From an optimization exercise on the open Yosys and OpenROAD flow, aimed at small area, a short achievable clock period and few clock cycles per item; shortcuts taken in it are not production practice.
Where RTL was checked, it was by simulation tests only, not by an equivalence proof against the original.
The series may have gaps, and a smaller design here may also do less where the tests do not look.
The RTL of runs 6 to 8 was laid out without a check of its function.

### Met1 routing, run 1

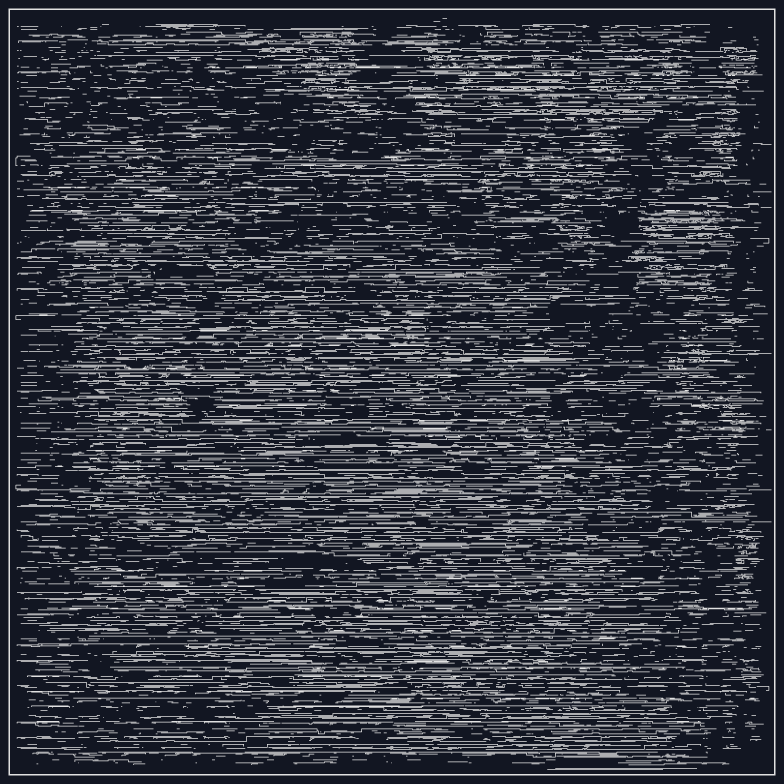
### Metal 2, run 1

Scale bar: 100 µm.
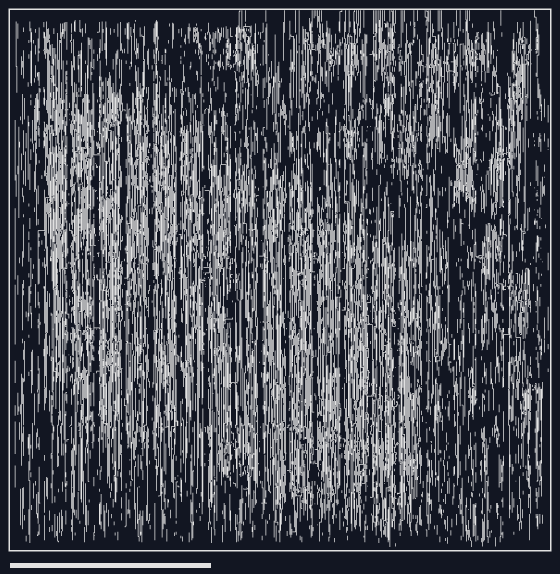
### M3 wires, run 1

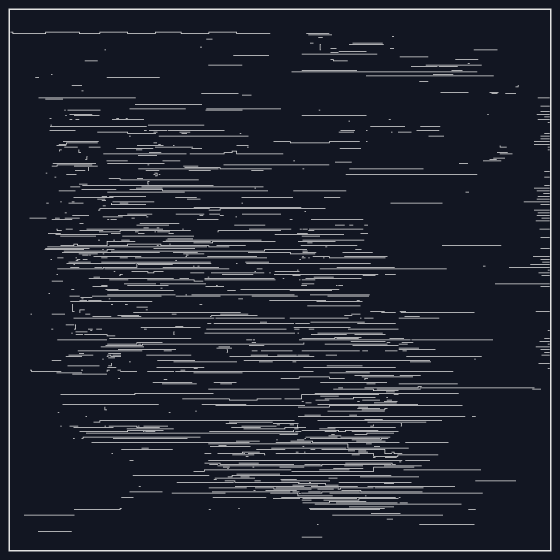
### Metal 4, run 1

Scale bar: 100 µm.
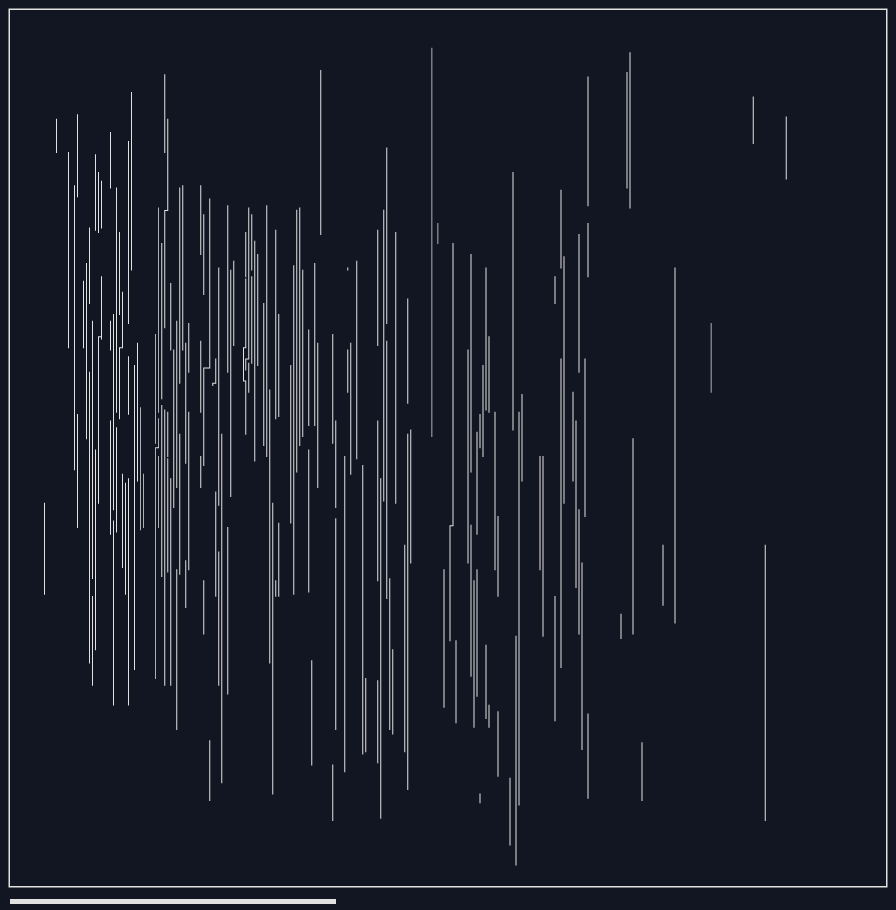
==> flow/design.v <==
`timescale 1ns/10ps
module CONV(
    input             clk,
    input             reset,
    output reg        busy,
    input             ready,
    output reg [11:0] iaddr,
    input      [19:0] idata,
    output reg        cwr,
    output reg [11:0] caddr_wr,
    output reg [19:0] cdata_wr,
    output reg        crd,
    output reg [11:0] caddr_rd,
    input      [19:0] cdata_rd,
    output     [2:0]  csel
  );
reg        s_pre, w_pre;
reg  [3:0] s_b, w_b;
reg  [6:0] s_j, w_j;
reg  [3:0] s_ph, w_ph;
reg        s_run, w_run;
localparam MACLAT = 2;    
reg  [MACLAT+2:0] w_dly;
wire s_last = (s_ph == 4'd9);
always @(posedge clk or posedge reset) begin
  if (reset) begin
    s_pre <= 1'b1; s_b <= 4'd0; s_j <= 7'd0; s_ph <= 4'd0;
  end else if (s_run) begin
    s_ph <= s_last ? 4'd0 : s_ph + 4'd1;
    if (s_last) begin
      if (s_pre) s_pre <= 1'b0;
      else if (s_j == 7'd64) begin s_j <= 7'd0; s_b <= s_b + 4'd1; end
      else s_j <= s_j + 7'd1;
    end
  end
end
wire       w_last = (w_ph == 4'd9);
wire       w_step = w_run && w_last;
wire [3:0] wn_ph  = !w_run ? w_ph : (w_last ? 4'd0 : w_ph + 4'd1);
wire       wn_pre = w_step ? 1'b0 : w_pre;
wire [6:0] wn_j   = (w_step && !w_pre) ? ((w_j == 7'd64) ? 7'd0 : w_j + 7'd1) : w_j;
wire [3:0] wn_b   = (w_step && !w_pre && w_j == 7'd64) ? w_b + 4'd1 : w_b;
always @(posedge clk or posedge reset) begin
  if (reset) begin
    w_pre <= 1'b1; w_b <= 4'd0; w_j <= 7'd0; w_ph <= 4'd0;
  end else begin
    w_pre <= wn_pre; w_b <= wn_b; w_j <= wn_j; w_ph <= wn_ph;
  end
end
wire w_end = (w_b == 4'd8) && (w_j == 7'd2) && (w_ph == 4'd2);
wire s_end = s_b[3];
reg idle;
always @(posedge clk or posedge reset) begin
  if (reset) begin
    busy <= 1'b0; idle <= 1'b1; s_run <= 1'b0; w_run <= 1'b0; w_dly <= 0;
  end else begin
    w_dly <= {w_dly[MACLAT+1:0], 1'b0};
    if (ready && idle) begin
      busy <= 1'b1; idle <= 1'b0; s_run <= 1'b1; w_dly[0] <= 1'b1;
    end
    if (w_dly[MACLAT+2]) w_run <= 1'b1;
    if (s_end) s_run <= 1'b0;
    if (w_run && w_end) begin
      busy <= 1'b0; w_run <= 1'b0;
    end
  end
end
wire [5:0] s_row = {s_b[2:0], 3'b000} + {2'b00, s_ph} - 6'd1;
wire s_zero = s_pre || (s_j == 7'd64) || (s_b[3]) ||
              (s_b[2:0] == 3'd0 && s_ph == 4'd0) || (s_b[2:0] == 3'd7 && s_ph == 4'd9);
reg zero_q;
always @(posedge clk) begin
  iaddr  <= {s_row, s_j[5:0]};
  zero_q <= s_zero;
end
reg [19:0] sr [0:22];
integer k;
always @(posedge clk) begin
  sr[0] <= zero_q ? 20'd0 : idata;
  for (k = 1; k < 23; k = k + 1) sr[k] <= sr[k-1];
end
wire        m_neg;
wire [19:0] m_val;
conv_mac mac(
  .clk(clk),
  .p0(sr[22]), .p1(sr[12]), .p2(sr[2]),
  .p3(sr[21]), .p4(sr[11]), .p5(sr[1]),
  .p6(sr[20]), .p7(sr[10]), .p8(sr[0]),
  .neg(m_neg), .val(m_val)
);
reg         l0_neg;
reg  [19:0] l0_val;
always @(posedge clk) begin
  l0_neg <= m_neg;
  l0_val <= m_val;
end
wire [19:0] l0_word = l0_neg ? 20'd0 : l0_val;
wire [6:0] w_jm3 = w_j - 7'd3;
wire       p_valid = !w_pre && ((w_j >= 7'd3) ? !w_b[3] : (w_j != 7'd2 && w_b != 4'd0));
wire [2:0] p_b     = (w_j >= 7'd3) ? w_b[2:0] : w_b[2:0] - 3'd1;
wire [4:0] p_c     = (w_j >= 7'd3) ? w_jm3[5:1] : 5'd31;
wire       p_h     = (w_j >= 7'd3) ? w_jm3[0] : w_j[0];
wire [6:0] w_jm4 = w_j - 7'd4;
wire       q_valid = !w_pre && ((w_j >= 7'd4) ? !w_b[3] : (w_j != 7'd3 && w_b != 4'd0));
wire [2:0] q_b     = (w_j >= 7'd4) ? w_b[2:0] : w_b[2:0] - 3'd1;
wire [4:0] q_c     = (w_j >= 7'd4) ? w_jm4[5:1] : (w_j == 7'd0 ? 5'd30 : 5'd31);
wire       q_h     = (w_j >= 7'd4) ? w_jm4[0] : (w_j == 7'd0 ? 1'b1 : w_j[1]);
wire [3:0] w_s  = w_ph - 4'd2;
reg        v0;      
always @(posedge clk) v0 <= !wn_pre && !wn_b[3] && (wn_ph >= 4'd2) && (wn_j != 7'd0);
wire       v1   = q_valid && (w_ph <= 4'd1);
wire       vrd  = p_valid && (w_ph >= 4'd2);
reg  [19:0] rdq, acc, hold;
reg         ld, hold_en;
wire [19:0] mx = (rdq > acc) ? rdq : acc;
always @(posedge clk) begin
  rdq     <= cdata_rd;
  ld      <= (w_ph == 4'd3) || (w_ph == 4'd7);
  hold_en <= (w_ph == 4'd7);
  acc     <= ld ? rdq : mx;
  if (hold_en) hold <= acc;
end
reg cwr_l1;
assign csel = {1'b0, cwr_l1, 1'b1};
always @(posedge clk or posedge reset) begin
  if (reset) begin
    cwr <= 1'b0; crd <= 1'b0; cwr_l1 <= 1'b0;
  end else begin
    cwr    <= w_run && (v0 || v1);
    crd    <= w_run && vrd;
    cwr_l1 <= w_run && v1;
  end
end
always @(posedge clk) begin
  caddr_rd <= {p_b, p_h, w_s[2], w_s[1], p_c, w_s[0]};
  if (v0) begin
    caddr_wr <= {w_b[2:0], w_s[2:0], w_j[5:0] - 6'd1};
    cdata_wr <= l0_word;
  end else begin
    caddr_wr <= {2'b00, q_b, q_h, w_ph[0], q_c};
    cdata_wr <= w_ph[0] ? mx : hold;
  end
end
endmodule
module conv_mac(
  input clk,
  input [19:0] p0, p1, p2, p3, p4, p5, p6, p7, p8,
  output neg,
  output [19:0] val
);
wire s1, c2;
wire s3, c4;
wire s5, c6;
wire s7, c8;
wire s9, c10;
wire s11, c12;
wire s13, c14;
wire s15, c16;
wire s17, c18;
wire s19, c20;
wire s21, c22;
wire s23, c24;
wire s25, c26;
wire s27, c28;
wire s29, c30;
wire s31, c32;
wire s33, c34;
wire s35, c36;
wire s37, c38;
wire s39, c40;
wire s41, c42;
wire s43, c44;
wire s45, c46;
wire s47, c48;
wire s49, c50;
wire s51, c52;
wire s53, c54;
wire s55, c56;
wire s57, c58;
wire s59, c60;
wire s61, c62;
wire s63, c64;
wire s65, c66;
wire s67, c68;
wire s69, c70;
wire s71, c72;
wire s73, c74;
wire s75, c76;
wire s77, c78;
wire s79, c80;
wire s81, c82;
wire s83, c84;
wire s85, c86;
wire s87, c88;
wire s89, c90;
wire s91, c92;
wire s93, c94;
wire s95, c96;
wire s97, c98;
wire s99, c100;
wire s101, c102;
wire s103, c104;
wire s105, c106;
wire s107, c108;
wire s109, c110;
wire s111, c112;
wire s113, c114;
wire s115, c116;
wire s117, c118;
wire s119, c120;
wire s121, c122;
wire s123, c124;
wire s125, c126;
wire s127, c128;
wire s129, c130;
wire s131, c132;
wire s133, c134;
wire s135, c136;
wire s137, c138;
wire s139, c140;
wire s141, c142;
wire s143, c144;
wire s145, c146;
wire s147, c148;
wire s149, c150;
wire s151, c152;
wire s153, c154;
wire s155, c156;
wire s157, c158;
wire s159, c160;
wire s161, c162;
wire s163, c164;
wire s165, c166;
wire s167, c168;
wire s169, c170;
wire s171, c172;
wire s173, c174;
wire s175, c176;
wire s177, c178;
wire s179, c180;
wire s181, c182;
wire s183, c184;
wire s185, c186;
wire s187, c188;
wire s189, c190;
wire s191, c192;
wire s193, c194;
wire s195, c196;
wire s197, c198;
wire s199, c200;
wire s201, c202;
wire s203, c204;
wire s205, c206;
wire s207, c208;
wire s209, c210;
wire s211, c212;
wire s213, c214;
wire s215, c216;
wire s217, c218;
wire s219, c220;
wire s221, c222;
wire s223, c224;
wire s225, c226;
wire s227, c228;
wire s229, c230;
wire s231, c232;
wire s233, c234;
wire s235, c236;
wire s237, c238;
wire s239, c240;
wire s241, c242;
wire s243, c244;
wire s245, c246;
wire s247, c248;
wire s249, c250;
wire s251, c252;
wire s253, c254;
wire s255, c256;
wire s257, c258;
wire s259, c260;
wire s261, c262;
wire s263, c264;
wire s265, c266;
wire s267, c268;
wire s269, c270;
wire s271, c272;
wire s273, c274;
wire s275, c276;
wire s277, c278;
wire s279, c280;
wire s281, c282;
wire s283, c284;
wire s285, c286;
wire s287, c288;
wire s289, c290;
wire s291, c292;
wire s293, c294;
wire s295, c296;
wire s297, c298;
wire s299, c300;
wire s301, c302;
wire s303, c304;
wire s305, c306;
wire s307, c308;
wire s309, c310;
wire s311, c312;
wire s313, c314;
wire s315, c316;
wire s317, c318;
wire s319, c320;
wire s321, c322;
wire s323, c324;
wire s325, c326;
wire s327, c328;
wire s329, c330;
wire s331, c332;
wire s333, c334;
wire s335, c336;
wire s337, c338;
wire s339, c340;
wire s341, c342;
wire s343, c344;
wire s345, c346;
wire s347, c348;
wire s349, c350;
wire s351, c352;
wire s353, c354;
wire s355, c356;
wire s357, c358;
wire s359, c360;
wire s361, c362;
wire s363, c364;
wire s365, c366;
wire s367, c368;
wire s369, c370;
wire s371, c372;
wire s373, c374;
wire s375, c376;
wire s377, c378;
wire s379, c380;
wire s381, c382;
wire s383, c384;
wire s385, c386;
wire s387, c388;
wire s389, c390;
wire s391, c392;
wire s393, c394;
wire s395, c396;
wire s397, c398;
wire s399, c400;
wire s401, c402;
wire s403, c404;
wire s405, c406;
wire s407, c408;
wire s409, c410;
wire s411, c412;
wire s413, c414;
wire s415, c416;
wire s417, c418;
wire s419, c420;
wire s421, c422;
wire s423, c424;
wire s425, c426;
wire s427, c428;
wire s429, c430;
wire s431, c432;
wire s433, c434;
wire s435, c436;
wire s437, c438;
wire s439, c440;
wire s441, c442;
wire s443, c444;
wire s445, c446;
wire s447, c448;
wire s449, c450;
wire s451, c452;
wire s453, c454;
wire s455, c456;
wire s457, c458;
wire s459, c460;
wire s461, c462;
wire s463, c464;
wire s465, c466;
wire s467, c468;
wire s469, c470;
wire s471, c472;
wire s473, c474;
wire s475, c476;
wire s477, c478;
wire s479, c480;
wire s481, c482;
wire s483, c484;
wire s485, c486;
wire s487, c488;
wire s489, c490;
wire s491, c492;
wire s493, c494;
wire s495, c496;
wire s497, c498;
wire s499, c500;
wire s501, c502;
wire s503, c504;
wire s505, c506;
wire s507, c508;
wire s509, c510;
wire s511, c512;
wire s513, c514;
wire s515, c516;
wire s517, c518;
wire s519, c520;
wire s521, c522;
wire s523, c524;
wire s525, c526;
wire s527, c528;
wire s529, c530;
wire s531, c532;
wire s533, c534;
wire s535, c536;
wire s537, c538;
wire s539, c540;
wire s541, c542;
wire s543, c544;
wire s545, c546;
wire s547, c548;
wire s549, c550;
wire s551, c552;
wire s553, c554;
wire s555, c556;
wire s557, c558;
wire s559, c560;
wire s561, c562;
wire s563, c564;
wire s565, c566;
wire s567, c568;
wire s569, c570;
wire s571, c572;
wire s573, c574;
wire s575, c576;
wire s577, c578;
wire s579, c580;
wire s581, c582;
wire s583, c584;
wire s585, c586;
wire s587, c588;
wire s589, c590;
wire s591, c592;
wire s593, c594;
wire s595, c596;
wire s597, c598;
wire s599, c600;
wire s601, c602;
wire s603, c604;
wire s605, c606;
wire s607, c608;
wire s609, c610;
wire s611, c612;
wire s613, c614;
wire s615, c616;
wire s617, c618;
wire s619, c620;
wire s621, c622;
wire s623, c624;
wire s625, c626;
wire s627, c628;
wire s629, c630;
wire s631, c632;
wire s633, c634;
wire s635, c636;
wire s637, c638;
wire s639, c640;
wire s641, c642;
wire s643, c644;
wire s645, c646;
wire s647, c648;
wire s649, c650;
wire s651, c652;
wire s653, c654;
wire s655, c656;
wire s657, c658;
wire s659, c660;
wire s661, c662;
wire s663, c664;
wire s665, c666;
wire s667, c668;
wire s669, c670;
wire s671, c672;
wire s673, c674;
wire s675, c676;
wire s677, c678;
wire s679, c680;
wire s681, c682;
wire s683, c684;
wire s685, c686;
wire s687, c688;
wire s689, c690;
wire s691, c692;
wire s693, c694;
wire s695, c696;
wire s697, c698;
wire s699, c700;
wire s701, c702;
wire s703, c704;
wire s705, c706;
wire s707, c708;
wire s709, c710;
wire s711, c712;
wire s713, c714;
wire s715, c716;
wire s717, c718;
wire s719, c720;
wire s721, c722;
wire s723, c724;
wire s725, c726;
wire s727, c728;
wire s729, c730;
wire s731, c732;
wire s733, c734;
wire s735, c736;
wire s737, c738;
wire s739, c740;
wire s741, c742;
wire s743, c744;
wire s745, c746;
wire s747, c748;
wire s749, c750;
wire s751, c752;
wire s753, c754;
wire s755, c756;
wire s757, c758;
wire s759, c760;
wire s761, c762;
wire s763, c764;
wire s765, c766;
wire s767, c768;
wire s769, c770;
wire s771, c772;
wire s773, c774;
wire s775, c776;
wire s777, c778;
wire s779, c780;
wire s781, c782;
wire s783, c784;
wire s785, c786;
wire s787, c788;
wire s789, c790;
wire s791, c792;
wire s793, c794;
wire s795, c796;
wire s797, c798;
wire s799, c800;
wire s801, c802;
wire s803, c804;
wire s805, c806;
wire s807, c808;
wire s809, c810;
wire s811, c812;
wire s813, c814;
wire s815, c816;
wire s817, c818;
wire s819, c820;
wire s821, c822;
wire s823, c824;
wire s825, c826;
wire s827, c828;
wire s829, c830;
wire s831, c832;
wire s833, c834;
wire s835, c836;
wire s837, c838;
wire s839, c840;
wire s841, c842;
wire s843, c844;
wire s845, c846;
wire s847, c848;
wire s849, c850;
wire s851, c852;
wire s853, c854;
wire s855, c856;
wire s857, c858;
wire s859, c860;
wire s861, c862;
wire s863, c864;
wire s865, c866;
wire s867, c868;
wire s869, c870;
wire s871, c872;
wire s873, c874;
wire s875, c876;
wire s877, c878;
wire s879, c880;
wire s881, c882;
wire s883, c884;
wire s885, c886;
wire s887, c888;
wire s889, c890;
wire s891, c892;
wire s893, c894;
wire s895, c896;
wire s897, c898;
wire s899, c900;
wire s901, c902;
wire s903, c904;
wire s905, c906;
wire s907, c908;
wire s909, c910;
wire s911, c912;
wire s913, c914;
wire s915, c916;
wire s917, c918;
wire s919, c920;
wire s921, c922;
wire s923, c924;
wire s925, c926;
wire s927, c928;
wire s929, c930;
wire s931, c932;
wire s933, c934;
wire s935, c936;
wire s937, c938;
wire s939, c940;
wire s941, c942;
wire s943, c944;
wire s945, c946;
wire s947, c948;
wire s949, c950;
wire s951, c952;
wire s953, c954;
wire s955, c956;
wire s957, c958;
wire s959, c960;
wire s961, c962;
wire s963, c964;
wire s965, c966;
wire s967, c968;
wire s969, c970;
wire s971, c972;
wire s973, c974;
wire s975, c976;
wire s977, c978;
wire s979, c980;
wire s981, c982;
wire s983, c984;
wire s985, c986;
wire s987, c988;
wire s989, c990;
wire s991, c992;
wire s993, c994;
wire s995, c996;
wire s997, c998;
wire s999, c1000;
wire s1001, c1002;
wire s1003, c1004;
wire s1005, c1006;
wire s1007, c1008;
wire s1009, c1010;
wire s1011, c1012;
wire s1013, c1014;
wire s1015, c1016;
wire s1017, c1018;
wire s1019, c1020;
wire s1021, c1022;
wire s1023, c1024;
wire s1025, c1026;
wire s1027, c1028;
wire s1029, c1030;
wire s1031, c1032;
wire s1033, c1034;
wire s1035, c1036;
wire s1037, c1038;
wire s1039, c1040;
wire s1041, c1042;
wire s1043, c1044;
wire s1045, c1046;
wire s1047, c1048;
wire s1049, c1050;
wire s1051, c1052;
wire s1053, c1054;
wire s1055, c1056;
wire s1057, c1058;
wire s1059, c1060;
wire s1061, c1062;
wire s1063, c1064;
wire s1065, c1066;
wire s1067, c1068;
wire s1069, c1070;
wire s1071, c1072;
wire s1073, c1074;
wire s1075, c1076;
wire s1077, c1078;
wire s1079, c1080;
wire s1081, c1082;
wire s1083, c1084;
wire s1085, c1086;
wire s1087, c1088;
wire s1089, c1090;
wire s1091, c1092;
wire s1093, c1094;
wire s1095, c1096;
wire s1097, c1098;
wire s1099, c1100;
wire s1101, c1102;
wire s1103, c1104;
wire s1105, c1106;
wire s1107, c1108;
wire s1109, c1110;
wire s1111, c1112;
wire s1113, c1114;
wire s1115, c1116;
wire s1117, c1118;
wire s1119, c1120;
wire s1121, c1122;
wire s1123, c1124;
wire s1125, c1126;
wire s1127, c1128;
wire s1129, c1130;
wire s1131, c1132;
wire s1133, c1134;
wire s1135, c1136;
wire s1137, c1138;
wire s1139, c1140;
wire s1141, c1142;
wire s1143, c1144;
wire s1145, c1146;
wire s1147, c1148;
wire s1149, c1150;
wire s1151, c1152;
wire s1153, c1154;
wire s1155, c1156;
wire s1157, c1158;
wire s1159, c1160;
wire s1161, c1162;
wire s1163, c1164;
wire s1165, c1166;
wire s1167, c1168;
wire s1169, c1170;
wire s1171, c1172;
wire s1173, c1174;
wire s1175, c1176;
wire s1177, c1178;
wire s1179, c1180;
wire s1181, c1182;
wire s1183, c1184;
wire s1185, c1186;
wire s1187, c1188;
wire s1189, c1190;
wire s1191, c1192;
wire s1193, c1194;
wire s1195, c1196;
wire s1197, c1198;
wire s1199, c1200;
wire s1201, c1202;
wire s1203, c1204;
wire s1205, c1206;
wire s1207, c1208;
wire s1209, c1210;
wire s1211, c1212;
wire s1213, c1214;
wire s1215, c1216;
wire s1217, c1218;
wire s1219, c1220;
wire s1221, c1222;
wire s1223, c1224;
wire s1225, c1226;
wire s1227, c1228;
wire s1229, c1230;
wire s1231, c1232;
wire s1233, c1234;
wire s1235, c1236;
wire s1237, c1238;
wire s1239, c1240;
wire s1241, c1242;
wire s1243, c1244;
wire s1245, c1246;
wire s1247, c1248;
wire s1249, c1250;
wire s1251, c1252;
wire s1253, c1254;
wire s1255, c1256;
wire s1257, c1258;
wire s1259, c1260;
wire s1261, c1262;
wire s1263, c1264;
wire s1265, c1266;
wire s1267, c1268;
wire s1269, c1270;
wire s1271, c1272;
wire s1273, c1274;
wire s1275, c1276;
wire s1277, c1278;
wire s1279, c1280;
wire s1281, c1282;
wire s1283, c1284;
wire s1285, c1286;
wire s1287, c1288;
wire s1289, c1290;
wire s1291, c1292;
wire s1293, c1294;
wire s1295, c1296;
wire s1297, c1298;
wire s1299, c1300;
wire s1301, c1302;
wire s1303, c1304;
wire s1305, c1306;
wire s1307, c1308;
wire s1309, c1310;
wire s1311, c1312;
wire s1313, c1314;
wire s1315, c1316;
wire s1317, c1318;
wire s1319, c1320;
wire s1321, c1322;
wire s1323, c1324;
wire s1325, c1326;
wire s1327, c1328;
wire s1329, c1330;
wire s1331, c1332;
wire s1333, c1334;
wire s1335, c1336;
wire s1337, c1338;
wire s1339, c1340;
wire s1341, c1342;
wire s1343, c1344;
wire s1345, c1346;
wire s1347, c1348;
wire s1349, c1350;
wire s1351, c1352;
wire s1353, c1354;
wire s1355, c1356;
wire s1357, c1358;
wire s1359, c1360;
wire s1361, c1362;
wire s1363, c1364;
wire s1365, c1366;
wire s1367, c1368;
wire s1369, c1370;
wire s1371, c1372;
wire s1373, c1374;
wire s1375, c1376;
wire s1377, c1378;
wire s1379, c1380;
wire s1381, c1382;
wire s1383, c1384;
wire s1385, c1386;
wire s1387, c1388;
wire s1389, c1390;
wire s1391, c1392;
wire s1393, c1394;
wire s1395, c1396;
wire s1397, c1398;
wire s1399, c1400;
wire s1401, c1402;
wire s1403, c1404;
wire s1405, c1406;
wire s1407, c1408;
wire s1409, c1410;
wire s1411, c1412;
wire s1413, c1414;
wire s1415, c1416;
wire s1417, c1418;
wire s1419, c1420;
wire s1421, c1422;
wire s1423, c1424;
wire s1425, c1426;
wire s1427, c1428;
wire s1429, c1430;
wire s1431, c1432;
wire s1433, c1434;
wire s1435, c1436;
wire s1437, c1438;
wire s1439, c1440;
wire s1441, c1442;
wire s1443, c1444;
wire s1445, c1446;
wire s1447, c1448;
wire s1449, c1450;
wire s1451, c1452;
wire s1453, c1454;
wire s1455, c1456;
wire s1457, c1458;
wire s1459, c1460;
wire s1461, c1462;
wire s1463, c1464;
wire s1465, c1466;
wire s1467, c1468;
wire s1469, c1470;
wire s1471, c1472;
wire s1473, c1474;
wire s1475, c1476;
wire s1477, c1478;
wire s1479, c1480;
wire s1481, c1482;
wire s1483, c1484;
wire s1485, c1486;
wire s1487, c1488;
wire s1489, c1490;
wire s1491, c1492;
wire s1493, c1494;
wire s1495, c1496;
wire s1497, c1498;
wire s1499, c1500;
wire s1501, c1502;
wire s1503, c1504;
wire s1505, c1506;
wire s1507, c1508;
wire s1509, c1510;
wire s1511, c1512;
wire s1513, c1514;
wire s1515, c1516;
wire s1517, c1518;
wire s1519, c1520;
wire s1521, c1522;
wire s1523, c1524;
wire s1525, c1526;
wire s1527, c1528;
wire s1529, c1530;
wire s1531, c1532;
wire s1533, c1534;
wire s1535, c1536;
wire s1537, c1538;
wire s1539, c1540;
wire s1541, c1542;
wire s1543, c1544;
wire s1545, c1546;
wire s1547, c1548;
wire s1549, c1550;
wire s1551, c1552;
wire s1553, c1554;
wire s1555, c1556;
wire s1557, c1558;
wire s1559, c1560;
wire s1561, c1562;
wire s1563, c1564;
wire s1565, c1566;
wire s1567, c1568;
wire s1569, c1570;
wire s1571, c1572;
wire s1573, c1574;
wire s1575, c1576;
wire s1577, c1578;
wire s1579, c1580;
wire s1581, c1582;
wire s1583, c1584;
wire s1585, c1586;
wire s1587, c1588;
wire s1589, c1590;
wire s1591, c1592;
wire s1593, c1594;
wire s1595, c1596;
wire s1597, c1598;
wire s1599, c1600;
wire s1601, c1602;
wire s1603, c1604;
wire s1605, c1606;
wire s1607, c1608;
wire s1609, c1610;
wire s1611, c1612;
wire s1613, c1614;
wire s1615, c1616;
wire s1617, c1618;
wire s1619, c1620;
wire s1621, c1622;
wire s1623, c1624;
wire s1625, c1626;
wire s1627, c1628;
wire s1629, c1630;
wire s1631, c1632;
wire s1633, c1634;
wire s1635, c1636;
reg r1637;
reg r1638;
reg r1639;
reg r1640;
reg r1641;
reg r1642;
reg r1643;
reg r1644;
reg r1645;
reg r1646;
reg r1647;
reg r1648;
reg r1649;
reg r1650;
reg r1651;
reg r1652;
reg r1653;
reg r1654;
reg r1655;
reg r1656;
reg r1657;
reg r1658;
reg r1659;
reg r1660;
reg r1661;
reg r1662;
reg r1663;
reg r1664;
reg r1665;
reg r1666;
reg r1667;
reg r1668;
reg r1669;
reg r1670;
reg r1671;
reg r1672;
reg r1673;
reg r1674;
reg r1675;
reg r1676;
reg r1677;
reg r1678;
reg r1679;
reg r1680;
reg r1681;
reg r1682;
reg r1683;
reg r1684;
reg r1685;
reg r1686;
reg r1687;
reg r1688;
reg r1689;
reg r1690;
reg r1691;
reg r1692;
reg r1693;
reg r1694;
reg r1695;
reg r1696;
reg r1697;
reg r1698;
reg r1699;
reg r1700;
reg r1701;
reg r1702;
reg r1703;
reg r1704;
reg r1705;
reg r1706;
reg r1707;
reg r1708;
reg r1709;
reg r1710;
reg r1711;
reg r1712;
reg r1713;
reg r1714;
reg r1715;
reg r1716;
reg r1717;
reg r1718;
reg r1719;
reg r1720;
reg r1721;
reg r1722;
reg r1723;
reg r1724;
reg r1725;
reg r1726;
reg r1727;
reg r1728;
reg r1729;
reg r1730;
reg r1731;
reg r1732;
reg r1733;
reg r1734;
reg r1735;
reg r1736;
reg r1737;
reg r1738;
reg r1739;
reg r1740;
reg r1741;
reg r1742;
reg r1743;
reg r1744;
reg r1745;
reg r1746;
reg r1747;
reg r1748;
reg r1749;
reg r1750;
reg r1751;
reg r1752;
reg r1753;
reg r1754;
reg r1755;
reg r1756;
reg r1757;
reg r1758;
reg r1759;
reg r1760;
reg r1761;
reg r1762;
reg r1763;
reg r1764;
reg r1765;
reg r1766;
reg r1767;
reg r1768;
reg r1769;
reg r1770;
reg r1771;
reg r1772;
reg r1773;
reg r1774;
reg r1775;
reg r1776;
reg r1777;
reg r1778;
reg r1779;
reg r1780;
reg r1781;
reg r1782;
reg r1783;
reg r1784;
reg r1785;
reg r1786;
reg r1787;
reg r1788;
reg r1789;
reg r1790;
reg r1791;
reg r1792;
reg r1793;
reg r1794;
reg r1795;
reg r1796;
reg r1797;
reg r1798;
reg r1799;
reg r1800;
reg r1801;
reg r1802;
reg r1803;
reg r1804;
reg r1805;
reg r1806;
reg r1807;
reg r1808;
reg r1809;
reg r1810;
reg r1811;
reg r1812;
reg r1813;
reg r1814;
reg r1815;
reg r1816;
reg r1817;
reg r1818;
reg r1819;
reg r1820;
reg r1821;
reg r1822;
reg r1823;
reg r1824;
reg r1825;
reg r1826;
reg r1827;
reg r1828;
reg r1829;
reg r1830;
reg r1831;
reg r1832;
reg r1833;
reg r1834;
reg r1835;
reg r1836;
reg r1837;
reg r1838;
reg r1839;
reg r1840;
reg r1841;
reg r1842;
reg r1843;
reg r1844;
reg r1845;
reg r1846;
reg r1847;
reg r1848;
reg r1849;
reg r1850;
reg r1851;
reg r1852;
reg r1853;
reg r1854;
reg r1855;
reg r1856;
reg r1857;
reg r1858;
reg r1859;
reg r1860;
reg r1861;
reg r1862;
reg r1863;
reg r1864;
reg r1865;
reg r1866;
reg r1867;
reg r1868;
reg r1869;
reg r1870;
reg r1871;
reg r1872;
reg r1873;
reg r1874;
reg r1875;
reg r1876;
reg r1877;
reg r1878;
wire s1879, c1880;
wire s1881, c1882;
wire s1883, c1884;
wire s1885, c1886;
wire s1887, c1888;
wire s1889, c1890;
wire s1891, c1892;
wire s1893, c1894;
wire s1895, c1896;
wire s1897, c1898;
wire s1899, c1900;
wire s1901, c1902;
wire s1903, c1904;
wire s1905, c1906;
wire s1907, c1908;
wire s1909, c1910;
wire s1911, c1912;
wire s1913, c1914;
wire s1915, c1916;
wire s1917, c1918;
wire s1919, c1920;
wire s1921, c1922;
wire s1923, c1924;
wire s1925, c1926;
wire s1927, c1928;
wire s1929, c1930;
wire s1931, c1932;
wire s1933, c1934;
wire s1935, c1936;
wire s1937, c1938;
wire s1939, c1940;
wire s1941, c1942;
wire s1943, c1944;
wire s1945, c1946;
wire s1947, c1948;
wire s1949, c1950;
wire s1951, c1952;
wire s1953, c1954;
wire s1955, c1956;
wire s1957, c1958;
wire s1959, c1960;
wire s1961, c1962;
wire s1963, c1964;
wire s1965, c1966;
wire s1967, c1968;
wire s1969, c1970;
wire s1971, c1972;
wire s1973, c1974;
wire s1975, c1976;
wire s1977, c1978;
wire s1979, c1980;
wire s1981, c1982;
wire s1983, c1984;
wire s1985, c1986;
wire s1987, c1988;
wire s1989, c1990;
wire s1991, c1992;
wire s1993, c1994;
wire s1995, c1996;
wire s1997, c1998;
wire s1999, c2000;
wire s2001, c2002;
wire s2003, c2004;
wire s2005, c2006;
wire s2007, c2008;
wire s2009, c2010;
wire s2011, c2012;
wire s2013, c2014;
wire s2015, c2016;
wire s2017, c2018;
wire s2019, c2020;
wire s2021, c2022;
wire s2023, c2024;
wire s2025, c2026;
wire s2027, c2028;
wire s2029, c2030;
wire s2031, c2032;
wire s2033, c2034;
wire s2035, c2036;
wire s2037, c2038;
wire s2039, c2040;
wire s2041, c2042;
wire s2043, c2044;
wire s2045, c2046;
wire s2047, c2048;
wire s2049, c2050;
wire s2051, c2052;
wire s2053, c2054;
wire s2055, c2056;
wire s2057, c2058;
wire s2059, c2060;
wire s2061, c2062;
wire s2063, c2064;
wire s2065, c2066;
wire s2067, c2068;
wire s2069, c2070;
wire s2071, c2072;
wire s2073, c2074;
wire s2075, c2076;
wire s2077, c2078;
wire s2079, c2080;
wire s2081, c2082;
wire s2083, c2084;
wire s2085, c2086;
wire s2087, c2088;
wire s2089, c2090;
wire s2091, c2092;
wire s2093, c2094;
wire s2095, c2096;
wire s2097, c2098;
wire s2099, c2100;
wire s2101, c2102;
wire s2103, c2104;
wire s2105, c2106;
wire s2107, c2108;
wire s2109, c2110;
wire s2111, c2112;
wire s2113, c2114;
wire s2115, c2116;
wire s2117, c2118;
wire s2119, c2120;
wire s2121, c2122;
wire s2123, c2124;
wire s2125, c2126;
wire s2127, c2128;
wire s2129, c2130;
wire s2131, c2132;
wire s2133, c2134;
wire s2135, c2136;
wire s2137, c2138;
wire s2139, c2140;
wire s2141, c2142;
wire s2143, c2144;
wire s2145, c2146;
wire s2147, c2148;
wire s2149, c2150;
wire s2151, c2152;
wire s2153, c2154;
wire s2155, c2156;
wire s2157, c2158;
wire s2159, c2160;
wire s2161, c2162;
wire s2163, c2164;
wire s2165, c2166;
wire s2167, c2168;
wire s2169, c2170;
wire s2171, c2172;
wire s2173, c2174;
wire s2175, c2176;
wire s2177, c2178;
wire s2179, c2180;
wire s2181, c2182;
wire s2183, c2184;
wire s2185, c2186;
wire s2187, c2188;
wire s2189, c2190;
wire s2191, c2192;
wire s2193, c2194;
reg r2195;
reg r2196;
reg r2197;
reg r2198;
reg r2199;
reg r2200;
reg r2201;
reg r2202;
reg r2203;
reg r2204;
reg r2205;
reg r2206;
reg r2207;
reg r2208;
reg r2209;
reg r2210;
reg r2211;
reg r2212;
reg r2213;
reg r2214;
reg r2215;
reg r2216;
reg r2217;
reg r2218;
reg r2219;
reg r2220;
reg r2221;
reg r2222;
reg r2223;
reg r2224;
reg r2225;
reg r2226;
reg r2227;
reg r2228;
reg r2229;
reg r2230;
reg r2231;
reg r2232;
reg r2233;
reg r2234;
reg r2235;
reg r2236;
reg r2237;
reg r2238;
reg r2239;
reg r2240;
reg r2241;
reg r2242;
reg r2243;
reg r2244;
reg r2245;
reg r2246;
reg r2247;
reg r2248;
reg r2249;
reg r2250;
reg r2251;
reg r2252;
reg r2253;
reg r2254;
reg r2255;
reg r2256;
reg r2257;
reg r2258;
reg r2259;
reg r2260;
reg r2261;
reg r2262;
reg r2263;
reg r2264;
reg r2265;
reg r2266;
reg r2267;
reg r2268;
reg r2269;
reg r2270;
reg r2271;
reg r2272;
reg r2273;
reg r2274;
reg r2275;
reg r2276;
reg r2277;
reg r2278;
reg r2279;
reg r2280;
reg r2281;
reg r2282;
reg r2283;
reg r2284;
reg r2285;
reg r2286;
reg r2287;
reg r2288;
reg r2289;
reg r2290;
reg r2291;
wire s2292, c2293;
wire s2294, c2295;
wire s2296, c2297;
wire s2298, c2299;
wire s2300, c2301;
wire s2302, c2303;
wire s2304, c2305;
wire s2306, c2307;
wire s2308, c2309;
wire s2310, c2311;
wire s2312, c2313;
wire s2314, c2315;
wire s2316, c2317;
wire s2318, c2319;
wire s2320, c2321;
wire s2322, c2323;
wire s2324, c2325;
wire s2326, c2327;
wire s2328, c2329;
wire s2330, c2331;
wire s2332, c2333;
wire s2334, c2335;
wire s2336, c2337;
wire s2338, c2339;
wire s2340, c2341;
wire s2342, c2343;
wire s2344, c2345;
wire s2346, c2347;
wire s2348, c2349;
wire s2350, c2351;
wire [37:0] ra = {c2351, c2349, c2347, c2345, c2343, c2341, c2339, c2337, c2335, c2333, c2331, c2329, c2327, c2325, c2323, c2321, c2319, c2317, c2315, c2313, c2311, c2309, c2307, c2305, c2303, c2301, c2299, c2297, c2295, c2293, s2292, r2203, r2202, r2201, r2199, r2198, r2196, r2195} ^ 38'h0;
wire [37:0] rb = {r2291, s2350, s2348, s2346, s2344, s2342, s2340, s2338, s2336, s2334, s2332, s2330, s2328, s2326, s2324, s2322, s2320, s2318, s2316, s2314, s2312, s2310, s2308, s2306, s2304, s2302, s2300, s2298, s2296, s2294, r2207, r2204, 1'b0, 1'b0, r2200, 1'b0, r2197, 1'b0} ^ 38'h0;
mac_fa f1(.a(p1[0]), .b(p4[0]), .c(p8[0]), .s(s1), .co(c2));
mac_fa f3(.a(p1[1]), .b(p4[1]), .c(p8[1]), .s(s3), .co(c4));
mac_fa f5(.a(p0[0]), .b(p2[1]), .c(p6[1]), .s(s5), .co(c6));
mac_fa f7(.a(p1[2]), .b(p1[0]), .c(p2[0]), .s(s7), .co(c8));
mac_fa f9(.a(p3[0]), .b(p4[2]), .c(p5[0]), .s(s9), .co(c10));
mac_fa f11(.a(p0[1]), .b(p2[2]), .c(p6[2]), .s(s11), .co(c12));
assign s13 = p7[0] ^ p8[2] ^ 1'b1;
assign c14 = (p7[0] & p8[2]) | (p7[0] & 1'b1) | (p8[2] & 1'b1);
mac_fa f15(.a(p1[3]), .b(p1[1]), .c(p2[1]), .s(s15), .co(c16));
mac_fa f17(.a(p3[1]), .b(p4[3]), .c(p5[1]), .s(s17), .co(c18));
mac_fa f19(.a(p0[2]), .b(p2[3]), .c(p6[3]), .s(s19), .co(c20));
mac_fa f21(.a(p1[4]), .b(p1[2]), .c(p1[0]), .s(s21), .co(c22));
mac_fa f23(.a(p2[2]), .b(p3[2]), .c(p4[4]), .s(s23), .co(c24));
mac_fa f25(.a(p5[2]), .b(p5[0]), .c(p7[2]), .s(s25), .co(c26));
mac_fa f27(.a(p0[3]), .b(p2[4]), .c(p4[0]), .s(s27), .co(c28));
mac_fa f29(.a(p6[4]), .b(p6[1]), .c(p7[0]), .s(s29), .co(c30));
mac_fa f31(.a(p0[0]), .b(p1[5]), .c(p1[3]), .s(s31), .co(c32));
mac_fa f33(.a(p1[1]), .b(p2[3]), .c(p3[3]), .s(s33), .co(c34));
mac_fa f35(.a(p4[5]), .b(p5[3]), .c(p5[1]), .s(s35), .co(c36));
mac_fa f37(.a(p7[3]), .b(p8[5]), .c(p8[0]), .s(s37), .co(c38));
mac_fa f39(.a(p0[4]), .b(p2[5]), .c(p4[1]), .s(s39), .co(c40));
mac_fa f41(.a(p6[5]), .b(p6[2]), .c(p6[0]), .s(s41), .co(c42));
mac_fa f43(.a(p0[1]), .b(p1[6]), .c(p1[4]), .s(s43), .co(c44));
mac_fa f45(.a(p1[2]), .b(p2[4]), .c(p2[0]), .s(s45), .co(c46));
mac_fa f47(.a(p3[4]), .b(p4[6]), .c(p5[4]), .s(s47), .co(c48));
mac_fa f49(.a(p5[2]), .b(p5[0]), .c(p7[4]), .s(s49), .co(c50));
mac_fa f51(.a(p7[0]), .b(p8[6]), .c(p8[1]), .s(s51), .co(c52));
mac_fa f53(.a(p0[5]), .b(p1[0]), .c(p2[6]), .s(s53), .co(c54));
mac_fa f55(.a(p4[2]), .b(p6[6]), .c(p6[3]), .s(s55), .co(c56));
mac_fa f57(.a(p6[1]), .b(p7[2]), .c(p8[3]), .s(s57), .co(c58));
mac_fa f59(.a(p0[2]), .b(p0[0]), .c(p1[7]), .s(s59), .co(c60));
mac_fa f61(.a(p1[5]), .b(p1[3]), .c(p2[5]), .s(s61), .co(c62));
mac_fa f63(.a(p2[1]), .b(p3[5]), .c(p4[7]), .s(s63), .co(c64));
mac_fa f65(.a(p5[5]), .b(p5[3]), .c(p5[1]), .s(s65), .co(c66));
mac_fa f67(.a(p7[5]), .b(p7[1]), .c(p8[7]), .s(s67), .co(c68));
mac_fa f69(.a(p0[6]), .b(p1[1]), .c(p2[7]), .s(s69), .co(c70));
mac_fa f71(.a(p4[3]), .b(p4[0]), .c(p6[7]), .s(s71), .co(c72));
mac_fa f73(.a(p6[4]), .b(p6[2]), .c(p7[3]), .s(s73), .co(c74));
mac_fa f75(.a(p0[3]), .b(p0[1]), .c(p1[8]), .s(s75), .co(c76));
mac_fa f77(.a(p1[6]), .b(p1[4]), .c(p2[6]), .s(s77), .co(c78));
mac_fa f79(.a(p2[2]), .b(p2[0]), .c(p3[6]), .s(s79), .co(c80));
mac_fa f81(.a(p4[8]), .b(p5[6]), .c(p5[4]), .s(s81), .co(c82));
mac_fa f83(.a(p5[2]), .b(p7[6]), .c(p7[2]), .s(s83), .co(c84));
mac_fa f85(.a(p0[7]), .b(p1[2]), .c(p1[0]), .s(s85), .co(c86));
mac_fa f87(.a(p2[8]), .b(p4[4]), .c(p4[1]), .s(s87), .co(c88));
mac_fa f89(.a(p6[8]), .b(p6[5]), .c(p6[3]), .s(s89), .co(c90));
mac_fa f91(.a(p6[0]), .b(p7[4]), .c(p8[5]), .s(s91), .co(c92));
assign s93 = p8[8] ^ p8[3] ^ 1'b1;
assign c94 = (p8[8] & p8[3]) | (p8[8] & 1'b1) | (p8[3] & 1'b1);
mac_fa f95(.a(p0[4]), .b(p0[2]), .c(p1[9]), .s(s95), .co(c96));
mac_fa f97(.a(p1[7]), .b(p1[5]), .c(p2[7]), .s(s97), .co(c98));
mac_fa f99(.a(p2[3]), .b(p2[1]), .c(p3[7]), .s(s99), .co(c100));
mac_fa f101(.a(p4[9]), .b(p5[7]), .c(p5[5]), .s(s101), .co(c102));
mac_fa f103(.a(p5[3]), .b(p7[7]), .c(p7[3]), .s(s103), .co(c104));
mac_fa f105(.a(p0[8]), .b(p1[3]), .c(p1[1]), .s(s105), .co(c106));
mac_fa f107(.a(p2[9]), .b(p4[5]), .c(p4[2]), .s(s107), .co(c108));
mac_fa f109(.a(p5[0]), .b(p6[9]), .c(p6[6]), .s(s109), .co(c110));
mac_fa f111(.a(p6[4]), .b(p6[1]), .c(p7[5]), .s(s111), .co(c112));
mac_fa f113(.a(p0[5]), .b(p0[3]), .c(p1[10]), .s(s113), .co(c114));
mac_fa f115(.a(p1[8]), .b(p1[6]), .c(p1[0]), .s(s115), .co(c116));
mac_fa f117(.a(p2[8]), .b(p2[4]), .c(p2[2]), .s(s117), .co(c118));
mac_fa f119(.a(p3[8]), .b(p4[10]), .c(p5[8]), .s(s119), .co(c120));
mac_fa f121(.a(p5[6]), .b(p5[4]), .c(p7[8]), .s(s121), .co(c122));
mac_fa f123(.a(p7[4]), .b(p8[10]), .c(p8[5]), .s(s123), .co(c124));
mac_fa f125(.a(p0[9]), .b(p1[4]), .c(p1[2]), .s(s125), .co(c126));
mac_fa f127(.a(p2[10]), .b(p2[0]), .c(p4[6]), .s(s127), .co(c128));
mac_fa f129(.a(p4[3]), .b(p5[1]), .c(p6[10]), .s(s129), .co(c130));
mac_fa f131(.a(p6[7]), .b(p6[5]), .c(p6[2]), .s(s131), .co(c132));
mac_fa f133(.a(p7[6]), .b(p8[7]), .c(p8[0]), .s(s133), .co(c134));
mac_fa f135(.a(p0[6]), .b(p0[4]), .c(p0[0]), .s(s135), .co(c136));
mac_fa f137(.a(p1[11]), .b(p1[9]), .c(p1[7]), .s(s137), .co(c138));
mac_fa f139(.a(p1[1]), .b(p2[9]), .c(p2[5]), .s(s139), .co(c140));
mac_fa f141(.a(p2[3]), .b(p3[9]), .c(p4[11]), .s(s141), .co(c142));
mac_fa f143(.a(p5[9]), .b(p5[7]), .c(p5[5]), .s(s143), .co(c144));
mac_fa f145(.a(p6[0]), .b(p7[9]), .c(p7[5]), .s(s145), .co(c146));
mac_fa f147(.a(p7[0]), .b(p8[11]), .c(p8[6]), .s(s147), .co(c148));
mac_fa f149(.a(p0[10]), .b(p1[5]), .c(p1[3]), .s(s149), .co(c150));
mac_fa f151(.a(p2[11]), .b(p2[1]), .c(p4[7]), .s(s151), .co(c152));
mac_fa f153(.a(p4[4]), .b(p5[2]), .c(p6[11]), .s(s153), .co(c154));
mac_fa f155(.a(p6[8]), .b(p6[6]), .c(p6[3]), .s(s155), .co(c156));
mac_fa f157(.a(p7[7]), .b(p8[8]), .c(p8[1]), .s(s157), .co(c158));
mac_fa f159(.a(p0[7]), .b(p0[5]), .c(p0[1]), .s(s159), .co(c160));
mac_fa f161(.a(p1[12]), .b(p1[10]), .c(p1[8]), .s(s161), .co(c162));
mac_fa f163(.a(p1[2]), .b(p1[0]), .c(p2[10]), .s(s163), .co(c164));
mac_fa f165(.a(p2[6]), .b(p2[4]), .c(p3[10]), .s(s165), .co(c166));
mac_fa f167(.a(p3[0]), .b(p4[12]), .c(p4[0]), .s(s167), .co(c168));
mac_fa f169(.a(p5[10]), .b(p5[8]), .c(p5[6]), .s(s169), .co(c170));
mac_fa f171(.a(p6[1]), .b(p7[10]), .c(p7[6]), .s(s171), .co(c172));
mac_fa f173(.a(p7[1]), .b(p8[12]), .c(p8[7]), .s(s173), .co(c174));
mac_fa f175(.a(p0[11]), .b(p1[6]), .c(p1[4]), .s(s175), .co(c176));
mac_fa f177(.a(p2[12]), .b(p2[2]), .c(p2[0]), .s(s177), .co(c178));
mac_fa f179(.a(p4[8]), .b(p4[5]), .c(p5[3]), .s(s179), .co(c180));
mac_fa f181(.a(p5[0]), .b(p6[12]), .c(p6[9]), .s(s181), .co(c182));
mac_fa f183(.a(p6[7]), .b(p6[4]), .c(p7[8]), .s(s183), .co(c184));
mac_fa f185(.a(p8[9]), .b(p8[2]), .c(p8[0]), .s(s185), .co(c186));
mac_fa f187(.a(p0[8]), .b(p0[6]), .c(p0[2]), .s(s187), .co(c188));
mac_fa f189(.a(p0[0]), .b(p1[13]), .c(p1[11]), .s(s189), .co(c190));
mac_fa f191(.a(p1[9]), .b(p1[3]), .c(p1[1]), .s(s191), .co(c192));
mac_fa f193(.a(p2[11]), .b(p2[7]), .c(p2[5]), .s(s193), .co(c194));
mac_fa f195(.a(p3[11]), .b(p3[1]), .c(p4[13]), .s(s195), .co(c196));
mac_fa f197(.a(p4[1]), .b(p5[11]), .c(p5[9]), .s(s197), .co(c198));
mac_fa f199(.a(p5[7]), .b(p6[2]), .c(p6[0]), .s(s199), .co(c200));
mac_fa f201(.a(p7[11]), .b(p7[7]), .c(p7[2]), .s(s201), .co(c202));
mac_fa f203(.a(p0[12]), .b(p1[7]), .c(p1[5]), .s(s203), .co(c204));
mac_fa f205(.a(p2[13]), .b(p2[3]), .c(p2[1]), .s(s205), .co(c206));
mac_fa f207(.a(p4[9]), .b(p4[6]), .c(p5[4]), .s(s207), .co(c208));
mac_fa f209(.a(p5[1]), .b(p6[13]), .c(p6[10]), .s(s209), .co(c210));
mac_fa f211(.a(p6[8]), .b(p6[5]), .c(p7[9]), .s(s211), .co(c212));
mac_fa f213(.a(p8[10]), .b(p8[3]), .c(p8[1]), .s(s213), .co(c214));
assign s215 = p8[13] ^ p8[8] ^ 1'b1;
assign c216 = (p8[13] & p8[8]) | (p8[13] & 1'b1) | (p8[8] & 1'b1);
mac_fa f217(.a(p0[9]), .b(p0[7]), .c(p0[3]), .s(s217), .co(c218));
mac_fa f219(.a(p0[1]), .b(p1[14]), .c(p1[12]), .s(s219), .co(c220));
mac_fa f221(.a(p1[10]), .b(p1[4]), .c(p1[2]), .s(s221), .co(c222));
mac_fa f223(.a(p2[12]), .b(p2[8]), .c(p2[6]), .s(s223), .co(c224));
mac_fa f225(.a(p3[12]), .b(p3[2]), .c(p4[14]), .s(s225), .co(c226));
mac_fa f227(.a(p4[2]), .b(p5[12]), .c(p5[10]), .s(s227), .co(c228));
mac_fa f229(.a(p5[8]), .b(p6[3]), .c(p6[1]), .s(s229), .co(c230));
mac_fa f231(.a(p7[12]), .b(p7[8]), .c(p7[3]), .s(s231), .co(c232));
mac_fa f233(.a(p0[13]), .b(p1[8]), .c(p1[6]), .s(s233), .co(c234));
mac_fa f235(.a(p2[14]), .b(p2[4]), .c(p2[2]), .s(s235), .co(c236));
mac_fa f237(.a(p4[10]), .b(p4[7]), .c(p5[5]), .s(s237), .co(c238));
mac_fa f239(.a(p5[2]), .b(p6[14]), .c(p6[11]), .s(s239), .co(c240));
mac_fa f241(.a(p6[9]), .b(p6[6]), .c(p7[10]), .s(s241), .co(c242));
mac_fa f243(.a(p7[0]), .b(p8[11]), .c(p8[4]), .s(s243), .co(c244));
mac_fa f245(.a(p0[10]), .b(p0[8]), .c(p0[4]), .s(s245), .co(c246));
mac_fa f247(.a(p0[2]), .b(p0[0]), .c(p1[15]), .s(s247), .co(c248));
mac_fa f249(.a(p1[13]), .b(p1[11]), .c(p1[5]), .s(s249), .co(c250));
mac_fa f251(.a(p1[3]), .b(p1[0]), .c(p2[13]), .s(s251), .co(c252));
mac_fa f253(.a(p2[9]), .b(p2[7]), .c(p2[0]), .s(s253), .co(c254));
mac_fa f255(.a(p3[13]), .b(p3[3]), .c(p4[15]), .s(s255), .co(c256));
mac_fa f257(.a(p4[3]), .b(p5[13]), .c(p5[11]), .s(s257), .co(c258));
mac_fa f259(.a(p5[9]), .b(p6[4]), .c(p6[2]), .s(s259), .co(c260));
mac_fa f261(.a(p7[13]), .b(p7[9]), .c(p7[4]), .s(s261), .co(c262));
mac_fa f263(.a(p0[14]), .b(p1[9]), .c(p1[7]), .s(s263), .co(c264));
mac_fa f265(.a(p2[15]), .b(p2[5]), .c(p2[3]), .s(s265), .co(c266));
mac_fa f267(.a(p4[11]), .b(p4[8]), .c(p4[0]), .s(s267), .co(c268));
mac_fa f269(.a(p5[6]), .b(p5[3]), .c(p5[0]), .s(s269), .co(c270));
mac_fa f271(.a(p6[15]), .b(p6[12]), .c(p6[10]), .s(s271), .co(c272));
mac_fa f273(.a(p6[7]), .b(p6[0]), .c(p7[11]), .s(s273), .co(c274));
mac_fa f275(.a(p7[1]), .b(p8[12]), .c(p8[5]), .s(s275), .co(c276));
assign s277 = p8[15] ^ p8[10] ^ 1'b1;
assign c278 = (p8[15] & p8[10]) | (p8[15] & 1'b1) | (p8[10] & 1'b1);
mac_fa f279(.a(p0[11]), .b(p0[9]), .c(p0[5]), .s(s279), .co(c280));
mac_fa f281(.a(p0[3]), .b(p0[1]), .c(p1[16]), .s(s281), .co(c282));
mac_fa f283(.a(p1[14]), .b(p1[12]), .c(p1[6]), .s(s283), .co(c284));
mac_fa f285(.a(p1[4]), .b(p1[1]), .c(p2[14]), .s(s285), .co(c286));
mac_fa f287(.a(p2[10]), .b(p2[8]), .c(p2[1]), .s(s287), .co(c288));
mac_fa f289(.a(p3[14]), .b(p3[4]), .c(p4[16]), .s(s289), .co(c290));
mac_fa f291(.a(p4[4]), .b(p5[14]), .c(p5[12]), .s(s291), .co(c292));
mac_fa f293(.a(p5[10]), .b(p6[5]), .c(p6[3]), .s(s293), .co(c294));
mac_fa f295(.a(p7[14]), .b(p7[10]), .c(p7[5]), .s(s295), .co(c296));
mac_fa f297(.a(p0[15]), .b(p1[10]), .c(p1[8]), .s(s297), .co(c298));
mac_fa f299(.a(p2[16]), .b(p2[6]), .c(p2[4]), .s(s299), .co(c300));
mac_fa f301(.a(p4[12]), .b(p4[9]), .c(p4[1]), .s(s301), .co(c302));
mac_fa f303(.a(p5[7]), .b(p5[4]), .c(p5[1]), .s(s303), .co(c304));
mac_fa f305(.a(p6[16]), .b(p6[13]), .c(p6[11]), .s(s305), .co(c306));
mac_fa f307(.a(p6[8]), .b(p6[1]), .c(p7[12]), .s(s307), .co(c308));
mac_fa f309(.a(p7[2]), .b(p8[13]), .c(p8[6]), .s(s309), .co(c310));
mac_fa f311(.a(p0[12]), .b(p0[10]), .c(p0[6]), .s(s311), .co(c312));
mac_fa f313(.a(p0[4]), .b(p0[2]), .c(p1[17]), .s(s313), .co(c314));
mac_fa f315(.a(p1[15]), .b(p1[13]), .c(p1[7]), .s(s315), .co(c316));
mac_fa f317(.a(p1[5]), .b(p1[2]), .c(p2[15]), .s(s317), .co(c318));
mac_fa f319(.a(p2[11]), .b(p2[9]), .c(p2[2]), .s(s319), .co(c320));
mac_fa f321(.a(p3[15]), .b(p3[5]), .c(p4[17]), .s(s321), .co(c322));
mac_fa f323(.a(p4[5]), .b(p5[15]), .c(p5[13]), .s(s323), .co(c324));
mac_fa f325(.a(p5[11]), .b(p6[6]), .c(p6[4]), .s(s325), .co(c326));
mac_fa f327(.a(p7[15]), .b(p7[11]), .c(p7[6]), .s(s327), .co(c328));
mac_fa f329(.a(p0[16]), .b(p1[11]), .c(p1[9]), .s(s329), .co(c330));
mac_fa f331(.a(p2[17]), .b(p2[7]), .c(p2[5]), .s(s331), .co(c332));
mac_fa f333(.a(p4[13]), .b(p4[10]), .c(p4[2]), .s(s333), .co(c334));
mac_fa f335(.a(p5[8]), .b(p5[5]), .c(p5[2]), .s(s335), .co(c336));
mac_fa f337(.a(p6[17]), .b(p6[14]), .c(p6[12]), .s(s337), .co(c338));
mac_fa f339(.a(p6[9]), .b(p6[2]), .c(p7[13]), .s(s339), .co(c340));
mac_fa f341(.a(p7[3]), .b(p8[14]), .c(p8[7]), .s(s341), .co(c342));
assign s343 = p8[17] ^ p8[12] ^ 1'b1;
assign c344 = (p8[17] & p8[12]) | (p8[17] & 1'b1) | (p8[12] & 1'b1);
mac_fa f345(.a(p0[13]), .b(p0[11]), .c(p0[7]), .s(s345), .co(c346));
mac_fa f347(.a(p0[5]), .b(p0[3]), .c(p1[18]), .s(s347), .co(c348));
mac_fa f349(.a(p1[16]), .b(p1[14]), .c(p1[8]), .s(s349), .co(c350));
mac_fa f351(.a(p1[6]), .b(p1[3]), .c(p2[16]), .s(s351), .co(c352));
mac_fa f353(.a(p2[12]), .b(p2[10]), .c(p2[3]), .s(s353), .co(c354));
mac_fa f355(.a(p3[16]), .b(p3[6]), .c(p4[18]), .s(s355), .co(c356));
mac_fa f357(.a(p4[6]), .b(p5[16]), .c(p5[14]), .s(s357), .co(c358));
mac_fa f359(.a(p5[12]), .b(p6[7]), .c(p6[5]), .s(s359), .co(c360));
mac_fa f361(.a(p7[16]), .b(p7[12]), .c(p7[7]), .s(s361), .co(c362));
mac_fa f363(.a(p0[17]), .b(p1[12]), .c(p1[10]), .s(s363), .co(c364));
mac_fa f365(.a(p2[18]), .b(p2[8]), .c(p2[6]), .s(s365), .co(c366));
mac_fa f367(.a(p4[14]), .b(p4[11]), .c(p4[3]), .s(s367), .co(c368));
mac_fa f369(.a(p5[9]), .b(p5[6]), .c(p5[3]), .s(s369), .co(c370));
mac_fa f371(.a(p6[18]), .b(p6[15]), .c(p6[13]), .s(s371), .co(c372));
mac_fa f373(.a(p6[10]), .b(p6[3]), .c(p7[14]), .s(s373), .co(c374));
mac_fa f375(.a(p7[4]), .b(p8[15]), .c(p8[8]), .s(s375), .co(c376));
mac_fa f377(.a(p0[14]), .b(p0[12]), .c(p0[8]), .s(s377), .co(c378));
mac_fa f379(.a(p0[6]), .b(p0[4]), .c(p1[17]), .s(s379), .co(c380));
mac_fa f381(.a(p1[15]), .b(p1[9]), .c(p1[7]), .s(s381), .co(c382));
mac_fa f383(.a(p1[4]), .b(p2[19]), .c(p2[17]), .s(s383), .co(c384));
mac_fa f385(.a(p2[13]), .b(p2[11]), .c(p2[4]), .s(s385), .co(c386));
mac_fa f387(.a(p3[17]), .b(p3[7]), .c(p4[7]), .s(s387), .co(c388));
mac_fa f389(.a(p5[17]), .b(p5[15]), .c(p5[13]), .s(s389), .co(c390));
mac_fa f391(.a(p6[19]), .b(p6[8]), .c(p6[6]), .s(s391), .co(c392));
mac_fa f393(.a(p7[17]), .b(p7[13]), .c(p7[8]), .s(s393), .co(c394));
mac_fa f395(.a(p0[18]), .b(p1[19]), .c(p1[13]), .s(s395), .co(c396));
mac_fa f397(.a(p1[11]), .b(p2[9]), .c(p2[7]), .s(s397), .co(c398));
mac_fa f399(.a(p4[19]), .b(p4[15]), .c(p4[12]), .s(s399), .co(c400));
mac_fa f401(.a(p4[4]), .b(p5[10]), .c(p5[7]), .s(s401), .co(c402));
mac_fa f403(.a(p5[4]), .b(p6[16]), .c(p6[14]), .s(s403), .co(c404));
mac_fa f405(.a(p6[11]), .b(p6[4]), .c(p7[15]), .s(s405), .co(c406));
mac_fa f407(.a(p7[5]), .b(p8[19]), .c(p8[16]), .s(s407), .co(c408));
mac_fa f409(.a(p8[9]), .b(p8[7]), .c(p8[5]), .s(s409), .co(c410));
mac_fa f411(.a(p0[19]), .b(p0[15]), .c(p0[13]), .s(s411), .co(c412));
mac_fa f413(.a(p0[9]), .b(p0[7]), .c(p0[5]), .s(s413), .co(c414));
mac_fa f415(.a(p1[18]), .b(p1[16]), .c(p1[10]), .s(s415), .co(c416));
mac_fa f417(.a(p1[8]), .b(p1[5]), .c(p2[18]), .s(s417), .co(c418));
mac_fa f419(.a(p2[14]), .b(p2[12]), .c(p2[5]), .s(s419), .co(c420));
mac_fa f421(.a(p3[18]), .b(p3[8]), .c(p4[8]), .s(s421), .co(c422));
mac_fa f423(.a(p5[18]), .b(p5[16]), .c(p5[14]), .s(s423), .co(c424));
mac_fa f425(.a(p6[9]), .b(p6[7]), .c(p7[18]), .s(s425), .co(c426));
mac_fa f427(.a(p7[14]), .b(p7[9]), .c(p8[15]), .s(s427), .co(c428));
mac_fa f429(.a(p1[14]), .b(p1[12]), .c(p2[10]), .s(s429), .co(c430));
mac_fa f431(.a(p2[8]), .b(p4[16]), .c(p4[13]), .s(s431), .co(c432));
mac_fa f433(.a(p4[5]), .b(p5[11]), .c(p5[8]), .s(s433), .co(c434));
mac_fa f435(.a(p5[5]), .b(p6[17]), .c(p6[15]), .s(s435), .co(c436));
mac_fa f437(.a(p6[12]), .b(p6[5]), .c(p7[16]), .s(s437), .co(c438));
mac_fa f439(.a(p7[6]), .b(p8[17]), .c(p8[10]), .s(s439), .co(c440));
assign s441 = p8[8] ^ p8[6] ^ 1'b0;
assign c442 = (p8[8] & p8[6]) | (p8[8] & 1'b0) | (p8[6] & 1'b0);
mac_fa f443(.a(p0[16]), .b(p0[14]), .c(p0[10]), .s(s443), .co(c444));
mac_fa f445(.a(p0[8]), .b(p0[6]), .c(p1[17]), .s(s445), .co(c446));
mac_fa f447(.a(p1[11]), .b(p1[9]), .c(p1[6]), .s(s447), .co(c448));
mac_fa f449(.a(p2[15]), .b(p2[13]), .c(p2[6]), .s(s449), .co(c450));
mac_fa f451(.a(p3[9]), .b(p4[9]), .c(p5[17]), .s(s451), .co(c452));
mac_fa f453(.a(p5[15]), .b(p6[10]), .c(p6[8]), .s(s453), .co(c454));
mac_fa f455(.a(p7[15]), .b(p7[10]), .c(p8[16]), .s(s455), .co(c456));
mac_fa f457(.a(p1[19]), .b(p1[15]), .c(p1[13]), .s(s457), .co(c458));
mac_fa f459(.a(p2[19]), .b(p2[11]), .c(p2[9]), .s(s459), .co(c460));
mac_fa f461(.a(p3[19]), .b(p4[17]), .c(p4[14]), .s(s461), .co(c462));
mac_fa f463(.a(p4[6]), .b(p5[19]), .c(p5[12]), .s(s463), .co(c464));
mac_fa f465(.a(p5[9]), .b(p5[6]), .c(p6[18]), .s(s465), .co(c466));
mac_fa f467(.a(p6[16]), .b(p6[13]), .c(p6[6]), .s(s467), .co(c468));
mac_fa f469(.a(p7[19]), .b(p7[17]), .c(p7[7]), .s(s469), .co(c470));
mac_fa f471(.a(p8[18]), .b(p8[11]), .c(p8[9]), .s(s471), .co(c472));
mac_fa f473(.a(p0[17]), .b(p0[15]), .c(p0[11]), .s(s473), .co(c474));
mac_fa f475(.a(p0[9]), .b(p0[7]), .c(p1[18]), .s(s475), .co(c476));
mac_fa f477(.a(p1[12]), .b(p1[10]), .c(p1[7]), .s(s477), .co(c478));
mac_fa f479(.a(p2[16]), .b(p2[14]), .c(p2[7]), .s(s479), .co(c480));
mac_fa f481(.a(p3[10]), .b(p4[10]), .c(p5[18]), .s(s481), .co(c482));
mac_fa f483(.a(p5[16]), .b(p6[19]), .c(p6[11]), .s(s483), .co(c484));
mac_fa f485(.a(p6[9]), .b(p7[16]), .c(p7[11]), .s(s485), .co(c486));
mac_fa f487(.a(p1[16]), .b(p1[14]), .c(p2[12]), .s(s487), .co(c488));
mac_fa f489(.a(p2[10]), .b(p4[18]), .c(p4[15]), .s(s489), .co(c490));
mac_fa f491(.a(p4[7]), .b(p5[13]), .c(p5[10]), .s(s491), .co(c492));
mac_fa f493(.a(p5[7]), .b(p6[17]), .c(p6[14]), .s(s493), .co(c494));
mac_fa f495(.a(p6[7]), .b(p7[18]), .c(p7[8]), .s(s495), .co(c496));
mac_fa f497(.a(p8[12]), .b(p8[10]), .c(p8[8]), .s(s497), .co(c498));
mac_fa f499(.a(p0[18]), .b(p0[16]), .c(p0[12]), .s(s499), .co(c500));
mac_fa f501(.a(p0[10]), .b(p0[8]), .c(p1[13]), .s(s501), .co(c502));
mac_fa f503(.a(p1[11]), .b(p1[8]), .c(p2[17]), .s(s503), .co(c504));
mac_fa f505(.a(p2[15]), .b(p2[8]), .c(p3[11]), .s(s505), .co(c506));
mac_fa f507(.a(p4[19]), .b(p4[11]), .c(p5[17]), .s(s507), .co(c508));
mac_fa f509(.a(p6[12]), .b(p6[10]), .c(p7[19]), .s(s509), .co(c510));
mac_fa f511(.a(p7[17]), .b(p7[12]), .c(p8[18]), .s(s511), .co(c512));
mac_fa f513(.a(p1[19]), .b(p1[17]), .c(p1[15]), .s(s513), .co(c514));
mac_fa f515(.a(p2[13]), .b(p2[11]), .c(p4[16]), .s(s515), .co(c516));
mac_fa f517(.a(p4[8]), .b(p5[19]), .c(p5[14]), .s(s517), .co(c518));
mac_fa f519(.a(p5[11]), .b(p5[8]), .c(p6[18]), .s(s519), .co(c520));
mac_fa f521(.a(p6[15]), .b(p6[8]), .c(p7[9]), .s(s521), .co(c522));
mac_fa f523(.a(p8[13]), .b(p8[11]), .c(p8[9]), .s(s523), .co(c524));
mac_fa f525(.a(p0[17]), .b(p0[13]), .c(p0[11]), .s(s525), .co(c526));
mac_fa f527(.a(p0[9]), .b(p1[14]), .c(p1[12]), .s(s527), .co(c528));
mac_fa f529(.a(p1[9]), .b(p2[18]), .c(p2[16]), .s(s529), .co(c530));
mac_fa f531(.a(p2[9]), .b(p3[12]), .c(p4[12]), .s(s531), .co(c532));
mac_fa f533(.a(p5[18]), .b(p6[19]), .c(p6[13]), .s(s533), .co(c534));
mac_fa f535(.a(p6[11]), .b(p7[18]), .c(p7[13]), .s(s535), .co(c536));
mac_fa f537(.a(p0[19]), .b(p1[18]), .c(p1[16]), .s(s537), .co(c538));
mac_fa f539(.a(p2[14]), .b(p2[12]), .c(p4[17]), .s(s539), .co(c540));
mac_fa f541(.a(p4[9]), .b(p5[15]), .c(p5[12]), .s(s541), .co(c542));
mac_fa f543(.a(p5[9]), .b(p6[16]), .c(p6[9]), .s(s543), .co(c544));
mac_fa f545(.a(p7[10]), .b(p8[19]), .c(p8[14]), .s(s545), .co(c546));
mac_fa f547(.a(p0[18]), .b(p0[14]), .c(p0[12]), .s(s547), .co(c548));
mac_fa f549(.a(p0[10]), .b(p1[19]), .c(p1[15]), .s(s549), .co(c550));
mac_fa f551(.a(p1[13]), .b(p1[10]), .c(p2[17]), .s(s551), .co(c552));
mac_fa f553(.a(p2[10]), .b(p3[13]), .c(p4[13]), .s(s553), .co(c554));
mac_fa f555(.a(p6[14]), .b(p6[12]), .c(p7[14]), .s(s555), .co(c556));
mac_fa f557(.a(p1[17]), .b(p2[19]), .c(p2[15]), .s(s557), .co(c558));
mac_fa f559(.a(p2[13]), .b(p4[18]), .c(p4[10]), .s(s559), .co(c560));
mac_fa f561(.a(p5[19]), .b(p5[16]), .c(p5[13]), .s(s561), .co(c562));
mac_fa f563(.a(p5[10]), .b(p6[17]), .c(p6[10]), .s(s563), .co(c564));
mac_fa f565(.a(p7[19]), .b(p7[11]), .c(p8[15]), .s(s565), .co(c566));
mac_fa f567(.a(p0[15]), .b(p0[13]), .c(p0[11]), .s(s567), .co(c568));
mac_fa f569(.a(p1[16]), .b(p1[14]), .c(p1[11]), .s(s569), .co(c570));
mac_fa f571(.a(p2[18]), .b(p2[11]), .c(p3[14]), .s(s571), .co(c572));
mac_fa f573(.a(p4[19]), .b(p4[14]), .c(p6[15]), .s(s573), .co(c574));
mac_fa f575(.a(p0[19]), .b(p1[18]), .c(p2[16]), .s(s575), .co(c576));
mac_fa f577(.a(p2[14]), .b(p4[11]), .c(p5[17]), .s(s577), .co(c578));
mac_fa f579(.a(p5[14]), .b(p5[11]), .c(p6[18]), .s(s579), .co(c580));
mac_fa f581(.a(p6[11]), .b(p7[12]), .c(p8[16]), .s(s581), .co(c582));
assign s583 = p6[13] ^ p7[15] ^ 1'b1;
assign c584 = (p6[13] & p7[15]) | (p6[13] & 1'b1) | (p7[15] & 1'b1);
mac_fa f585(.a(p0[16]), .b(p0[14]), .c(p0[12]), .s(s585), .co(c586));
mac_fa f587(.a(p1[19]), .b(p1[17]), .c(p1[15]), .s(s587), .co(c588));
mac_fa f589(.a(p1[12]), .b(p2[12]), .c(p3[15]), .s(s589), .co(c590));
mac_fa f591(.a(p4[15]), .b(p6[19]), .c(p6[16]), .s(s591), .co(c592));
mac_fa f593(.a(p2[19]), .b(p2[17]), .c(p2[15]), .s(s593), .co(c594));
mac_fa f595(.a(p4[12]), .b(p5[18]), .c(p5[15]), .s(s595), .co(c596));
mac_fa f597(.a(p5[12]), .b(p6[12]), .c(p7[13]), .s(s597), .co(c598));
mac_fa f599(.a(p8[17]), .b(p8[15]), .c(p8[13]), .s(s599), .co(c600));
mac_fa f601(.a(p0[17]), .b(p0[15]), .c(p0[13]), .s(s601), .co(c602));
mac_fa f603(.a(p1[18]), .b(p1[16]), .c(p1[13]), .s(s603), .co(c604));
mac_fa f605(.a(p2[13]), .b(p3[16]), .c(p4[16]), .s(s605), .co(c606));
mac_fa f607(.a(p5[19]), .b(p6[17]), .c(p6[15]), .s(s607), .co(c608));
mac_fa f609(.a(p2[18]), .b(p2[16]), .c(p4[13]), .s(s609), .co(c610));
mac_fa f611(.a(p5[16]), .b(p5[13]), .c(p6[13]), .s(s611), .co(c612));
mac_fa f613(.a(p7[14]), .b(p8[18]), .c(p8[16]), .s(s613), .co(c614));
mac_fa f615(.a(p0[18]), .b(p0[16]), .c(p0[14]), .s(s615), .co(c616));
mac_fa f617(.a(p1[17]), .b(p1[14]), .c(p2[19]), .s(s617), .co(c618));
mac_fa f619(.a(p2[14]), .b(p3[17]), .c(p4[17]), .s(s619), .co(c620));
mac_fa f621(.a(p6[18]), .b(p6[16]), .c(p7[18]), .s(s621), .co(c622));
mac_fa f623(.a(p1[19]), .b(p2[17]), .c(p4[14]), .s(s623), .co(c624));
mac_fa f625(.a(p5[17]), .b(p5[14]), .c(p6[14]), .s(s625), .co(c626));
mac_fa f627(.a(p7[15]), .b(p8[17]), .c(p8[15]), .s(s627), .co(c628));
mac_fa f629(.a(p0[17]), .b(p0[15]), .c(p1[18]), .s(s629), .co(c630));
mac_fa f631(.a(p1[15]), .b(p2[15]), .c(p3[18]), .s(s631), .co(c632));
mac_fa f633(.a(p0[19]), .b(p2[18]), .c(p4[15]), .s(s633), .co(c634));
mac_fa f635(.a(p5[18]), .b(p5[15]), .c(p6[19]), .s(s635), .co(c636));
mac_fa f637(.a(p6[15]), .b(p7[19]), .c(p7[16]), .s(s637), .co(c638));
mac_fa f639(.a(p0[18]), .b(p0[16]), .c(p1[16]), .s(s639), .co(c640));
mac_fa f641(.a(p2[19]), .b(p2[16]), .c(p5[19]), .s(s641), .co(c642));
mac_fa f643(.a(p1[19]), .b(p3[19]), .c(p4[19]), .s(s643), .co(c644));
mac_fa f645(.a(p4[16]), .b(p5[16]), .c(p6[16]), .s(s645), .co(c646));
assign s647 = p6[18] ^ p8[19] ^ 1'b1;
assign c648 = (p6[18] & p8[19]) | (p6[18] & 1'b1) | (p8[19] & 1'b1);
mac_fa f649(.a(p0[17]), .b(p1[17]), .c(p2[17]), .s(s649), .co(c650));
mac_fa f651(.a(p0[19]), .b(p4[17]), .c(p5[17]), .s(s651), .co(c652));
mac_fa f653(.a(p6[19]), .b(p6[17]), .c(p7[18]), .s(s653), .co(c654));
mac_fa f655(.a(p0[18]), .b(p1[18]), .c(p2[18]), .s(s655), .co(c656));
mac_fa f657(.a(p4[18]), .b(p5[18]), .c(p6[18]), .s(s657), .co(c658));
mac_fa f659(.a(p4[19]), .b(p5[19]), .c(p6[19]), .s(s659), .co(c660));
mac_fa f661(.a(p0[19]), .b(p1[19]), .c(p2[19]), .s(s661), .co(c662));
mac_fa f663(.a(~s1), .b(p2[0]), .c(p6[0]), .s(s663), .co(c664));
mac_fa f665(.a(c2), .b(s3), .c(~s5), .s(s665), .co(c666));
mac_fa f667(.a(c4), .b(s7), .c(s9), .s(s667), .co(c668));
mac_fa f669(.a(~s13), .b(c6), .c(s11), .s(s669), .co(c670));
mac_fa f671(.a(c8), .b(c10), .c(c14), .s(s671), .co(c672));
mac_fa f673(.a(s15), .b(s17), .c(p7[1]), .s(s673), .co(c674));
mac_fa f675(.a(c12), .b(s19), .c(p8[0]), .s(s675), .co(c676));
mac_fa f677(.a(c16), .b(c18), .c(s21), .s(s677), .co(c678));
mac_fa f679(.a(s23), .b(s25), .c(p8[4]), .s(s679), .co(c680));
mac_fa f681(.a(c20), .b(s27), .c(s29), .s(s681), .co(c682));
mac_fa f683(.a(c22), .b(c24), .c(c26), .s(s683), .co(c684));
mac_fa f685(.a(s31), .b(s33), .c(s35), .s(s685), .co(c686));
mac_fa f687(.a(c28), .b(c30), .c(s39), .s(s687), .co(c688));
mac_fa f689(.a(s41), .b(p7[1]), .c(p8[2]), .s(s689), .co(c690));
mac_fa f691(.a(c32), .b(c34), .c(c36), .s(s691), .co(c692));
mac_fa f693(.a(c38), .b(s43), .c(s45), .s(s693), .co(c694));
mac_fa f695(.a(s47), .b(s49), .c(s51), .s(s695), .co(c696));
mac_fa f697(.a(c40), .b(c42), .c(s53), .s(s697), .co(c698));
mac_fa f699(.a(c44), .b(c46), .c(c48), .s(s699), .co(c700));
mac_fa f701(.a(c50), .b(c52), .c(s59), .s(s701), .co(c702));
mac_fa f703(.a(s61), .b(s63), .c(s65), .s(s703), .co(c704));
mac_fa f705(.a(c54), .b(c56), .c(c58), .s(s705), .co(c706));
mac_fa f707(.a(s69), .b(s71), .c(s73), .s(s707), .co(c708));
mac_fa f709(.a(s67), .b(p8[2]), .c(~p8[4]), .s(s709), .co(c710));
mac_fa f711(.a(c60), .b(c62), .c(c64), .s(s711), .co(c712));
mac_fa f713(.a(c66), .b(c68), .c(s75), .s(s713), .co(c714));
mac_fa f715(.a(s77), .b(s79), .c(s81), .s(s715), .co(c716));
mac_fa f717(.a(c70), .b(c72), .c(c74), .s(s717), .co(c718));
mac_fa f719(.a(s85), .b(s87), .c(s89), .s(s719), .co(c720));
mac_fa f721(.a(s83), .b(s93), .c(~s91), .s(s721), .co(c722));
mac_fa f723(.a(c76), .b(c78), .c(c80), .s(s723), .co(c724));
mac_fa f725(.a(c82), .b(c84), .c(c94), .s(s725), .co(c726));
mac_fa f727(.a(s95), .b(s97), .c(s99), .s(s727), .co(c728));
mac_fa f729(.a(s101), .b(s103), .c(p8[9]), .s(s729), .co(c730));
mac_fa f731(.a(c86), .b(c88), .c(c90), .s(s731), .co(c732));
mac_fa f733(.a(c92), .b(s105), .c(s107), .s(s733), .co(c734));
mac_fa f735(.a(s109), .b(s111), .c(p8[6]), .s(s735), .co(c736));
mac_fa f737(.a(c96), .b(c98), .c(c100), .s(s737), .co(c738));
mac_fa f739(.a(c102), .b(c104), .c(s113), .s(s739), .co(c740));
mac_fa f741(.a(s115), .b(s117), .c(s119), .s(s741), .co(c742));
mac_fa f743(.a(c106), .b(c108), .c(c110), .s(s743), .co(c744));
mac_fa f745(.a(c112), .b(s125), .c(s127), .s(s745), .co(c746));
mac_fa f747(.a(s129), .b(s131), .c(s133), .s(s747), .co(c748));
assign s749 = s121 ^ s123 ^ 1'b1;
assign c750 = (s121 & s123) | (s121 & 1'b1) | (s123 & 1'b1);
mac_fa f751(.a(c114), .b(c116), .c(c118), .s(s751), .co(c752));
mac_fa f753(.a(c120), .b(c122), .c(c124), .s(s753), .co(c754));
mac_fa f755(.a(s135), .b(s137), .c(s139), .s(s755), .co(c756));
mac_fa f757(.a(s141), .b(s143), .c(s145), .s(s757), .co(c758));
mac_fa f759(.a(c126), .b(c128), .c(c130), .s(s759), .co(c760));
mac_fa f761(.a(c132), .b(c134), .c(s149), .s(s761), .co(c762));
mac_fa f763(.a(s151), .b(s153), .c(s155), .s(s763), .co(c764));
assign s765 = s147 ^ ~s157 ^ 1'b1;
assign c766 = (s147 & ~s157) | (s147 & 1'b1) | (~s157 & 1'b1);
mac_fa f767(.a(c136), .b(c138), .c(c140), .s(s767), .co(c768));
mac_fa f769(.a(c142), .b(c144), .c(c146), .s(s769), .co(c770));
mac_fa f771(.a(c148), .b(s159), .c(s161), .s(s771), .co(c772));
mac_fa f773(.a(s163), .b(s165), .c(s167), .s(s773), .co(c774));
mac_fa f775(.a(s169), .b(s171), .c(s173), .s(s775), .co(c776));
mac_fa f777(.a(c150), .b(c152), .c(c154), .s(s777), .co(c778));
mac_fa f779(.a(c156), .b(c158), .c(s175), .s(s779), .co(c780));
mac_fa f781(.a(s177), .b(s179), .c(s181), .s(s781), .co(c782));
assign s783 = s183 ^ s185 ^ 1'b0;
assign c784 = (s183 & s185) | (s183 & 1'b0) | (s185 & 1'b0);
mac_fa f785(.a(c160), .b(c162), .c(c164), .s(s785), .co(c786));
mac_fa f787(.a(c166), .b(c168), .c(c170), .s(s787), .co(c788));
mac_fa f789(.a(c172), .b(c174), .c(s187), .s(s789), .co(c790));
mac_fa f791(.a(s189), .b(s191), .c(s193), .s(s791), .co(c792));
mac_fa f793(.a(s195), .b(s197), .c(s199), .s(s793), .co(c794));
mac_fa f795(.a(c176), .b(c178), .c(c180), .s(s795), .co(c796));
mac_fa f797(.a(c182), .b(c184), .c(c186), .s(s797), .co(c798));
mac_fa f799(.a(s203), .b(s205), .c(s207), .s(s799), .co(c800));
mac_fa f801(.a(s209), .b(s211), .c(s213), .s(s801), .co(c802));
mac_fa f803(.a(c188), .b(c190), .c(c192), .s(s803), .co(c804));
mac_fa f805(.a(c194), .b(c196), .c(c198), .s(s805), .co(c806));
mac_fa f807(.a(c200), .b(c202), .c(c216), .s(s807), .co(c808));
mac_fa f809(.a(s217), .b(s219), .c(s221), .s(s809), .co(c810));
mac_fa f811(.a(s223), .b(s225), .c(s227), .s(s811), .co(c812));
mac_fa f813(.a(s229), .b(s231), .c(p8[14]), .s(s813), .co(c814));
mac_fa f815(.a(c204), .b(c206), .c(c208), .s(s815), .co(c816));
mac_fa f817(.a(c210), .b(c212), .c(c214), .s(s817), .co(c818));
mac_fa f819(.a(s233), .b(s235), .c(s237), .s(s819), .co(c820));
mac_fa f821(.a(s239), .b(s241), .c(s243), .s(s821), .co(c822));
mac_fa f823(.a(~p8[9]), .b(p8[0]), .c(p8[2]), .s(s823), .co(c824));
mac_fa f825(.a(c218), .b(c220), .c(c222), .s(s825), .co(c826));
mac_fa f827(.a(c224), .b(c226), .c(c228), .s(s827), .co(c828));
mac_fa f829(.a(c230), .b(c232), .c(s245), .s(s829), .co(c830));
mac_fa f831(.a(s247), .b(s249), .c(s251), .s(s831), .co(c832));
mac_fa f833(.a(s253), .b(s255), .c(s257), .s(s833), .co(c834));
mac_fa f835(.a(s259), .b(s261), .c(s277), .s(s835), .co(c836));
mac_fa f837(.a(c234), .b(c236), .c(c238), .s(s837), .co(c838));
mac_fa f839(.a(c240), .b(c242), .c(c244), .s(s839), .co(c840));
mac_fa f841(.a(s263), .b(s265), .c(s267), .s(s841), .co(c842));
mac_fa f843(.a(s269), .b(s271), .c(s273), .s(s843), .co(c844));
mac_fa f845(.a(s275), .b(p8[3]), .c(p8[1]), .s(s845), .co(c846));
mac_fa f847(.a(c246), .b(c248), .c(c250), .s(s847), .co(c848));
mac_fa f849(.a(c252), .b(c254), .c(c256), .s(s849), .co(c850));
mac_fa f851(.a(c258), .b(c260), .c(c262), .s(s851), .co(c852));
mac_fa f853(.a(c278), .b(s279), .c(s281), .s(s853), .co(c854));
mac_fa f855(.a(s283), .b(s285), .c(s287), .s(s855), .co(c856));
mac_fa f857(.a(s289), .b(s291), .c(s293), .s(s857), .co(c858));
mac_fa f859(.a(s295), .b(p8[16]), .c(p8[11]), .s(s859), .co(c860));
mac_fa f861(.a(c264), .b(c266), .c(c268), .s(s861), .co(c862));
mac_fa f863(.a(c270), .b(c272), .c(c274), .s(s863), .co(c864));
mac_fa f865(.a(c276), .b(s297), .c(s299), .s(s865), .co(c866));
mac_fa f867(.a(s301), .b(s303), .c(s305), .s(s867), .co(c868));
mac_fa f869(.a(s307), .b(s309), .c(p8[2]), .s(s869), .co(c870));
mac_fa f871(.a(c280), .b(c282), .c(c284), .s(s871), .co(c872));
mac_fa f873(.a(c286), .b(c288), .c(c290), .s(s873), .co(c874));
mac_fa f875(.a(c292), .b(c294), .c(c296), .s(s875), .co(c876));
mac_fa f877(.a(s311), .b(s313), .c(s315), .s(s877), .co(c878));
mac_fa f879(.a(s317), .b(s319), .c(s321), .s(s879), .co(c880));
mac_fa f881(.a(s323), .b(s325), .c(s327), .s(s881), .co(c882));
mac_fa f883(.a(c298), .b(c300), .c(c302), .s(s883), .co(c884));
mac_fa f885(.a(c304), .b(c306), .c(c308), .s(s885), .co(c886));
mac_fa f887(.a(c310), .b(s329), .c(s331), .s(s887), .co(c888));
mac_fa f889(.a(s333), .b(s335), .c(s337), .s(s889), .co(c890));
mac_fa f891(.a(s339), .b(s341), .c(p8[5]), .s(s891), .co(c892));
mac_fa f893(.a(c312), .b(c314), .c(c316), .s(s893), .co(c894));
mac_fa f895(.a(c318), .b(c320), .c(c322), .s(s895), .co(c896));
mac_fa f897(.a(c324), .b(c326), .c(c328), .s(s897), .co(c898));
mac_fa f899(.a(c344), .b(s345), .c(s347), .s(s899), .co(c900));
mac_fa f901(.a(s349), .b(s351), .c(s353), .s(s901), .co(c902));
mac_fa f903(.a(s355), .b(s357), .c(s359), .s(s903), .co(c904));
mac_fa f905(.a(s361), .b(p8[18]), .c(p8[13]), .s(s905), .co(c906));
mac_fa f907(.a(c330), .b(c332), .c(c334), .s(s907), .co(c908));
mac_fa f909(.a(c336), .b(c338), .c(c340), .s(s909), .co(c910));
mac_fa f911(.a(c342), .b(s363), .c(s365), .s(s911), .co(c912));
mac_fa f913(.a(s367), .b(s369), .c(s371), .s(s913), .co(c914));
mac_fa f915(.a(s373), .b(s375), .c(p8[4]), .s(s915), .co(c916));
mac_fa f917(.a(c346), .b(c348), .c(c350), .s(s917), .co(c918));
mac_fa f919(.a(c352), .b(c354), .c(c356), .s(s919), .co(c920));
mac_fa f921(.a(c358), .b(c360), .c(c362), .s(s921), .co(c922));
mac_fa f923(.a(s377), .b(s379), .c(s381), .s(s923), .co(c924));
mac_fa f925(.a(s383), .b(s385), .c(s387), .s(s925), .co(c926));
mac_fa f927(.a(s389), .b(s391), .c(s393), .s(s927), .co(c928));
mac_fa f929(.a(c364), .b(c366), .c(c368), .s(s929), .co(c930));
mac_fa f931(.a(c370), .b(c372), .c(c374), .s(s931), .co(c932));
mac_fa f933(.a(c376), .b(s395), .c(s397), .s(s933), .co(c934));
mac_fa f935(.a(s399), .b(s401), .c(s403), .s(s935), .co(c936));
mac_fa f937(.a(s405), .b(s407), .c(s409), .s(s937), .co(c938));
mac_fa f939(.a(c378), .b(c380), .c(c382), .s(s939), .co(c940));
mac_fa f941(.a(c384), .b(c386), .c(c388), .s(s941), .co(c942));
mac_fa f943(.a(c390), .b(c392), .c(c394), .s(s943), .co(c944));
mac_fa f945(.a(s411), .b(s413), .c(s415), .s(s945), .co(c946));
mac_fa f947(.a(s417), .b(s419), .c(s421), .s(s947), .co(c948));
mac_fa f949(.a(s423), .b(s425), .c(s427), .s(s949), .co(c950));
mac_fa f951(.a(c396), .b(c398), .c(c400), .s(s951), .co(c952));
mac_fa f953(.a(c402), .b(c404), .c(c406), .s(s953), .co(c954));
mac_fa f955(.a(c408), .b(c410), .c(s429), .s(s955), .co(c956));
mac_fa f957(.a(s431), .b(s433), .c(s435), .s(s957), .co(c958));
mac_fa f959(.a(s437), .b(s439), .c(s441), .s(s959), .co(c960));
mac_fa f961(.a(c412), .b(c414), .c(c416), .s(s961), .co(c962));
mac_fa f963(.a(c418), .b(c420), .c(c422), .s(s963), .co(c964));
mac_fa f965(.a(c424), .b(c426), .c(c428), .s(s965), .co(c966));
mac_fa f967(.a(s443), .b(s445), .c(s447), .s(s967), .co(c968));
mac_fa f969(.a(s449), .b(s451), .c(s453), .s(s969), .co(c970));
mac_fa f971(.a(c430), .b(c432), .c(c434), .s(s971), .co(c972));
mac_fa f973(.a(c436), .b(c438), .c(c440), .s(s973), .co(c974));
mac_fa f975(.a(c442), .b(s457), .c(s459), .s(s975), .co(c976));
mac_fa f977(.a(s461), .b(s463), .c(s465), .s(s977), .co(c978));
mac_fa f979(.a(s467), .b(s469), .c(s471), .s(s979), .co(c980));
assign s981 = s455 ^ ~p8[7] ^ 1'b1;
assign c982 = (s455 & ~p8[7]) | (s455 & 1'b1) | (~p8[7] & 1'b1);
mac_fa f983(.a(c444), .b(c446), .c(c448), .s(s983), .co(c984));
mac_fa f985(.a(c450), .b(c452), .c(c454), .s(s985), .co(c986));
mac_fa f987(.a(c456), .b(s473), .c(s475), .s(s987), .co(c988));
mac_fa f989(.a(s477), .b(s479), .c(s481), .s(s989), .co(c990));
mac_fa f991(.a(s483), .b(s485), .c(p8[19]), .s(s991), .co(c992));
mac_fa f993(.a(c458), .b(c460), .c(c462), .s(s993), .co(c994));
mac_fa f995(.a(c464), .b(c466), .c(c468), .s(s995), .co(c996));
mac_fa f997(.a(c470), .b(c472), .c(s487), .s(s997), .co(c998));
mac_fa f999(.a(s489), .b(s491), .c(s493), .s(s999), .co(c1000));
mac_fa f1001(.a(~p8[17]), .b(s495), .c(s497), .s(s1001), .co(c1002));
mac_fa f1003(.a(c474), .b(c476), .c(c478), .s(s1003), .co(c1004));
mac_fa f1005(.a(c480), .b(c482), .c(c484), .s(s1005), .co(c1006));
mac_fa f1007(.a(c486), .b(s499), .c(s501), .s(s1007), .co(c1008));
mac_fa f1009(.a(s503), .b(s505), .c(s507), .s(s1009), .co(c1010));
mac_fa f1011(.a(c488), .b(c490), .c(c492), .s(s1011), .co(c1012));
mac_fa f1013(.a(c494), .b(c496), .c(c498), .s(s1013), .co(c1014));
mac_fa f1015(.a(s513), .b(s515), .c(s517), .s(s1015), .co(c1016));
mac_fa f1017(.a(s519), .b(s521), .c(s523), .s(s1017), .co(c1018));
assign s1019 = s509 ^ s511 ^ 1'b1;
assign c1020 = (s509 & s511) | (s509 & 1'b1) | (s511 & 1'b1);
mac_fa f1021(.a(c500), .b(c502), .c(c504), .s(s1021), .co(c1022));
mac_fa f1023(.a(c506), .b(c508), .c(c510), .s(s1023), .co(c1024));
mac_fa f1025(.a(c512), .b(s525), .c(s527), .s(s1025), .co(c1026));
mac_fa f1027(.a(s529), .b(s531), .c(s533), .s(s1027), .co(c1028));
mac_fa f1029(.a(c514), .b(c516), .c(c518), .s(s1029), .co(c1030));
mac_fa f1031(.a(c520), .b(c522), .c(c524), .s(s1031), .co(c1032));
mac_fa f1033(.a(s537), .b(s539), .c(s541), .s(s1033), .co(c1034));
mac_fa f1035(.a(s543), .b(s545), .c(p8[12]), .s(s1035), .co(c1036));
mac_fa f1037(.a(c526), .b(c528), .c(c530), .s(s1037), .co(c1038));
mac_fa f1039(.a(c532), .b(c534), .c(c536), .s(s1039), .co(c1040));
mac_fa f1041(.a(s547), .b(s549), .c(s551), .s(s1041), .co(c1042));
mac_fa f1043(.a(c538), .b(c540), .c(c542), .s(s1043), .co(c1044));
mac_fa f1045(.a(c544), .b(c546), .c(s557), .s(s1045), .co(c1046));
mac_fa f1047(.a(s559), .b(s561), .c(s563), .s(s1047), .co(c1048));
mac_fa f1049(.a(s565), .b(p8[13]), .c(p8[11]), .s(s1049), .co(c1050));
mac_fa f1051(.a(c548), .b(c550), .c(c552), .s(s1051), .co(c1052));
mac_fa f1053(.a(c554), .b(c556), .c(s567), .s(s1053), .co(c1054));
mac_fa f1055(.a(s569), .b(s571), .c(s573), .s(s1055), .co(c1056));
mac_fa f1057(.a(c558), .b(c560), .c(c562), .s(s1057), .co(c1058));
mac_fa f1059(.a(c564), .b(c566), .c(s575), .s(s1059), .co(c1060));
mac_fa f1061(.a(s577), .b(s579), .c(s581), .s(s1061), .co(c1062));
mac_fa f1063(.a(~s583), .b(p8[14]), .c(p8[12]), .s(s1063), .co(c1064));
mac_fa f1065(.a(c568), .b(c570), .c(c572), .s(s1065), .co(c1066));
mac_fa f1067(.a(c574), .b(c584), .c(s585), .s(s1067), .co(c1068));
mac_fa f1069(.a(s587), .b(s589), .c(s591), .s(s1069), .co(c1070));
mac_fa f1071(.a(c576), .b(c578), .c(c580), .s(s1071), .co(c1072));
mac_fa f1073(.a(c582), .b(s593), .c(s595), .s(s1073), .co(c1074));
mac_fa f1075(.a(p6[14]), .b(p7[16]), .c(~s597), .s(s1075), .co(c1076));
mac_fa f1077(.a(c586), .b(c588), .c(c590), .s(s1077), .co(c1078));
mac_fa f1079(.a(c592), .b(s601), .c(s603), .s(s1079), .co(c1080));
mac_fa f1081(.a(s605), .b(s607), .c(p7[17]), .s(s1081), .co(c1082));
mac_fa f1083(.a(c594), .b(c596), .c(c598), .s(s1083), .co(c1084));
mac_fa f1085(.a(c600), .b(s609), .c(s611), .s(s1085), .co(c1086));
assign s1087 = s613 ^ p8[14] ^ 1'b0;
assign c1088 = (s613 & p8[14]) | (s613 & 1'b0) | (p8[14] & 1'b0);
mac_fa f1089(.a(c602), .b(c604), .c(c606), .s(s1089), .co(c1090));
mac_fa f1091(.a(c608), .b(s615), .c(s617), .s(s1091), .co(c1092));
mac_fa f1093(.a(s619), .b(s621), .c(p8[19]), .s(s1093), .co(c1094));
mac_fa f1095(.a(c610), .b(c612), .c(c614), .s(s1095), .co(c1096));
mac_fa f1097(.a(s623), .b(s625), .c(s627), .s(s1097), .co(c1098));
mac_fa f1099(.a(c616), .b(c618), .c(c620), .s(s1099), .co(c1100));
mac_fa f1101(.a(c622), .b(s629), .c(s631), .s(s1101), .co(c1102));
mac_fa f1103(.a(c624), .b(c626), .c(c628), .s(s1103), .co(c1104));
mac_fa f1105(.a(s633), .b(s635), .c(s637), .s(s1105), .co(c1106));
mac_fa f1107(.a(p4[18]), .b(p6[17]), .c(~p8[16]), .s(s1107), .co(c1108));
mac_fa f1109(.a(c630), .b(c632), .c(s639), .s(s1109), .co(c1110));
mac_fa f1111(.a(c634), .b(c636), .c(c638), .s(s1111), .co(c1112));
mac_fa f1113(.a(s643), .b(s645), .c(p7[17]), .s(s1113), .co(c1114));
mac_fa f1115(.a(s641), .b(s647), .c(~p8[17]), .s(s1115), .co(c1116));
mac_fa f1117(.a(c640), .b(c642), .c(c648), .s(s1117), .co(c1118));
mac_fa f1119(.a(c644), .b(c646), .c(s651), .s(s1119), .co(c1120));
assign s1121 = s649 ^ ~s653 ^ 1'b1;
assign c1122 = (s649 & ~s653) | (s649 & 1'b1) | (~s653 & 1'b1);
mac_fa f1123(.a(c650), .b(s655), .c(p7[19]), .s(s1123), .co(c1124));
mac_fa f1125(.a(c652), .b(c654), .c(s657), .s(s1125), .co(c1126));
assign s1127 = c656 ^ s659 ^ 1'b1;
assign c1128 = (c656 & s659) | (c656 & 1'b1) | (s659 & 1'b1);
assign s1129 = c660 ^ ~c662 ^ 1'b1;
assign c1130 = (c660 & ~c662) | (c660 & 1'b1) | (~c662 & 1'b1);
mac_fa f1131(.a(c666), .b(s667), .c(~s669), .s(s1131), .co(c1132));
mac_fa f1133(.a(c668), .b(s671), .c(s673), .s(s1133), .co(c1134));
mac_fa f1135(.a(c670), .b(s675), .c(p6[0]), .s(s1135), .co(c1136));
mac_fa f1137(.a(c672), .b(c674), .c(s677), .s(s1137), .co(c1138));
mac_fa f1139(.a(c676), .b(s681), .c(p8[1]), .s(s1139), .co(c1140));
mac_fa f1141(.a(c678), .b(c680), .c(s683), .s(s1141), .co(c1142));
mac_fa f1143(.a(c682), .b(s687), .c(s689), .s(s1143), .co(c1144));
mac_fa f1145(.a(c684), .b(c686), .c(s691), .s(s1145), .co(c1146));
mac_fa f1147(.a(c688), .b(c690), .c(s697), .s(s1147), .co(c1148));
mac_fa f1149(.a(s693), .b(s695), .c(~s55), .s(s1149), .co(c1150));
mac_fa f1151(.a(c692), .b(c694), .c(c696), .s(s1151), .co(c1152));
mac_fa f1153(.a(s699), .b(s701), .c(s703), .s(s1153), .co(c1154));
mac_fa f1155(.a(c698), .b(s705), .c(s707), .s(s1155), .co(c1156));
mac_fa f1157(.a(c700), .b(c702), .c(c704), .s(s1157), .co(c1158));
mac_fa f1159(.a(c710), .b(s711), .c(s713), .s(s1159), .co(c1160));
mac_fa f1161(.a(c706), .b(c708), .c(s717), .s(s1161), .co(c1162));
mac_fa f1163(.a(s715), .b(s721), .c(~s719), .s(s1163), .co(c1164));
mac_fa f1165(.a(c712), .b(c714), .c(c716), .s(s1165), .co(c1166));
mac_fa f1167(.a(c722), .b(s723), .c(s725), .s(s1167), .co(c1168));
mac_fa f1169(.a(s727), .b(s729), .c(p8[4]), .s(s1169), .co(c1170));
mac_fa f1171(.a(c718), .b(c720), .c(s731), .s(s1171), .co(c1172));
mac_fa f1173(.a(c724), .b(c726), .c(c728), .s(s1173), .co(c1174));
mac_fa f1175(.a(c730), .b(s737), .c(s739), .s(s1175), .co(c1176));
mac_fa f1177(.a(c732), .b(c734), .c(c736), .s(s1177), .co(c1178));
mac_fa f1179(.a(s743), .b(s745), .c(s747), .s(s1179), .co(c1180));
mac_fa f1181(.a(c738), .b(c740), .c(c742), .s(s1181), .co(c1182));
mac_fa f1183(.a(c750), .b(s751), .c(s753), .s(s1183), .co(c1184));
mac_fa f1185(.a(s755), .b(s757), .c(s765), .s(s1185), .co(c1186));
mac_fa f1187(.a(c744), .b(c746), .c(c748), .s(s1187), .co(c1188));
mac_fa f1189(.a(s759), .b(s761), .c(s763), .s(s1189), .co(c1190));
mac_fa f1191(.a(c752), .b(c754), .c(c756), .s(s1191), .co(c1192));
mac_fa f1193(.a(c758), .b(c766), .c(s767), .s(s1193), .co(c1194));
mac_fa f1195(.a(s769), .b(s771), .c(s773), .s(s1195), .co(c1196));
mac_fa f1197(.a(c760), .b(c762), .c(c764), .s(s1197), .co(c1198));
mac_fa f1199(.a(s777), .b(s779), .c(s781), .s(s1199), .co(c1200));
mac_fa f1201(.a(c768), .b(c770), .c(c772), .s(s1201), .co(c1202));
mac_fa f1203(.a(c774), .b(c776), .c(s785), .s(s1203), .co(c1204));
mac_fa f1205(.a(s787), .b(s789), .c(s791), .s(s1205), .co(c1206));
mac_fa f1207(.a(s793), .b(s201), .c(s215), .s(s1207), .co(c1208));
mac_fa f1209(.a(c778), .b(c780), .c(c782), .s(s1209), .co(c1210));
mac_fa f1211(.a(c784), .b(s795), .c(s797), .s(s1211), .co(c1212));
mac_fa f1213(.a(c786), .b(c788), .c(c790), .s(s1213), .co(c1214));
mac_fa f1215(.a(c792), .b(c794), .c(s803), .s(s1215), .co(c1216));
mac_fa f1217(.a(s805), .b(s807), .c(s809), .s(s1217), .co(c1218));
mac_fa f1219(.a(c796), .b(c798), .c(c800), .s(s1219), .co(c1220));
mac_fa f1221(.a(c802), .b(s815), .c(s817), .s(s1221), .co(c1222));
mac_fa f1223(.a(s819), .b(s821), .c(s823), .s(s1223), .co(c1224));
mac_fa f1225(.a(c804), .b(c806), .c(c808), .s(s1225), .co(c1226));
mac_fa f1227(.a(c810), .b(c812), .c(c814), .s(s1227), .co(c1228));
mac_fa f1229(.a(s825), .b(s827), .c(s829), .s(s1229), .co(c1230));
mac_fa f1231(.a(s831), .b(s833), .c(s835), .s(s1231), .co(c1232));
mac_fa f1233(.a(c816), .b(c818), .c(c820), .s(s1233), .co(c1234));
mac_fa f1235(.a(c822), .b(c824), .c(s837), .s(s1235), .co(c1236));
mac_fa f1237(.a(s839), .b(s841), .c(s843), .s(s1237), .co(c1238));
mac_fa f1239(.a(c826), .b(c828), .c(c830), .s(s1239), .co(c1240));
mac_fa f1241(.a(c832), .b(c834), .c(c836), .s(s1241), .co(c1242));
mac_fa f1243(.a(s847), .b(s849), .c(s851), .s(s1243), .co(c1244));
mac_fa f1245(.a(s853), .b(s855), .c(s857), .s(s1245), .co(c1246));
mac_fa f1247(.a(c838), .b(c840), .c(c842), .s(s1247), .co(c1248));
mac_fa f1249(.a(c844), .b(c846), .c(s861), .s(s1249), .co(c1250));
mac_fa f1251(.a(s863), .b(s865), .c(s867), .s(s1251), .co(c1252));
mac_fa f1253(.a(~s859), .b(s869), .c(p8[4]), .s(s1253), .co(c1254));
mac_fa f1255(.a(c848), .b(c850), .c(c852), .s(s1255), .co(c1256));
mac_fa f1257(.a(c854), .b(c856), .c(c858), .s(s1257), .co(c1258));
mac_fa f1259(.a(c860), .b(s871), .c(s873), .s(s1259), .co(c1260));
mac_fa f1261(.a(s875), .b(s877), .c(s879), .s(s1261), .co(c1262));
mac_fa f1263(.a(c862), .b(c864), .c(c866), .s(s1263), .co(c1264));
mac_fa f1265(.a(c868), .b(c870), .c(s883), .s(s1265), .co(c1266));
mac_fa f1267(.a(s885), .b(s887), .c(s889), .s(s1267), .co(c1268));
mac_fa f1269(.a(s881), .b(s343), .c(~s891), .s(s1269), .co(c1270));
mac_fa f1271(.a(c872), .b(c874), .c(c876), .s(s1271), .co(c1272));
mac_fa f1273(.a(c878), .b(c880), .c(c882), .s(s1273), .co(c1274));
mac_fa f1275(.a(s893), .b(s895), .c(s897), .s(s1275), .co(c1276));
mac_fa f1277(.a(s899), .b(s901), .c(s903), .s(s1277), .co(c1278));
mac_fa f1279(.a(c884), .b(c886), .c(c888), .s(s1279), .co(c1280));
mac_fa f1281(.a(c890), .b(c892), .c(s907), .s(s1281), .co(c1282));
mac_fa f1283(.a(s909), .b(s911), .c(s913), .s(s1283), .co(c1284));
mac_fa f1285(.a(~s905), .b(s915), .c(p8[6]), .s(s1285), .co(c1286));
mac_fa f1287(.a(c894), .b(c896), .c(c898), .s(s1287), .co(c1288));
mac_fa f1289(.a(c900), .b(c902), .c(c904), .s(s1289), .co(c1290));
mac_fa f1291(.a(c906), .b(s917), .c(s919), .s(s1291), .co(c1292));
mac_fa f1293(.a(s921), .b(s923), .c(s925), .s(s1293), .co(c1294));
mac_fa f1295(.a(c908), .b(c910), .c(c912), .s(s1295), .co(c1296));
mac_fa f1297(.a(c914), .b(c916), .c(s929), .s(s1297), .co(c1298));
mac_fa f1299(.a(s931), .b(s933), .c(s935), .s(s1299), .co(c1300));
assign s1301 = s927 ^ p8[14] ^ 1'b1;
assign c1302 = (s927 & p8[14]) | (s927 & 1'b1) | (p8[14] & 1'b1);
mac_fa f1303(.a(c918), .b(c920), .c(c922), .s(s1303), .co(c1304));
mac_fa f1305(.a(c924), .b(c926), .c(c928), .s(s1305), .co(c1306));
mac_fa f1307(.a(s939), .b(s941), .c(s943), .s(s1307), .co(c1308));
mac_fa f1309(.a(s945), .b(s947), .c(s949), .s(s1309), .co(c1310));
mac_fa f1311(.a(c930), .b(c932), .c(c934), .s(s1311), .co(c1312));
mac_fa f1313(.a(c936), .b(c938), .c(s951), .s(s1313), .co(c1314));
mac_fa f1315(.a(s953), .b(s955), .c(s957), .s(s1315), .co(c1316));
mac_fa f1317(.a(c940), .b(c942), .c(c944), .s(s1317), .co(c1318));
mac_fa f1319(.a(c946), .b(c948), .c(c950), .s(s1319), .co(c1320));
mac_fa f1321(.a(s961), .b(s963), .c(s965), .s(s1321), .co(c1322));
mac_fa f1323(.a(s967), .b(s969), .c(s981), .s(s1323), .co(c1324));
mac_fa f1325(.a(c952), .b(c954), .c(c956), .s(s1325), .co(c1326));
mac_fa f1327(.a(c958), .b(c960), .c(s971), .s(s1327), .co(c1328));
mac_fa f1329(.a(s973), .b(s975), .c(s977), .s(s1329), .co(c1330));
mac_fa f1331(.a(c962), .b(c964), .c(c966), .s(s1331), .co(c1332));
mac_fa f1333(.a(c968), .b(c970), .c(c982), .s(s1333), .co(c1334));
mac_fa f1335(.a(s983), .b(s985), .c(s987), .s(s1335), .co(c1336));
mac_fa f1337(.a(c972), .b(c974), .c(c976), .s(s1337), .co(c1338));
mac_fa f1339(.a(c978), .b(c980), .c(s993), .s(s1339), .co(c1340));
mac_fa f1341(.a(s995), .b(s997), .c(s999), .s(s1341), .co(c1342));
mac_fa f1343(.a(s989), .b(s991), .c(~s1001), .s(s1343), .co(c1344));
mac_fa f1345(.a(c984), .b(c986), .c(c988), .s(s1345), .co(c1346));
mac_fa f1347(.a(c990), .b(c992), .c(s1003), .s(s1347), .co(c1348));
mac_fa f1349(.a(s1005), .b(s1007), .c(s1009), .s(s1349), .co(c1350));
mac_fa f1351(.a(c994), .b(c996), .c(c998), .s(s1351), .co(c1352));
mac_fa f1353(.a(c1000), .b(c1002), .c(s1011), .s(s1353), .co(c1354));
mac_fa f1355(.a(s1013), .b(s1015), .c(s1017), .s(s1355), .co(c1356));
mac_fa f1357(.a(c1004), .b(c1006), .c(c1008), .s(s1357), .co(c1358));
mac_fa f1359(.a(c1010), .b(c1020), .c(s1021), .s(s1359), .co(c1360));
mac_fa f1361(.a(s1023), .b(s1025), .c(s1027), .s(s1361), .co(c1362));
mac_fa f1363(.a(c1012), .b(c1014), .c(c1016), .s(s1363), .co(c1364));
mac_fa f1365(.a(c1018), .b(s1029), .c(s1031), .s(s1365), .co(c1366));
mac_fa f1367(.a(s1033), .b(s1035), .c(p8[10]), .s(s1367), .co(c1368));
mac_fa f1369(.a(c1022), .b(c1024), .c(c1026), .s(s1369), .co(c1370));
mac_fa f1371(.a(c1028), .b(s1037), .c(s1039), .s(s1371), .co(c1372));
mac_fa f1373(.a(s1041), .b(s553), .c(s555), .s(s1373), .co(c1374));
mac_fa f1375(.a(c1030), .b(c1032), .c(c1034), .s(s1375), .co(c1376));
mac_fa f1377(.a(c1036), .b(s1043), .c(s1045), .s(s1377), .co(c1378));
mac_fa f1379(.a(c1038), .b(c1040), .c(c1042), .s(s1379), .co(c1380));
mac_fa f1381(.a(s1051), .b(s1053), .c(s1055), .s(s1381), .co(c1382));
mac_fa f1383(.a(c1044), .b(c1046), .c(c1048), .s(s1383), .co(c1384));
mac_fa f1385(.a(c1050), .b(s1057), .c(s1059), .s(s1385), .co(c1386));
mac_fa f1387(.a(c1052), .b(c1054), .c(c1056), .s(s1387), .co(c1388));
mac_fa f1389(.a(s1065), .b(s1067), .c(s1069), .s(s1389), .co(c1390));
mac_fa f1391(.a(c1058), .b(c1060), .c(c1062), .s(s1391), .co(c1392));
mac_fa f1393(.a(c1064), .b(s1071), .c(s1073), .s(s1393), .co(c1394));
mac_fa f1395(.a(c1066), .b(c1068), .c(c1070), .s(s1395), .co(c1396));
mac_fa f1397(.a(c1076), .b(s1077), .c(s1079), .s(s1397), .co(c1398));
mac_fa f1399(.a(c1072), .b(c1074), .c(s1083), .s(s1399), .co(c1400));
mac_fa f1401(.a(~s1081), .b(s1085), .c(s1087), .s(s1401), .co(c1402));
mac_fa f1403(.a(c1078), .b(c1080), .c(c1082), .s(s1403), .co(c1404));
mac_fa f1405(.a(s1089), .b(s1091), .c(s1093), .s(s1405), .co(c1406));
mac_fa f1407(.a(c1084), .b(c1086), .c(c1088), .s(s1407), .co(c1408));
assign s1409 = s1095 ^ s1097 ^ 1'b0;
assign c1410 = (s1095 & s1097) | (s1095 & 1'b0) | (s1097 & 1'b0);
mac_fa f1411(.a(c1090), .b(c1092), .c(c1094), .s(s1411), .co(c1412));
mac_fa f1413(.a(s1099), .b(s1101), .c(s1107), .s(s1413), .co(c1414));
mac_fa f1415(.a(c1096), .b(c1098), .c(s1103), .s(s1415), .co(c1416));
mac_fa f1417(.a(c1100), .b(c1102), .c(c1108), .s(s1417), .co(c1418));
mac_fa f1419(.a(c1104), .b(c1106), .c(s1111), .s(s1419), .co(c1420));
mac_fa f1421(.a(s1109), .b(s1115), .c(~s1113), .s(s1421), .co(c1422));
mac_fa f1423(.a(c1110), .b(c1116), .c(s1117), .s(s1423), .co(c1424));
mac_fa f1425(.a(c1112), .b(c1114), .c(s1119), .s(s1425), .co(c1426));
mac_fa f1427(.a(c1118), .b(c1122), .c(s1123), .s(s1427), .co(c1428));
mac_fa f1429(.a(~p8[19]), .b(c1120), .c(s1125), .s(s1429), .co(c1430));
mac_fa f1431(.a(c1126), .b(c658), .c(s661), .s(s1431), .co(c1432));
mac_fa f1433(.a(c1132), .b(s1133), .c(p8[3]), .s(s1433), .co(c1434));
mac_fa f1435(.a(c1134), .b(s1137), .c(s679), .s(s1435), .co(c1436));
assign s1437 = c1136 ^ s1139 ^ 1'b0;
assign c1438 = (c1136 & s1139) | (c1136 & 1'b0) | (s1139 & 1'b0);
mac_fa f1439(.a(c1138), .b(s1141), .c(s685), .s(s1439), .co(c1440));
mac_fa f1441(.a(~s37), .b(c1140), .c(s1143), .s(s1441), .co(c1442));
mac_fa f1443(.a(c1142), .b(s1145), .c(s1149), .s(s1443), .co(c1444));
mac_fa f1445(.a(c1144), .b(s1147), .c(s57), .s(s1445), .co(c1446));
mac_fa f1447(.a(c1146), .b(c1150), .c(s1151), .s(s1447), .co(c1448));
mac_fa f1449(.a(s1153), .b(s709), .c(~c1148), .s(s1449), .co(c1450));
mac_fa f1451(.a(c1152), .b(c1154), .c(s1157), .s(s1451), .co(c1452));
mac_fa f1453(.a(s1159), .b(s1163), .c(~c1156), .s(s1453), .co(c1454));
mac_fa f1455(.a(c1158), .b(c1160), .c(c1164), .s(s1455), .co(c1456));
mac_fa f1457(.a(s1165), .b(s1167), .c(s1169), .s(s1457), .co(c1458));
mac_fa f1459(.a(c1162), .b(s1171), .c(s733), .s(s1459), .co(c1460));
mac_fa f1461(.a(c1166), .b(c1168), .c(c1170), .s(s1461), .co(c1462));
mac_fa f1463(.a(s1173), .b(s1175), .c(s741), .s(s1463), .co(c1464));
mac_fa f1465(.a(c1172), .b(s1177), .c(s1179), .s(s1465), .co(c1466));
mac_fa f1467(.a(c1174), .b(c1176), .c(s1181), .s(s1467), .co(c1468));
mac_fa f1469(.a(c1178), .b(c1180), .c(s1187), .s(s1469), .co(c1470));
mac_fa f1471(.a(s1183), .b(s1185), .c(~s1189), .s(s1471), .co(c1472));
mac_fa f1473(.a(c1182), .b(c1184), .c(c1186), .s(s1473), .co(c1474));
mac_fa f1475(.a(s1191), .b(s1193), .c(s1195), .s(s1475), .co(c1476));
mac_fa f1477(.a(c1188), .b(c1190), .c(s1197), .s(s1477), .co(c1478));
mac_fa f1479(.a(~s775), .b(s1199), .c(s783), .s(s1479), .co(c1480));
mac_fa f1481(.a(c1192), .b(c1194), .c(c1196), .s(s1481), .co(c1482));
mac_fa f1483(.a(s1201), .b(s1203), .c(s1205), .s(s1483), .co(c1484));
mac_fa f1485(.a(c1198), .b(c1200), .c(s1209), .s(s1485), .co(c1486));
mac_fa f1487(.a(s1211), .b(s799), .c(s801), .s(s1487), .co(c1488));
mac_fa f1489(.a(c1202), .b(c1204), .c(c1206), .s(s1489), .co(c1490));
mac_fa f1491(.a(c1208), .b(s1213), .c(s1215), .s(s1491), .co(c1492));
mac_fa f1493(.a(s1217), .b(s811), .c(s813), .s(s1493), .co(c1494));
mac_fa f1495(.a(c1210), .b(c1212), .c(s1219), .s(s1495), .co(c1496));
mac_fa f1497(.a(c1214), .b(c1216), .c(c1218), .s(s1497), .co(c1498));
mac_fa f1499(.a(s1225), .b(s1227), .c(s1229), .s(s1499), .co(c1500));
mac_fa f1501(.a(c1220), .b(c1222), .c(c1224), .s(s1501), .co(c1502));
mac_fa f1503(.a(s1233), .b(s1235), .c(s1237), .s(s1503), .co(c1504));
mac_fa f1505(.a(c1226), .b(c1228), .c(c1230), .s(s1505), .co(c1506));
mac_fa f1507(.a(c1232), .b(s1239), .c(s1241), .s(s1507), .co(c1508));
mac_fa f1509(.a(c1234), .b(c1236), .c(c1238), .s(s1509), .co(c1510));
mac_fa f1511(.a(s1247), .b(s1249), .c(s1251), .s(s1511), .co(c1512));
mac_fa f1513(.a(s1243), .b(s1245), .c(~s1253), .s(s1513), .co(c1514));
mac_fa f1515(.a(c1240), .b(c1242), .c(c1244), .s(s1515), .co(c1516));
mac_fa f1517(.a(c1246), .b(s1255), .c(s1257), .s(s1517), .co(c1518));
mac_fa f1519(.a(s1259), .b(s1261), .c(s1269), .s(s1519), .co(c1520));
mac_fa f1521(.a(c1248), .b(c1250), .c(c1252), .s(s1521), .co(c1522));
mac_fa f1523(.a(c1254), .b(s1263), .c(s1265), .s(s1523), .co(c1524));
mac_fa f1525(.a(c1256), .b(c1258), .c(c1260), .s(s1525), .co(c1526));
mac_fa f1527(.a(c1262), .b(c1270), .c(s1271), .s(s1527), .co(c1528));
mac_fa f1529(.a(s1273), .b(s1275), .c(s1277), .s(s1529), .co(c1530));
mac_fa f1531(.a(c1264), .b(c1266), .c(c1268), .s(s1531), .co(c1532));
mac_fa f1533(.a(s1279), .b(s1281), .c(s1283), .s(s1533), .co(c1534));
mac_fa f1535(.a(c1272), .b(c1274), .c(c1276), .s(s1535), .co(c1536));
mac_fa f1537(.a(c1278), .b(s1287), .c(s1289), .s(s1537), .co(c1538));
mac_fa f1539(.a(s1291), .b(s1293), .c(s1301), .s(s1539), .co(c1540));
mac_fa f1541(.a(c1280), .b(c1282), .c(c1284), .s(s1541), .co(c1542));
mac_fa f1543(.a(c1286), .b(s1295), .c(s1297), .s(s1543), .co(c1544));
mac_fa f1545(.a(c1288), .b(c1290), .c(c1292), .s(s1545), .co(c1546));
mac_fa f1547(.a(c1294), .b(c1302), .c(s1303), .s(s1547), .co(c1548));
mac_fa f1549(.a(s1305), .b(s1307), .c(s1309), .s(s1549), .co(c1550));
mac_fa f1551(.a(c1296), .b(c1298), .c(c1300), .s(s1551), .co(c1552));
mac_fa f1553(.a(s1311), .b(s1313), .c(s1315), .s(s1553), .co(c1554));
mac_fa f1555(.a(c1304), .b(c1306), .c(c1308), .s(s1555), .co(c1556));
mac_fa f1557(.a(c1310), .b(s1317), .c(s1319), .s(s1557), .co(c1558));
mac_fa f1559(.a(c1312), .b(c1314), .c(c1316), .s(s1559), .co(c1560));
mac_fa f1561(.a(s1325), .b(s1327), .c(s1329), .s(s1561), .co(c1562));
mac_fa f1563(.a(s1321), .b(s1323), .c(~s979), .s(s1563), .co(c1564));
mac_fa f1565(.a(c1318), .b(c1320), .c(c1322), .s(s1565), .co(c1566));
mac_fa f1567(.a(c1324), .b(s1331), .c(s1333), .s(s1567), .co(c1568));
mac_fa f1569(.a(c1326), .b(c1328), .c(c1330), .s(s1569), .co(c1570));
mac_fa f1571(.a(s1337), .b(s1339), .c(s1341), .s(s1571), .co(c1572));
mac_fa f1573(.a(c1332), .b(c1334), .c(c1336), .s(s1573), .co(c1574));
mac_fa f1575(.a(c1344), .b(s1345), .c(s1347), .s(s1575), .co(c1576));
mac_fa f1577(.a(c1338), .b(c1340), .c(c1342), .s(s1577), .co(c1578));
mac_fa f1579(.a(s1351), .b(s1353), .c(s1355), .s(s1579), .co(c1580));
mac_fa f1581(.a(c1346), .b(c1348), .c(c1350), .s(s1581), .co(c1582));
mac_fa f1583(.a(s1357), .b(s1359), .c(s1361), .s(s1583), .co(c1584));
mac_fa f1585(.a(c1352), .b(c1354), .c(c1356), .s(s1585), .co(c1586));
mac_fa f1587(.a(s1363), .b(s1365), .c(s1367), .s(s1587), .co(c1588));
mac_fa f1589(.a(c1358), .b(c1360), .c(c1362), .s(s1589), .co(c1590));
mac_fa f1591(.a(s1369), .b(s1371), .c(s1373), .s(s1591), .co(c1592));
mac_fa f1593(.a(c1364), .b(c1366), .c(c1368), .s(s1593), .co(c1594));
mac_fa f1595(.a(s1375), .b(s1377), .c(s1047), .s(s1595), .co(c1596));
mac_fa f1597(.a(c1370), .b(c1372), .c(c1374), .s(s1597), .co(c1598));
mac_fa f1599(.a(c1376), .b(c1378), .c(s1383), .s(s1599), .co(c1600));
mac_fa f1601(.a(s1385), .b(s1061), .c(s1063), .s(s1601), .co(c1602));
mac_fa f1603(.a(c1380), .b(c1382), .c(s1387), .s(s1603), .co(c1604));
mac_fa f1605(.a(c1384), .b(c1386), .c(s1391), .s(s1605), .co(c1606));
mac_fa f1607(.a(s1389), .b(s1075), .c(~s1393), .s(s1607), .co(c1608));
mac_fa f1609(.a(c1388), .b(c1390), .c(s1395), .s(s1609), .co(c1610));
mac_fa f1611(.a(c1392), .b(c1394), .c(s1399), .s(s1611), .co(c1612));
mac_fa f1613(.a(c1396), .b(c1398), .c(s1403), .s(s1613), .co(c1614));
mac_fa f1615(.a(c1400), .b(c1402), .c(s1407), .s(s1615), .co(c1616));
mac_fa f1617(.a(c1404), .b(c1406), .c(s1411), .s(s1617), .co(c1618));
mac_fa f1619(.a(c1408), .b(c1410), .c(s1415), .s(s1619), .co(c1620));
mac_fa f1621(.a(~s1413), .b(s1105), .c(p8[18]), .s(s1621), .co(c1622));
mac_fa f1623(.a(c1412), .b(c1414), .c(s1417), .s(s1623), .co(c1624));
mac_fa f1625(.a(~s1421), .b(c1416), .c(s1419), .s(s1625), .co(c1626));
mac_fa f1627(.a(c1418), .b(c1422), .c(s1423), .s(s1627), .co(c1628));
mac_fa f1629(.a(c1420), .b(s1425), .c(p8[18]), .s(s1629), .co(c1630));
mac_fa f1631(.a(c1424), .b(s1427), .c(~c1426), .s(s1631), .co(c1632));
mac_fa f1633(.a(c1428), .b(c1124), .c(s1127), .s(s1633), .co(c1634));
mac_fa f1635(.a(c1128), .b(s1129), .c(~c1432), .s(s1635), .co(c1636));
mac_fa f1879(.a(r1643), .b(r1644), .c(~r1645), .s(s1879), .co(c1880));
mac_fa f1881(.a(r1646), .b(r1648), .c(~r1647), .s(s1881), .co(c1882));
mac_fa f1883(.a(r1650), .b(r1652), .c(~r1651), .s(s1883), .co(c1884));
mac_fa f1885(.a(r1654), .b(r1656), .c(r1657), .s(s1885), .co(c1886));
mac_fa f1887(.a(r1659), .b(r1660), .c(r1661), .s(s1887), .co(c1888));
mac_fa f1889(.a(r1664), .b(r1665), .c(r1666), .s(s1889), .co(c1890));
mac_fa f1891(.a(~r1667), .b(r1668), .c(r1669), .s(s1891), .co(c1892));
mac_fa f1893(.a(r1670), .b(r1671), .c(r1673), .s(s1893), .co(c1894));
mac_fa f1895(.a(r1674), .b(r1676), .c(~r1672), .s(s1895), .co(c1896));
mac_fa f1897(.a(r1677), .b(r1678), .c(r1680), .s(s1897), .co(c1898));
mac_fa f1899(.a(~r1682), .b(r1679), .c(r1681), .s(s1899), .co(c1900));
mac_fa f1901(.a(r1683), .b(r1685), .c(r1686), .s(s1901), .co(c1902));
mac_fa f1903(.a(r1684), .b(r1688), .c(r1689), .s(s1903), .co(c1904));
mac_fa f1905(.a(r1690), .b(r1691), .c(r1694), .s(s1905), .co(c1906));
mac_fa f1907(.a(r1692), .b(r1693), .c(r1696), .s(s1907), .co(c1908));
mac_fa f1909(.a(r1695), .b(r1698), .c(~r1697), .s(s1909), .co(c1910));
mac_fa f1911(.a(r1699), .b(r1700), .c(r1703), .s(s1911), .co(c1912));
mac_fa f1913(.a(r1701), .b(r1702), .c(r1706), .s(s1913), .co(c1914));
mac_fa f1915(.a(r1704), .b(r1705), .c(~r1707), .s(s1915), .co(c1916));
mac_fa f1917(.a(r1709), .b(r1710), .c(r1711), .s(s1917), .co(c1918));
mac_fa f1919(.a(r1713), .b(r1714), .c(r1717), .s(s1919), .co(c1920));
mac_fa f1921(.a(r1712), .b(r1715), .c(r1716), .s(s1921), .co(c1922));
mac_fa f1923(.a(r1719), .b(r1720), .c(r1723), .s(s1923), .co(c1924));
mac_fa f1925(.a(r1721), .b(r1722), .c(r1725), .s(s1925), .co(c1926));
mac_fa f1927(.a(r1724), .b(r1727), .c(~r1726), .s(s1927), .co(c1928));
mac_fa f1929(.a(r1728), .b(r1729), .c(r1732), .s(s1929), .co(c1930));
mac_fa f1931(.a(r1733), .b(r1734), .c(r1735), .s(s1931), .co(c1932));
mac_fa f1933(.a(r1730), .b(r1731), .c(r1736), .s(s1933), .co(c1934));
mac_fa f1935(.a(r1737), .b(r1738), .c(r1739), .s(s1935), .co(c1936));
mac_fa f1937(.a(r1740), .b(r1741), .c(r1742), .s(s1937), .co(c1938));
mac_fa f1939(.a(r1745), .b(r1746), .c(r1747), .s(s1939), .co(c1940));
mac_fa f1941(.a(r1743), .b(r1744), .c(r1748), .s(s1941), .co(c1942));
mac_fa f1943(.a(r1751), .b(r1752), .c(r1753), .s(s1943), .co(c1944));
mac_fa f1945(.a(r1756), .b(r1757), .c(r1758), .s(s1945), .co(c1946));
mac_fa f1947(.a(r1754), .b(r1755), .c(r1759), .s(s1947), .co(c1948));
mac_fa f1949(.a(r1760), .b(r1761), .c(r1762), .s(s1949), .co(c1950));
mac_fa f1951(.a(r1763), .b(r1764), .c(r1765), .s(s1951), .co(c1952));
mac_fa f1953(.a(r1768), .b(r1769), .c(r1770), .s(s1953), .co(c1954));
mac_fa f1955(.a(r1766), .b(r1767), .c(r1771), .s(s1955), .co(c1956));
mac_fa f1957(.a(r1774), .b(r1775), .c(r1776), .s(s1957), .co(c1958));
mac_fa f1959(.a(r1779), .b(r1780), .c(r1783), .s(s1959), .co(c1960));
mac_fa f1961(.a(r1777), .b(r1778), .c(r1781), .s(s1961), .co(c1962));
mac_fa f1963(.a(r1784), .b(r1785), .c(r1788), .s(s1963), .co(c1964));
mac_fa f1965(.a(r1789), .b(r1790), .c(r1793), .s(s1965), .co(c1966));
mac_fa f1967(.a(r1786), .b(r1787), .c(r1791), .s(s1967), .co(c1968));
mac_fa f1969(.a(r1795), .b(r1796), .c(r1799), .s(s1969), .co(c1970));
mac_fa f1971(.a(r1800), .b(r1803), .c(r1804), .s(s1971), .co(c1972));
mac_fa f1973(.a(r1797), .b(r1798), .c(r1801), .s(s1973), .co(c1974));
mac_fa f1975(.a(r1805), .b(r1806), .c(r1809), .s(s1975), .co(c1976));
mac_fa f1977(.a(r1807), .b(r1808), .c(r1811), .s(s1977), .co(c1978));
mac_fa f1979(.a(r1810), .b(r1813), .c(~r1812), .s(s1979), .co(c1980));
mac_fa f1981(.a(r1814), .b(r1815), .c(r1818), .s(s1981), .co(c1982));
mac_fa f1983(.a(r1816), .b(r1817), .c(r1820), .s(s1983), .co(c1984));
mac_fa f1985(.a(~r1819), .b(r1821), .c(r1822), .s(s1985), .co(c1986));
mac_fa f1987(.a(r1823), .b(r1824), .c(r1827), .s(s1987), .co(c1988));
mac_fa f1989(.a(r1825), .b(r1826), .c(r1828), .s(s1989), .co(c1990));
mac_fa f1991(.a(r1830), .b(r1831), .c(~r1829), .s(s1991), .co(c1992));
mac_fa f1993(.a(r1832), .b(r1835), .c(r1837), .s(s1993), .co(c1994));
mac_fa f1995(.a(r1833), .b(r1834), .c(r1836), .s(s1995), .co(c1996));
mac_fa f1997(.a(r1839), .b(r1841), .c(r1842), .s(s1997), .co(c1998));
mac_fa f1999(.a(r1840), .b(r1843), .c(r1845), .s(s1999), .co(c2000));
mac_fa f2001(.a(r1846), .b(r1848), .c(r1850), .s(s2001), .co(c2002));
mac_fa f2003(.a(r1847), .b(r1849), .c(r1851), .s(s2003), .co(c2004));
mac_fa f2005(.a(r1853), .b(r1855), .c(r1856), .s(s2005), .co(c2006));
mac_fa f2007(.a(r1858), .b(r1859), .c(r1861), .s(s2007), .co(c2008));
mac_fa f2009(.a(r1862), .b(r1864), .c(r1866), .s(s2009), .co(c2010));
mac_fa f2011(.a(r1867), .b(r1869), .c(~r1868), .s(s2011), .co(c2012));
mac_fa f2013(.a(r1871), .b(r1872), .c(~r1873), .s(s2013), .co(c2014));
assign s2015 = r1877 ^ r1878 ^ 1'b1;
assign c2016 = (r1877 & r1878) | (r1877 & 1'b1) | (r1878 & 1'b1);
mac_fa f2017(.a(c1880), .b(s1881), .c(~r1649), .s(s2017), .co(c2018));
mac_fa f2019(.a(c1882), .b(s1883), .c(~r1653), .s(s2019), .co(c2020));
mac_fa f2021(.a(c1884), .b(s1885), .c(~r1655), .s(s2021), .co(c2022));
mac_fa f2023(.a(c1886), .b(s1887), .c(r1662), .s(s2023), .co(c2024));
mac_fa f2025(.a(c1888), .b(s1889), .c(~s1891), .s(s2025), .co(c2026));
mac_fa f2027(.a(c1890), .b(s1893), .c(s1895), .s(s2027), .co(c2028));
mac_fa f2029(.a(c1894), .b(c1896), .c(s1897), .s(s2029), .co(c2030));
mac_fa f2031(.a(c1898), .b(s1901), .c(r1687), .s(s2031), .co(c2032));
mac_fa f2033(.a(c1902), .b(s1905), .c(s1909), .s(s2033), .co(c2034));
mac_fa f2035(.a(c1906), .b(c1910), .c(s1911), .s(s2035), .co(c2036));
mac_fa f2037(.a(c1908), .b(s1913), .c(r1708), .s(s2037), .co(c2038));
mac_fa f2039(.a(c1912), .b(c1916), .c(s1917), .s(s2039), .co(c2040));
mac_fa f2041(.a(c1914), .b(s1921), .c(r1718), .s(s2041), .co(c2042));
mac_fa f2043(.a(c1918), .b(c1920), .c(s1923), .s(s2043), .co(c2044));
mac_fa f2045(.a(~s1927), .b(c1922), .c(s1925), .s(s2045), .co(c2046));
mac_fa f2047(.a(c1924), .b(c1928), .c(s1929), .s(s2047), .co(c2048));
mac_fa f2049(.a(c1926), .b(s1933), .c(s1935), .s(s2049), .co(c2050));
mac_fa f2051(.a(c1930), .b(c1932), .c(s1937), .s(s2051), .co(c2052));
mac_fa f2053(.a(c1934), .b(c1936), .c(s1941), .s(s2053), .co(c2054));
mac_fa f2055(.a(~s1939), .b(r1749), .c(r1750), .s(s2055), .co(c2056));
mac_fa f2057(.a(c1938), .b(c1940), .c(s1943), .s(s2057), .co(c2058));
mac_fa f2059(.a(c1942), .b(s1947), .c(s1949), .s(s2059), .co(c2060));
mac_fa f2061(.a(c1944), .b(c1946), .c(s1951), .s(s2061), .co(c2062));
mac_fa f2063(.a(c1948), .b(c1950), .c(s1955), .s(s2063), .co(c2064));
mac_fa f2065(.a(~s1953), .b(r1772), .c(r1773), .s(s2065), .co(c2066));
mac_fa f2067(.a(c1952), .b(c1954), .c(s1957), .s(s2067), .co(c2068));
mac_fa f2069(.a(c1956), .b(s1961), .c(r1782), .s(s2069), .co(c2070));
mac_fa f2071(.a(c1958), .b(c1960), .c(s1963), .s(s2071), .co(c2072));
mac_fa f2073(.a(c1962), .b(s1967), .c(r1792), .s(s2073), .co(c2074));
mac_fa f2075(.a(c1964), .b(c1966), .c(s1969), .s(s2075), .co(c2076));
mac_fa f2077(.a(c1968), .b(s1973), .c(r1802), .s(s2077), .co(c2078));
mac_fa f2079(.a(c1970), .b(c1972), .c(s1975), .s(s2079), .co(c2080));
mac_fa f2081(.a(~s1979), .b(c1974), .c(s1977), .s(s2081), .co(c2082));
mac_fa f2083(.a(c1976), .b(c1980), .c(s1981), .s(s2083), .co(c2084));
mac_fa f2085(.a(c1978), .b(s1983), .c(s1985), .s(s2085), .co(c2086));
mac_fa f2087(.a(c1982), .b(s1987), .c(s1991), .s(s2087), .co(c2088));
mac_fa f2089(.a(c1984), .b(c1986), .c(s1989), .s(s2089), .co(c2090));
mac_fa f2091(.a(c1988), .b(c1992), .c(s1993), .s(s2091), .co(c2092));
mac_fa f2093(.a(c1990), .b(s1995), .c(r1838), .s(s2093), .co(c2094));
mac_fa f2095(.a(c1994), .b(s1997), .c(r1844), .s(s2095), .co(c2096));
mac_fa f2097(.a(c1998), .b(s2001), .c(~c2000), .s(s2097), .co(c2098));
mac_fa f2099(.a(c2002), .b(r1852), .c(r1854), .s(s2099), .co(c2100));
mac_fa f2101(.a(r1857), .b(r1860), .c(~c2006), .s(s2101), .co(c2102));
mac_fa f2103(.a(c2008), .b(r1863), .c(r1865), .s(s2103), .co(c2104));
mac_fa f2105(.a(c2010), .b(s2011), .c(~r1870), .s(s2105), .co(c2106));
mac_fa f2107(.a(c2012), .b(s2013), .c(~r1874), .s(s2107), .co(c2108));
mac_fa f2109(.a(c2014), .b(r1875), .c(r1876), .s(s2109), .co(c2110));
mac_ha h2111(.a(c2036), .b(s2039), .s(s2111), .co(c2112));
mac_ha h2113(.a(c2040), .b(s2043), .s(s2113), .co(c2114));
mac_fa f2115(.a(c2044), .b(s2047), .c(s1931), .s(s2115), .co(c2116));
mac_fa f2117(.a(c2050), .b(s2053), .c(s2055), .s(s2117), .co(c2118));
mac_fa f2119(.a(c2052), .b(s2057), .c(s1945), .s(s2119), .co(c2120));
assign s2121 = c2054 ^ c2056;
assign c2122 = c2054 | c2056;
mac_fa f2123(.a(c2060), .b(s2063), .c(s2065), .s(s2123), .co(c2124));
mac_ha h2125(.a(c2058), .b(s2061), .s(s2125), .co(c2126));
mac_fa f2127(.a(c2062), .b(s2067), .c(s1959), .s(s2127), .co(c2128));
mac_fa f2129(.a(c2064), .b(c2066), .c(s2069), .s(s2129), .co(c2130));
mac_fa f2131(.a(c2068), .b(s2071), .c(s1965), .s(s2131), .co(c2132));
mac_fa f2133(.a(~r1794), .b(c2070), .c(s2073), .s(s2133), .co(c2134));
mac_fa f2135(.a(c2072), .b(s2075), .c(s1971), .s(s2135), .co(c2136));
assign s2137 = c2074 ^ s2077;
assign c2138 = c2074 | s2077;
mac_fa f2139(.a(c2076), .b(s2079), .c(~c2078), .s(s2139), .co(c2140));
mac_ha h2141(.a(c2080), .b(s2083), .s(s2141), .co(c2142));
mac_ha h2143(.a(c2084), .b(s2087), .s(s2143), .co(c2144));
mac_ha h2145(.a(c2088), .b(s2091), .s(s2145), .co(c2146));
mac_fa f2147(.a(c2094), .b(c1996), .c(s1999), .s(s2147), .co(c2148));
mac_ha h2149(.a(c2026), .b(s2027), .s(s2149), .co(c2150));
mac_ha h2151(.a(c2028), .b(s2029), .s(s2151), .co(c2152));
mac_fa f2153(.a(c2030), .b(s2031), .c(~c1900), .s(s2153), .co(c2154));
mac_fa f2155(.a(c2032), .b(s2033), .c(~c1904), .s(s2155), .co(c2156));
mac_fa f2157(.a(c2034), .b(s2035), .c(s1915), .s(s2157), .co(c2158));
mac_fa f2159(.a(s2111), .b(s1919), .c(~c2038), .s(s2159), .co(c2160));
mac_fa f2161(.a(c2112), .b(s2113), .c(~c2042), .s(s2161), .co(c2162));
mac_fa f2163(.a(c2114), .b(s2115), .c(~c2046), .s(s2163), .co(c2164));
mac_fa f2165(.a(c2116), .b(c2048), .c(s2051), .s(s2165), .co(c2166));
mac_fa f2167(.a(s2119), .b(s2121), .c(~c2118), .s(s2167), .co(c2168));
mac_fa f2169(.a(c2120), .b(s2125), .c(~c2122), .s(s2169), .co(c2170));
mac_fa f2171(.a(c2126), .b(s2127), .c(~c2124), .s(s2171), .co(c2172));
mac_fa f2173(.a(c2128), .b(s2131), .c(~c2130), .s(s2173), .co(c2174));
mac_fa f2175(.a(c2132), .b(s2135), .c(s2137), .s(s2175), .co(c2176));
mac_fa f2177(.a(c2136), .b(s2139), .c(~c2138), .s(s2177), .co(c2178));
mac_fa f2179(.a(c2140), .b(s2141), .c(~c2082), .s(s2179), .co(c2180));
mac_fa f2181(.a(c2142), .b(s2143), .c(~c2086), .s(s2181), .co(c2182));
mac_fa f2183(.a(c2144), .b(s2145), .c(~c2090), .s(s2183), .co(c2184));
mac_fa f2185(.a(c2146), .b(c2092), .c(s2095), .s(s2185), .co(c2186));
mac_fa f2187(.a(c2096), .b(s2097), .c(~c2148), .s(s2187), .co(c2188));
mac_fa f2189(.a(c2098), .b(s2099), .c(~c2004), .s(s2189), .co(c2190));
mac_ha h2191(.a(c2100), .b(s2101), .s(s2191), .co(c2192));
mac_ha h2193(.a(c2102), .b(s2009), .s(s2193), .co(c2194));
mac_ha h2292(.a(r2205), .b(r2206), .s(s2292), .co(c2293));
mac_fa f2294(.a(r2208), .b(r2209), .c(r2210), .s(s2294), .co(c2295));
mac_ha h2296(.a(r2211), .b(r2212), .s(s2296), .co(c2297));
mac_fa f2298(.a(r2213), .b(r2214), .c(r2215), .s(s2298), .co(c2299));
mac_fa f2300(.a(r2216), .b(r2217), .c(r2218), .s(s2300), .co(c2301));
mac_fa f2302(.a(r2219), .b(r2220), .c(r2221), .s(s2302), .co(c2303));
mac_fa f2304(.a(r2222), .b(r2223), .c(r2224), .s(s2304), .co(c2305));
mac_fa f2306(.a(r2225), .b(r2226), .c(r2227), .s(s2306), .co(c2307));
mac_fa f2308(.a(r2228), .b(r2229), .c(r2230), .s(s2308), .co(c2309));
mac_fa f2310(.a(r2231), .b(r2232), .c(r2233), .s(s2310), .co(c2311));
mac_fa f2312(.a(r2234), .b(r2235), .c(r2236), .s(s2312), .co(c2313));
mac_fa f2314(.a(r2237), .b(r2238), .c(r2239), .s(s2314), .co(c2315));
mac_fa f2316(.a(r2240), .b(r2241), .c(r2242), .s(s2316), .co(c2317));
mac_fa f2318(.a(r2243), .b(r2244), .c(r2245), .s(s2318), .co(c2319));
mac_fa f2320(.a(r2246), .b(r2247), .c(r2248), .s(s2320), .co(c2321));
mac_fa f2322(.a(r2249), .b(r2250), .c(r2251), .s(s2322), .co(c2323));
mac_fa f2324(.a(r2252), .b(r2253), .c(r2254), .s(s2324), .co(c2325));
mac_fa f2326(.a(r2255), .b(r2256), .c(r2257), .s(s2326), .co(c2327));
mac_fa f2328(.a(r2258), .b(r2259), .c(r2260), .s(s2328), .co(c2329));
mac_fa f2330(.a(r2261), .b(r2262), .c(r2263), .s(s2330), .co(c2331));
mac_fa f2332(.a(r2264), .b(r2265), .c(r2266), .s(s2332), .co(c2333));
mac_fa f2334(.a(r2267), .b(r2268), .c(r2269), .s(s2334), .co(c2335));
mac_fa f2336(.a(r2270), .b(r2271), .c(r2272), .s(s2336), .co(c2337));
mac_fa f2338(.a(r2273), .b(r2274), .c(r2275), .s(s2338), .co(c2339));
mac_fa f2340(.a(r2276), .b(r2277), .c(r2278), .s(s2340), .co(c2341));
mac_fa f2342(.a(r2279), .b(r2280), .c(r2281), .s(s2342), .co(c2343));
mac_fa f2344(.a(r2282), .b(r2283), .c(r2284), .s(s2344), .co(c2345));
mac_ha h2346(.a(r2285), .b(r2286), .s(s2346), .co(c2347));
mac_ha h2348(.a(r2287), .b(r2288), .s(s2348), .co(c2349));
mac_ha h2350(.a(r2289), .b(r2290), .s(s2350), .co(c2351));
always @(posedge clk) begin
  r1637 <= s663;
  r1638 <= s665;
  r1639 <= c664;
  r1640 <= s1131;
  r1641 <= s1433;
  r1642 <= s1135;
  r1643 <= c1434;
  r1644 <= s1435;
  r1645 <= s1437;
  r1646 <= c1436;
  r1647 <= c1438;
  r1648 <= s1439;
  r1649 <= s1441;
  r1650 <= c1440;
  r1651 <= c1442;
  r1652 <= s1443;
  r1653 <= s1445;
  r1654 <= c1444;
  r1655 <= c1446;
  r1656 <= s1447;
  r1657 <= s1449;
  r1658 <= s1155;
  r1659 <= c1448;
  r1660 <= c1450;
  r1661 <= s1451;
  r1662 <= s1453;
  r1663 <= s1161;
  r1664 <= c1452;
  r1665 <= c1454;
  r1666 <= s1455;
  r1667 <= s1457;
  r1668 <= s1459;
  r1669 <= s735;
  r1670 <= c1456;
  r1671 <= c1458;
  r1672 <= c1460;
  r1673 <= s1461;
  r1674 <= s1463;
  r1675 <= s1465;
  r1676 <= s749;
  r1677 <= c1462;
  r1678 <= c1464;
  r1679 <= c1466;
  r1680 <= s1467;
  r1681 <= s1469;
  r1682 <= s1471;
  r1683 <= c1468;
  r1684 <= c1470;
  r1685 <= c1472;
  r1686 <= s1473;
  r1687 <= s1475;
  r1688 <= s1477;
  r1689 <= s1479;
  r1690 <= c1474;
  r1691 <= c1476;
  r1692 <= c1478;
  r1693 <= c1480;
  r1694 <= s1481;
  r1695 <= s1483;
  r1696 <= s1485;
  r1697 <= s1487;
  r1698 <= s1207;
  r1699 <= c1482;
  r1700 <= c1484;
  r1701 <= c1486;
  r1702 <= c1488;
  r1703 <= s1489;
  r1704 <= s1491;
  r1705 <= s1493;
  r1706 <= s1495;
  r1707 <= s1221;
  r1708 <= s1223;
  r1709 <= c1490;
  r1710 <= c1492;
  r1711 <= c1494;
  r1712 <= c1496;
  r1713 <= s1497;
  r1714 <= s1499;
  r1715 <= s1501;
  r1716 <= s1503;
  r1717 <= s1231;
  r1718 <= s845;
  r1719 <= c1498;
  r1720 <= c1500;
  r1721 <= c1502;
  r1722 <= c1504;
  r1723 <= s1505;
  r1724 <= s1507;
  r1725 <= s1509;
  r1726 <= s1511;
  r1727 <= s1513;
  r1728 <= c1506;
  r1729 <= c1508;
  r1730 <= c1510;
  r1731 <= c1512;
  r1732 <= c1514;
  r1733 <= s1515;
  r1734 <= s1517;
  r1735 <= s1519;
  r1736 <= s1521;
  r1737 <= s1523;
  r1738 <= s1267;
  r1739 <= p8[3];
  r1740 <= c1516;
  r1741 <= c1518;
  r1742 <= c1520;
  r1743 <= c1522;
  r1744 <= c1524;
  r1745 <= s1525;
  r1746 <= s1527;
  r1747 <= s1529;
  r1748 <= s1531;
  r1749 <= s1533;
  r1750 <= s1285;
  r1751 <= c1526;
  r1752 <= c1528;
  r1753 <= c1530;
  r1754 <= c1532;
  r1755 <= c1534;
  r1756 <= s1535;
  r1757 <= s1537;
  r1758 <= s1539;
  r1759 <= s1541;
  r1760 <= s1543;
  r1761 <= s1299;
  r1762 <= s937;
  r1763 <= c1536;
  r1764 <= c1538;
  r1765 <= c1540;
  r1766 <= c1542;
  r1767 <= c1544;
  r1768 <= s1545;
  r1769 <= s1547;
  r1770 <= s1549;
  r1771 <= s1551;
  r1772 <= s1553;
  r1773 <= s959;
  r1774 <= c1546;
  r1775 <= c1548;
  r1776 <= c1550;
  r1777 <= c1552;
  r1778 <= c1554;
  r1779 <= s1555;
  r1780 <= s1557;
  r1781 <= s1559;
  r1782 <= s1561;
  r1783 <= s1563;
  r1784 <= c1556;
  r1785 <= c1558;
  r1786 <= c1560;
  r1787 <= c1562;
  r1788 <= c1564;
  r1789 <= s1565;
  r1790 <= s1567;
  r1791 <= s1569;
  r1792 <= s1571;
  r1793 <= s1335;
  r1794 <= s1343;
  r1795 <= c1566;
  r1796 <= c1568;
  r1797 <= c1570;
  r1798 <= c1572;
  r1799 <= s1573;
  r1800 <= s1575;
  r1801 <= s1577;
  r1802 <= s1579;
  r1803 <= s1349;
  r1804 <= s1019;
  r1805 <= c1574;
  r1806 <= c1576;
  r1807 <= c1578;
  r1808 <= c1580;
  r1809 <= s1581;
  r1810 <= s1583;
  r1811 <= s1585;
  r1812 <= s1587;
  r1813 <= s535;
  r1814 <= c1582;
  r1815 <= c1584;
  r1816 <= c1586;
  r1817 <= c1588;
  r1818 <= s1589;
  r1819 <= s1591;
  r1820 <= s1593;
  r1821 <= s1595;
  r1822 <= s1049;
  r1823 <= c1590;
  r1824 <= c1592;
  r1825 <= c1594;
  r1826 <= c1596;
  r1827 <= s1597;
  r1828 <= s1599;
  r1829 <= s1601;
  r1830 <= s1379;
  r1831 <= s1381;
  r1832 <= c1598;
  r1833 <= c1600;
  r1834 <= c1602;
  r1835 <= s1603;
  r1836 <= s1605;
  r1837 <= s1607;
  r1838 <= s599;
  r1839 <= c1604;
  r1840 <= c1606;
  r1841 <= c1608;
  r1842 <= s1609;
  r1843 <= s1611;
  r1844 <= s1397;
  r1845 <= s1401;
  r1846 <= c1610;
  r1847 <= c1612;
  r1848 <= s1613;
  r1849 <= s1615;
  r1850 <= s1405;
  r1851 <= s1409;
  r1852 <= c1614;
  r1853 <= c1616;
  r1854 <= s1617;
  r1855 <= s1619;
  r1856 <= s1621;
  r1857 <= c1618;
  r1858 <= c1620;
  r1859 <= c1622;
  r1860 <= s1623;
  r1861 <= s1625;
  r1862 <= c1624;
  r1863 <= c1626;
  r1864 <= s1627;
  r1865 <= s1629;
  r1866 <= s1121;
  r1867 <= c1628;
  r1868 <= c1630;
  r1869 <= s1631;
  r1870 <= s1429;
  r1871 <= c1632;
  r1872 <= s1633;
  r1873 <= c1430;
  r1874 <= s1431;
  r1875 <= c1634;
  r1876 <= s1635;
  r1877 <= c1636;
  r1878 <= c1130;
  r2195 <= ~r1637;
  r2196 <= r1638;
  r2197 <= ~r1639;
  r2198 <= r1640;
  r2199 <= r1641;
  r2200 <= ~r1642;
  r2201 <= s1879;
  r2202 <= s2017;
  r2203 <= c2018;
  r2204 <= s2019;
  r2205 <= c2020;
  r2206 <= s2021;
  r2207 <= ~r1658;
  r2208 <= c2022;
  r2209 <= s2023;
  r2210 <= ~r1663;
  r2211 <= c2024;
  r2212 <= s2025;
  r2213 <= s2149;
  r2214 <= ~c1892;
  r2215 <= ~r1675;
  r2216 <= c2150;
  r2217 <= s2151;
  r2218 <= ~s1899;
  r2219 <= c2152;
  r2220 <= s2153;
  r2221 <= ~s1903;
  r2222 <= c2154;
  r2223 <= s2155;
  r2224 <= ~s1907;
  r2225 <= c2156;
  r2226 <= s2157;
  r2227 <= ~s2037;
  r2228 <= c2158;
  r2229 <= s2159;
  r2230 <= ~s2041;
  r2231 <= c2160;
  r2232 <= s2161;
  r2233 <= ~s2045;
  r2234 <= c2162;
  r2235 <= s2163;
  r2236 <= ~s2049;
  r2237 <= c2164;
  r2238 <= s2165;
  r2239 <= ~s2117;
  r2240 <= c2166;
  r2241 <= s2167;
  r2242 <= ~s2059;
  r2243 <= c2168;
  r2244 <= s2169;
  r2245 <= ~s2123;
  r2246 <= c2170;
  r2247 <= s2171;
  r2248 <= ~s2129;
  r2249 <= c2172;
  r2250 <= s2173;
  r2251 <= ~s2133;
  r2252 <= c2174;
  r2253 <= s2175;
  r2254 <= ~c2134;
  r2255 <= c2176;
  r2256 <= s2177;
  r2257 <= ~s2081;
  r2258 <= c2178;
  r2259 <= s2179;
  r2260 <= ~s2085;
  r2261 <= c2180;
  r2262 <= s2181;
  r2263 <= ~s2089;
  r2264 <= c2182;
  r2265 <= s2183;
  r2266 <= ~s2093;
  r2267 <= c2184;
  r2268 <= s2185;
  r2269 <= ~s2147;
  r2270 <= c2186;
  r2271 <= s2187;
  r2272 <= ~s2003;
  r2273 <= c2188;
  r2274 <= s2189;
  r2275 <= ~s2005;
  r2276 <= c2190;
  r2277 <= s2191;
  r2278 <= ~s2007;
  r2279 <= c2192;
  r2280 <= s2193;
  r2281 <= ~s2103;
  r2282 <= c2194;
  r2283 <= s2105;
  r2284 <= ~c2104;
  r2285 <= c2106;
  r2286 <= s2107;
  r2287 <= c2108;
  r2288 <= s2109;
  r2289 <= c2110;
  r2290 <= s2015;
  r2291 <= c2016;
end
wire [37:0] t = ra + rb;
assign neg = t[37];
assign val = t[35:16];
endmodule
module mac_fa(input a, input b, input c, output s, output co);
assign s = a ^ b ^ c;
assign co = (a & b) | (a & c) | (b & c);
endmodule
module mac_ha(input a, input b, output s, output co);
assign s = a ^ b;
assign co = a & b;
endmodule
==> flow/flow/run.sh <==
#!/bin/bash
# Layout: the standard flow (standard.sh), with these changes to how it is made:
#  - ports are buffered with buf_2 instead of the default weakest buffer;
#  - after placement, the shift register's tap flip-flops are upsized (upsize.tcl).
# Constraints (constraint.sdc, 10 ns clock) are unchanged.
set -euo pipefail
export BUFFER_PORTS_ARGS="-buffer_cell sky130_fd_sc_hd__buf_2"
export SETUP_SLACK_MARGIN=7.0
bash standard.sh synth floorplan place > standard_place.log 2>&1
RESULTS=orfs/results/sky130hd/CONV/base \
LIBERTY=$FLOW_HOME/platforms/sky130hd/lib/sky130_fd_sc_hd__tt_025C_1v80.lib \
  openroad -no_init -exit flow/upsize.tcl > upsize.log 2>&1
bash standard.sh > standard.log 2>&1
==> flow/flow/upsize.tcl <==
# Upsize the pixel shift register's tap flip-flops (the ones that feed the adder
# tree, fanout 6-9) from dfxtp_1 to dfxtp_2, then legalize. Runs on the placed
# design, before clock tree synthesis.
set results $::env(RESULTS)
read_db $results/3_place.odb
read_liberty $::env(LIBERTY)
set n 0
set m [[ord::get_db] findMaster sky130_fd_sc_hd__dfxtp_2]
foreach inst [[ord::get_db_block] getInsts] {
  set name [$inst getName]
  if {[regexp {^sr\\\[(0|1|2|10|11|12|20|21|22)\\\]} $name] &&
      [[$inst getMaster] getName] eq "sky130_fd_sc_hd__dfxtp_1"} {
    $inst swapMaster $m
    incr n
  }
}
puts "upsized $n tap flip-flops"
detailed_placement
check_placement
write_db $results/3_place.odb
==> flow/standard.sh <==
#!/bin/bash
# synth_recipe.tcl (not shown) runs the flow's synth.tcl, then flattens the netlist and writes it again
# the make line also repeats each setting of config.mk as NAME=value (left out here)
make -C /OpenROAD-flow-scripts/flow DESIGN_CONFIG=/design/flow/config.mk WORK_HOME=/design/flow/orfs CLKGATE_MAP_FILE= SYNTH_SCRIPT=/design/flow/synth_recipe.tcl "${@:-finish}"
==> flow/config.mk <==
export PLATFORM = sky130hd
export DESIGN_NAME = CONV
export DESIGN_NICKNAME = CONV
export VERILOG_FILES = /design/flow/design.v
export SDC_FILE = /design/flow/constraint.sdc
export NUM_CORES = 4
export LEC_CHECK = 0
export ABC_CLOCK_PERIOD_IN_PS = 3000
export CAP_MARGIN = 20
export CORE_MARGIN = 2
export CORE_UTILIZATION = 65
export CTS_CLUSTER_DIAMETER = 80
export CTS_CLUSTER_SIZE = 24
export PLACE_DENSITY = 0.75
export SLEW_MARGIN = 20
export SYNTH_HIERARCHICAL = 1
export SYNTH_MINIMUM_KEEP_SIZE = 0
==> flow/constraint.sdc <==
create_clock -name core_clock -period 10.0 [get_ports {clk}]
set_input_delay 2.0000 -clock core_clock [delete_from_list [all_inputs] [get_ports {clk}]]
set_output_delay 2.0000 -clock core_clock [all_outputs]
set_load 0.01 [all_outputs]
==> metrics.sh, run 1 <==
STATUS='no timing/DRC/antenna violations'
LARGEST_REG_FLOPS=460
TOP_CELL_TYPE_S_SHARE_OF_SYNTHESIZED_AREA_PCT=42.7
TIMING.SETUP.CRITICAL_PATH_CLASS='reg2out'
DRV.MAX_CAP_VIOLATION_COUNT=0
POSTSYNTHCELLCOUNT=2846
POST_SYNTH_INSTANCE_AREA_MM2=0.0454
LAYOUT.CELL_AREA.NON_FILLER_MM2=0.0492
FIRSTDRTPASSITERS=7
DP_WORST_SETUP_SLACK_NS=6.67
SHARE_OF_FINAL_LAYOUT_CELL_AREA_TAKEN_BY_CLOCK_BUFFERS_AND_INVERTERS_PCT=3.39
CRIT_PATH_END_KIND='primary output'
SYNTH_CELL_TYPE_COUNT=77
COMMONEST_CELLS_POST_SYNTH='sky130_fd_sc_hd__fa_1 (969), sky130_fd_sc_hd__dfxtp_1 (918), sky130_fd_sc_hd__inv_1 (205), sky130_fd_sc_hd__ha_1 (114), sky130_fd_sc_hd__nand2_1 (64)'
CTSHOLDBUFFERS=0
VIAS_PER_CELL=5.91
CRIT_PATH_TOP_DELAY_CELL='sky130_fd_sc_hd__dfrtp_1'
SYN-NUM-NETS=3972
SEQUENTIAL_CELL_AREA_MM2=0.0203
CRITICAL_PATH_MAX_STAGE_DELAY_NS=0.38
FINAL.MIN_CLOCK_PERIOD_NS=3.16
FINALHOLDVIOLATIONS=0
DRT_ITER0_MARKERS=2202
BOUNDARYPINS=105
TOP_REGISTER='sr'
DETAIL_ROUTE.WL_PER_CELL_UM=31.3
TIMING.SETUP.TNS_NS=0
CORE_AREA_MM2=0.0689
POSTROUTEANTENNANETS=0
MOST-COMMON-LAYOUT-CELLS='sky130_fd_sc_hd__fa_1 (969), sky130_fd_sc_hd__dfxtp_1 (712), sky130_fd_sc_hd__inv_1 (204), sky130_fd_sc_hd__dfxtp_2 (203), sky130_fd_sc_hd__ha_1 (111)'
INVERTERS_EXCL_CLOCK=205
DIODES=4
CTS_TREE='yes'
LAYOUT.CORE_UTILIZATION_PCT=71.3
REPORT.FINAL.SLEW_VIOL_COUNT=0
YOSYSMOSTFREQUENTCELL='sky130_fd_sc_hd__fa_1'
GRT_START_MAX_NET_PINS=45
WORSTSKEWPAIRLATENCY_NS=0.66
CTS.CLK_SLEW.WORST_PATHS_NS=0.09
WORST-ENDPOINT-ARRIVAL_NS=1.16
NUMBER_OF_PORT_BUFFERS=102
DIE_AR_MM2=0.0720
HOLD_CLASS='reg2reg'
MAX_FREQ_MHz=316
CLOCK-ROOT-BUFFER='sky130_fd_sc_hd__clkbuf_16'
TIMING.CRITICAL_PATH.FANOUT_MAX=2
COUNT_OF_FINAL_SETUP_VIOLATORS=0
SYNTH.YOSYS.SEQ_AREA_SHARE_PCT=44.2
GRT_FIRST_PASS_WIRELENGTH_MM=179
CP-START-KIND='flip-flop'
WORSTPATHCELLLIST='buf_2'
FINAL_NETS=4103
FIN_CRIT_SH_PCT=31.6
FINAL_CRITICAL_PATH_SETUP_SLACK_NS=6.84
NUM-NONCLK-BUFFERS=113
DOMINANT-CELL-CLASS='multi-input combinational cells'
LAYOUT.FILLER_CELLS=4471
MULTI_INPUT_CELLS=1623
GR-TOTAL-OVERFLOW=0
SYNTHDOMINANTAREACELLTYPE='sky130_fd_sc_hd__fa_1'
SYNTHARSTFLOPSHARE_PCT=4.48
NUMPLACEDINSTANCES=3848
SYNTHESIS.YOSYS.WARNINGS=10
TAP_CELLS=931
FIN_WORST_SKEW_NS=0.0270
LAYOUT.CELLS.MOST_COMMON='sky130_fd_sc_hd__fa_1'
SYNTH-MAIN-FF-CELL='sky130_fd_sc_hd__dfxtp_1'
PATH_BUF_INV=1
FINAL_CELL_COUNT_NO_FILL=3938
GLOBAL_ROUTE.USAGE.TOTAL_PCT=36.3
TIMING.MAX_SLEW.REL_SLACK_PCT=27.8
Testbench counts for the RTL of run 1, summed over its fixed seeds: cycles 41,912, images 8.
Back to the opening pictures, 'Met1 routing':
The layer carries 46.3 mm of wire. The layer holds 38% of the routed length.

Back to the opening pictures, 'Metal 2':
3611 nets have wire on it. The longest straight run is 94.2 µm.
Routed Wire Length: 123 mm
met2 GRT Util: 56.5%

Back to the opening pictures, 'M3 wires':
384 nets have wire on it. The longest straight run is 105 µm. The layer carries 12500 µm of wire. The wires run mostly horizontal. The layer holds 10% of the routed length.

Back to the opening pictures, 'Metal 4':
The layer carries 8030 µm of wire. The wires run mostly vertical. The layer holds 6.5% of the routed length. The longest straight run is 120 µm. 114 nets have wire on it.
number of vias in the routed layout: 23300

## run 1: timing repair
item                                   in CTS  in global routing
pin swaps                                   3                  3
setup endpoints to repair                  64                 80
setup buffers                               2                  3
gates cloned                                0                  1
resized for setup                          21                 43
endpoints found under the hold margin       0                  0
## run 1: worst paths after layout
check                                from        end  depth (start not counted)
worst max register to register  sr[2][15]  mac.r1856                          5
min in group asynchronous           reset     s_b[2]                          2
worst min register to register  sr[19][2]  sr[20][2]                          0
max in group asynchronous           reset     w_j[1]                          2
worst min-delay path            sr[19][2]  sr[20][2]                          0
worst max-delay path                 busy       busy                          1
## run 1: kinds of logic (layout without fill, tap and decap cells)
family | count (synthesis) | after routing | synth area share, %
compound gates | 179 | 179 | 2.64
flops | 982 | 982 | 44.2
other cells | 2 | 6 | 0.0165
buf+inv | 242 | 398 | 2.13
mux | 44 | 44 | 1.19
xor+xnor | 46 | 46 | 0.887
fa+ha+maj | 1083 | 1083 | 45.8
simple gates | 268 | 269 | 3.11
## run 1: per-layer routing
layer  routed length, µm  global-route usage, %
met1               46300                   47.8
met2               56300                   56.5
met3               12500                   9.57
met4                8030                   18.5
met5                  16                      0
==> run 2: changes to the inputs <==
--- a/flow/flow/run.sh
+++ b/flow/flow/run.sh
@@ -5,7 +5,7 @@
 # Constraints (constraint.sdc, 10 ns clock) are unchanged.
 set -euo pipefail
 export BUFFER_PORTS_ARGS="-buffer_cell sky130_fd_sc_hd__buf_2"
-export SETUP_SLACK_MARGIN=7.0
+export SETUP_SLACK_MARGIN=6.7
 bash standard.sh synth floorplan place > standard_place.log 2>&1
 RESULTS=orfs/results/sky130hd/CONV/base \
 LIBERTY=$FLOW_HOME/platforms/sky130hd/lib/sky130_fd_sc_hd__tt_025C_1v80.lib \
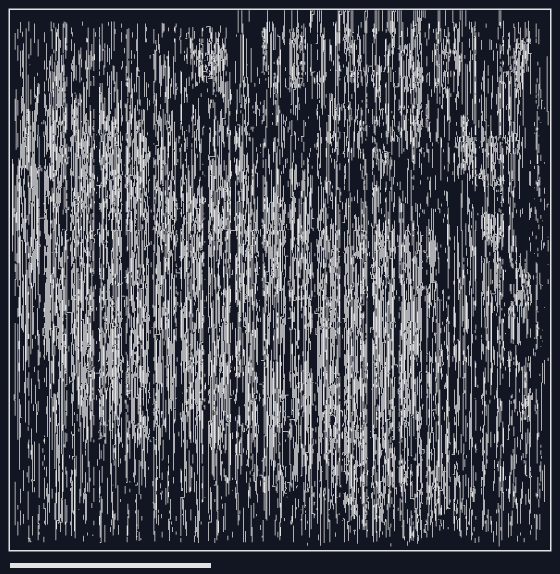
*Metal 2, run 2*
Scale bar: 100 µm.
The layer holds 47% of the routed length. 3650 nets have wire on it.
met2 GRT Util: 58.1%
Routed Wire Length: 123 mm
number of vias in the routed layout: 23200

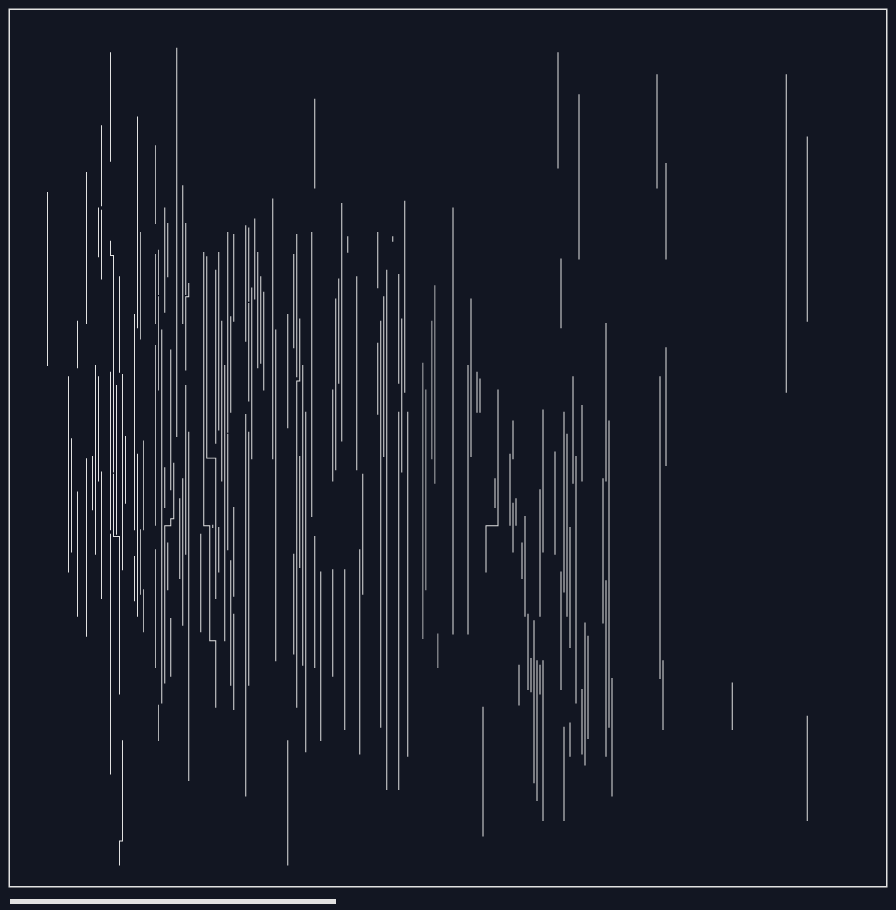
*Metal 4, run 2*
Scale bar: 100 µm.
The longest straight run is 159 µm. The layer holds 6.4% of the routed length. The wires run mostly vertical.

==> run 2 against run 1 <==
Compared with the run above: still clean; utilization fell by 0.43 points; synthesized cell count is the same; sequential share of layout area is 0.17 points higher; critical path type unchanged; wire length shrank 0.25%; via count fell by 0.18%; highest routed layer unchanged.
==> metrics.sh, run 2 <==
SYNTH-MAIN-FF-CELL='sky130_fd_sc_hd__dfxtp_1'
LARGEST_REG_FLOPS=460
TIMING.SETUP.TNS_NS=0
SYNTHESIS.YOSYS.WARNINGS=10
SYNTHDOMINANTAREACELLTYPE='sky130_fd_sc_hd__fa_1'
SYNTH.YOSYS.SEQ_AREA_SHARE_PCT=44.2
FINALHOLDVIOLATIONS=0
REPORT.FINAL.SLEW_VIOL_COUNT=0
CORE_AREA_MM2=0.0689
LAYOUT.CELL_AREA.NON_FILLER_MM2=0.0489
SYN-NUM-NETS=3972
NUMBER_OF_PORT_BUFFERS=102
FIRSTDRTPASSITERS=5
TIMING.CRITICAL_PATH.FANOUT_MAX=2
CTSHOLDBUFFERS=0
CTS.CLK_SLEW.WORST_PATHS_NS=0.09
CTS_TREE='yes'
SYNTHXORXNORAREAFRAC_PCT=0.887
PATH_BUF_INV=1
SYNTH_FA_HA_AREA_SHARE_PCT=45.8
GRT_FIRST_PASS_WIRELENGTH_MM=181
YOSYS.AREA_SHARE.SIMPLE_PCT=3.11
LAYOUT.FILLER_CELLS=4480
DP_WORST_SETUP_SLACK_NS=6.61
FIN_WORST_SKEW_NS=0.0381
HOLDPATHEND='sr[20][13]'
MAX_FREQ_MHz=316
FINAL_NETS=4100
CLOCK-ROOT-BUFFER='sky130_fd_sc_hd__clkbuf_16'
SYNTHARSTFLOPSHARE_PCT=4.48
HOLD_CLASS='reg2reg'
STATUS='no timing/DRC/antenna violations'
GR-USAGE-MET1_PCT=47.5
LAYOUT.CELLS.MOST_COMMON='sky130_fd_sc_hd__fa_1'
POST-CTS-SETUP-BUFFERS=0
WHS_PATH_DEPTH=0
TOP_CELL_TYPE_S_SHARE_OF_SYNTHESIZED_AREA_PCT=42.7
VIAS_PER_CELL=5.91
WORSTREGTOREGCELLS=10
SYNTHMUXAREASHARE_PCT=1.19
ENDPOINT='busy'
YOSYSMOSTFREQUENTCELL='sky130_fd_sc_hd__fa_1'
SYNTH_CELL_TYPE_COUNT=77
CRIT_CELLS=1
FIN_CRIT_SH_PCT=31.7
HP-START='sr[19][13]'
DIE_AR_MM2=0.0720
SYNTHESIZED_AREA_FRACTION_OCCUPIED_BY_AO_OA_AOI_AND_OAI_CELLS_PCT=2.64
BOUNDARYPINS=105
LAYOUT.CORE_UTILIZATION_PCT=70.9
GRT.MET3_USAGE_PCT=8.69
GRT.BUSIEST_LAYER='met2'
POST_SYNTH_INSTANCE_AREA_MM2=0.0454
REGTOREGSTARTPOINT='mac.r2231'
WL_MET2_MM=57.6
DIODES=0
WORSTPATHCELLLIST='buf_2'
WIRE_LENGTH_ON_MET1_MM=46.7
DRV.MAX_CAP_VIOLATION_COUNT=0
TIMING.SETUP.CRITICAL_PATH_CLASS='reg2out'
POSTROUTEANTENNANETS=0
WORSTSKEWPAIRLATENCY_NS=0.67
GRT_START_MAX_NET_PINS=45
MET3_WIRELENGTH_MM=10.7
MOST-COMMON-LAYOUT-CELLS='sky130_fd_sc_hd__fa_1 (969), sky130_fd_sc_hd__dfxtp_1 (737), sky130_fd_sc_hd__inv_1 (205), sky130_fd_sc_hd__dfxtp_2 (181), sky130_fd_sc_hd__ha_1 (114)'
DETAIL_ROUTE.WL_PER_CELL_UM=31.2
STARTPOINT='busy'
CRIT_PATH_TOP_DELAY_CELL='sky130_fd_sc_hd__dfrtp_1'
COMMONEST_CELLS_POST_SYNTH='sky130_fd_sc_hd__fa_1 (969), sky130_fd_sc_hd__dfxtp_1 (918), sky130_fd_sc_hd__inv_1 (205), sky130_fd_sc_hd__ha_1 (114), sky130_fd_sc_hd__nand2_1 (64)'
CRIT_PATH_END_KIND='primary output'
TIMING.MAX_SLEW.REL_SLACK_PCT=30.8
WORST-ENDPOINT-ARRIVAL_NS=1.17
TOP_REGISTER='sr'
CP-START-KIND='flip-flop'
POSTSYNTHCELLCOUNT=2846
FINAL.MIN_CLOCK_PERIOD_NS=3.17
FINAL_CRITICAL_PATH_SETUP_SLACK_NS=6.83
==> run 2: cell counts after synthesis <==
Identical to the previous run, type by type.
==> run 2: area by class of cell <==
cell class              count  area (µm²)  area share [%]
clock buffers              64        1390            2.84
clock inverters            19         295           0.604
inverters                 205         769            1.57
multi-input cells        1622       24400            49.9
flip-flops and latches    982       20300            41.5
well taps                 931        1160            2.38
repair buffers            109         563            1.15
==> run 2: cell families (layout without fill, tap and decap cells) <==
logic type / count (synthesis) / after routing
buffers and inverters: 242 / 397
muxes: 44 / 44
adders and majority gates: 1083 / 1083
and+or+nand+nor: 268 / 268
other: 2 / 2
AOI/OAI and AO/OA: 179 / 179
xor gates and xnor gates: 46 / 46
DFF: 982 / 982
==> run 3: changes to the inputs <==
--- a/flow/config.mk
+++ b/flow/config.mk
@@ -5,7 +5,7 @@
 export SDC_FILE = /design/flow/constraint.sdc
 export NUM_CORES = 4
 export LEC_CHECK = 0
-export ABC_CLOCK_PERIOD_IN_PS = 3000
+export ABC_CLOCK_PERIOD_IN_PS = 4500
 export CAP_MARGIN = 20
 export CORE_MARGIN = 2
 export CORE_UTILIZATION = 65
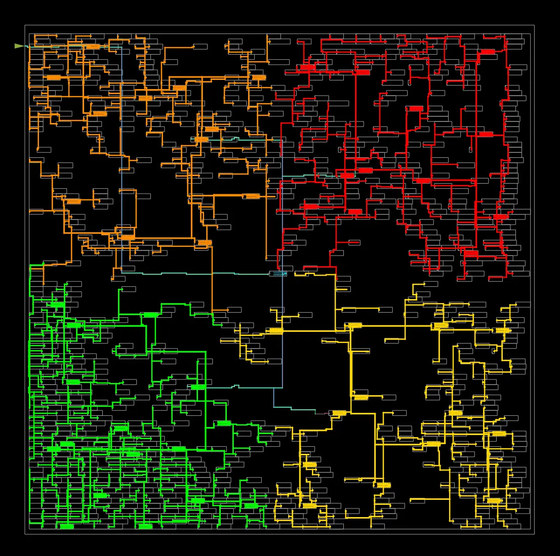
*The clock tree on the layout, run 3*
TritonCTS Sinks: 982
Clock Tree Root: sky130_fd_sc_hd__clkbuf_16
number of sequential storage elements: 982
Clock H-tree levels: 2

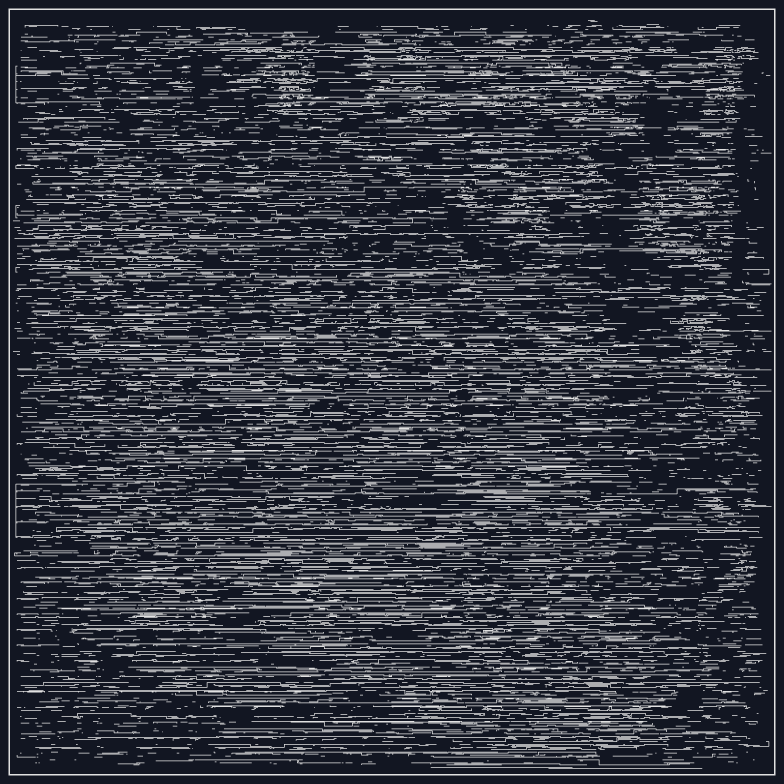
*Met1 routing, run 3*
met1 GRT Util: 47.5%

==> run 3 against run 2 <==
Compared with the run above: still clean; first-iteration DRC count did not move; fmax stayed put; clock-buffer cell count is the same; critical path type unchanged; highest routed layer unchanged.
==> metrics.sh, run 3 <==
CTSRESIZECOUNT=0
TOP_CELL_TYPE_S_SHARE_OF_SYNTHESIZED_AREA_PCT=42.7
POSTROUTEANTENNANETS=0
GR-TOTAL-OVERFLOW=0
DIODES=0
WORSTPATHCELLLIST='buf_2'
FINALHOLDVIOLATIONS=0
MET2_USAGE_PCT=58.1
DIE_AR_MM2=0.0720
TOP_REGISTER='sr'
HOLD_CLASS='reg2reg'
POST-CTS-SETUP-BUFFERS=0
STATUS='no timing/DRC/antenna violations'
LARGEST_REG_FLOPS=460
MAX_FREQ_MHz=316
LAYOUT.CORE_UTILIZATION_PCT=70.9
FIN_WORST_SKEW_NS=0.0381
POST_SYNTH_INSTANCE_AREA_MM2=0.0454
GLOBAL_ROUTE.USAGE.TOTAL_PCT=36.5
FIN_CRIT_SH_PCT=31.7
DRT_ITER0_MARKERS=2117
WORST-ENDPOINT-ARRIVAL_NS=1.17
GRT_FIRST_PASS_WIRELENGTH_MM=181
CTS.CLK_SLEW.WORST_PATHS_NS=0.09
DR.MAX_LAYER_USED='met5'
SYNTHARSTFLOPSHARE_PCT=4.48
LAYOUT.CELLS.MOST_COMMON='sky130_fd_sc_hd__fa_1'
CP-START-KIND='flip-flop'
NUMPLACEDINSTANCES=3849
REPORT.FINAL.SLEW_VIOL_COUNT=0
WL_MET2_MM=57.6
NUMBER_OF_PORT_BUFFERS=102
GRT.MET3_USAGE_PCT=8.69
CRIT_PATH_TOP_DELAY_CELL='sky130_fd_sc_hd__dfrtp_1'
COMMONEST_CELLS_POST_SYNTH='sky130_fd_sc_hd__fa_1 (969), sky130_fd_sc_hd__dfxtp_1 (918), sky130_fd_sc_hd__inv_1 (205), sky130_fd_sc_hd__ha_1 (114), sky130_fd_sc_hd__nand2_1 (64)'
TIMING.MAX_SLEW.REL_SLACK_PCT=30.8
FINAL.MIN_CLOCK_PERIOD_NS=3.17
FINAL_CRITICAL_PATH_SETUP_SLACK_NS=6.83
MOST-COMMON-LAYOUT-CELLS='sky130_fd_sc_hd__fa_1 (969), sky130_fd_sc_hd__dfxtp_1 (737), sky130_fd_sc_hd__inv_1 (205), sky130_fd_sc_hd__dfxtp_2 (181), sky130_fd_sc_hd__ha_1 (114)'
DETAIL_ROUTE.WL_PER_CELL_UM=31.2
DRV.MAX_CAP_VIOLATION_COUNT=0
COUNT_OF_FINAL_SETUP_VIOLATORS=0
TOTALWIRELENGTH_MM=123
CRITICAL_PATH_MAX_STAGE_DELAY_NS=0.39
POSTSYNTHCELLCOUNT=2846
SYNTHDOMINANTAREACELLTYPE='sky130_fd_sc_hd__fa_1'
-- run 3: cell counts after synthesis --
Identical to the previous run, type by type.
-- run 3: final cells by class --
class | count | area (µm²)
flip-flops and latches | 982 | 20300
fillers | 4480 | 20100
inverters | 205 | 769
well taps | 931 | 1160
clock inverters | 19 | 295
repair buffers | 109 | 563
multi-input cells | 1622 | 24400
clock buffers | 64 | 1390
-- run 3: cell families (layout without fill, tap and decap cells) --
| group | count (synthesis) | after routing | share of synthesized area [%] |
|---|---|---|---|
| xor+xnor | 46 | 46 | 0.887 |
| simple gates | 268 | 268 | 3.11 |
| flops | 982 | 982 | 44.2 |
| fa+ha+maj | 1083 | 1083 | 45.8 |
| compound gates | 179 | 179 | 2.64 |
| other cells | 2 | 2 | 0.0165 |
| mux | 44 | 44 | 1.19 |
| buf+inv | 242 | 397 | 2.13 |
-- run 3: final timing paths --
kind	from	end	slack [ns]	cells past startpoint
setup / recovery	busy	busy	6.83	1
hold / removal	sr[19][13]	sr[20][13]	0.32	0
setup reg to reg	mac.r2231	l0_val[15]	6.88	10
hold reg to reg	sr[19][13]	sr[20][13]	0.32	0
max in group asynchronous	reset	w_pre	8.12	3
min in group asynchronous	reset	s_ph[2]	1.48	3
==> run 4: changes to the inputs <==
--- a/flow/config.mk
+++ b/flow/config.mk
@@ -5,10 +5,11 @@
 export SDC_FILE = /design/flow/constraint.sdc
 export NUM_CORES = 4
 export LEC_CHECK = 0
-export ABC_CLOCK_PERIOD_IN_PS = 4500
+export ABC_CLOCK_PERIOD_IN_PS = 3000
 export CAP_MARGIN = 20
 export CORE_MARGIN = 2
 export CORE_UTILIZATION = 65
+export CTS_BUF_LIST = sky130_fd_sc_hd__clkbuf_8 sky130_fd_sc_hd__clkbuf_16
 export CTS_CLUSTER_DIAMETER = 80
 export CTS_CLUSTER_SIZE = 24
 export PLACE_DENSITY = 0.75
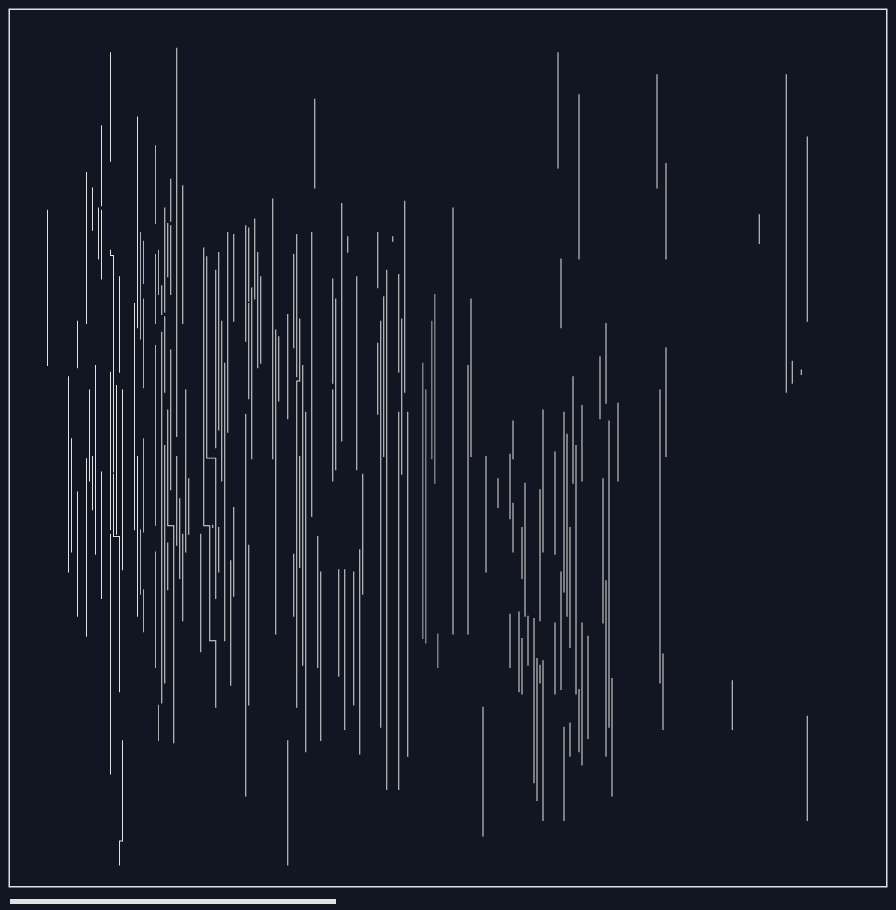
*Metal 4, run 4*
Scale bar: 100 µm.
The layer carries 7770 µm of wire. The wires run mostly vertical. The layer holds 6.3% of the routed length. 111 nets have wire on it. The longest straight run is 159 µm.

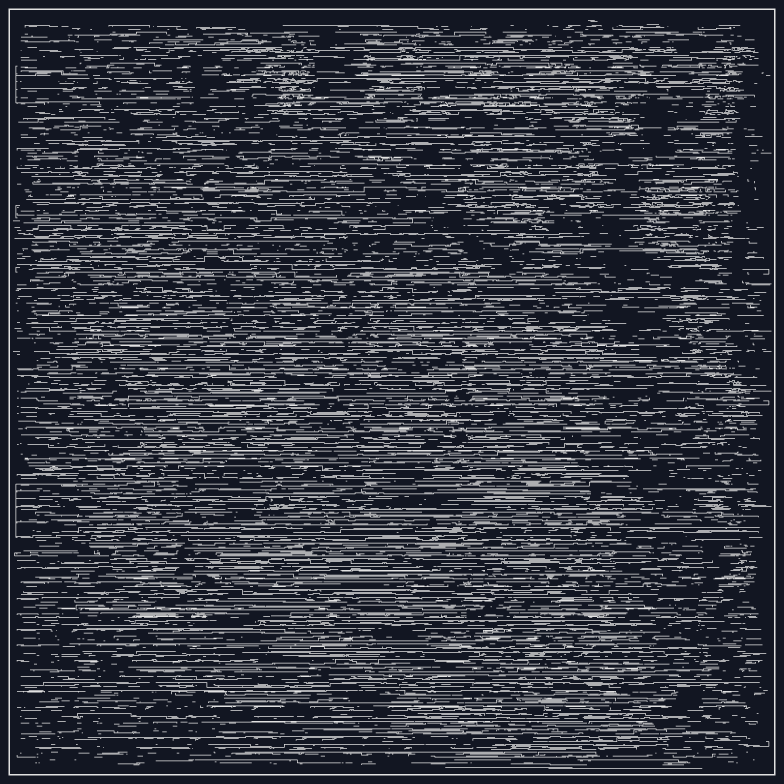
*Met1 routing, run 4*
The layer carries 46.5 mm of wire. The wires run mostly horizontal. The longest straight run is 105 µm. 3781 nets have wire on it. The layer holds 38% of the routed length.
Routed Wire Length: 123 mm
number of vias in the routed layout: 23200

==> run 4 against run 3 <==
Compared with the run above: still clean on timing, DRC and antenna; synthesized cell count is the same; synthesized area is the same; clock skew grew 0.0010 ns; sequential share of layout area is the same; final area is the same; wire length is essentially flat; first-iteration DRC count grew 2.6%; hold slack is essentially flat; non-clock buffer count is the same; highest routed layer unchanged.
==> metrics.sh, run 4 <==
CRIT_PATH_TOP_DELAY_CELL='sky130_fd_sc_hd__dfrtp_1'
DRT_ITER0_MARKERS=2171
FINAL_CELL_COUNT_NO_FILL=3932
FIN_CRIT_SH_PCT=31.6
DOMINANT-CELL-CLASS='multi-input combinational cells'
STARTPOINT='busy'
FINAL.MIN_CLOCK_PERIOD_NS=3.16
GRT_FIRST_PASS_WIRELENGTH_MM=181
SYNTHESIS.YOSYS.WARNINGS=10
VIAS_PER_CELL=5.90
SYN-NUM-NETS=3972
STATUS='no timing/DRC/antenna violations'
CTS_TREE='yes'
MOST-COMMON-LAYOUT-CELLS='sky130_fd_sc_hd__fa_1 (969), sky130_fd_sc_hd__dfxtp_1 (737), sky130_fd_sc_hd__inv_1 (215), sky130_fd_sc_hd__dfxtp_2 (181), sky130_fd_sc_hd__ha_1 (114)'
FINALHOLDVIOLATIONS=0
POSTROUTEANTENNANETS=0
GR-USAGE-MET1_PCT=47.5
DRV.MAX_CAP_VIOLATION_COUNT=0
SYNTHDOMINANTAREACELLTYPE='sky130_fd_sc_hd__fa_1'
YOSYS.AREA_SHARE.SIMPLE_PCT=3.11
POST-CTS-SETUP-BUFFERS=0
SEQ_CELLS=982
POST_SYNTH_INSTANCE_AREA_MM2=0.0454
SYNTHXORXNORAREAFRAC_PCT=0.887
SYNTHESIZED_AREA_FRACTION_OCCUPIED_BY_AO_OA_AOI_AND_OAI_CELLS_PCT=2.64
DETAIL_ROUTE.WL_PER_CELL_UM=31.3
FIRSTDRTPASSITERS=5
SYNTH-MAIN-FF-CELL='sky130_fd_sc_hd__dfxtp_1'
SYNTH_FA_HA_AREA_SHARE_PCT=45.8
SHARE_OF_FINAL_LAYOUT_CELL_AREA_TAKEN_BY_CLOCK_BUFFERS_AND_INVERTERS_PCT=3.45
DP_WORST_SETUP_SLACK_NS=6.61
WORSTSKEWPAIRLATENCY_NS=0.68
SEQUENTIAL_CELL_AREA_MM2=0.0203
FINAL_NETS=4100
REPORT.FINAL.SLEW_VIOL_COUNT=0
NUM-NONCLK-BUFFERS=109
SYNTH.YOSYS.SEQ_AREA_SHARE_PCT=44.2
WORSTREGTOREGCELLS=10
LAYOUT.CELLS.MOST_COMMON='sky130_fd_sc_hd__fa_1'
CTSRESIZECOUNT=0
HOLD_CLASS='reg2reg'
SYNTH_TOP_FAMILY_BY_AREA='adder cells'
FIN_WORST_SKEW_NS=0.0391
CRITICAL_PATH_MAX_STAGE_DELAY_NS=0.39
TIMING.MAX_SLEW.REL_SLACK_PCT=32.2
## run 4: cell types whose count changed in the layout (fill, tap and decap cells not counted), sizes merged
cell    before  now
clkbuf      64   54
inv        215  225
## run 4: worst min path at each step
| stage | from | end | slack, ns |
|---|---|---|---|
| global route | sr[19][13] | sr[20][13] | 0.32 |
| finish | sr[19][13] | sr[20][13] | 0.32 |
| detailed placement | sr[3][12] | sr[4][12] | 0.31 |
| floorplan | mac.r1638 | mac.r2196 | 0.31 |
| global placement | sr[7][15] | sr[8][15] | 0.31 |
| CTS | sr[19][13] | sr[20][13] | 0.32 |
## run 4: modules after synthesis (local to each module, per instance)
module	copies in the design	area (µm²)
CONV	1	16900
conv_mac	1	8970
mac_fa	968	20.0
mac_ha	15	12.5
## run 4: metal layers
metal	vias to the layer above	wire length [µm]
li1	9176	-
met1	12400	46500
met2	1208	57700
met3	408	10800
met4	2	7770
met5	-	13
==> run 5: changes to the inputs <==
--- a/flow/config.mk
+++ b/flow/config.mk
@@ -9,9 +9,9 @@
 export CAP_MARGIN = 20
 export CORE_MARGIN = 2
 export CORE_UTILIZATION = 65
-export CTS_BUF_LIST = sky130_fd_sc_hd__clkbuf_8 sky130_fd_sc_hd__clkbuf_16
-export CTS_CLUSTER_DIAMETER = 80
-export CTS_CLUSTER_SIZE = 24
+export CTS_BUF_LIST = sky130_fd_sc_hd__clkbuf_4 sky130_fd_sc_hd__clkbuf_8
+export CTS_CLUSTER_DIAMETER = 60
+export CTS_CLUSTER_SIZE = 16
 export PLACE_DENSITY = 0.75
 export SLEW_MARGIN = 20
 export SYNTH_HIERARCHICAL = 1
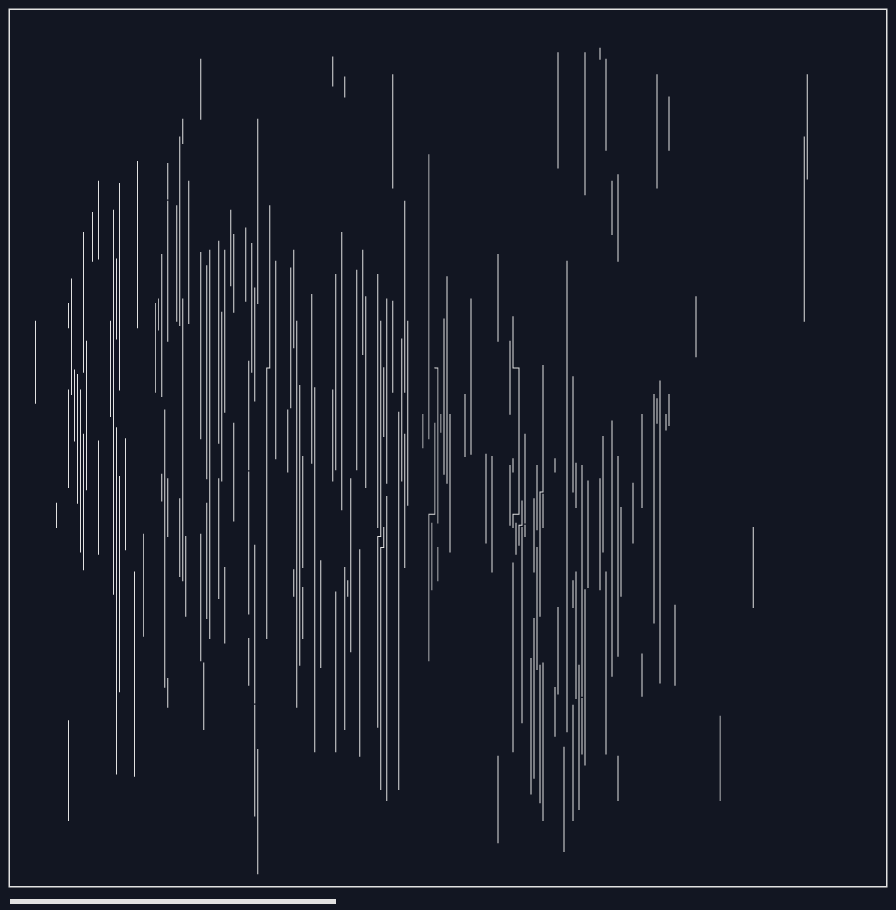
*Metal 4, run 5*
Scale bar: 100 µm.
113 nets have wire on it. The layer carries 7450 µm of wire. The layer holds 6.2% of the routed length. The longest straight run is 144 µm.
number of vias in the routed layout: 23200
Routed Wire Length: 121 mm

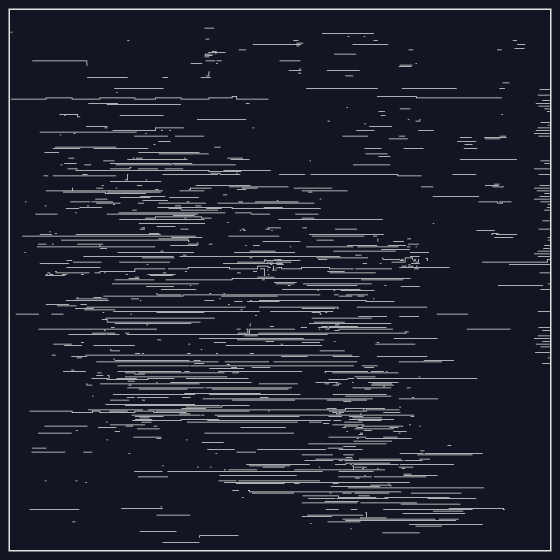
*M3 wires, run 5*
377 nets have wire on it. The wires run mostly horizontal. The longest straight run is 133 µm. The layer holds 9.3% of the routed length. The layer carries 11200 µm of wire.

==> run 5 against run 4 <==
Compared with the run above: register-to-register slack got worse by 0.04 ns; setup slack got worse by 0.083 ns; first-iteration DRC count fell by 5.0%; critical path depth did not move; hold slack got worse by 0.028 ns; non-clock buffer count rose by 1; via count rose by 0.16%; die area did not move; critical endpoint unchanged; highest routed layer unchanged.
==> metrics.sh, run 5 <==
STATUS='no timing/DRC/antenna violations'
SYNTHXORXNORAREAFRAC_PCT=0.887
FIN_WORST_SKEW_NS=0.0510
SYNTH_CELL_TYPE_COUNT=77
SYNTH_FA_HA_AREA_SHARE_PCT=45.8
BOUNDARYPINS=105
TIMING.SETUP.CRITICAL_PATH_CLASS='reg2out'
VIAS_PER_CELL=5.85
HOLDPATHEND='sr[10][5]'
SYN-NUM-NETS=3972
FINALHOLDVIOLATIONS=0
FINAL_CELL_COUNT_NO_FILL=3973
SYNTHMUXAREASHARE_PCT=1.19
CP-START-KIND='flip-flop'
WIRE_LENGTH_ON_MET1_MM=45.9
NUMBER_OF_PORT_BUFFERS=102
LAYOUT.FILLER_CELLS=4551
POSTROUTEANTENNANETS=0
DETAIL_ROUTE.WL_PER_CELL_UM=30.4
TIMING.CRITICAL_PATH.FANOUT_MAX=2
GRT.MET3_USAGE_PCT=9.15
COUNT_OF_FINAL_SETUP_VIOLATORS=0
CRITICAL_PATH_MAX_STAGE_DELAY_NS=0.39
CTS.SINK_COUNT=982
DRV.MAX_CAP_VIOLATION_COUNT=0
TIMING.MAX_SLEW.REL_SLACK_PCT=27.4
YOSYSMOSTFREQUENTCELL='sky130_fd_sc_hd__fa_1'
MET2_USAGE_PCT=56.3
REPORT.FINAL.SLEW_VIOL_COUNT=0
CTS_TREE='yes'
CTS_MAX_LEVEL=3
TIMING.SETUP.TNS_NS=0
SEQUENTIAL_CELL_AREA_MM2=0.0203
SYNTH-MAIN-FF-CELL='sky130_fd_sc_hd__dfxtp_1'
SYNTHESIZED_AREA_FRACTION_OCCUPIED_BY_AO_OA_AOI_AND_OAI_CELLS_PCT=2.64
NUMPLACEDINSTANCES=3849
FF2FF_SETUP_SLACK_NS=6.86
WORSTREGTOREGCELLS=10
REGTOREGSTARTPOINT='mac.r2231'
WORST-ENDPOINT-ARRIVAL_NS=1.25
YOSYS.AREA_SHARE.SIMPLE_PCT=3.11
POST_SYNTH_INSTANCE_AREA_MM2=0.0454
LAYOUT.CELL_AREA.NON_FILLER_MM2=0.0487
CORE_AREA_MM2=0.0689
WHS_PATH_DEPTH=0
HP-START='sr[9][5]'
==> run 5: cell counts after synthesis <==
No cell type changed its count.
==> run 5: stage by stage <==
stage	worst slack [ns]	util (%)
floorplan	6.97	-
global placement	6.58	68.1
finish	6.75	70.7
CTS	6.71	70.7
detailed placement	6.61	68.1
global route	6.70	70.7
==> run 5: how the worst max path moves through the flow <==
stage                           from         to  cells after the start
after floorplan                reset       busy                      1
after global placement    sr[12][12]  mac.r1727                      4
after detailed placement   sr[2][13]  mac.r1849                      5
after CTS                       busy       busy                      1
after global routing            busy       busy                      1
final                           busy       busy                      1
==> run 5: final cells by class <==
type | count | area share [%]
multi-input cells | 1622 | 50.1
flip-flops and latches | 982 | 41.7
clock buffers | 98 | 2.59
well taps | 931 | 2.39
inverters | 205 | 1.58
repair buffers | 110 | 1.17
clock inverters | 22 | 0.531
diodes | 3 | 0.0154
==> run 6: changes to the inputs <==
--- a/flow/design.v
+++ b/flow/design.v
@@ -110,14 +110,13 @@
 always @(posedge clk) v0 <= !wn_pre && !wn_b[3] && (wn_ph >= 4'd2) && (wn_j != 7'd0);
 wire       v1   = q_valid && (w_ph <= 4'd1);
 wire       vrd  = p_valid && (w_ph >= 4'd2);
-reg  [19:0] rdq, acc, hold;
+reg  [19:0] acc, hold;
 reg         ld, hold_en;
-wire [19:0] mx = (rdq > acc) ? rdq : acc;
+wire [19:0] mx = (cdata_rd > acc) ? cdata_rd : acc;
 always @(posedge clk) begin
-  rdq     <= cdata_rd;
-  ld      <= (w_ph == 4'd3) || (w_ph == 4'd7);
-  hold_en <= (w_ph == 4'd7);
-  acc     <= ld ? rdq : mx;
+  ld      <= (w_ph == 4'd2) || (w_ph == 4'd6);
+  hold_en <= (w_ph == 4'd6);
+  acc     <= ld ? cdata_rd : mx;
   if (hold_en) hold <= acc;
 end
 reg cwr_l1;
@@ -137,8 +136,8 @@
     caddr_wr <= {w_b[2:0], w_s[2:0], w_j[5:0] - 6'd1};
     cdata_wr <= l0_word;
   end else begin
-    caddr_wr <= {2'b00, q_b, q_h, w_ph[0], q_c};
-    cdata_wr <= w_ph[0] ? mx : hold;
+    caddr_wr <= {2'b00, q_b, q_h, ~w_ph[0], q_c};
+    cdata_wr <= w_ph[0] ? hold : mx;
   end
 end
 endmodule
--- a/flow/config.mk
+++ b/flow/config.mk
@@ -9,9 +9,8 @@
 export CAP_MARGIN = 20
 export CORE_MARGIN = 2
 export CORE_UTILIZATION = 65
-export CTS_BUF_LIST = sky130_fd_sc_hd__clkbuf_4 sky130_fd_sc_hd__clkbuf_8
-export CTS_CLUSTER_DIAMETER = 60
-export CTS_CLUSTER_SIZE = 16
+export CTS_CLUSTER_DIAMETER = 80
+export CTS_CLUSTER_SIZE = 24
 export PLACE_DENSITY = 0.75
 export SLEW_MARGIN = 20
 export SYNTH_HIERARCHICAL = 1
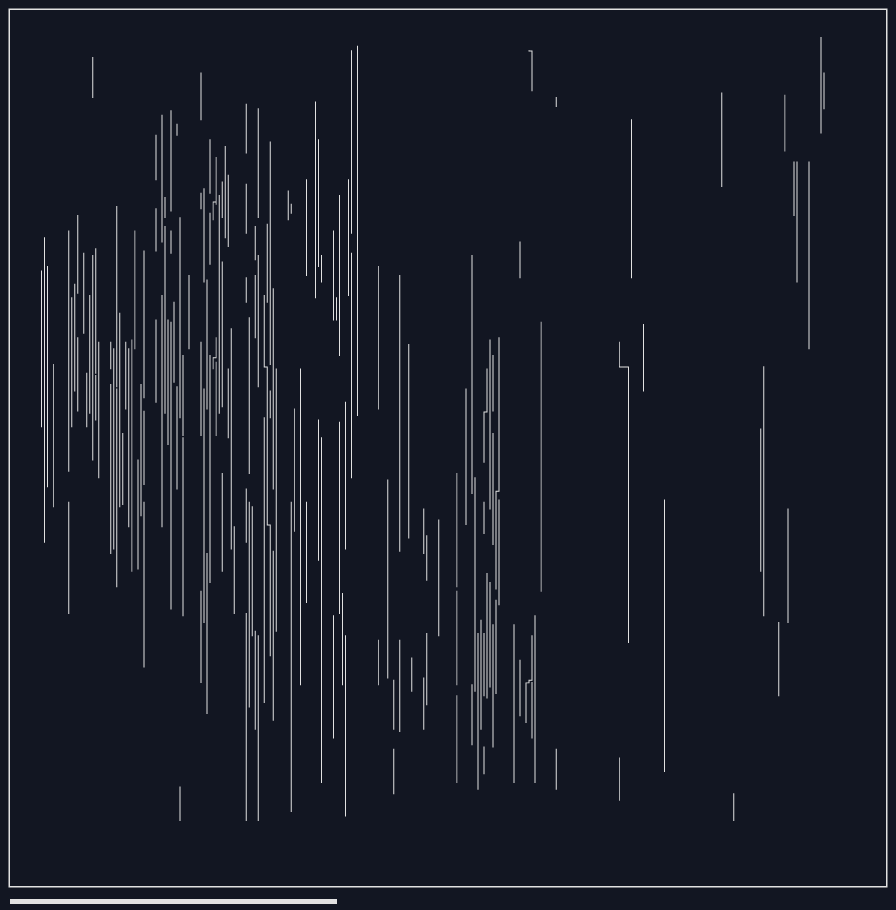
*Metal 4, run 6*
Scale bar: 100 µm.
The layer carries 6980 µm of wire. The wires run mostly vertical. The layer holds 5.6% of the routed length. 111 nets have wire on it. The longest straight run is 113 µm.

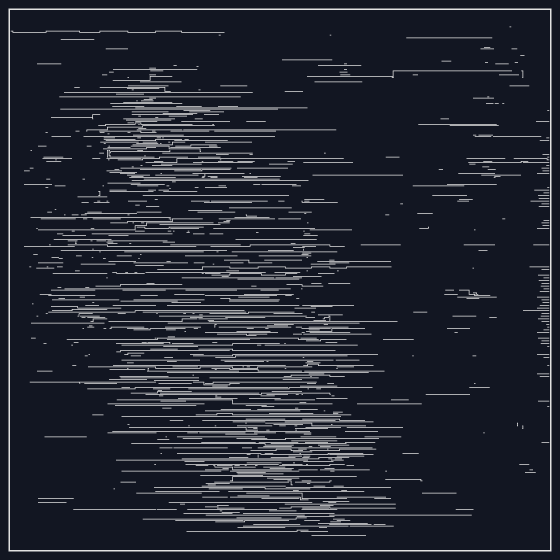
*M3 wires, run 6*
The wires run mostly horizontal. The longest straight run is 112 µm. The layer carries 14700 µm of wire. 451 nets have wire on it.
met3 Resource Use GR: 12.6%
Routed Wire Length: 124 mm
number of vias in the routed layout: 23700

==> run 6 against run 5 <==
Compared with the run above: still clean; sequential share of layout area is 1.3 points lower; cell count stayed put; die area is 0.44% lower; via count is 1.9% higher; non-clock buffer count is 18 higher; critical path type is now in2reg; highest routed layer unchanged.
==> metrics.sh, run 6 <==
GLOBAL_ROUTE.USAGE.TOTAL_PCT=36.4
CTSHOLDBUFFERS=0
MULTI_INPUT_CELLS=1643
FIN_WORST_SKEW_NS=0.0351
CRIT_PATH_TOP_DELAY_CELL='sky130_fd_sc_hd__mux2_4'
FIN_CRIT_SH_PCT=34.3
MET2_USAGE_PCT=55.6
DP_WORST_SETUP_SLACK_NS=4.90
TAP_CELLS=931
MULTI_INPUT_AREA_MM2=0.0250
SHARE_OF_FINAL_LAYOUT_CELL_AREA_TAKEN_BY_CLOCK_BUFFERS_AND_INVERTERS_PCT=3.25
POSTSYNTHCELLCOUNT=2879
CTS_MAX_LEVEL=2
CTS.CLK_SLEW.WORST_PATHS_NS=0.10
LAYOUT.CELLS.MOST_COMMON='sky130_fd_sc_hd__fa_1'
FIRSTDRTPASSITERS=5
LARGEST_REG_FLOPS=460
DIE_AR_MM2=0.0717
CTS.SINK_COUNT=962
DRV.MAX_CAP_VIOLATION_COUNT=0
HOLD_CLASS='reg2reg'
SYNTHESIS.YOSYS.WARNINGS=10
CRIT_PATH_END_KIND='flip-flop'
BOUNDARYPINS=105
FINALHOLDVIOLATIONS=0
CLOCK_BUFFERS=61
DIODES=4
LAYOUT.FILLER_CELLS=4309
TOP_REGISTER='sr'
SEQ_CELLS=962
TIMING.CRITICAL_PATH.FANOUT_MAX=5
TIMING.SETUP.TNS_NS=0
FINAL.MIN_CLOCK_PERIOD_NS=3.43
STATUS='no timing/DRC/antenna violations'
WIRE_LENGTH_ON_MET1_MM=46.3
SYNTHDOMINANTAREACELLTYPE='sky130_fd_sc_hd__fa_1'
R2R_END='mac.r1705'
POSTROUTEANTENNANETS=0
CORE_AREA_MM2=0.0687
TIMING.MAX_SLEW.REL_SLACK_PCT=29.2
SYNTHESIZED_AREA_FRACTION_OCCUPIED_BY_AO_OA_AOI_AND_OAI_CELLS_PCT=3.57
DETAIL_ROUTE.WL_PER_CELL_UM=31.2
SYNTH_TOP_FAMILY_BY_AREA='adder cells'
NONCLKBUFAREAFRAC_PCT=1.72
FINAL_CRITICAL_PATH_SETUP_SLACK_NS=6.57
SYNTHXORXNORAREAFRAC_PCT=0.852
SYNTHARSTFLOPSHARE_PCT=4.57
CLOCK-ROOT-BUFFER='sky130_fd_sc_hd__clkbuf_16'
WORSTSKEWPAIRLATENCY_NS=0.66
NUM-NONCLK-BUFFERS=128
SYNTH_CELL_TYPE_COUNT=74
WHS_PATH_DEPTH=0
WL_MET2_MM=55.8
SYN-NUM-NETS=4005
YOSYSMOSTFREQUENTCELL='sky130_fd_sc_hd__fa_1'
REGTOREGSTARTPOINT='sr[12][12]'
SYNTH.YOSYS.SEQ_AREA_SHARE_PCT=43.5
WORSTPATHCELLLIST='buf_4, ha_4, and4_1, and4_4, a21bo_4, o2111ai_4, a21oi_2, buf_4, clkbuf_16, mux2_4'
DR.MAX_LAYER_USED='met5'
INVERTERS_EXCL_CLOCK=228
DOMINANT-CELL-CLASS='multi-input combinational cells'
LAYOUT.CORE_UTILIZATION_PCT=71.8
YOSYS.AREA_SHARE.SIMPLE_PCT=2.92
FINAL_CELL_COUNT_NO_FILL=3973
COUNT_OF_FINAL_SETUP_VIOLATORS=0
HOLDPATHEND='sr[19][16]'
AREA.SHARE.SEQUENTIAL_PCT=40.4
CP-START-KIND='input pin'
TOP_CELL_TYPE_S_SHARE_OF_SYNTHESIZED_AREA_PCT=42.9
NUMPLACEDINSTANCES=3877
DRT_ITER0_MARKERS=2419
MULTI_INPUT_AREA_SHARE_PCT=50.6
FINAL_NETS=4140
SYNTH_FA_HA_AREA_SHARE_PCT=46.0
MAX_FREQ_MHz=291
REPORT.FINAL.SLEW_VIOL_COUNT=0
MOST-COMMON-LAYOUT-CELLS='sky130_fd_sc_hd__fa_1 (969), sky130_fd_sc_hd__dfxtp_1 (717), sky130_fd_sc_hd__inv_1 (227), sky130_fd_sc_hd__dfxtp_2 (181), sky130_fd_sc_hd__a21oi_1 (101)'
[run 6: logic make-up (layout without fill, tap and decap cells)]
family                   count (synthesis)  after routing
adder cells (fa/ha/maj)               1083           1083
other                                    2              6
XOR/XNOR                                44             44
buffers and inverters                  276            433
multiplexers                            29             29
AO/OA/AOI/OAI                          241            242
AND/OR/NAND/NOR                        242            243
flip-flops                             962            962
[run 6: timing repair]
| item | 4_1_cts | 5_1_grt |
|---|---|---|
| resized for setup | 11 | 43 |
| setup buffers | 4 | 6 |
| pin swaps | 6 | 21 |
| setup endpoints to repair | 40 | 40 |
| cloned | 2 | 3 |
[run 6: how the worst max path moves through the flow]
stage	start	endpoint	slack [ns]	depth (start not counted)
detailed placement	cdata_rd[19]	acc[9]	4.90	8
floorplan	cdata_rd[16]	acc[0]	6.31	8
CTS	cdata_rd[16]	acc[10]	6.67	10
global route	cdata_rd[10]	acc[2]	6.60	9
global placement	cdata_rd[19]	acc[16]	4.97	8
finish	cdata_rd[4]	acc[6]	6.57	10
[run 6: through the flow]
stage	cell area (µm²)
after global routing	49300
after floorplan	45600
after CTS	49100
after detailed placement	47200
after global placement	47200
final	49300
--- run 7: outline of the changes from run 6 ---
flow/design.v: 2878 -> 2697 lines; modules unchanged: 2
  CONV: edited, 142 -> 143 lines
  conv_mac: edited, 2727 -> 2545 lines
==> module CONV as of run 7 <==
module CONV(
    input             clk,
    input             reset,
    output reg        busy,
    input             ready,
    output reg [11:0] iaddr,
    input      [19:0] idata,
    output reg        cwr,
    output reg [11:0] caddr_wr,
    output reg [19:0] cdata_wr,
    output reg        crd,
    output reg [11:0] caddr_rd,
    input      [19:0] cdata_rd,
    output     [2:0]  csel
  );
reg        s_pre, w_pre;
reg  [3:0] s_b, w_b;
reg  [6:0] s_j, w_j;
reg  [3:0] s_ph, w_ph;
reg        s_run, w_run;
localparam MACLAT = 2;    
reg  [MACLAT+2:0] w_dly;
wire s_last = (s_ph == 4'd9);
always @(posedge clk or posedge reset) begin
  if (reset) begin
    s_pre <= 1'b1; s_b <= 4'd0; s_j <= 7'd0; s_ph <= 4'd0;
  end else if (s_run) begin
    s_ph <= s_last ? 4'd0 : s_ph + 4'd1;
    if (s_last) begin
      if (s_pre) s_pre <= 1'b0;
      else if (s_j == 7'd64) begin s_j <= 7'd0; s_b <= s_b + 4'd1; end
      else s_j <= s_j + 7'd1;
    end
  end
end
wire       w_last = (w_ph == 4'd9);
wire       w_step = w_run && w_last;
wire [3:0] wn_ph  = !w_run ? w_ph : (w_last ? 4'd0 : w_ph + 4'd1);
wire       wn_pre = w_step ? 1'b0 : w_pre;
wire [6:0] wn_j   = (w_step && !w_pre) ? ((w_j == 7'd64) ? 7'd0 : w_j + 7'd1) : w_j;
wire [3:0] wn_b   = (w_step && !w_pre && w_j == 7'd64) ? w_b + 4'd1 : w_b;
always @(posedge clk or posedge reset) begin
  if (reset) begin
    w_pre <= 1'b1; w_b <= 4'd0; w_j <= 7'd0; w_ph <= 4'd0;
  end else begin
    w_pre <= wn_pre; w_b <= wn_b; w_j <= wn_j; w_ph <= wn_ph;
  end
end
wire w_end = (w_b == 4'd8) && (w_j == 7'd2) && (w_ph == 4'd2);
wire s_end = s_b[3];
reg idle;
always @(posedge clk or posedge reset) begin
  if (reset) begin
    busy <= 1'b0; idle <= 1'b1; s_run <= 1'b0; w_run <= 1'b0; w_dly <= 0;
  end else begin
    w_dly <= {w_dly[MACLAT+1:0], 1'b0};
    if (ready && idle) begin
      busy <= 1'b1; idle <= 1'b0; s_run <= 1'b1; w_dly[0] <= 1'b1;
    end
    if (w_dly[MACLAT+2]) w_run <= 1'b1;
    if (s_end) s_run <= 1'b0;
    if (w_run && w_end) begin
      busy <= 1'b0; w_run <= 1'b0;
    end
  end
end
wire [5:0] s_row = {s_b[2:0], 3'b000} + {2'b00, s_ph} - 6'd1;
wire s_zero = s_pre || (s_j == 7'd64) || (s_b[3]) ||
              (s_b[2:0] == 3'd0 && s_ph == 4'd0) || (s_b[2:0] == 3'd7 && s_ph == 4'd9);
reg zero_q;
always @(posedge clk) begin
  iaddr  <= {s_row, s_j[5:0]};
  zero_q <= s_zero;
end
reg [19:0] sr [0:22];
integer k;
always @(posedge clk) begin
  sr[0] <= zero_q ? 20'd0 : idata;
  for (k = 1; k < 23; k = k + 1) sr[k] <= sr[k-1];
end
wire        m_neg;
wire [19:0] m_val;
conv_mac mac(
  .clk(clk),
  .p0(sr[22]), .p1(sr[12]), .p2(sr[2]),
  .p3(sr[21]), .p4(sr[11]), .p5(sr[1]),
  .p6(sr[20]), .p7(sr[10]), .p8(sr[0]),
  .neg(m_neg), .val(m_val)
);
reg         l0_neg;
reg  [19:0] l0_val;
always @(posedge clk) begin
  l0_neg <= m_neg;
  l0_val <= m_val;
end
wire [19:0] l0_word = l0_neg ? 20'd0 : l0_val;
wire [6:0] w_jm3 = w_j - 7'd3;
wire       p_valid = !w_pre && ((w_j >= 7'd3) ? !w_b[3] : (w_j != 7'd2 && w_b != 4'd0));
wire [2:0] p_b     = (w_j >= 7'd3) ? w_b[2:0] : w_b[2:0] - 3'd1;
wire [4:0] p_c     = (w_j >= 7'd3) ? w_jm3[5:1] : 5'd31;
wire       p_h     = (w_j >= 7'd3) ? w_jm3[0] : w_j[0];
wire [6:0] w_jm4 = w_j - 7'd4;
wire       q_valid = !w_pre && ((w_j >= 7'd4) ? !w_b[3] : (w_j != 7'd3 && w_b != 4'd0));
wire [2:0] q_b     = (w_j >= 7'd4) ? w_b[2:0] : w_b[2:0] - 3'd1;
wire [4:0] q_c     = (w_j >= 7'd4) ? w_jm4[5:1] : (w_j == 7'd0 ? 5'd30 : 5'd31);
wire       q_h     = (w_j >= 7'd4) ? w_jm4[0] : (w_j == 7'd0 ? 1'b1 : w_j[1]);
wire [3:0] w_s  = w_ph - 4'd2;
reg        v0;      
always @(posedge clk) v0 <= !wn_pre && !wn_b[3] && (wn_ph >= 4'd2) && (wn_j != 7'd0);
wire       v1   = q_valid && (w_ph <= 4'd1);
wire       vrd  = p_valid && (w_ph >= 4'd2);
reg  [19:0] rdq, acc, hold;
reg         ld, hold_en;
wire [19:0] mx = (rdq > acc) ? rdq : acc;
always @(posedge clk) begin
  rdq     <= cdata_rd;
  ld      <= (w_ph == 4'd3) || (w_ph == 4'd7);
  hold_en <= (w_ph == 4'd7);
  acc     <= ld ? rdq : mx;
  if (hold_en) hold <= acc;
end
reg cwr_l1;
assign csel = {1'b0, cwr_l1, 1'b1};
always @(posedge clk or posedge reset) begin
  if (reset) begin
    cwr <= 1'b0; crd <= 1'b0; cwr_l1 <= 1'b0;
  end else begin
    cwr    <= w_run && (v0 || v1);
    crd    <= w_run && vrd;
    cwr_l1 <= w_run && v1;
  end
end
always @(posedge clk) begin
  caddr_rd <= {p_b, p_h, w_s[2], w_s[1], p_c, w_s[0]};
  if (v0) begin
    caddr_wr <= {w_b[2:0], w_s[2:0], w_j[5:0] - 6'd1};
    cdata_wr <= l0_word;
  end else begin
    caddr_wr <= {2'b00, q_b, q_h, w_ph[0], q_c};
    cdata_wr <= w_ph[0] ? mx : hold;
  end
end
endmodule
--- a/flow/flow/upsize.tcl
+++ b/flow/flow/upsize.tcl
@@ -1,4 +1,4 @@
 # Upsize the pixel shift register's tap flip-flops (the ones that feed the adder
-# tree, fanout 6-9) from dfxtp_1 to dfxtp_2, then legalize. Runs on the placed
+# tree, fanout 6-9) from dfxtp_1 to dfxtp_4, then legalize. Runs on the placed
 # design, before clock tree synthesis.
 set results $::env(RESULTS)
@@ -6,5 +6,5 @@
 read_liberty $::env(LIBERTY)
 set n 0
-set m [[ord::get_db] findMaster sky130_fd_sc_hd__dfxtp_2]
+set m [[ord::get_db] findMaster sky130_fd_sc_hd__dfxtp_4]
 foreach inst [[ord::get_db_block] getInsts] {
   set name [$inst getName]
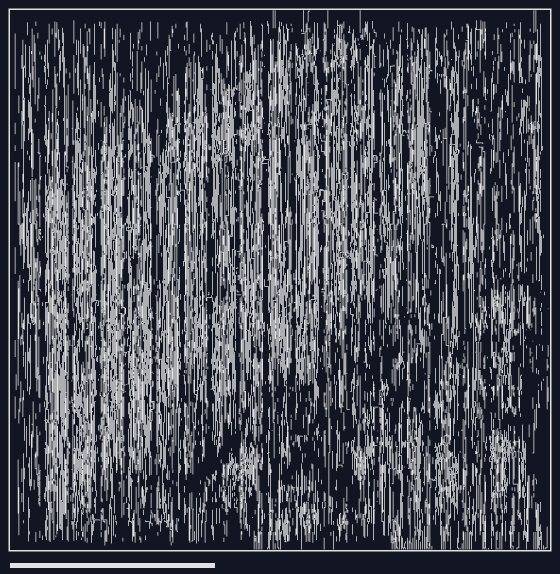
*Metal 2, run 7*
Scale bar: 100 µm.
The layer carries 55.7 mm of wire. The layer holds 45% of the routed length. 3646 nets have wire on it. The longest straight run is 110 µm. The wires run mostly vertical.

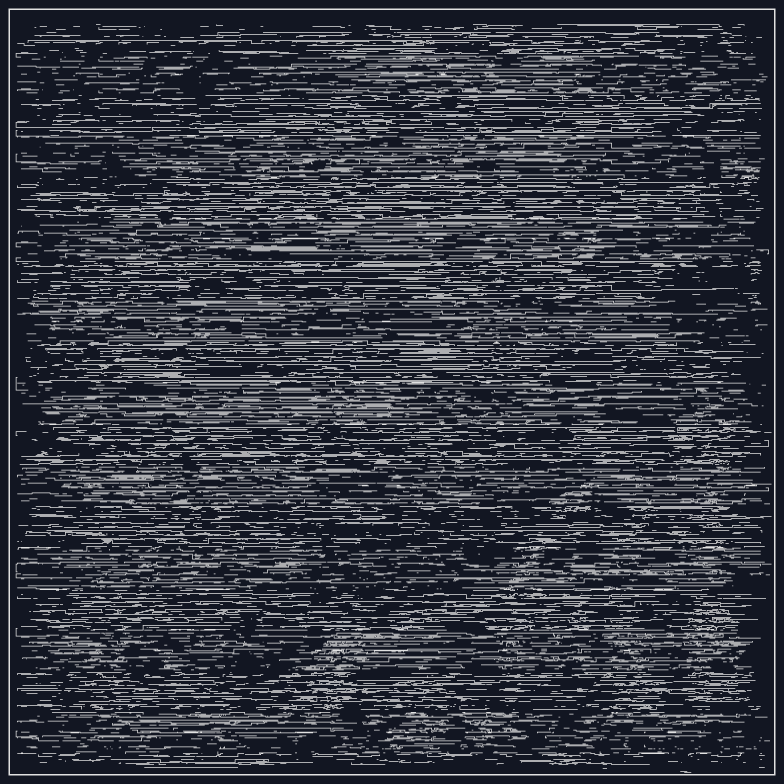
*Met1 routing, run 7*
3760 nets have wire on it. The longest straight run is 100 µm. The wires run mostly horizontal. The layer carries 46.2 mm of wire. The layer holds 38% of the routed length.

==> run 7 against run 6 <==
Compared with the run above: global-route usage grew 0.68 points; setup slack gained 0.024 ns; cell count shrank 3.3%; non-clock buffer count grew 43; register-to-register slack lost 0.33 ns; critical path type is now reg2reg; highest routed layer unchanged.
==> metrics.sh, run 7 <==
STATUS='no timing/DRC/antenna violations'
DIE_AR_MM2=0.0691
CRIT_CELLS=6
WL_MET2_MM=55.7
MULTI_INPUT_AREA_MM2=0.0244
SYNTH.YOSYS.SEQ_AREA_SHARE_PCT=41.8
LAYOUT.CELLS.MOST_COMMON='sky130_fd_sc_hd__fa_1'
CRITICAL_PATH_MAX_STAGE_DELAY_NS=0.69
MET3_WIRELENGTH_MM=13.8
SYNTHDOMINANTAREACELLTYPE='sky130_fd_sc_hd__fa_1'
LARGEST_REG_FLOPS=460
LAYOUT.CORE_UTILIZATION_PCT=72.3
TOP_REGISTER='sr'
LAYOUT.FILLER_CELLS=4112
POST-CTS-SETUP-BUFFERS=3
SYNTHESIS.YOSYS.WARNINGS=10
COUNT_OF_FINAL_SETUP_VIOLATORS=0
CTS.SINK_COUNT=889
VIAS_PER_CELL=6.01
FF2FF_SETUP_SLACK_NS=6.59
REPORT.FINAL.SLEW_VIOL_COUNT=0
CTS_TREE='yes'
CTSRESIZECOUNT=0
FINAL_CELL_COUNT_NO_FILL=3841
DRT_ITER0_MARKERS=2274
CORE_AREA_MM2=0.0661
GLOBAL_ROUTE.USAGE.TOTAL_PCT=37.1
GR-USAGE-MET1_PCT=49.3
GRT_FIRST_PASS_WIRELENGTH_MM=179
STARTPOINT='sr[12][19]'
POST_SYNTH_INSTANCE_AREA_MM2=0.0436
CP-START-KIND='flip-flop'
HP-START='sr[18][2]'
LAYOUT.CELL_AREA.NON_FILLER_MM2=0.0478
DPL-INSTANCE-AREA_MM2=0.0451
TIMING.MAX_SLEW.REL_SLACK_PCT=25.4
CLOCK-ROOT-BUFFER='sky130_fd_sc_hd__clkbuf_16'
DP_WORST_SETUP_SLACK_NS=6.14
POSTSYNTHCELLCOUNT=2752
GR-TOTAL-OVERFLOW=0
TIMING.SETUP.CRITICAL_PATH_CLASS='reg2reg'
[run 7: cell count changes in the layout (fill, tap and decap cells not counted), sizes merged, moves of 6 or more]
| cell | delta |
|---|---|
| mux2i | +17 |
| a22oi | +19 |
| clkinv | -6 |
| nand2 | +20 |
| clkbuf | +9 |
| nand3 | +22 |
| dfxtp | -73 |
| or2 | +20 |
| a211o | -41 |
| buf | +45 |
| nor3 | -38 |
| o21ai | +18 |
| a21oi | -57 |
| inv | -18 |
[run 7: cell type report]
cell class	count	share of cell area, %
antenna	3	0.0157
clock inverter	16	0.455
inverter	204	1.60
clock buffer	72	2.66
multi-input combinational	1622	51.0
sequential	889	39.5
timing repair buffer	171	2.47
tap	864	2.26
[run 7: kinds of logic after synthesis]
kind of cell / synth area share (%)
flops: 41.8
mux: 1.24
simple gates: 3.24
compound gates: 2.75
xor+xnor: 0.925
fa+ha+maj: 47.8
buf+inv: 2.22
other cells: 0.0172
--- run 8: outline of the changes from run 7 ---
flow/design.v: 2697 -> 3790 lines; modules unchanged: 0
  CONV: edited, 143 -> 135 lines
  conv_mac: edited, 2545 -> 3654 lines
  removed: mac_fa, mac_ha
==> module CONV as of run 8 <==
module CONV(
    input             clk,
    input             reset,
    output reg        busy,
    input             ready,
    output reg [11:0] iaddr,
    input      [19:0] idata,
    output reg        cwr,
    output reg [11:0] caddr_wr,
    output reg [19:0] cdata_wr,
    output reg        crd,
    output reg [11:0] caddr_rd,
    input      [19:0] cdata_rd,
    output     [2:0]  csel
  );
reg        s_pre, w_pre;
reg  [3:0] s_b, w_b;
reg  [6:0] s_j, w_j;
reg  [3:0] s_ph, w_ph;
reg        s_run, w_run;
reg  [2:0] w_dly;
reg        done;
reg  [3:0] c_ph;       
wire s_last = (s_ph == 4'd9);
always @(posedge clk or posedge reset) begin
  if (reset) begin
    s_pre <= 1'b1; s_b <= 4'd0; s_j <= 7'd0; s_ph <= 4'd0;
  end else if (s_run) begin
    s_ph <= s_last ? 4'd0 : s_ph + 4'd1;
    if (s_last) begin
      if (s_pre) s_pre <= 1'b0;
      else if (s_j == 7'd64) begin s_j <= 7'd0; s_b <= s_b + 4'd1; end
      else s_j <= s_j + 7'd1;
    end
  end
end
wire w_last = (w_ph == 4'd9);
always @(posedge clk or posedge reset) begin
  if (reset) begin
    w_pre <= 1'b1; w_b <= 4'd0; w_j <= 7'd0; w_ph <= 4'd0;
  end else if (w_run) begin
    w_ph <= w_last ? 4'd0 : w_ph + 4'd1;
    if (w_last) begin
      if (w_pre) w_pre <= 1'b0;
      else if (w_j == 7'd64) begin w_j <= 7'd0; w_b <= w_b + 4'd1; end
      else w_j <= w_j + 7'd1;
    end
  end
end
wire w_end = (w_b == 4'd8) && (w_j == 7'd2) && (w_ph == 4'd2);
always @(posedge clk or posedge reset) begin
  if (reset) begin
    busy <= 1'b0; done <= 1'b0; s_run <= 1'b0; w_run <= 1'b0; w_dly <= 3'd0;
  end else begin
    w_dly <= {w_dly[1:0], 1'b0};
    if (ready && !busy && !done) begin
      busy <= 1'b1; s_run <= 1'b1; w_dly[0] <= 1'b1;
    end
    if (w_dly[2]) w_run <= 1'b1;
    if (w_run && w_end) begin
      busy <= 1'b0; done <= 1'b1; s_run <= 1'b0; w_run <= 1'b0;
    end
  end
end
wire [5:0] s_row = {s_b[2:0], 3'b000} + {2'b00, s_ph} - 6'd1;
wire s_zero = s_pre || (s_j == 7'd64) || (s_b[3]) ||
              (s_b[2:0] == 3'd0 && s_ph == 4'd0) || (s_b[2:0] == 3'd7 && s_ph == 4'd9);
reg zero_q;
always @(posedge clk) begin
  iaddr  <= {s_row, s_j[5:0]};
  zero_q <= s_zero;
end
reg [19:0] sr [0:22];
integer k;
always @(posedge clk) begin
  sr[0] <= zero_q ? 20'd0 : idata;
  for (k = 1; k < 23; k = k + 1) sr[k] <= sr[k-1];
end
wire        m_neg;
wire [19:0] m_val;
conv_mac mac(
  .clk(clk),
  .p0(sr[22]), .p1(sr[12]), .p2(sr[2]),
  .p3(sr[21]), .p4(sr[11]), .p5(sr[1]),
  .p6(sr[20]), .p7(sr[10]), .p8(sr[0]),
  .neg(m_neg), .val(m_val)
);
wire [19:0] l0_word = m_neg ? 20'd0 : m_val;
wire [6:0] w_jm3 = w_j - 7'd3;
wire       p_valid = !w_pre && ((w_j >= 7'd3) ? !w_b[3] : (w_j != 7'd2 && w_b != 4'd0));
wire [2:0] p_b     = (w_j >= 7'd3) ? w_b[2:0] : w_b[2:0] - 3'd1;
wire [4:0] p_c     = (w_j >= 7'd3) ? w_jm3[5:1] : 5'd31;
wire       p_h     = (w_j >= 7'd3) ? w_jm3[0] : w_j[0];
wire [6:0] w_jm4 = w_j - 7'd4;
wire       q_valid = !w_pre && ((w_j >= 7'd4) ? !w_b[3] : (w_j != 7'd3 && w_b != 4'd0));
wire [2:0] q_b     = (w_j >= 7'd4) ? w_b[2:0] : w_b[2:0] - 3'd1;
wire [4:0] q_c     = (w_j >= 7'd4) ? w_jm4[5:1] : (w_j == 7'd0 ? 5'd30 : 5'd31);
wire       q_h     = (w_j >= 7'd4) ? w_jm4[0] : (w_j == 7'd0 ? 1'b1 : w_j[1]);
wire [3:0] w_s  = w_ph - 4'd2;
wire       v0   = !w_pre && !w_b[3] && (w_ph >= 4'd2) && (w_j != 7'd0);
wire       v1   = q_valid && (w_ph <= 4'd1);
wire       vrd  = p_valid && (w_ph >= 4'd2);
reg  [19:0] rdq, acc_a, acc_b;
wire [19:0] max_a = (rdq > acc_a) ? rdq : acc_a;
wire [19:0] max_b = (rdq > acc_b) ? rdq : acc_b;
always @(posedge clk) begin
  rdq  <= cdata_rd;
  c_ph <= w_ph;
  if (c_ph == 4'd3) acc_a <= rdq;
  else if (c_ph >= 4'd4 && c_ph <= 4'd6) acc_a <= max_a;
  if (c_ph == 4'd7) acc_b <= rdq;
  else if (c_ph >= 4'd8) acc_b <= max_b;
end
reg cwr_l1;
assign csel = {1'b0, cwr_l1, 1'b1};
always @(posedge clk or posedge reset) begin
  if (reset) begin
    cwr <= 1'b0; crd <= 1'b0; cwr_l1 <= 1'b0;
  end else begin
    cwr    <= w_run && (v0 || v1);
    crd    <= w_run && vrd;
    cwr_l1 <= w_run && v1;
  end
end
always @(posedge clk) begin
  caddr_rd <= {p_b, p_h, w_s[2], w_s[1], p_c, w_s[0]};
  if (v0) begin
    caddr_wr <= {w_b[2:0], w_s[2:0], w_j[5:0] - 6'd1};
    cdata_wr <= l0_word;
  end else begin
    caddr_wr <= {2'b00, q_b, q_h, w_ph[0], q_c};
    cdata_wr <= w_ph[0] ? max_b : acc_a;
  end
end
endmodule
==> flow/run.sh (new file) <==
#!/bin/bash
# synth_recipe.tcl (not shown) runs the flow's synth.tcl, then flattens the netlist and writes it again
# the make line also repeats each setting of config.mk as NAME=value (left out here)
make -C /OpenROAD-flow-scripts/flow DESIGN_CONFIG=/design/flow/config.mk WORK_HOME=/design/flow/orfs CLKGATE_MAP_FILE= SYNTH_SCRIPT=/design/flow/synth_recipe.tcl finish
==> flow/config.mk (replaced) <==
export PLATFORM = sky130hd
export DESIGN_NAME = CONV
export DESIGN_NICKNAME = CONV
export VERILOG_FILES = /design/flow/design.v
export SDC_FILE = /design/flow/constraint.sdc
export NUM_CORES = 4
export LEC_CHECK = 0
export CAP_MARGIN = 20
export CORE_MARGIN = 2
export CORE_UTILIZATION = 40
export PLACE_DENSITY = 0.6
export SLEW_MARGIN = 20
removed: flow/flow/run.sh
removed: flow/flow/upsize.tcl
removed: flow/standard.sh
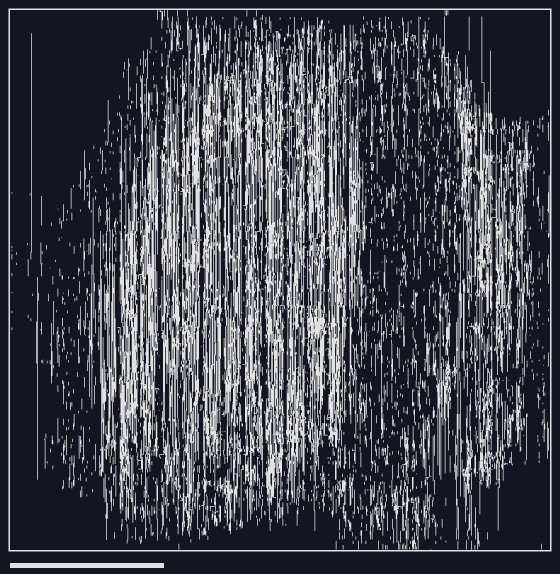
*Metal 2, run 8*
Scale bar: 100 µm.
number of vias in the routed layout: 26600
Routed Wire Length: 149 mm
met2 GRT Util: 37.6%

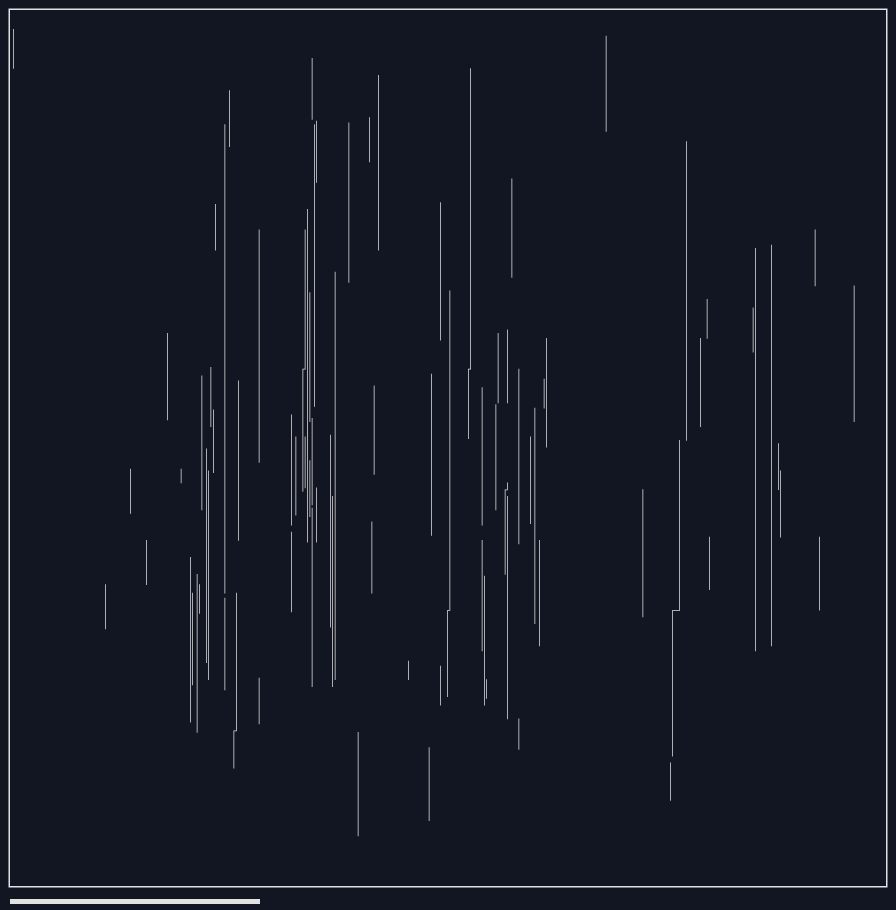
*Metal 4, run 8*
Scale bar: 100 µm.
61 nets have wire on it. The wires run mostly vertical.

==> run 8 against run 7 <==
Compared with the run above: still clean on timing, DRC and antenna; hold slack lost 0.011 ns; register-to-register slack lost 2.8 ns; die area grew 78%; critical path depth grew 9; final area grew 14%; non-clock buffer count shrank 37; critical path type unchanged; critical endpoint is now cdata_wr[12]; largest cell class unchanged.
==> metrics.sh, run 8 <==
STATUS='no timing/DRC/antenna violations'
LAYOUT.CELL_AREA.NON_FILLER_MM2=0.0545
SYNTHARSTFLOPSHARE_PCT=4.56
MOST-COMMON-LAYOUT-CELLS='sky130_fd_sc_hd__inv_1 (1246), sky130_fd_sc_hd__fa_1 (964), sky130_fd_sc_hd__dfxtp_1 (819), sky130_fd_sc_hd__ha_1 (155), sky130_fd_sc_hd__clkdlybuf4s50_1 (102)'
TOP_REGISTER='sr'
MET3_WIRELENGTH_MM=11.7
FINAL.MIN_CLOCK_PERIOD_NS=6.19
POST_SYNTH_INSTANCE_AREA_MM2=0.0481
COMMONEST_CELLS_POST_SYNTH='sky130_fd_sc_hd__inv_1 (1247), sky130_fd_sc_hd__fa_1 (964), sky130_fd_sc_hd__dfxtp_1 (819), sky130_fd_sc_hd__ha_1 (155), sky130_fd_sc_hd__nand2_1 (91)'
SYNTHESIS.YOSYS.WARNINGS=4
TIMING.SETUP.TNS_NS=0
LAYOUT.CORE_UTILIZATION_PCT=45.6
DIE_AR_MM2=0.123
FINAL_CELL_COUNT_NO_FILL=5746
GLOBAL_ROUTE.USAGE.TOTAL_PCT=25.0
TIMING.CRITICAL_PATH.FANOUT_MAX=19
DPL-INSTANCE-AREA_MM2=0.0513
FIN_CRIT_SH_PCT=61.9
FINALHOLDVIOLATIONS=0
CRITICAL_PATH_MAX_STAGE_DELAY_NS=0.76
SYNTH_CELL_TYPE_COUNT=71
DETAIL_ROUTE.WL_PER_CELL_UM=26.0
CTS.CLK_SLEW.WORST_PATHS_NS=0.06
GRT.BUSIEST_LAYER='met2'
YOSYSMOSTFREQUENTCELL='sky130_fd_sc_hd__inv_1'
WHS_PATH_DEPTH=0
POSTROUTEANTENNANETS=0
FIN_WORST_SKEW_NS=0.0384
LARGEST_REG_FLOPS=457
CTS_MAX_LEVEL=3
FINAL_NETS=5216
LAYOUT.CELLS.MOST_COMMON='sky130_fd_sc_hd__inv_1'
DRV.MAX_CAP_VIOLATION_COUNT=0
GRT_FIRST_PASS_WIRELENGTH_MM=211
WORSTSKEWPAIRLATENCY_NS=0.72
CORE_AREA_MM2=0.120
CRIT_CELLS=15
CRIT_PATH_END_KIND='flip-flop'
GRT_START_MAX_NET_PINS=49
CLOCK-ROOT-BUFFER='sky130_fd_sc_hd__clkbuf_16'
CP-START-KIND='flip-flop'
SYN-NUM-NETS=5021
SYNTH-MAIN-FF-CELL='sky130_fd_sc_hd__dfxtp_1'
GR-TOTAL-OVERFLOW=0
CTS_TREE='yes'
FIRSTDRTPASSITERS=5
WIRE_LENGTH_ON_MET1_MM=67.9
TIMING.MAX_SLEW.REL_SLACK_PCT=31.0
DR.MAX_LAYER_USED='met4'
PATH_BUF_INV=2
CTS.SINK_COUNT=900
WORSTPATHCELLLIST='fa_1, fa_1, inv_1, fa_1, fa_1, inv_1, ha_1, a21oi_1, a211oi_1, or3_1, o2111ai_2, a211o_1, o21a_4, mux2i_4, o32ai_1'
POST-CTS-SETUP-BUFFERS=0
CTSRESIZECOUNT=0
WORST-ENDPOINT-ARRIVAL_NS=6.73
REPORT.FINAL.SLEW_VIOL_COUNT=0
FINAL_CRITICAL_PATH_SETUP_SLACK_NS=3.81
POSTSYNTHCELLCOUNT=3859
CTSHOLDBUFFERS=0
[run 8: layout make-up]
cell class	instances	area [µm²]
clock inverters	59	707
clock buffers	117	2560
flip-flops and latches	900	18600
multi-input cells	1675	24700
fillers	11000	65100
repair buffers	134	1280
inverters	1248	4680
well taps	1612	2020
diodes	1	2.50
[run 8: cell families (layout without fill, tap and decap cells)]
kind of cell	Yosys count	count (layout)	synth area share [%]
other	2	3	0.0156
AOI/OAI and AO/OA	248	248	3.45
and+or+nand+nor	255	255	2.62
muxes	11	11	0.260
buffers and inverters	1284	1558	10.1
xor gates and xnor gates	40	40	0.728
adders and majority gates	1119	1119	44.1
DFF	900	900	38.7
[run 8: path summary, 6_finish.rpt]
kind / end / startpoint / slack, ns
max: cdata_wr[12] / sr[22][0] / 3.81
min reg2reg: sr[17][6] / sr[16][6] / 0.31
max in group asynchronous: w_b[0] / reset / 7.86
min: sr[17][6] / sr[16][6] / 0.31
min in group asynchronous: s_j[1] / reset / 1.74
max reg2reg: cdata_wr[12] / sr[22][0] / 3.81

==> notes/layouts.md <==
Pictures saved along the way, in no particular order.

M3 wires.
picture 1
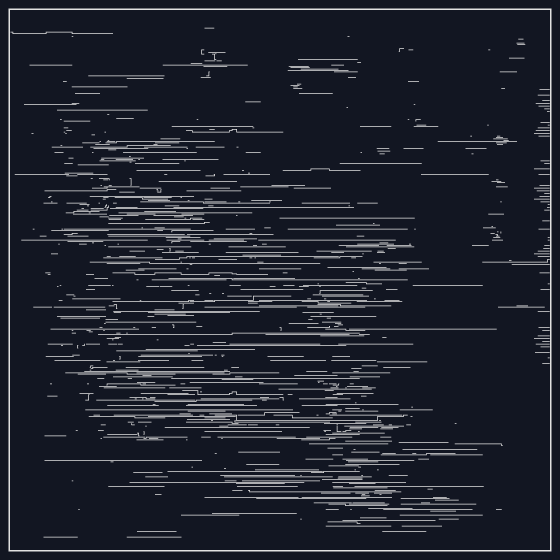
picture 2
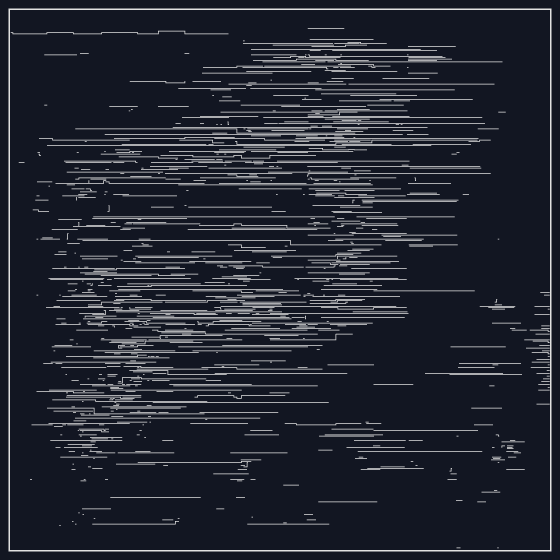
picture 3
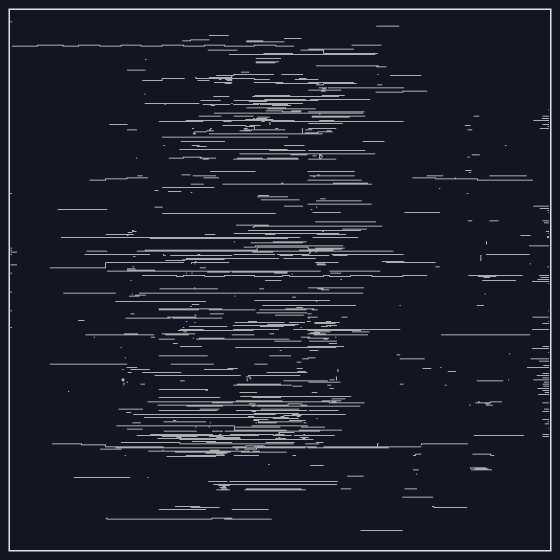
For run 8, see picture 3.
For run 7, see picture 2.
For run 4, see picture 1.

## static timing again, ports no longer ideal
How much do the figures lean on ideal ports? The routed layouts below were timed once more, with nothing changed but the port constraints. Step 1 sets driving cells, clkbuf_16 on the clock port and buf_2 on the other inputs (assumed; they add their load-dependent delay and slew). Step 2, shift: input delay + t, output delay - t, t = (earliest + latest rising clock arrival at the registers) / 2. This alone moves slack from input paths to output paths. Slacks: no drivers / after step 1 / after step 2; pairs: no drivers / after step 1.
run	shift t [ns]	slack for setup (ns)	clock arrival spread, ns	worst slew at a driven data input, ns	cell pins on the clock port's net
run 1	0.720	6.838 / 6.768 / 7.003	0.027 / 0.027	0.06	1
run 2	0.722	6.834 / 6.765 / 6.878	0.038 / 0.038	0.05	1
run 3	0.722	6.834 / 6.765 / 6.878	0.038 / 0.038	0.05	1
run 4	0.724	6.836 / 6.767 / 6.897	0.039 / 0.040	0.05	1
run 5	0.787	6.753 / 6.692 / 6.863	0.051 / 0.051	0.05	1
run 6	0.712	6.569 / 6.595 / 5.884	0.039 / 0.039	0.06	1
run 7	0.690	6.593 / 6.593 / 6.593	0.038 / 0.037	0.08	1
run 8	0.790	3.815 / 3.815 / 3.815	0.049 / 0.048	0.05	1
After both steps every run listed still meets setup and hold. For run 6, which loses most, drivers alone change the setup slack by +0.026 ns; drivers and shift together by -0.685 ns.
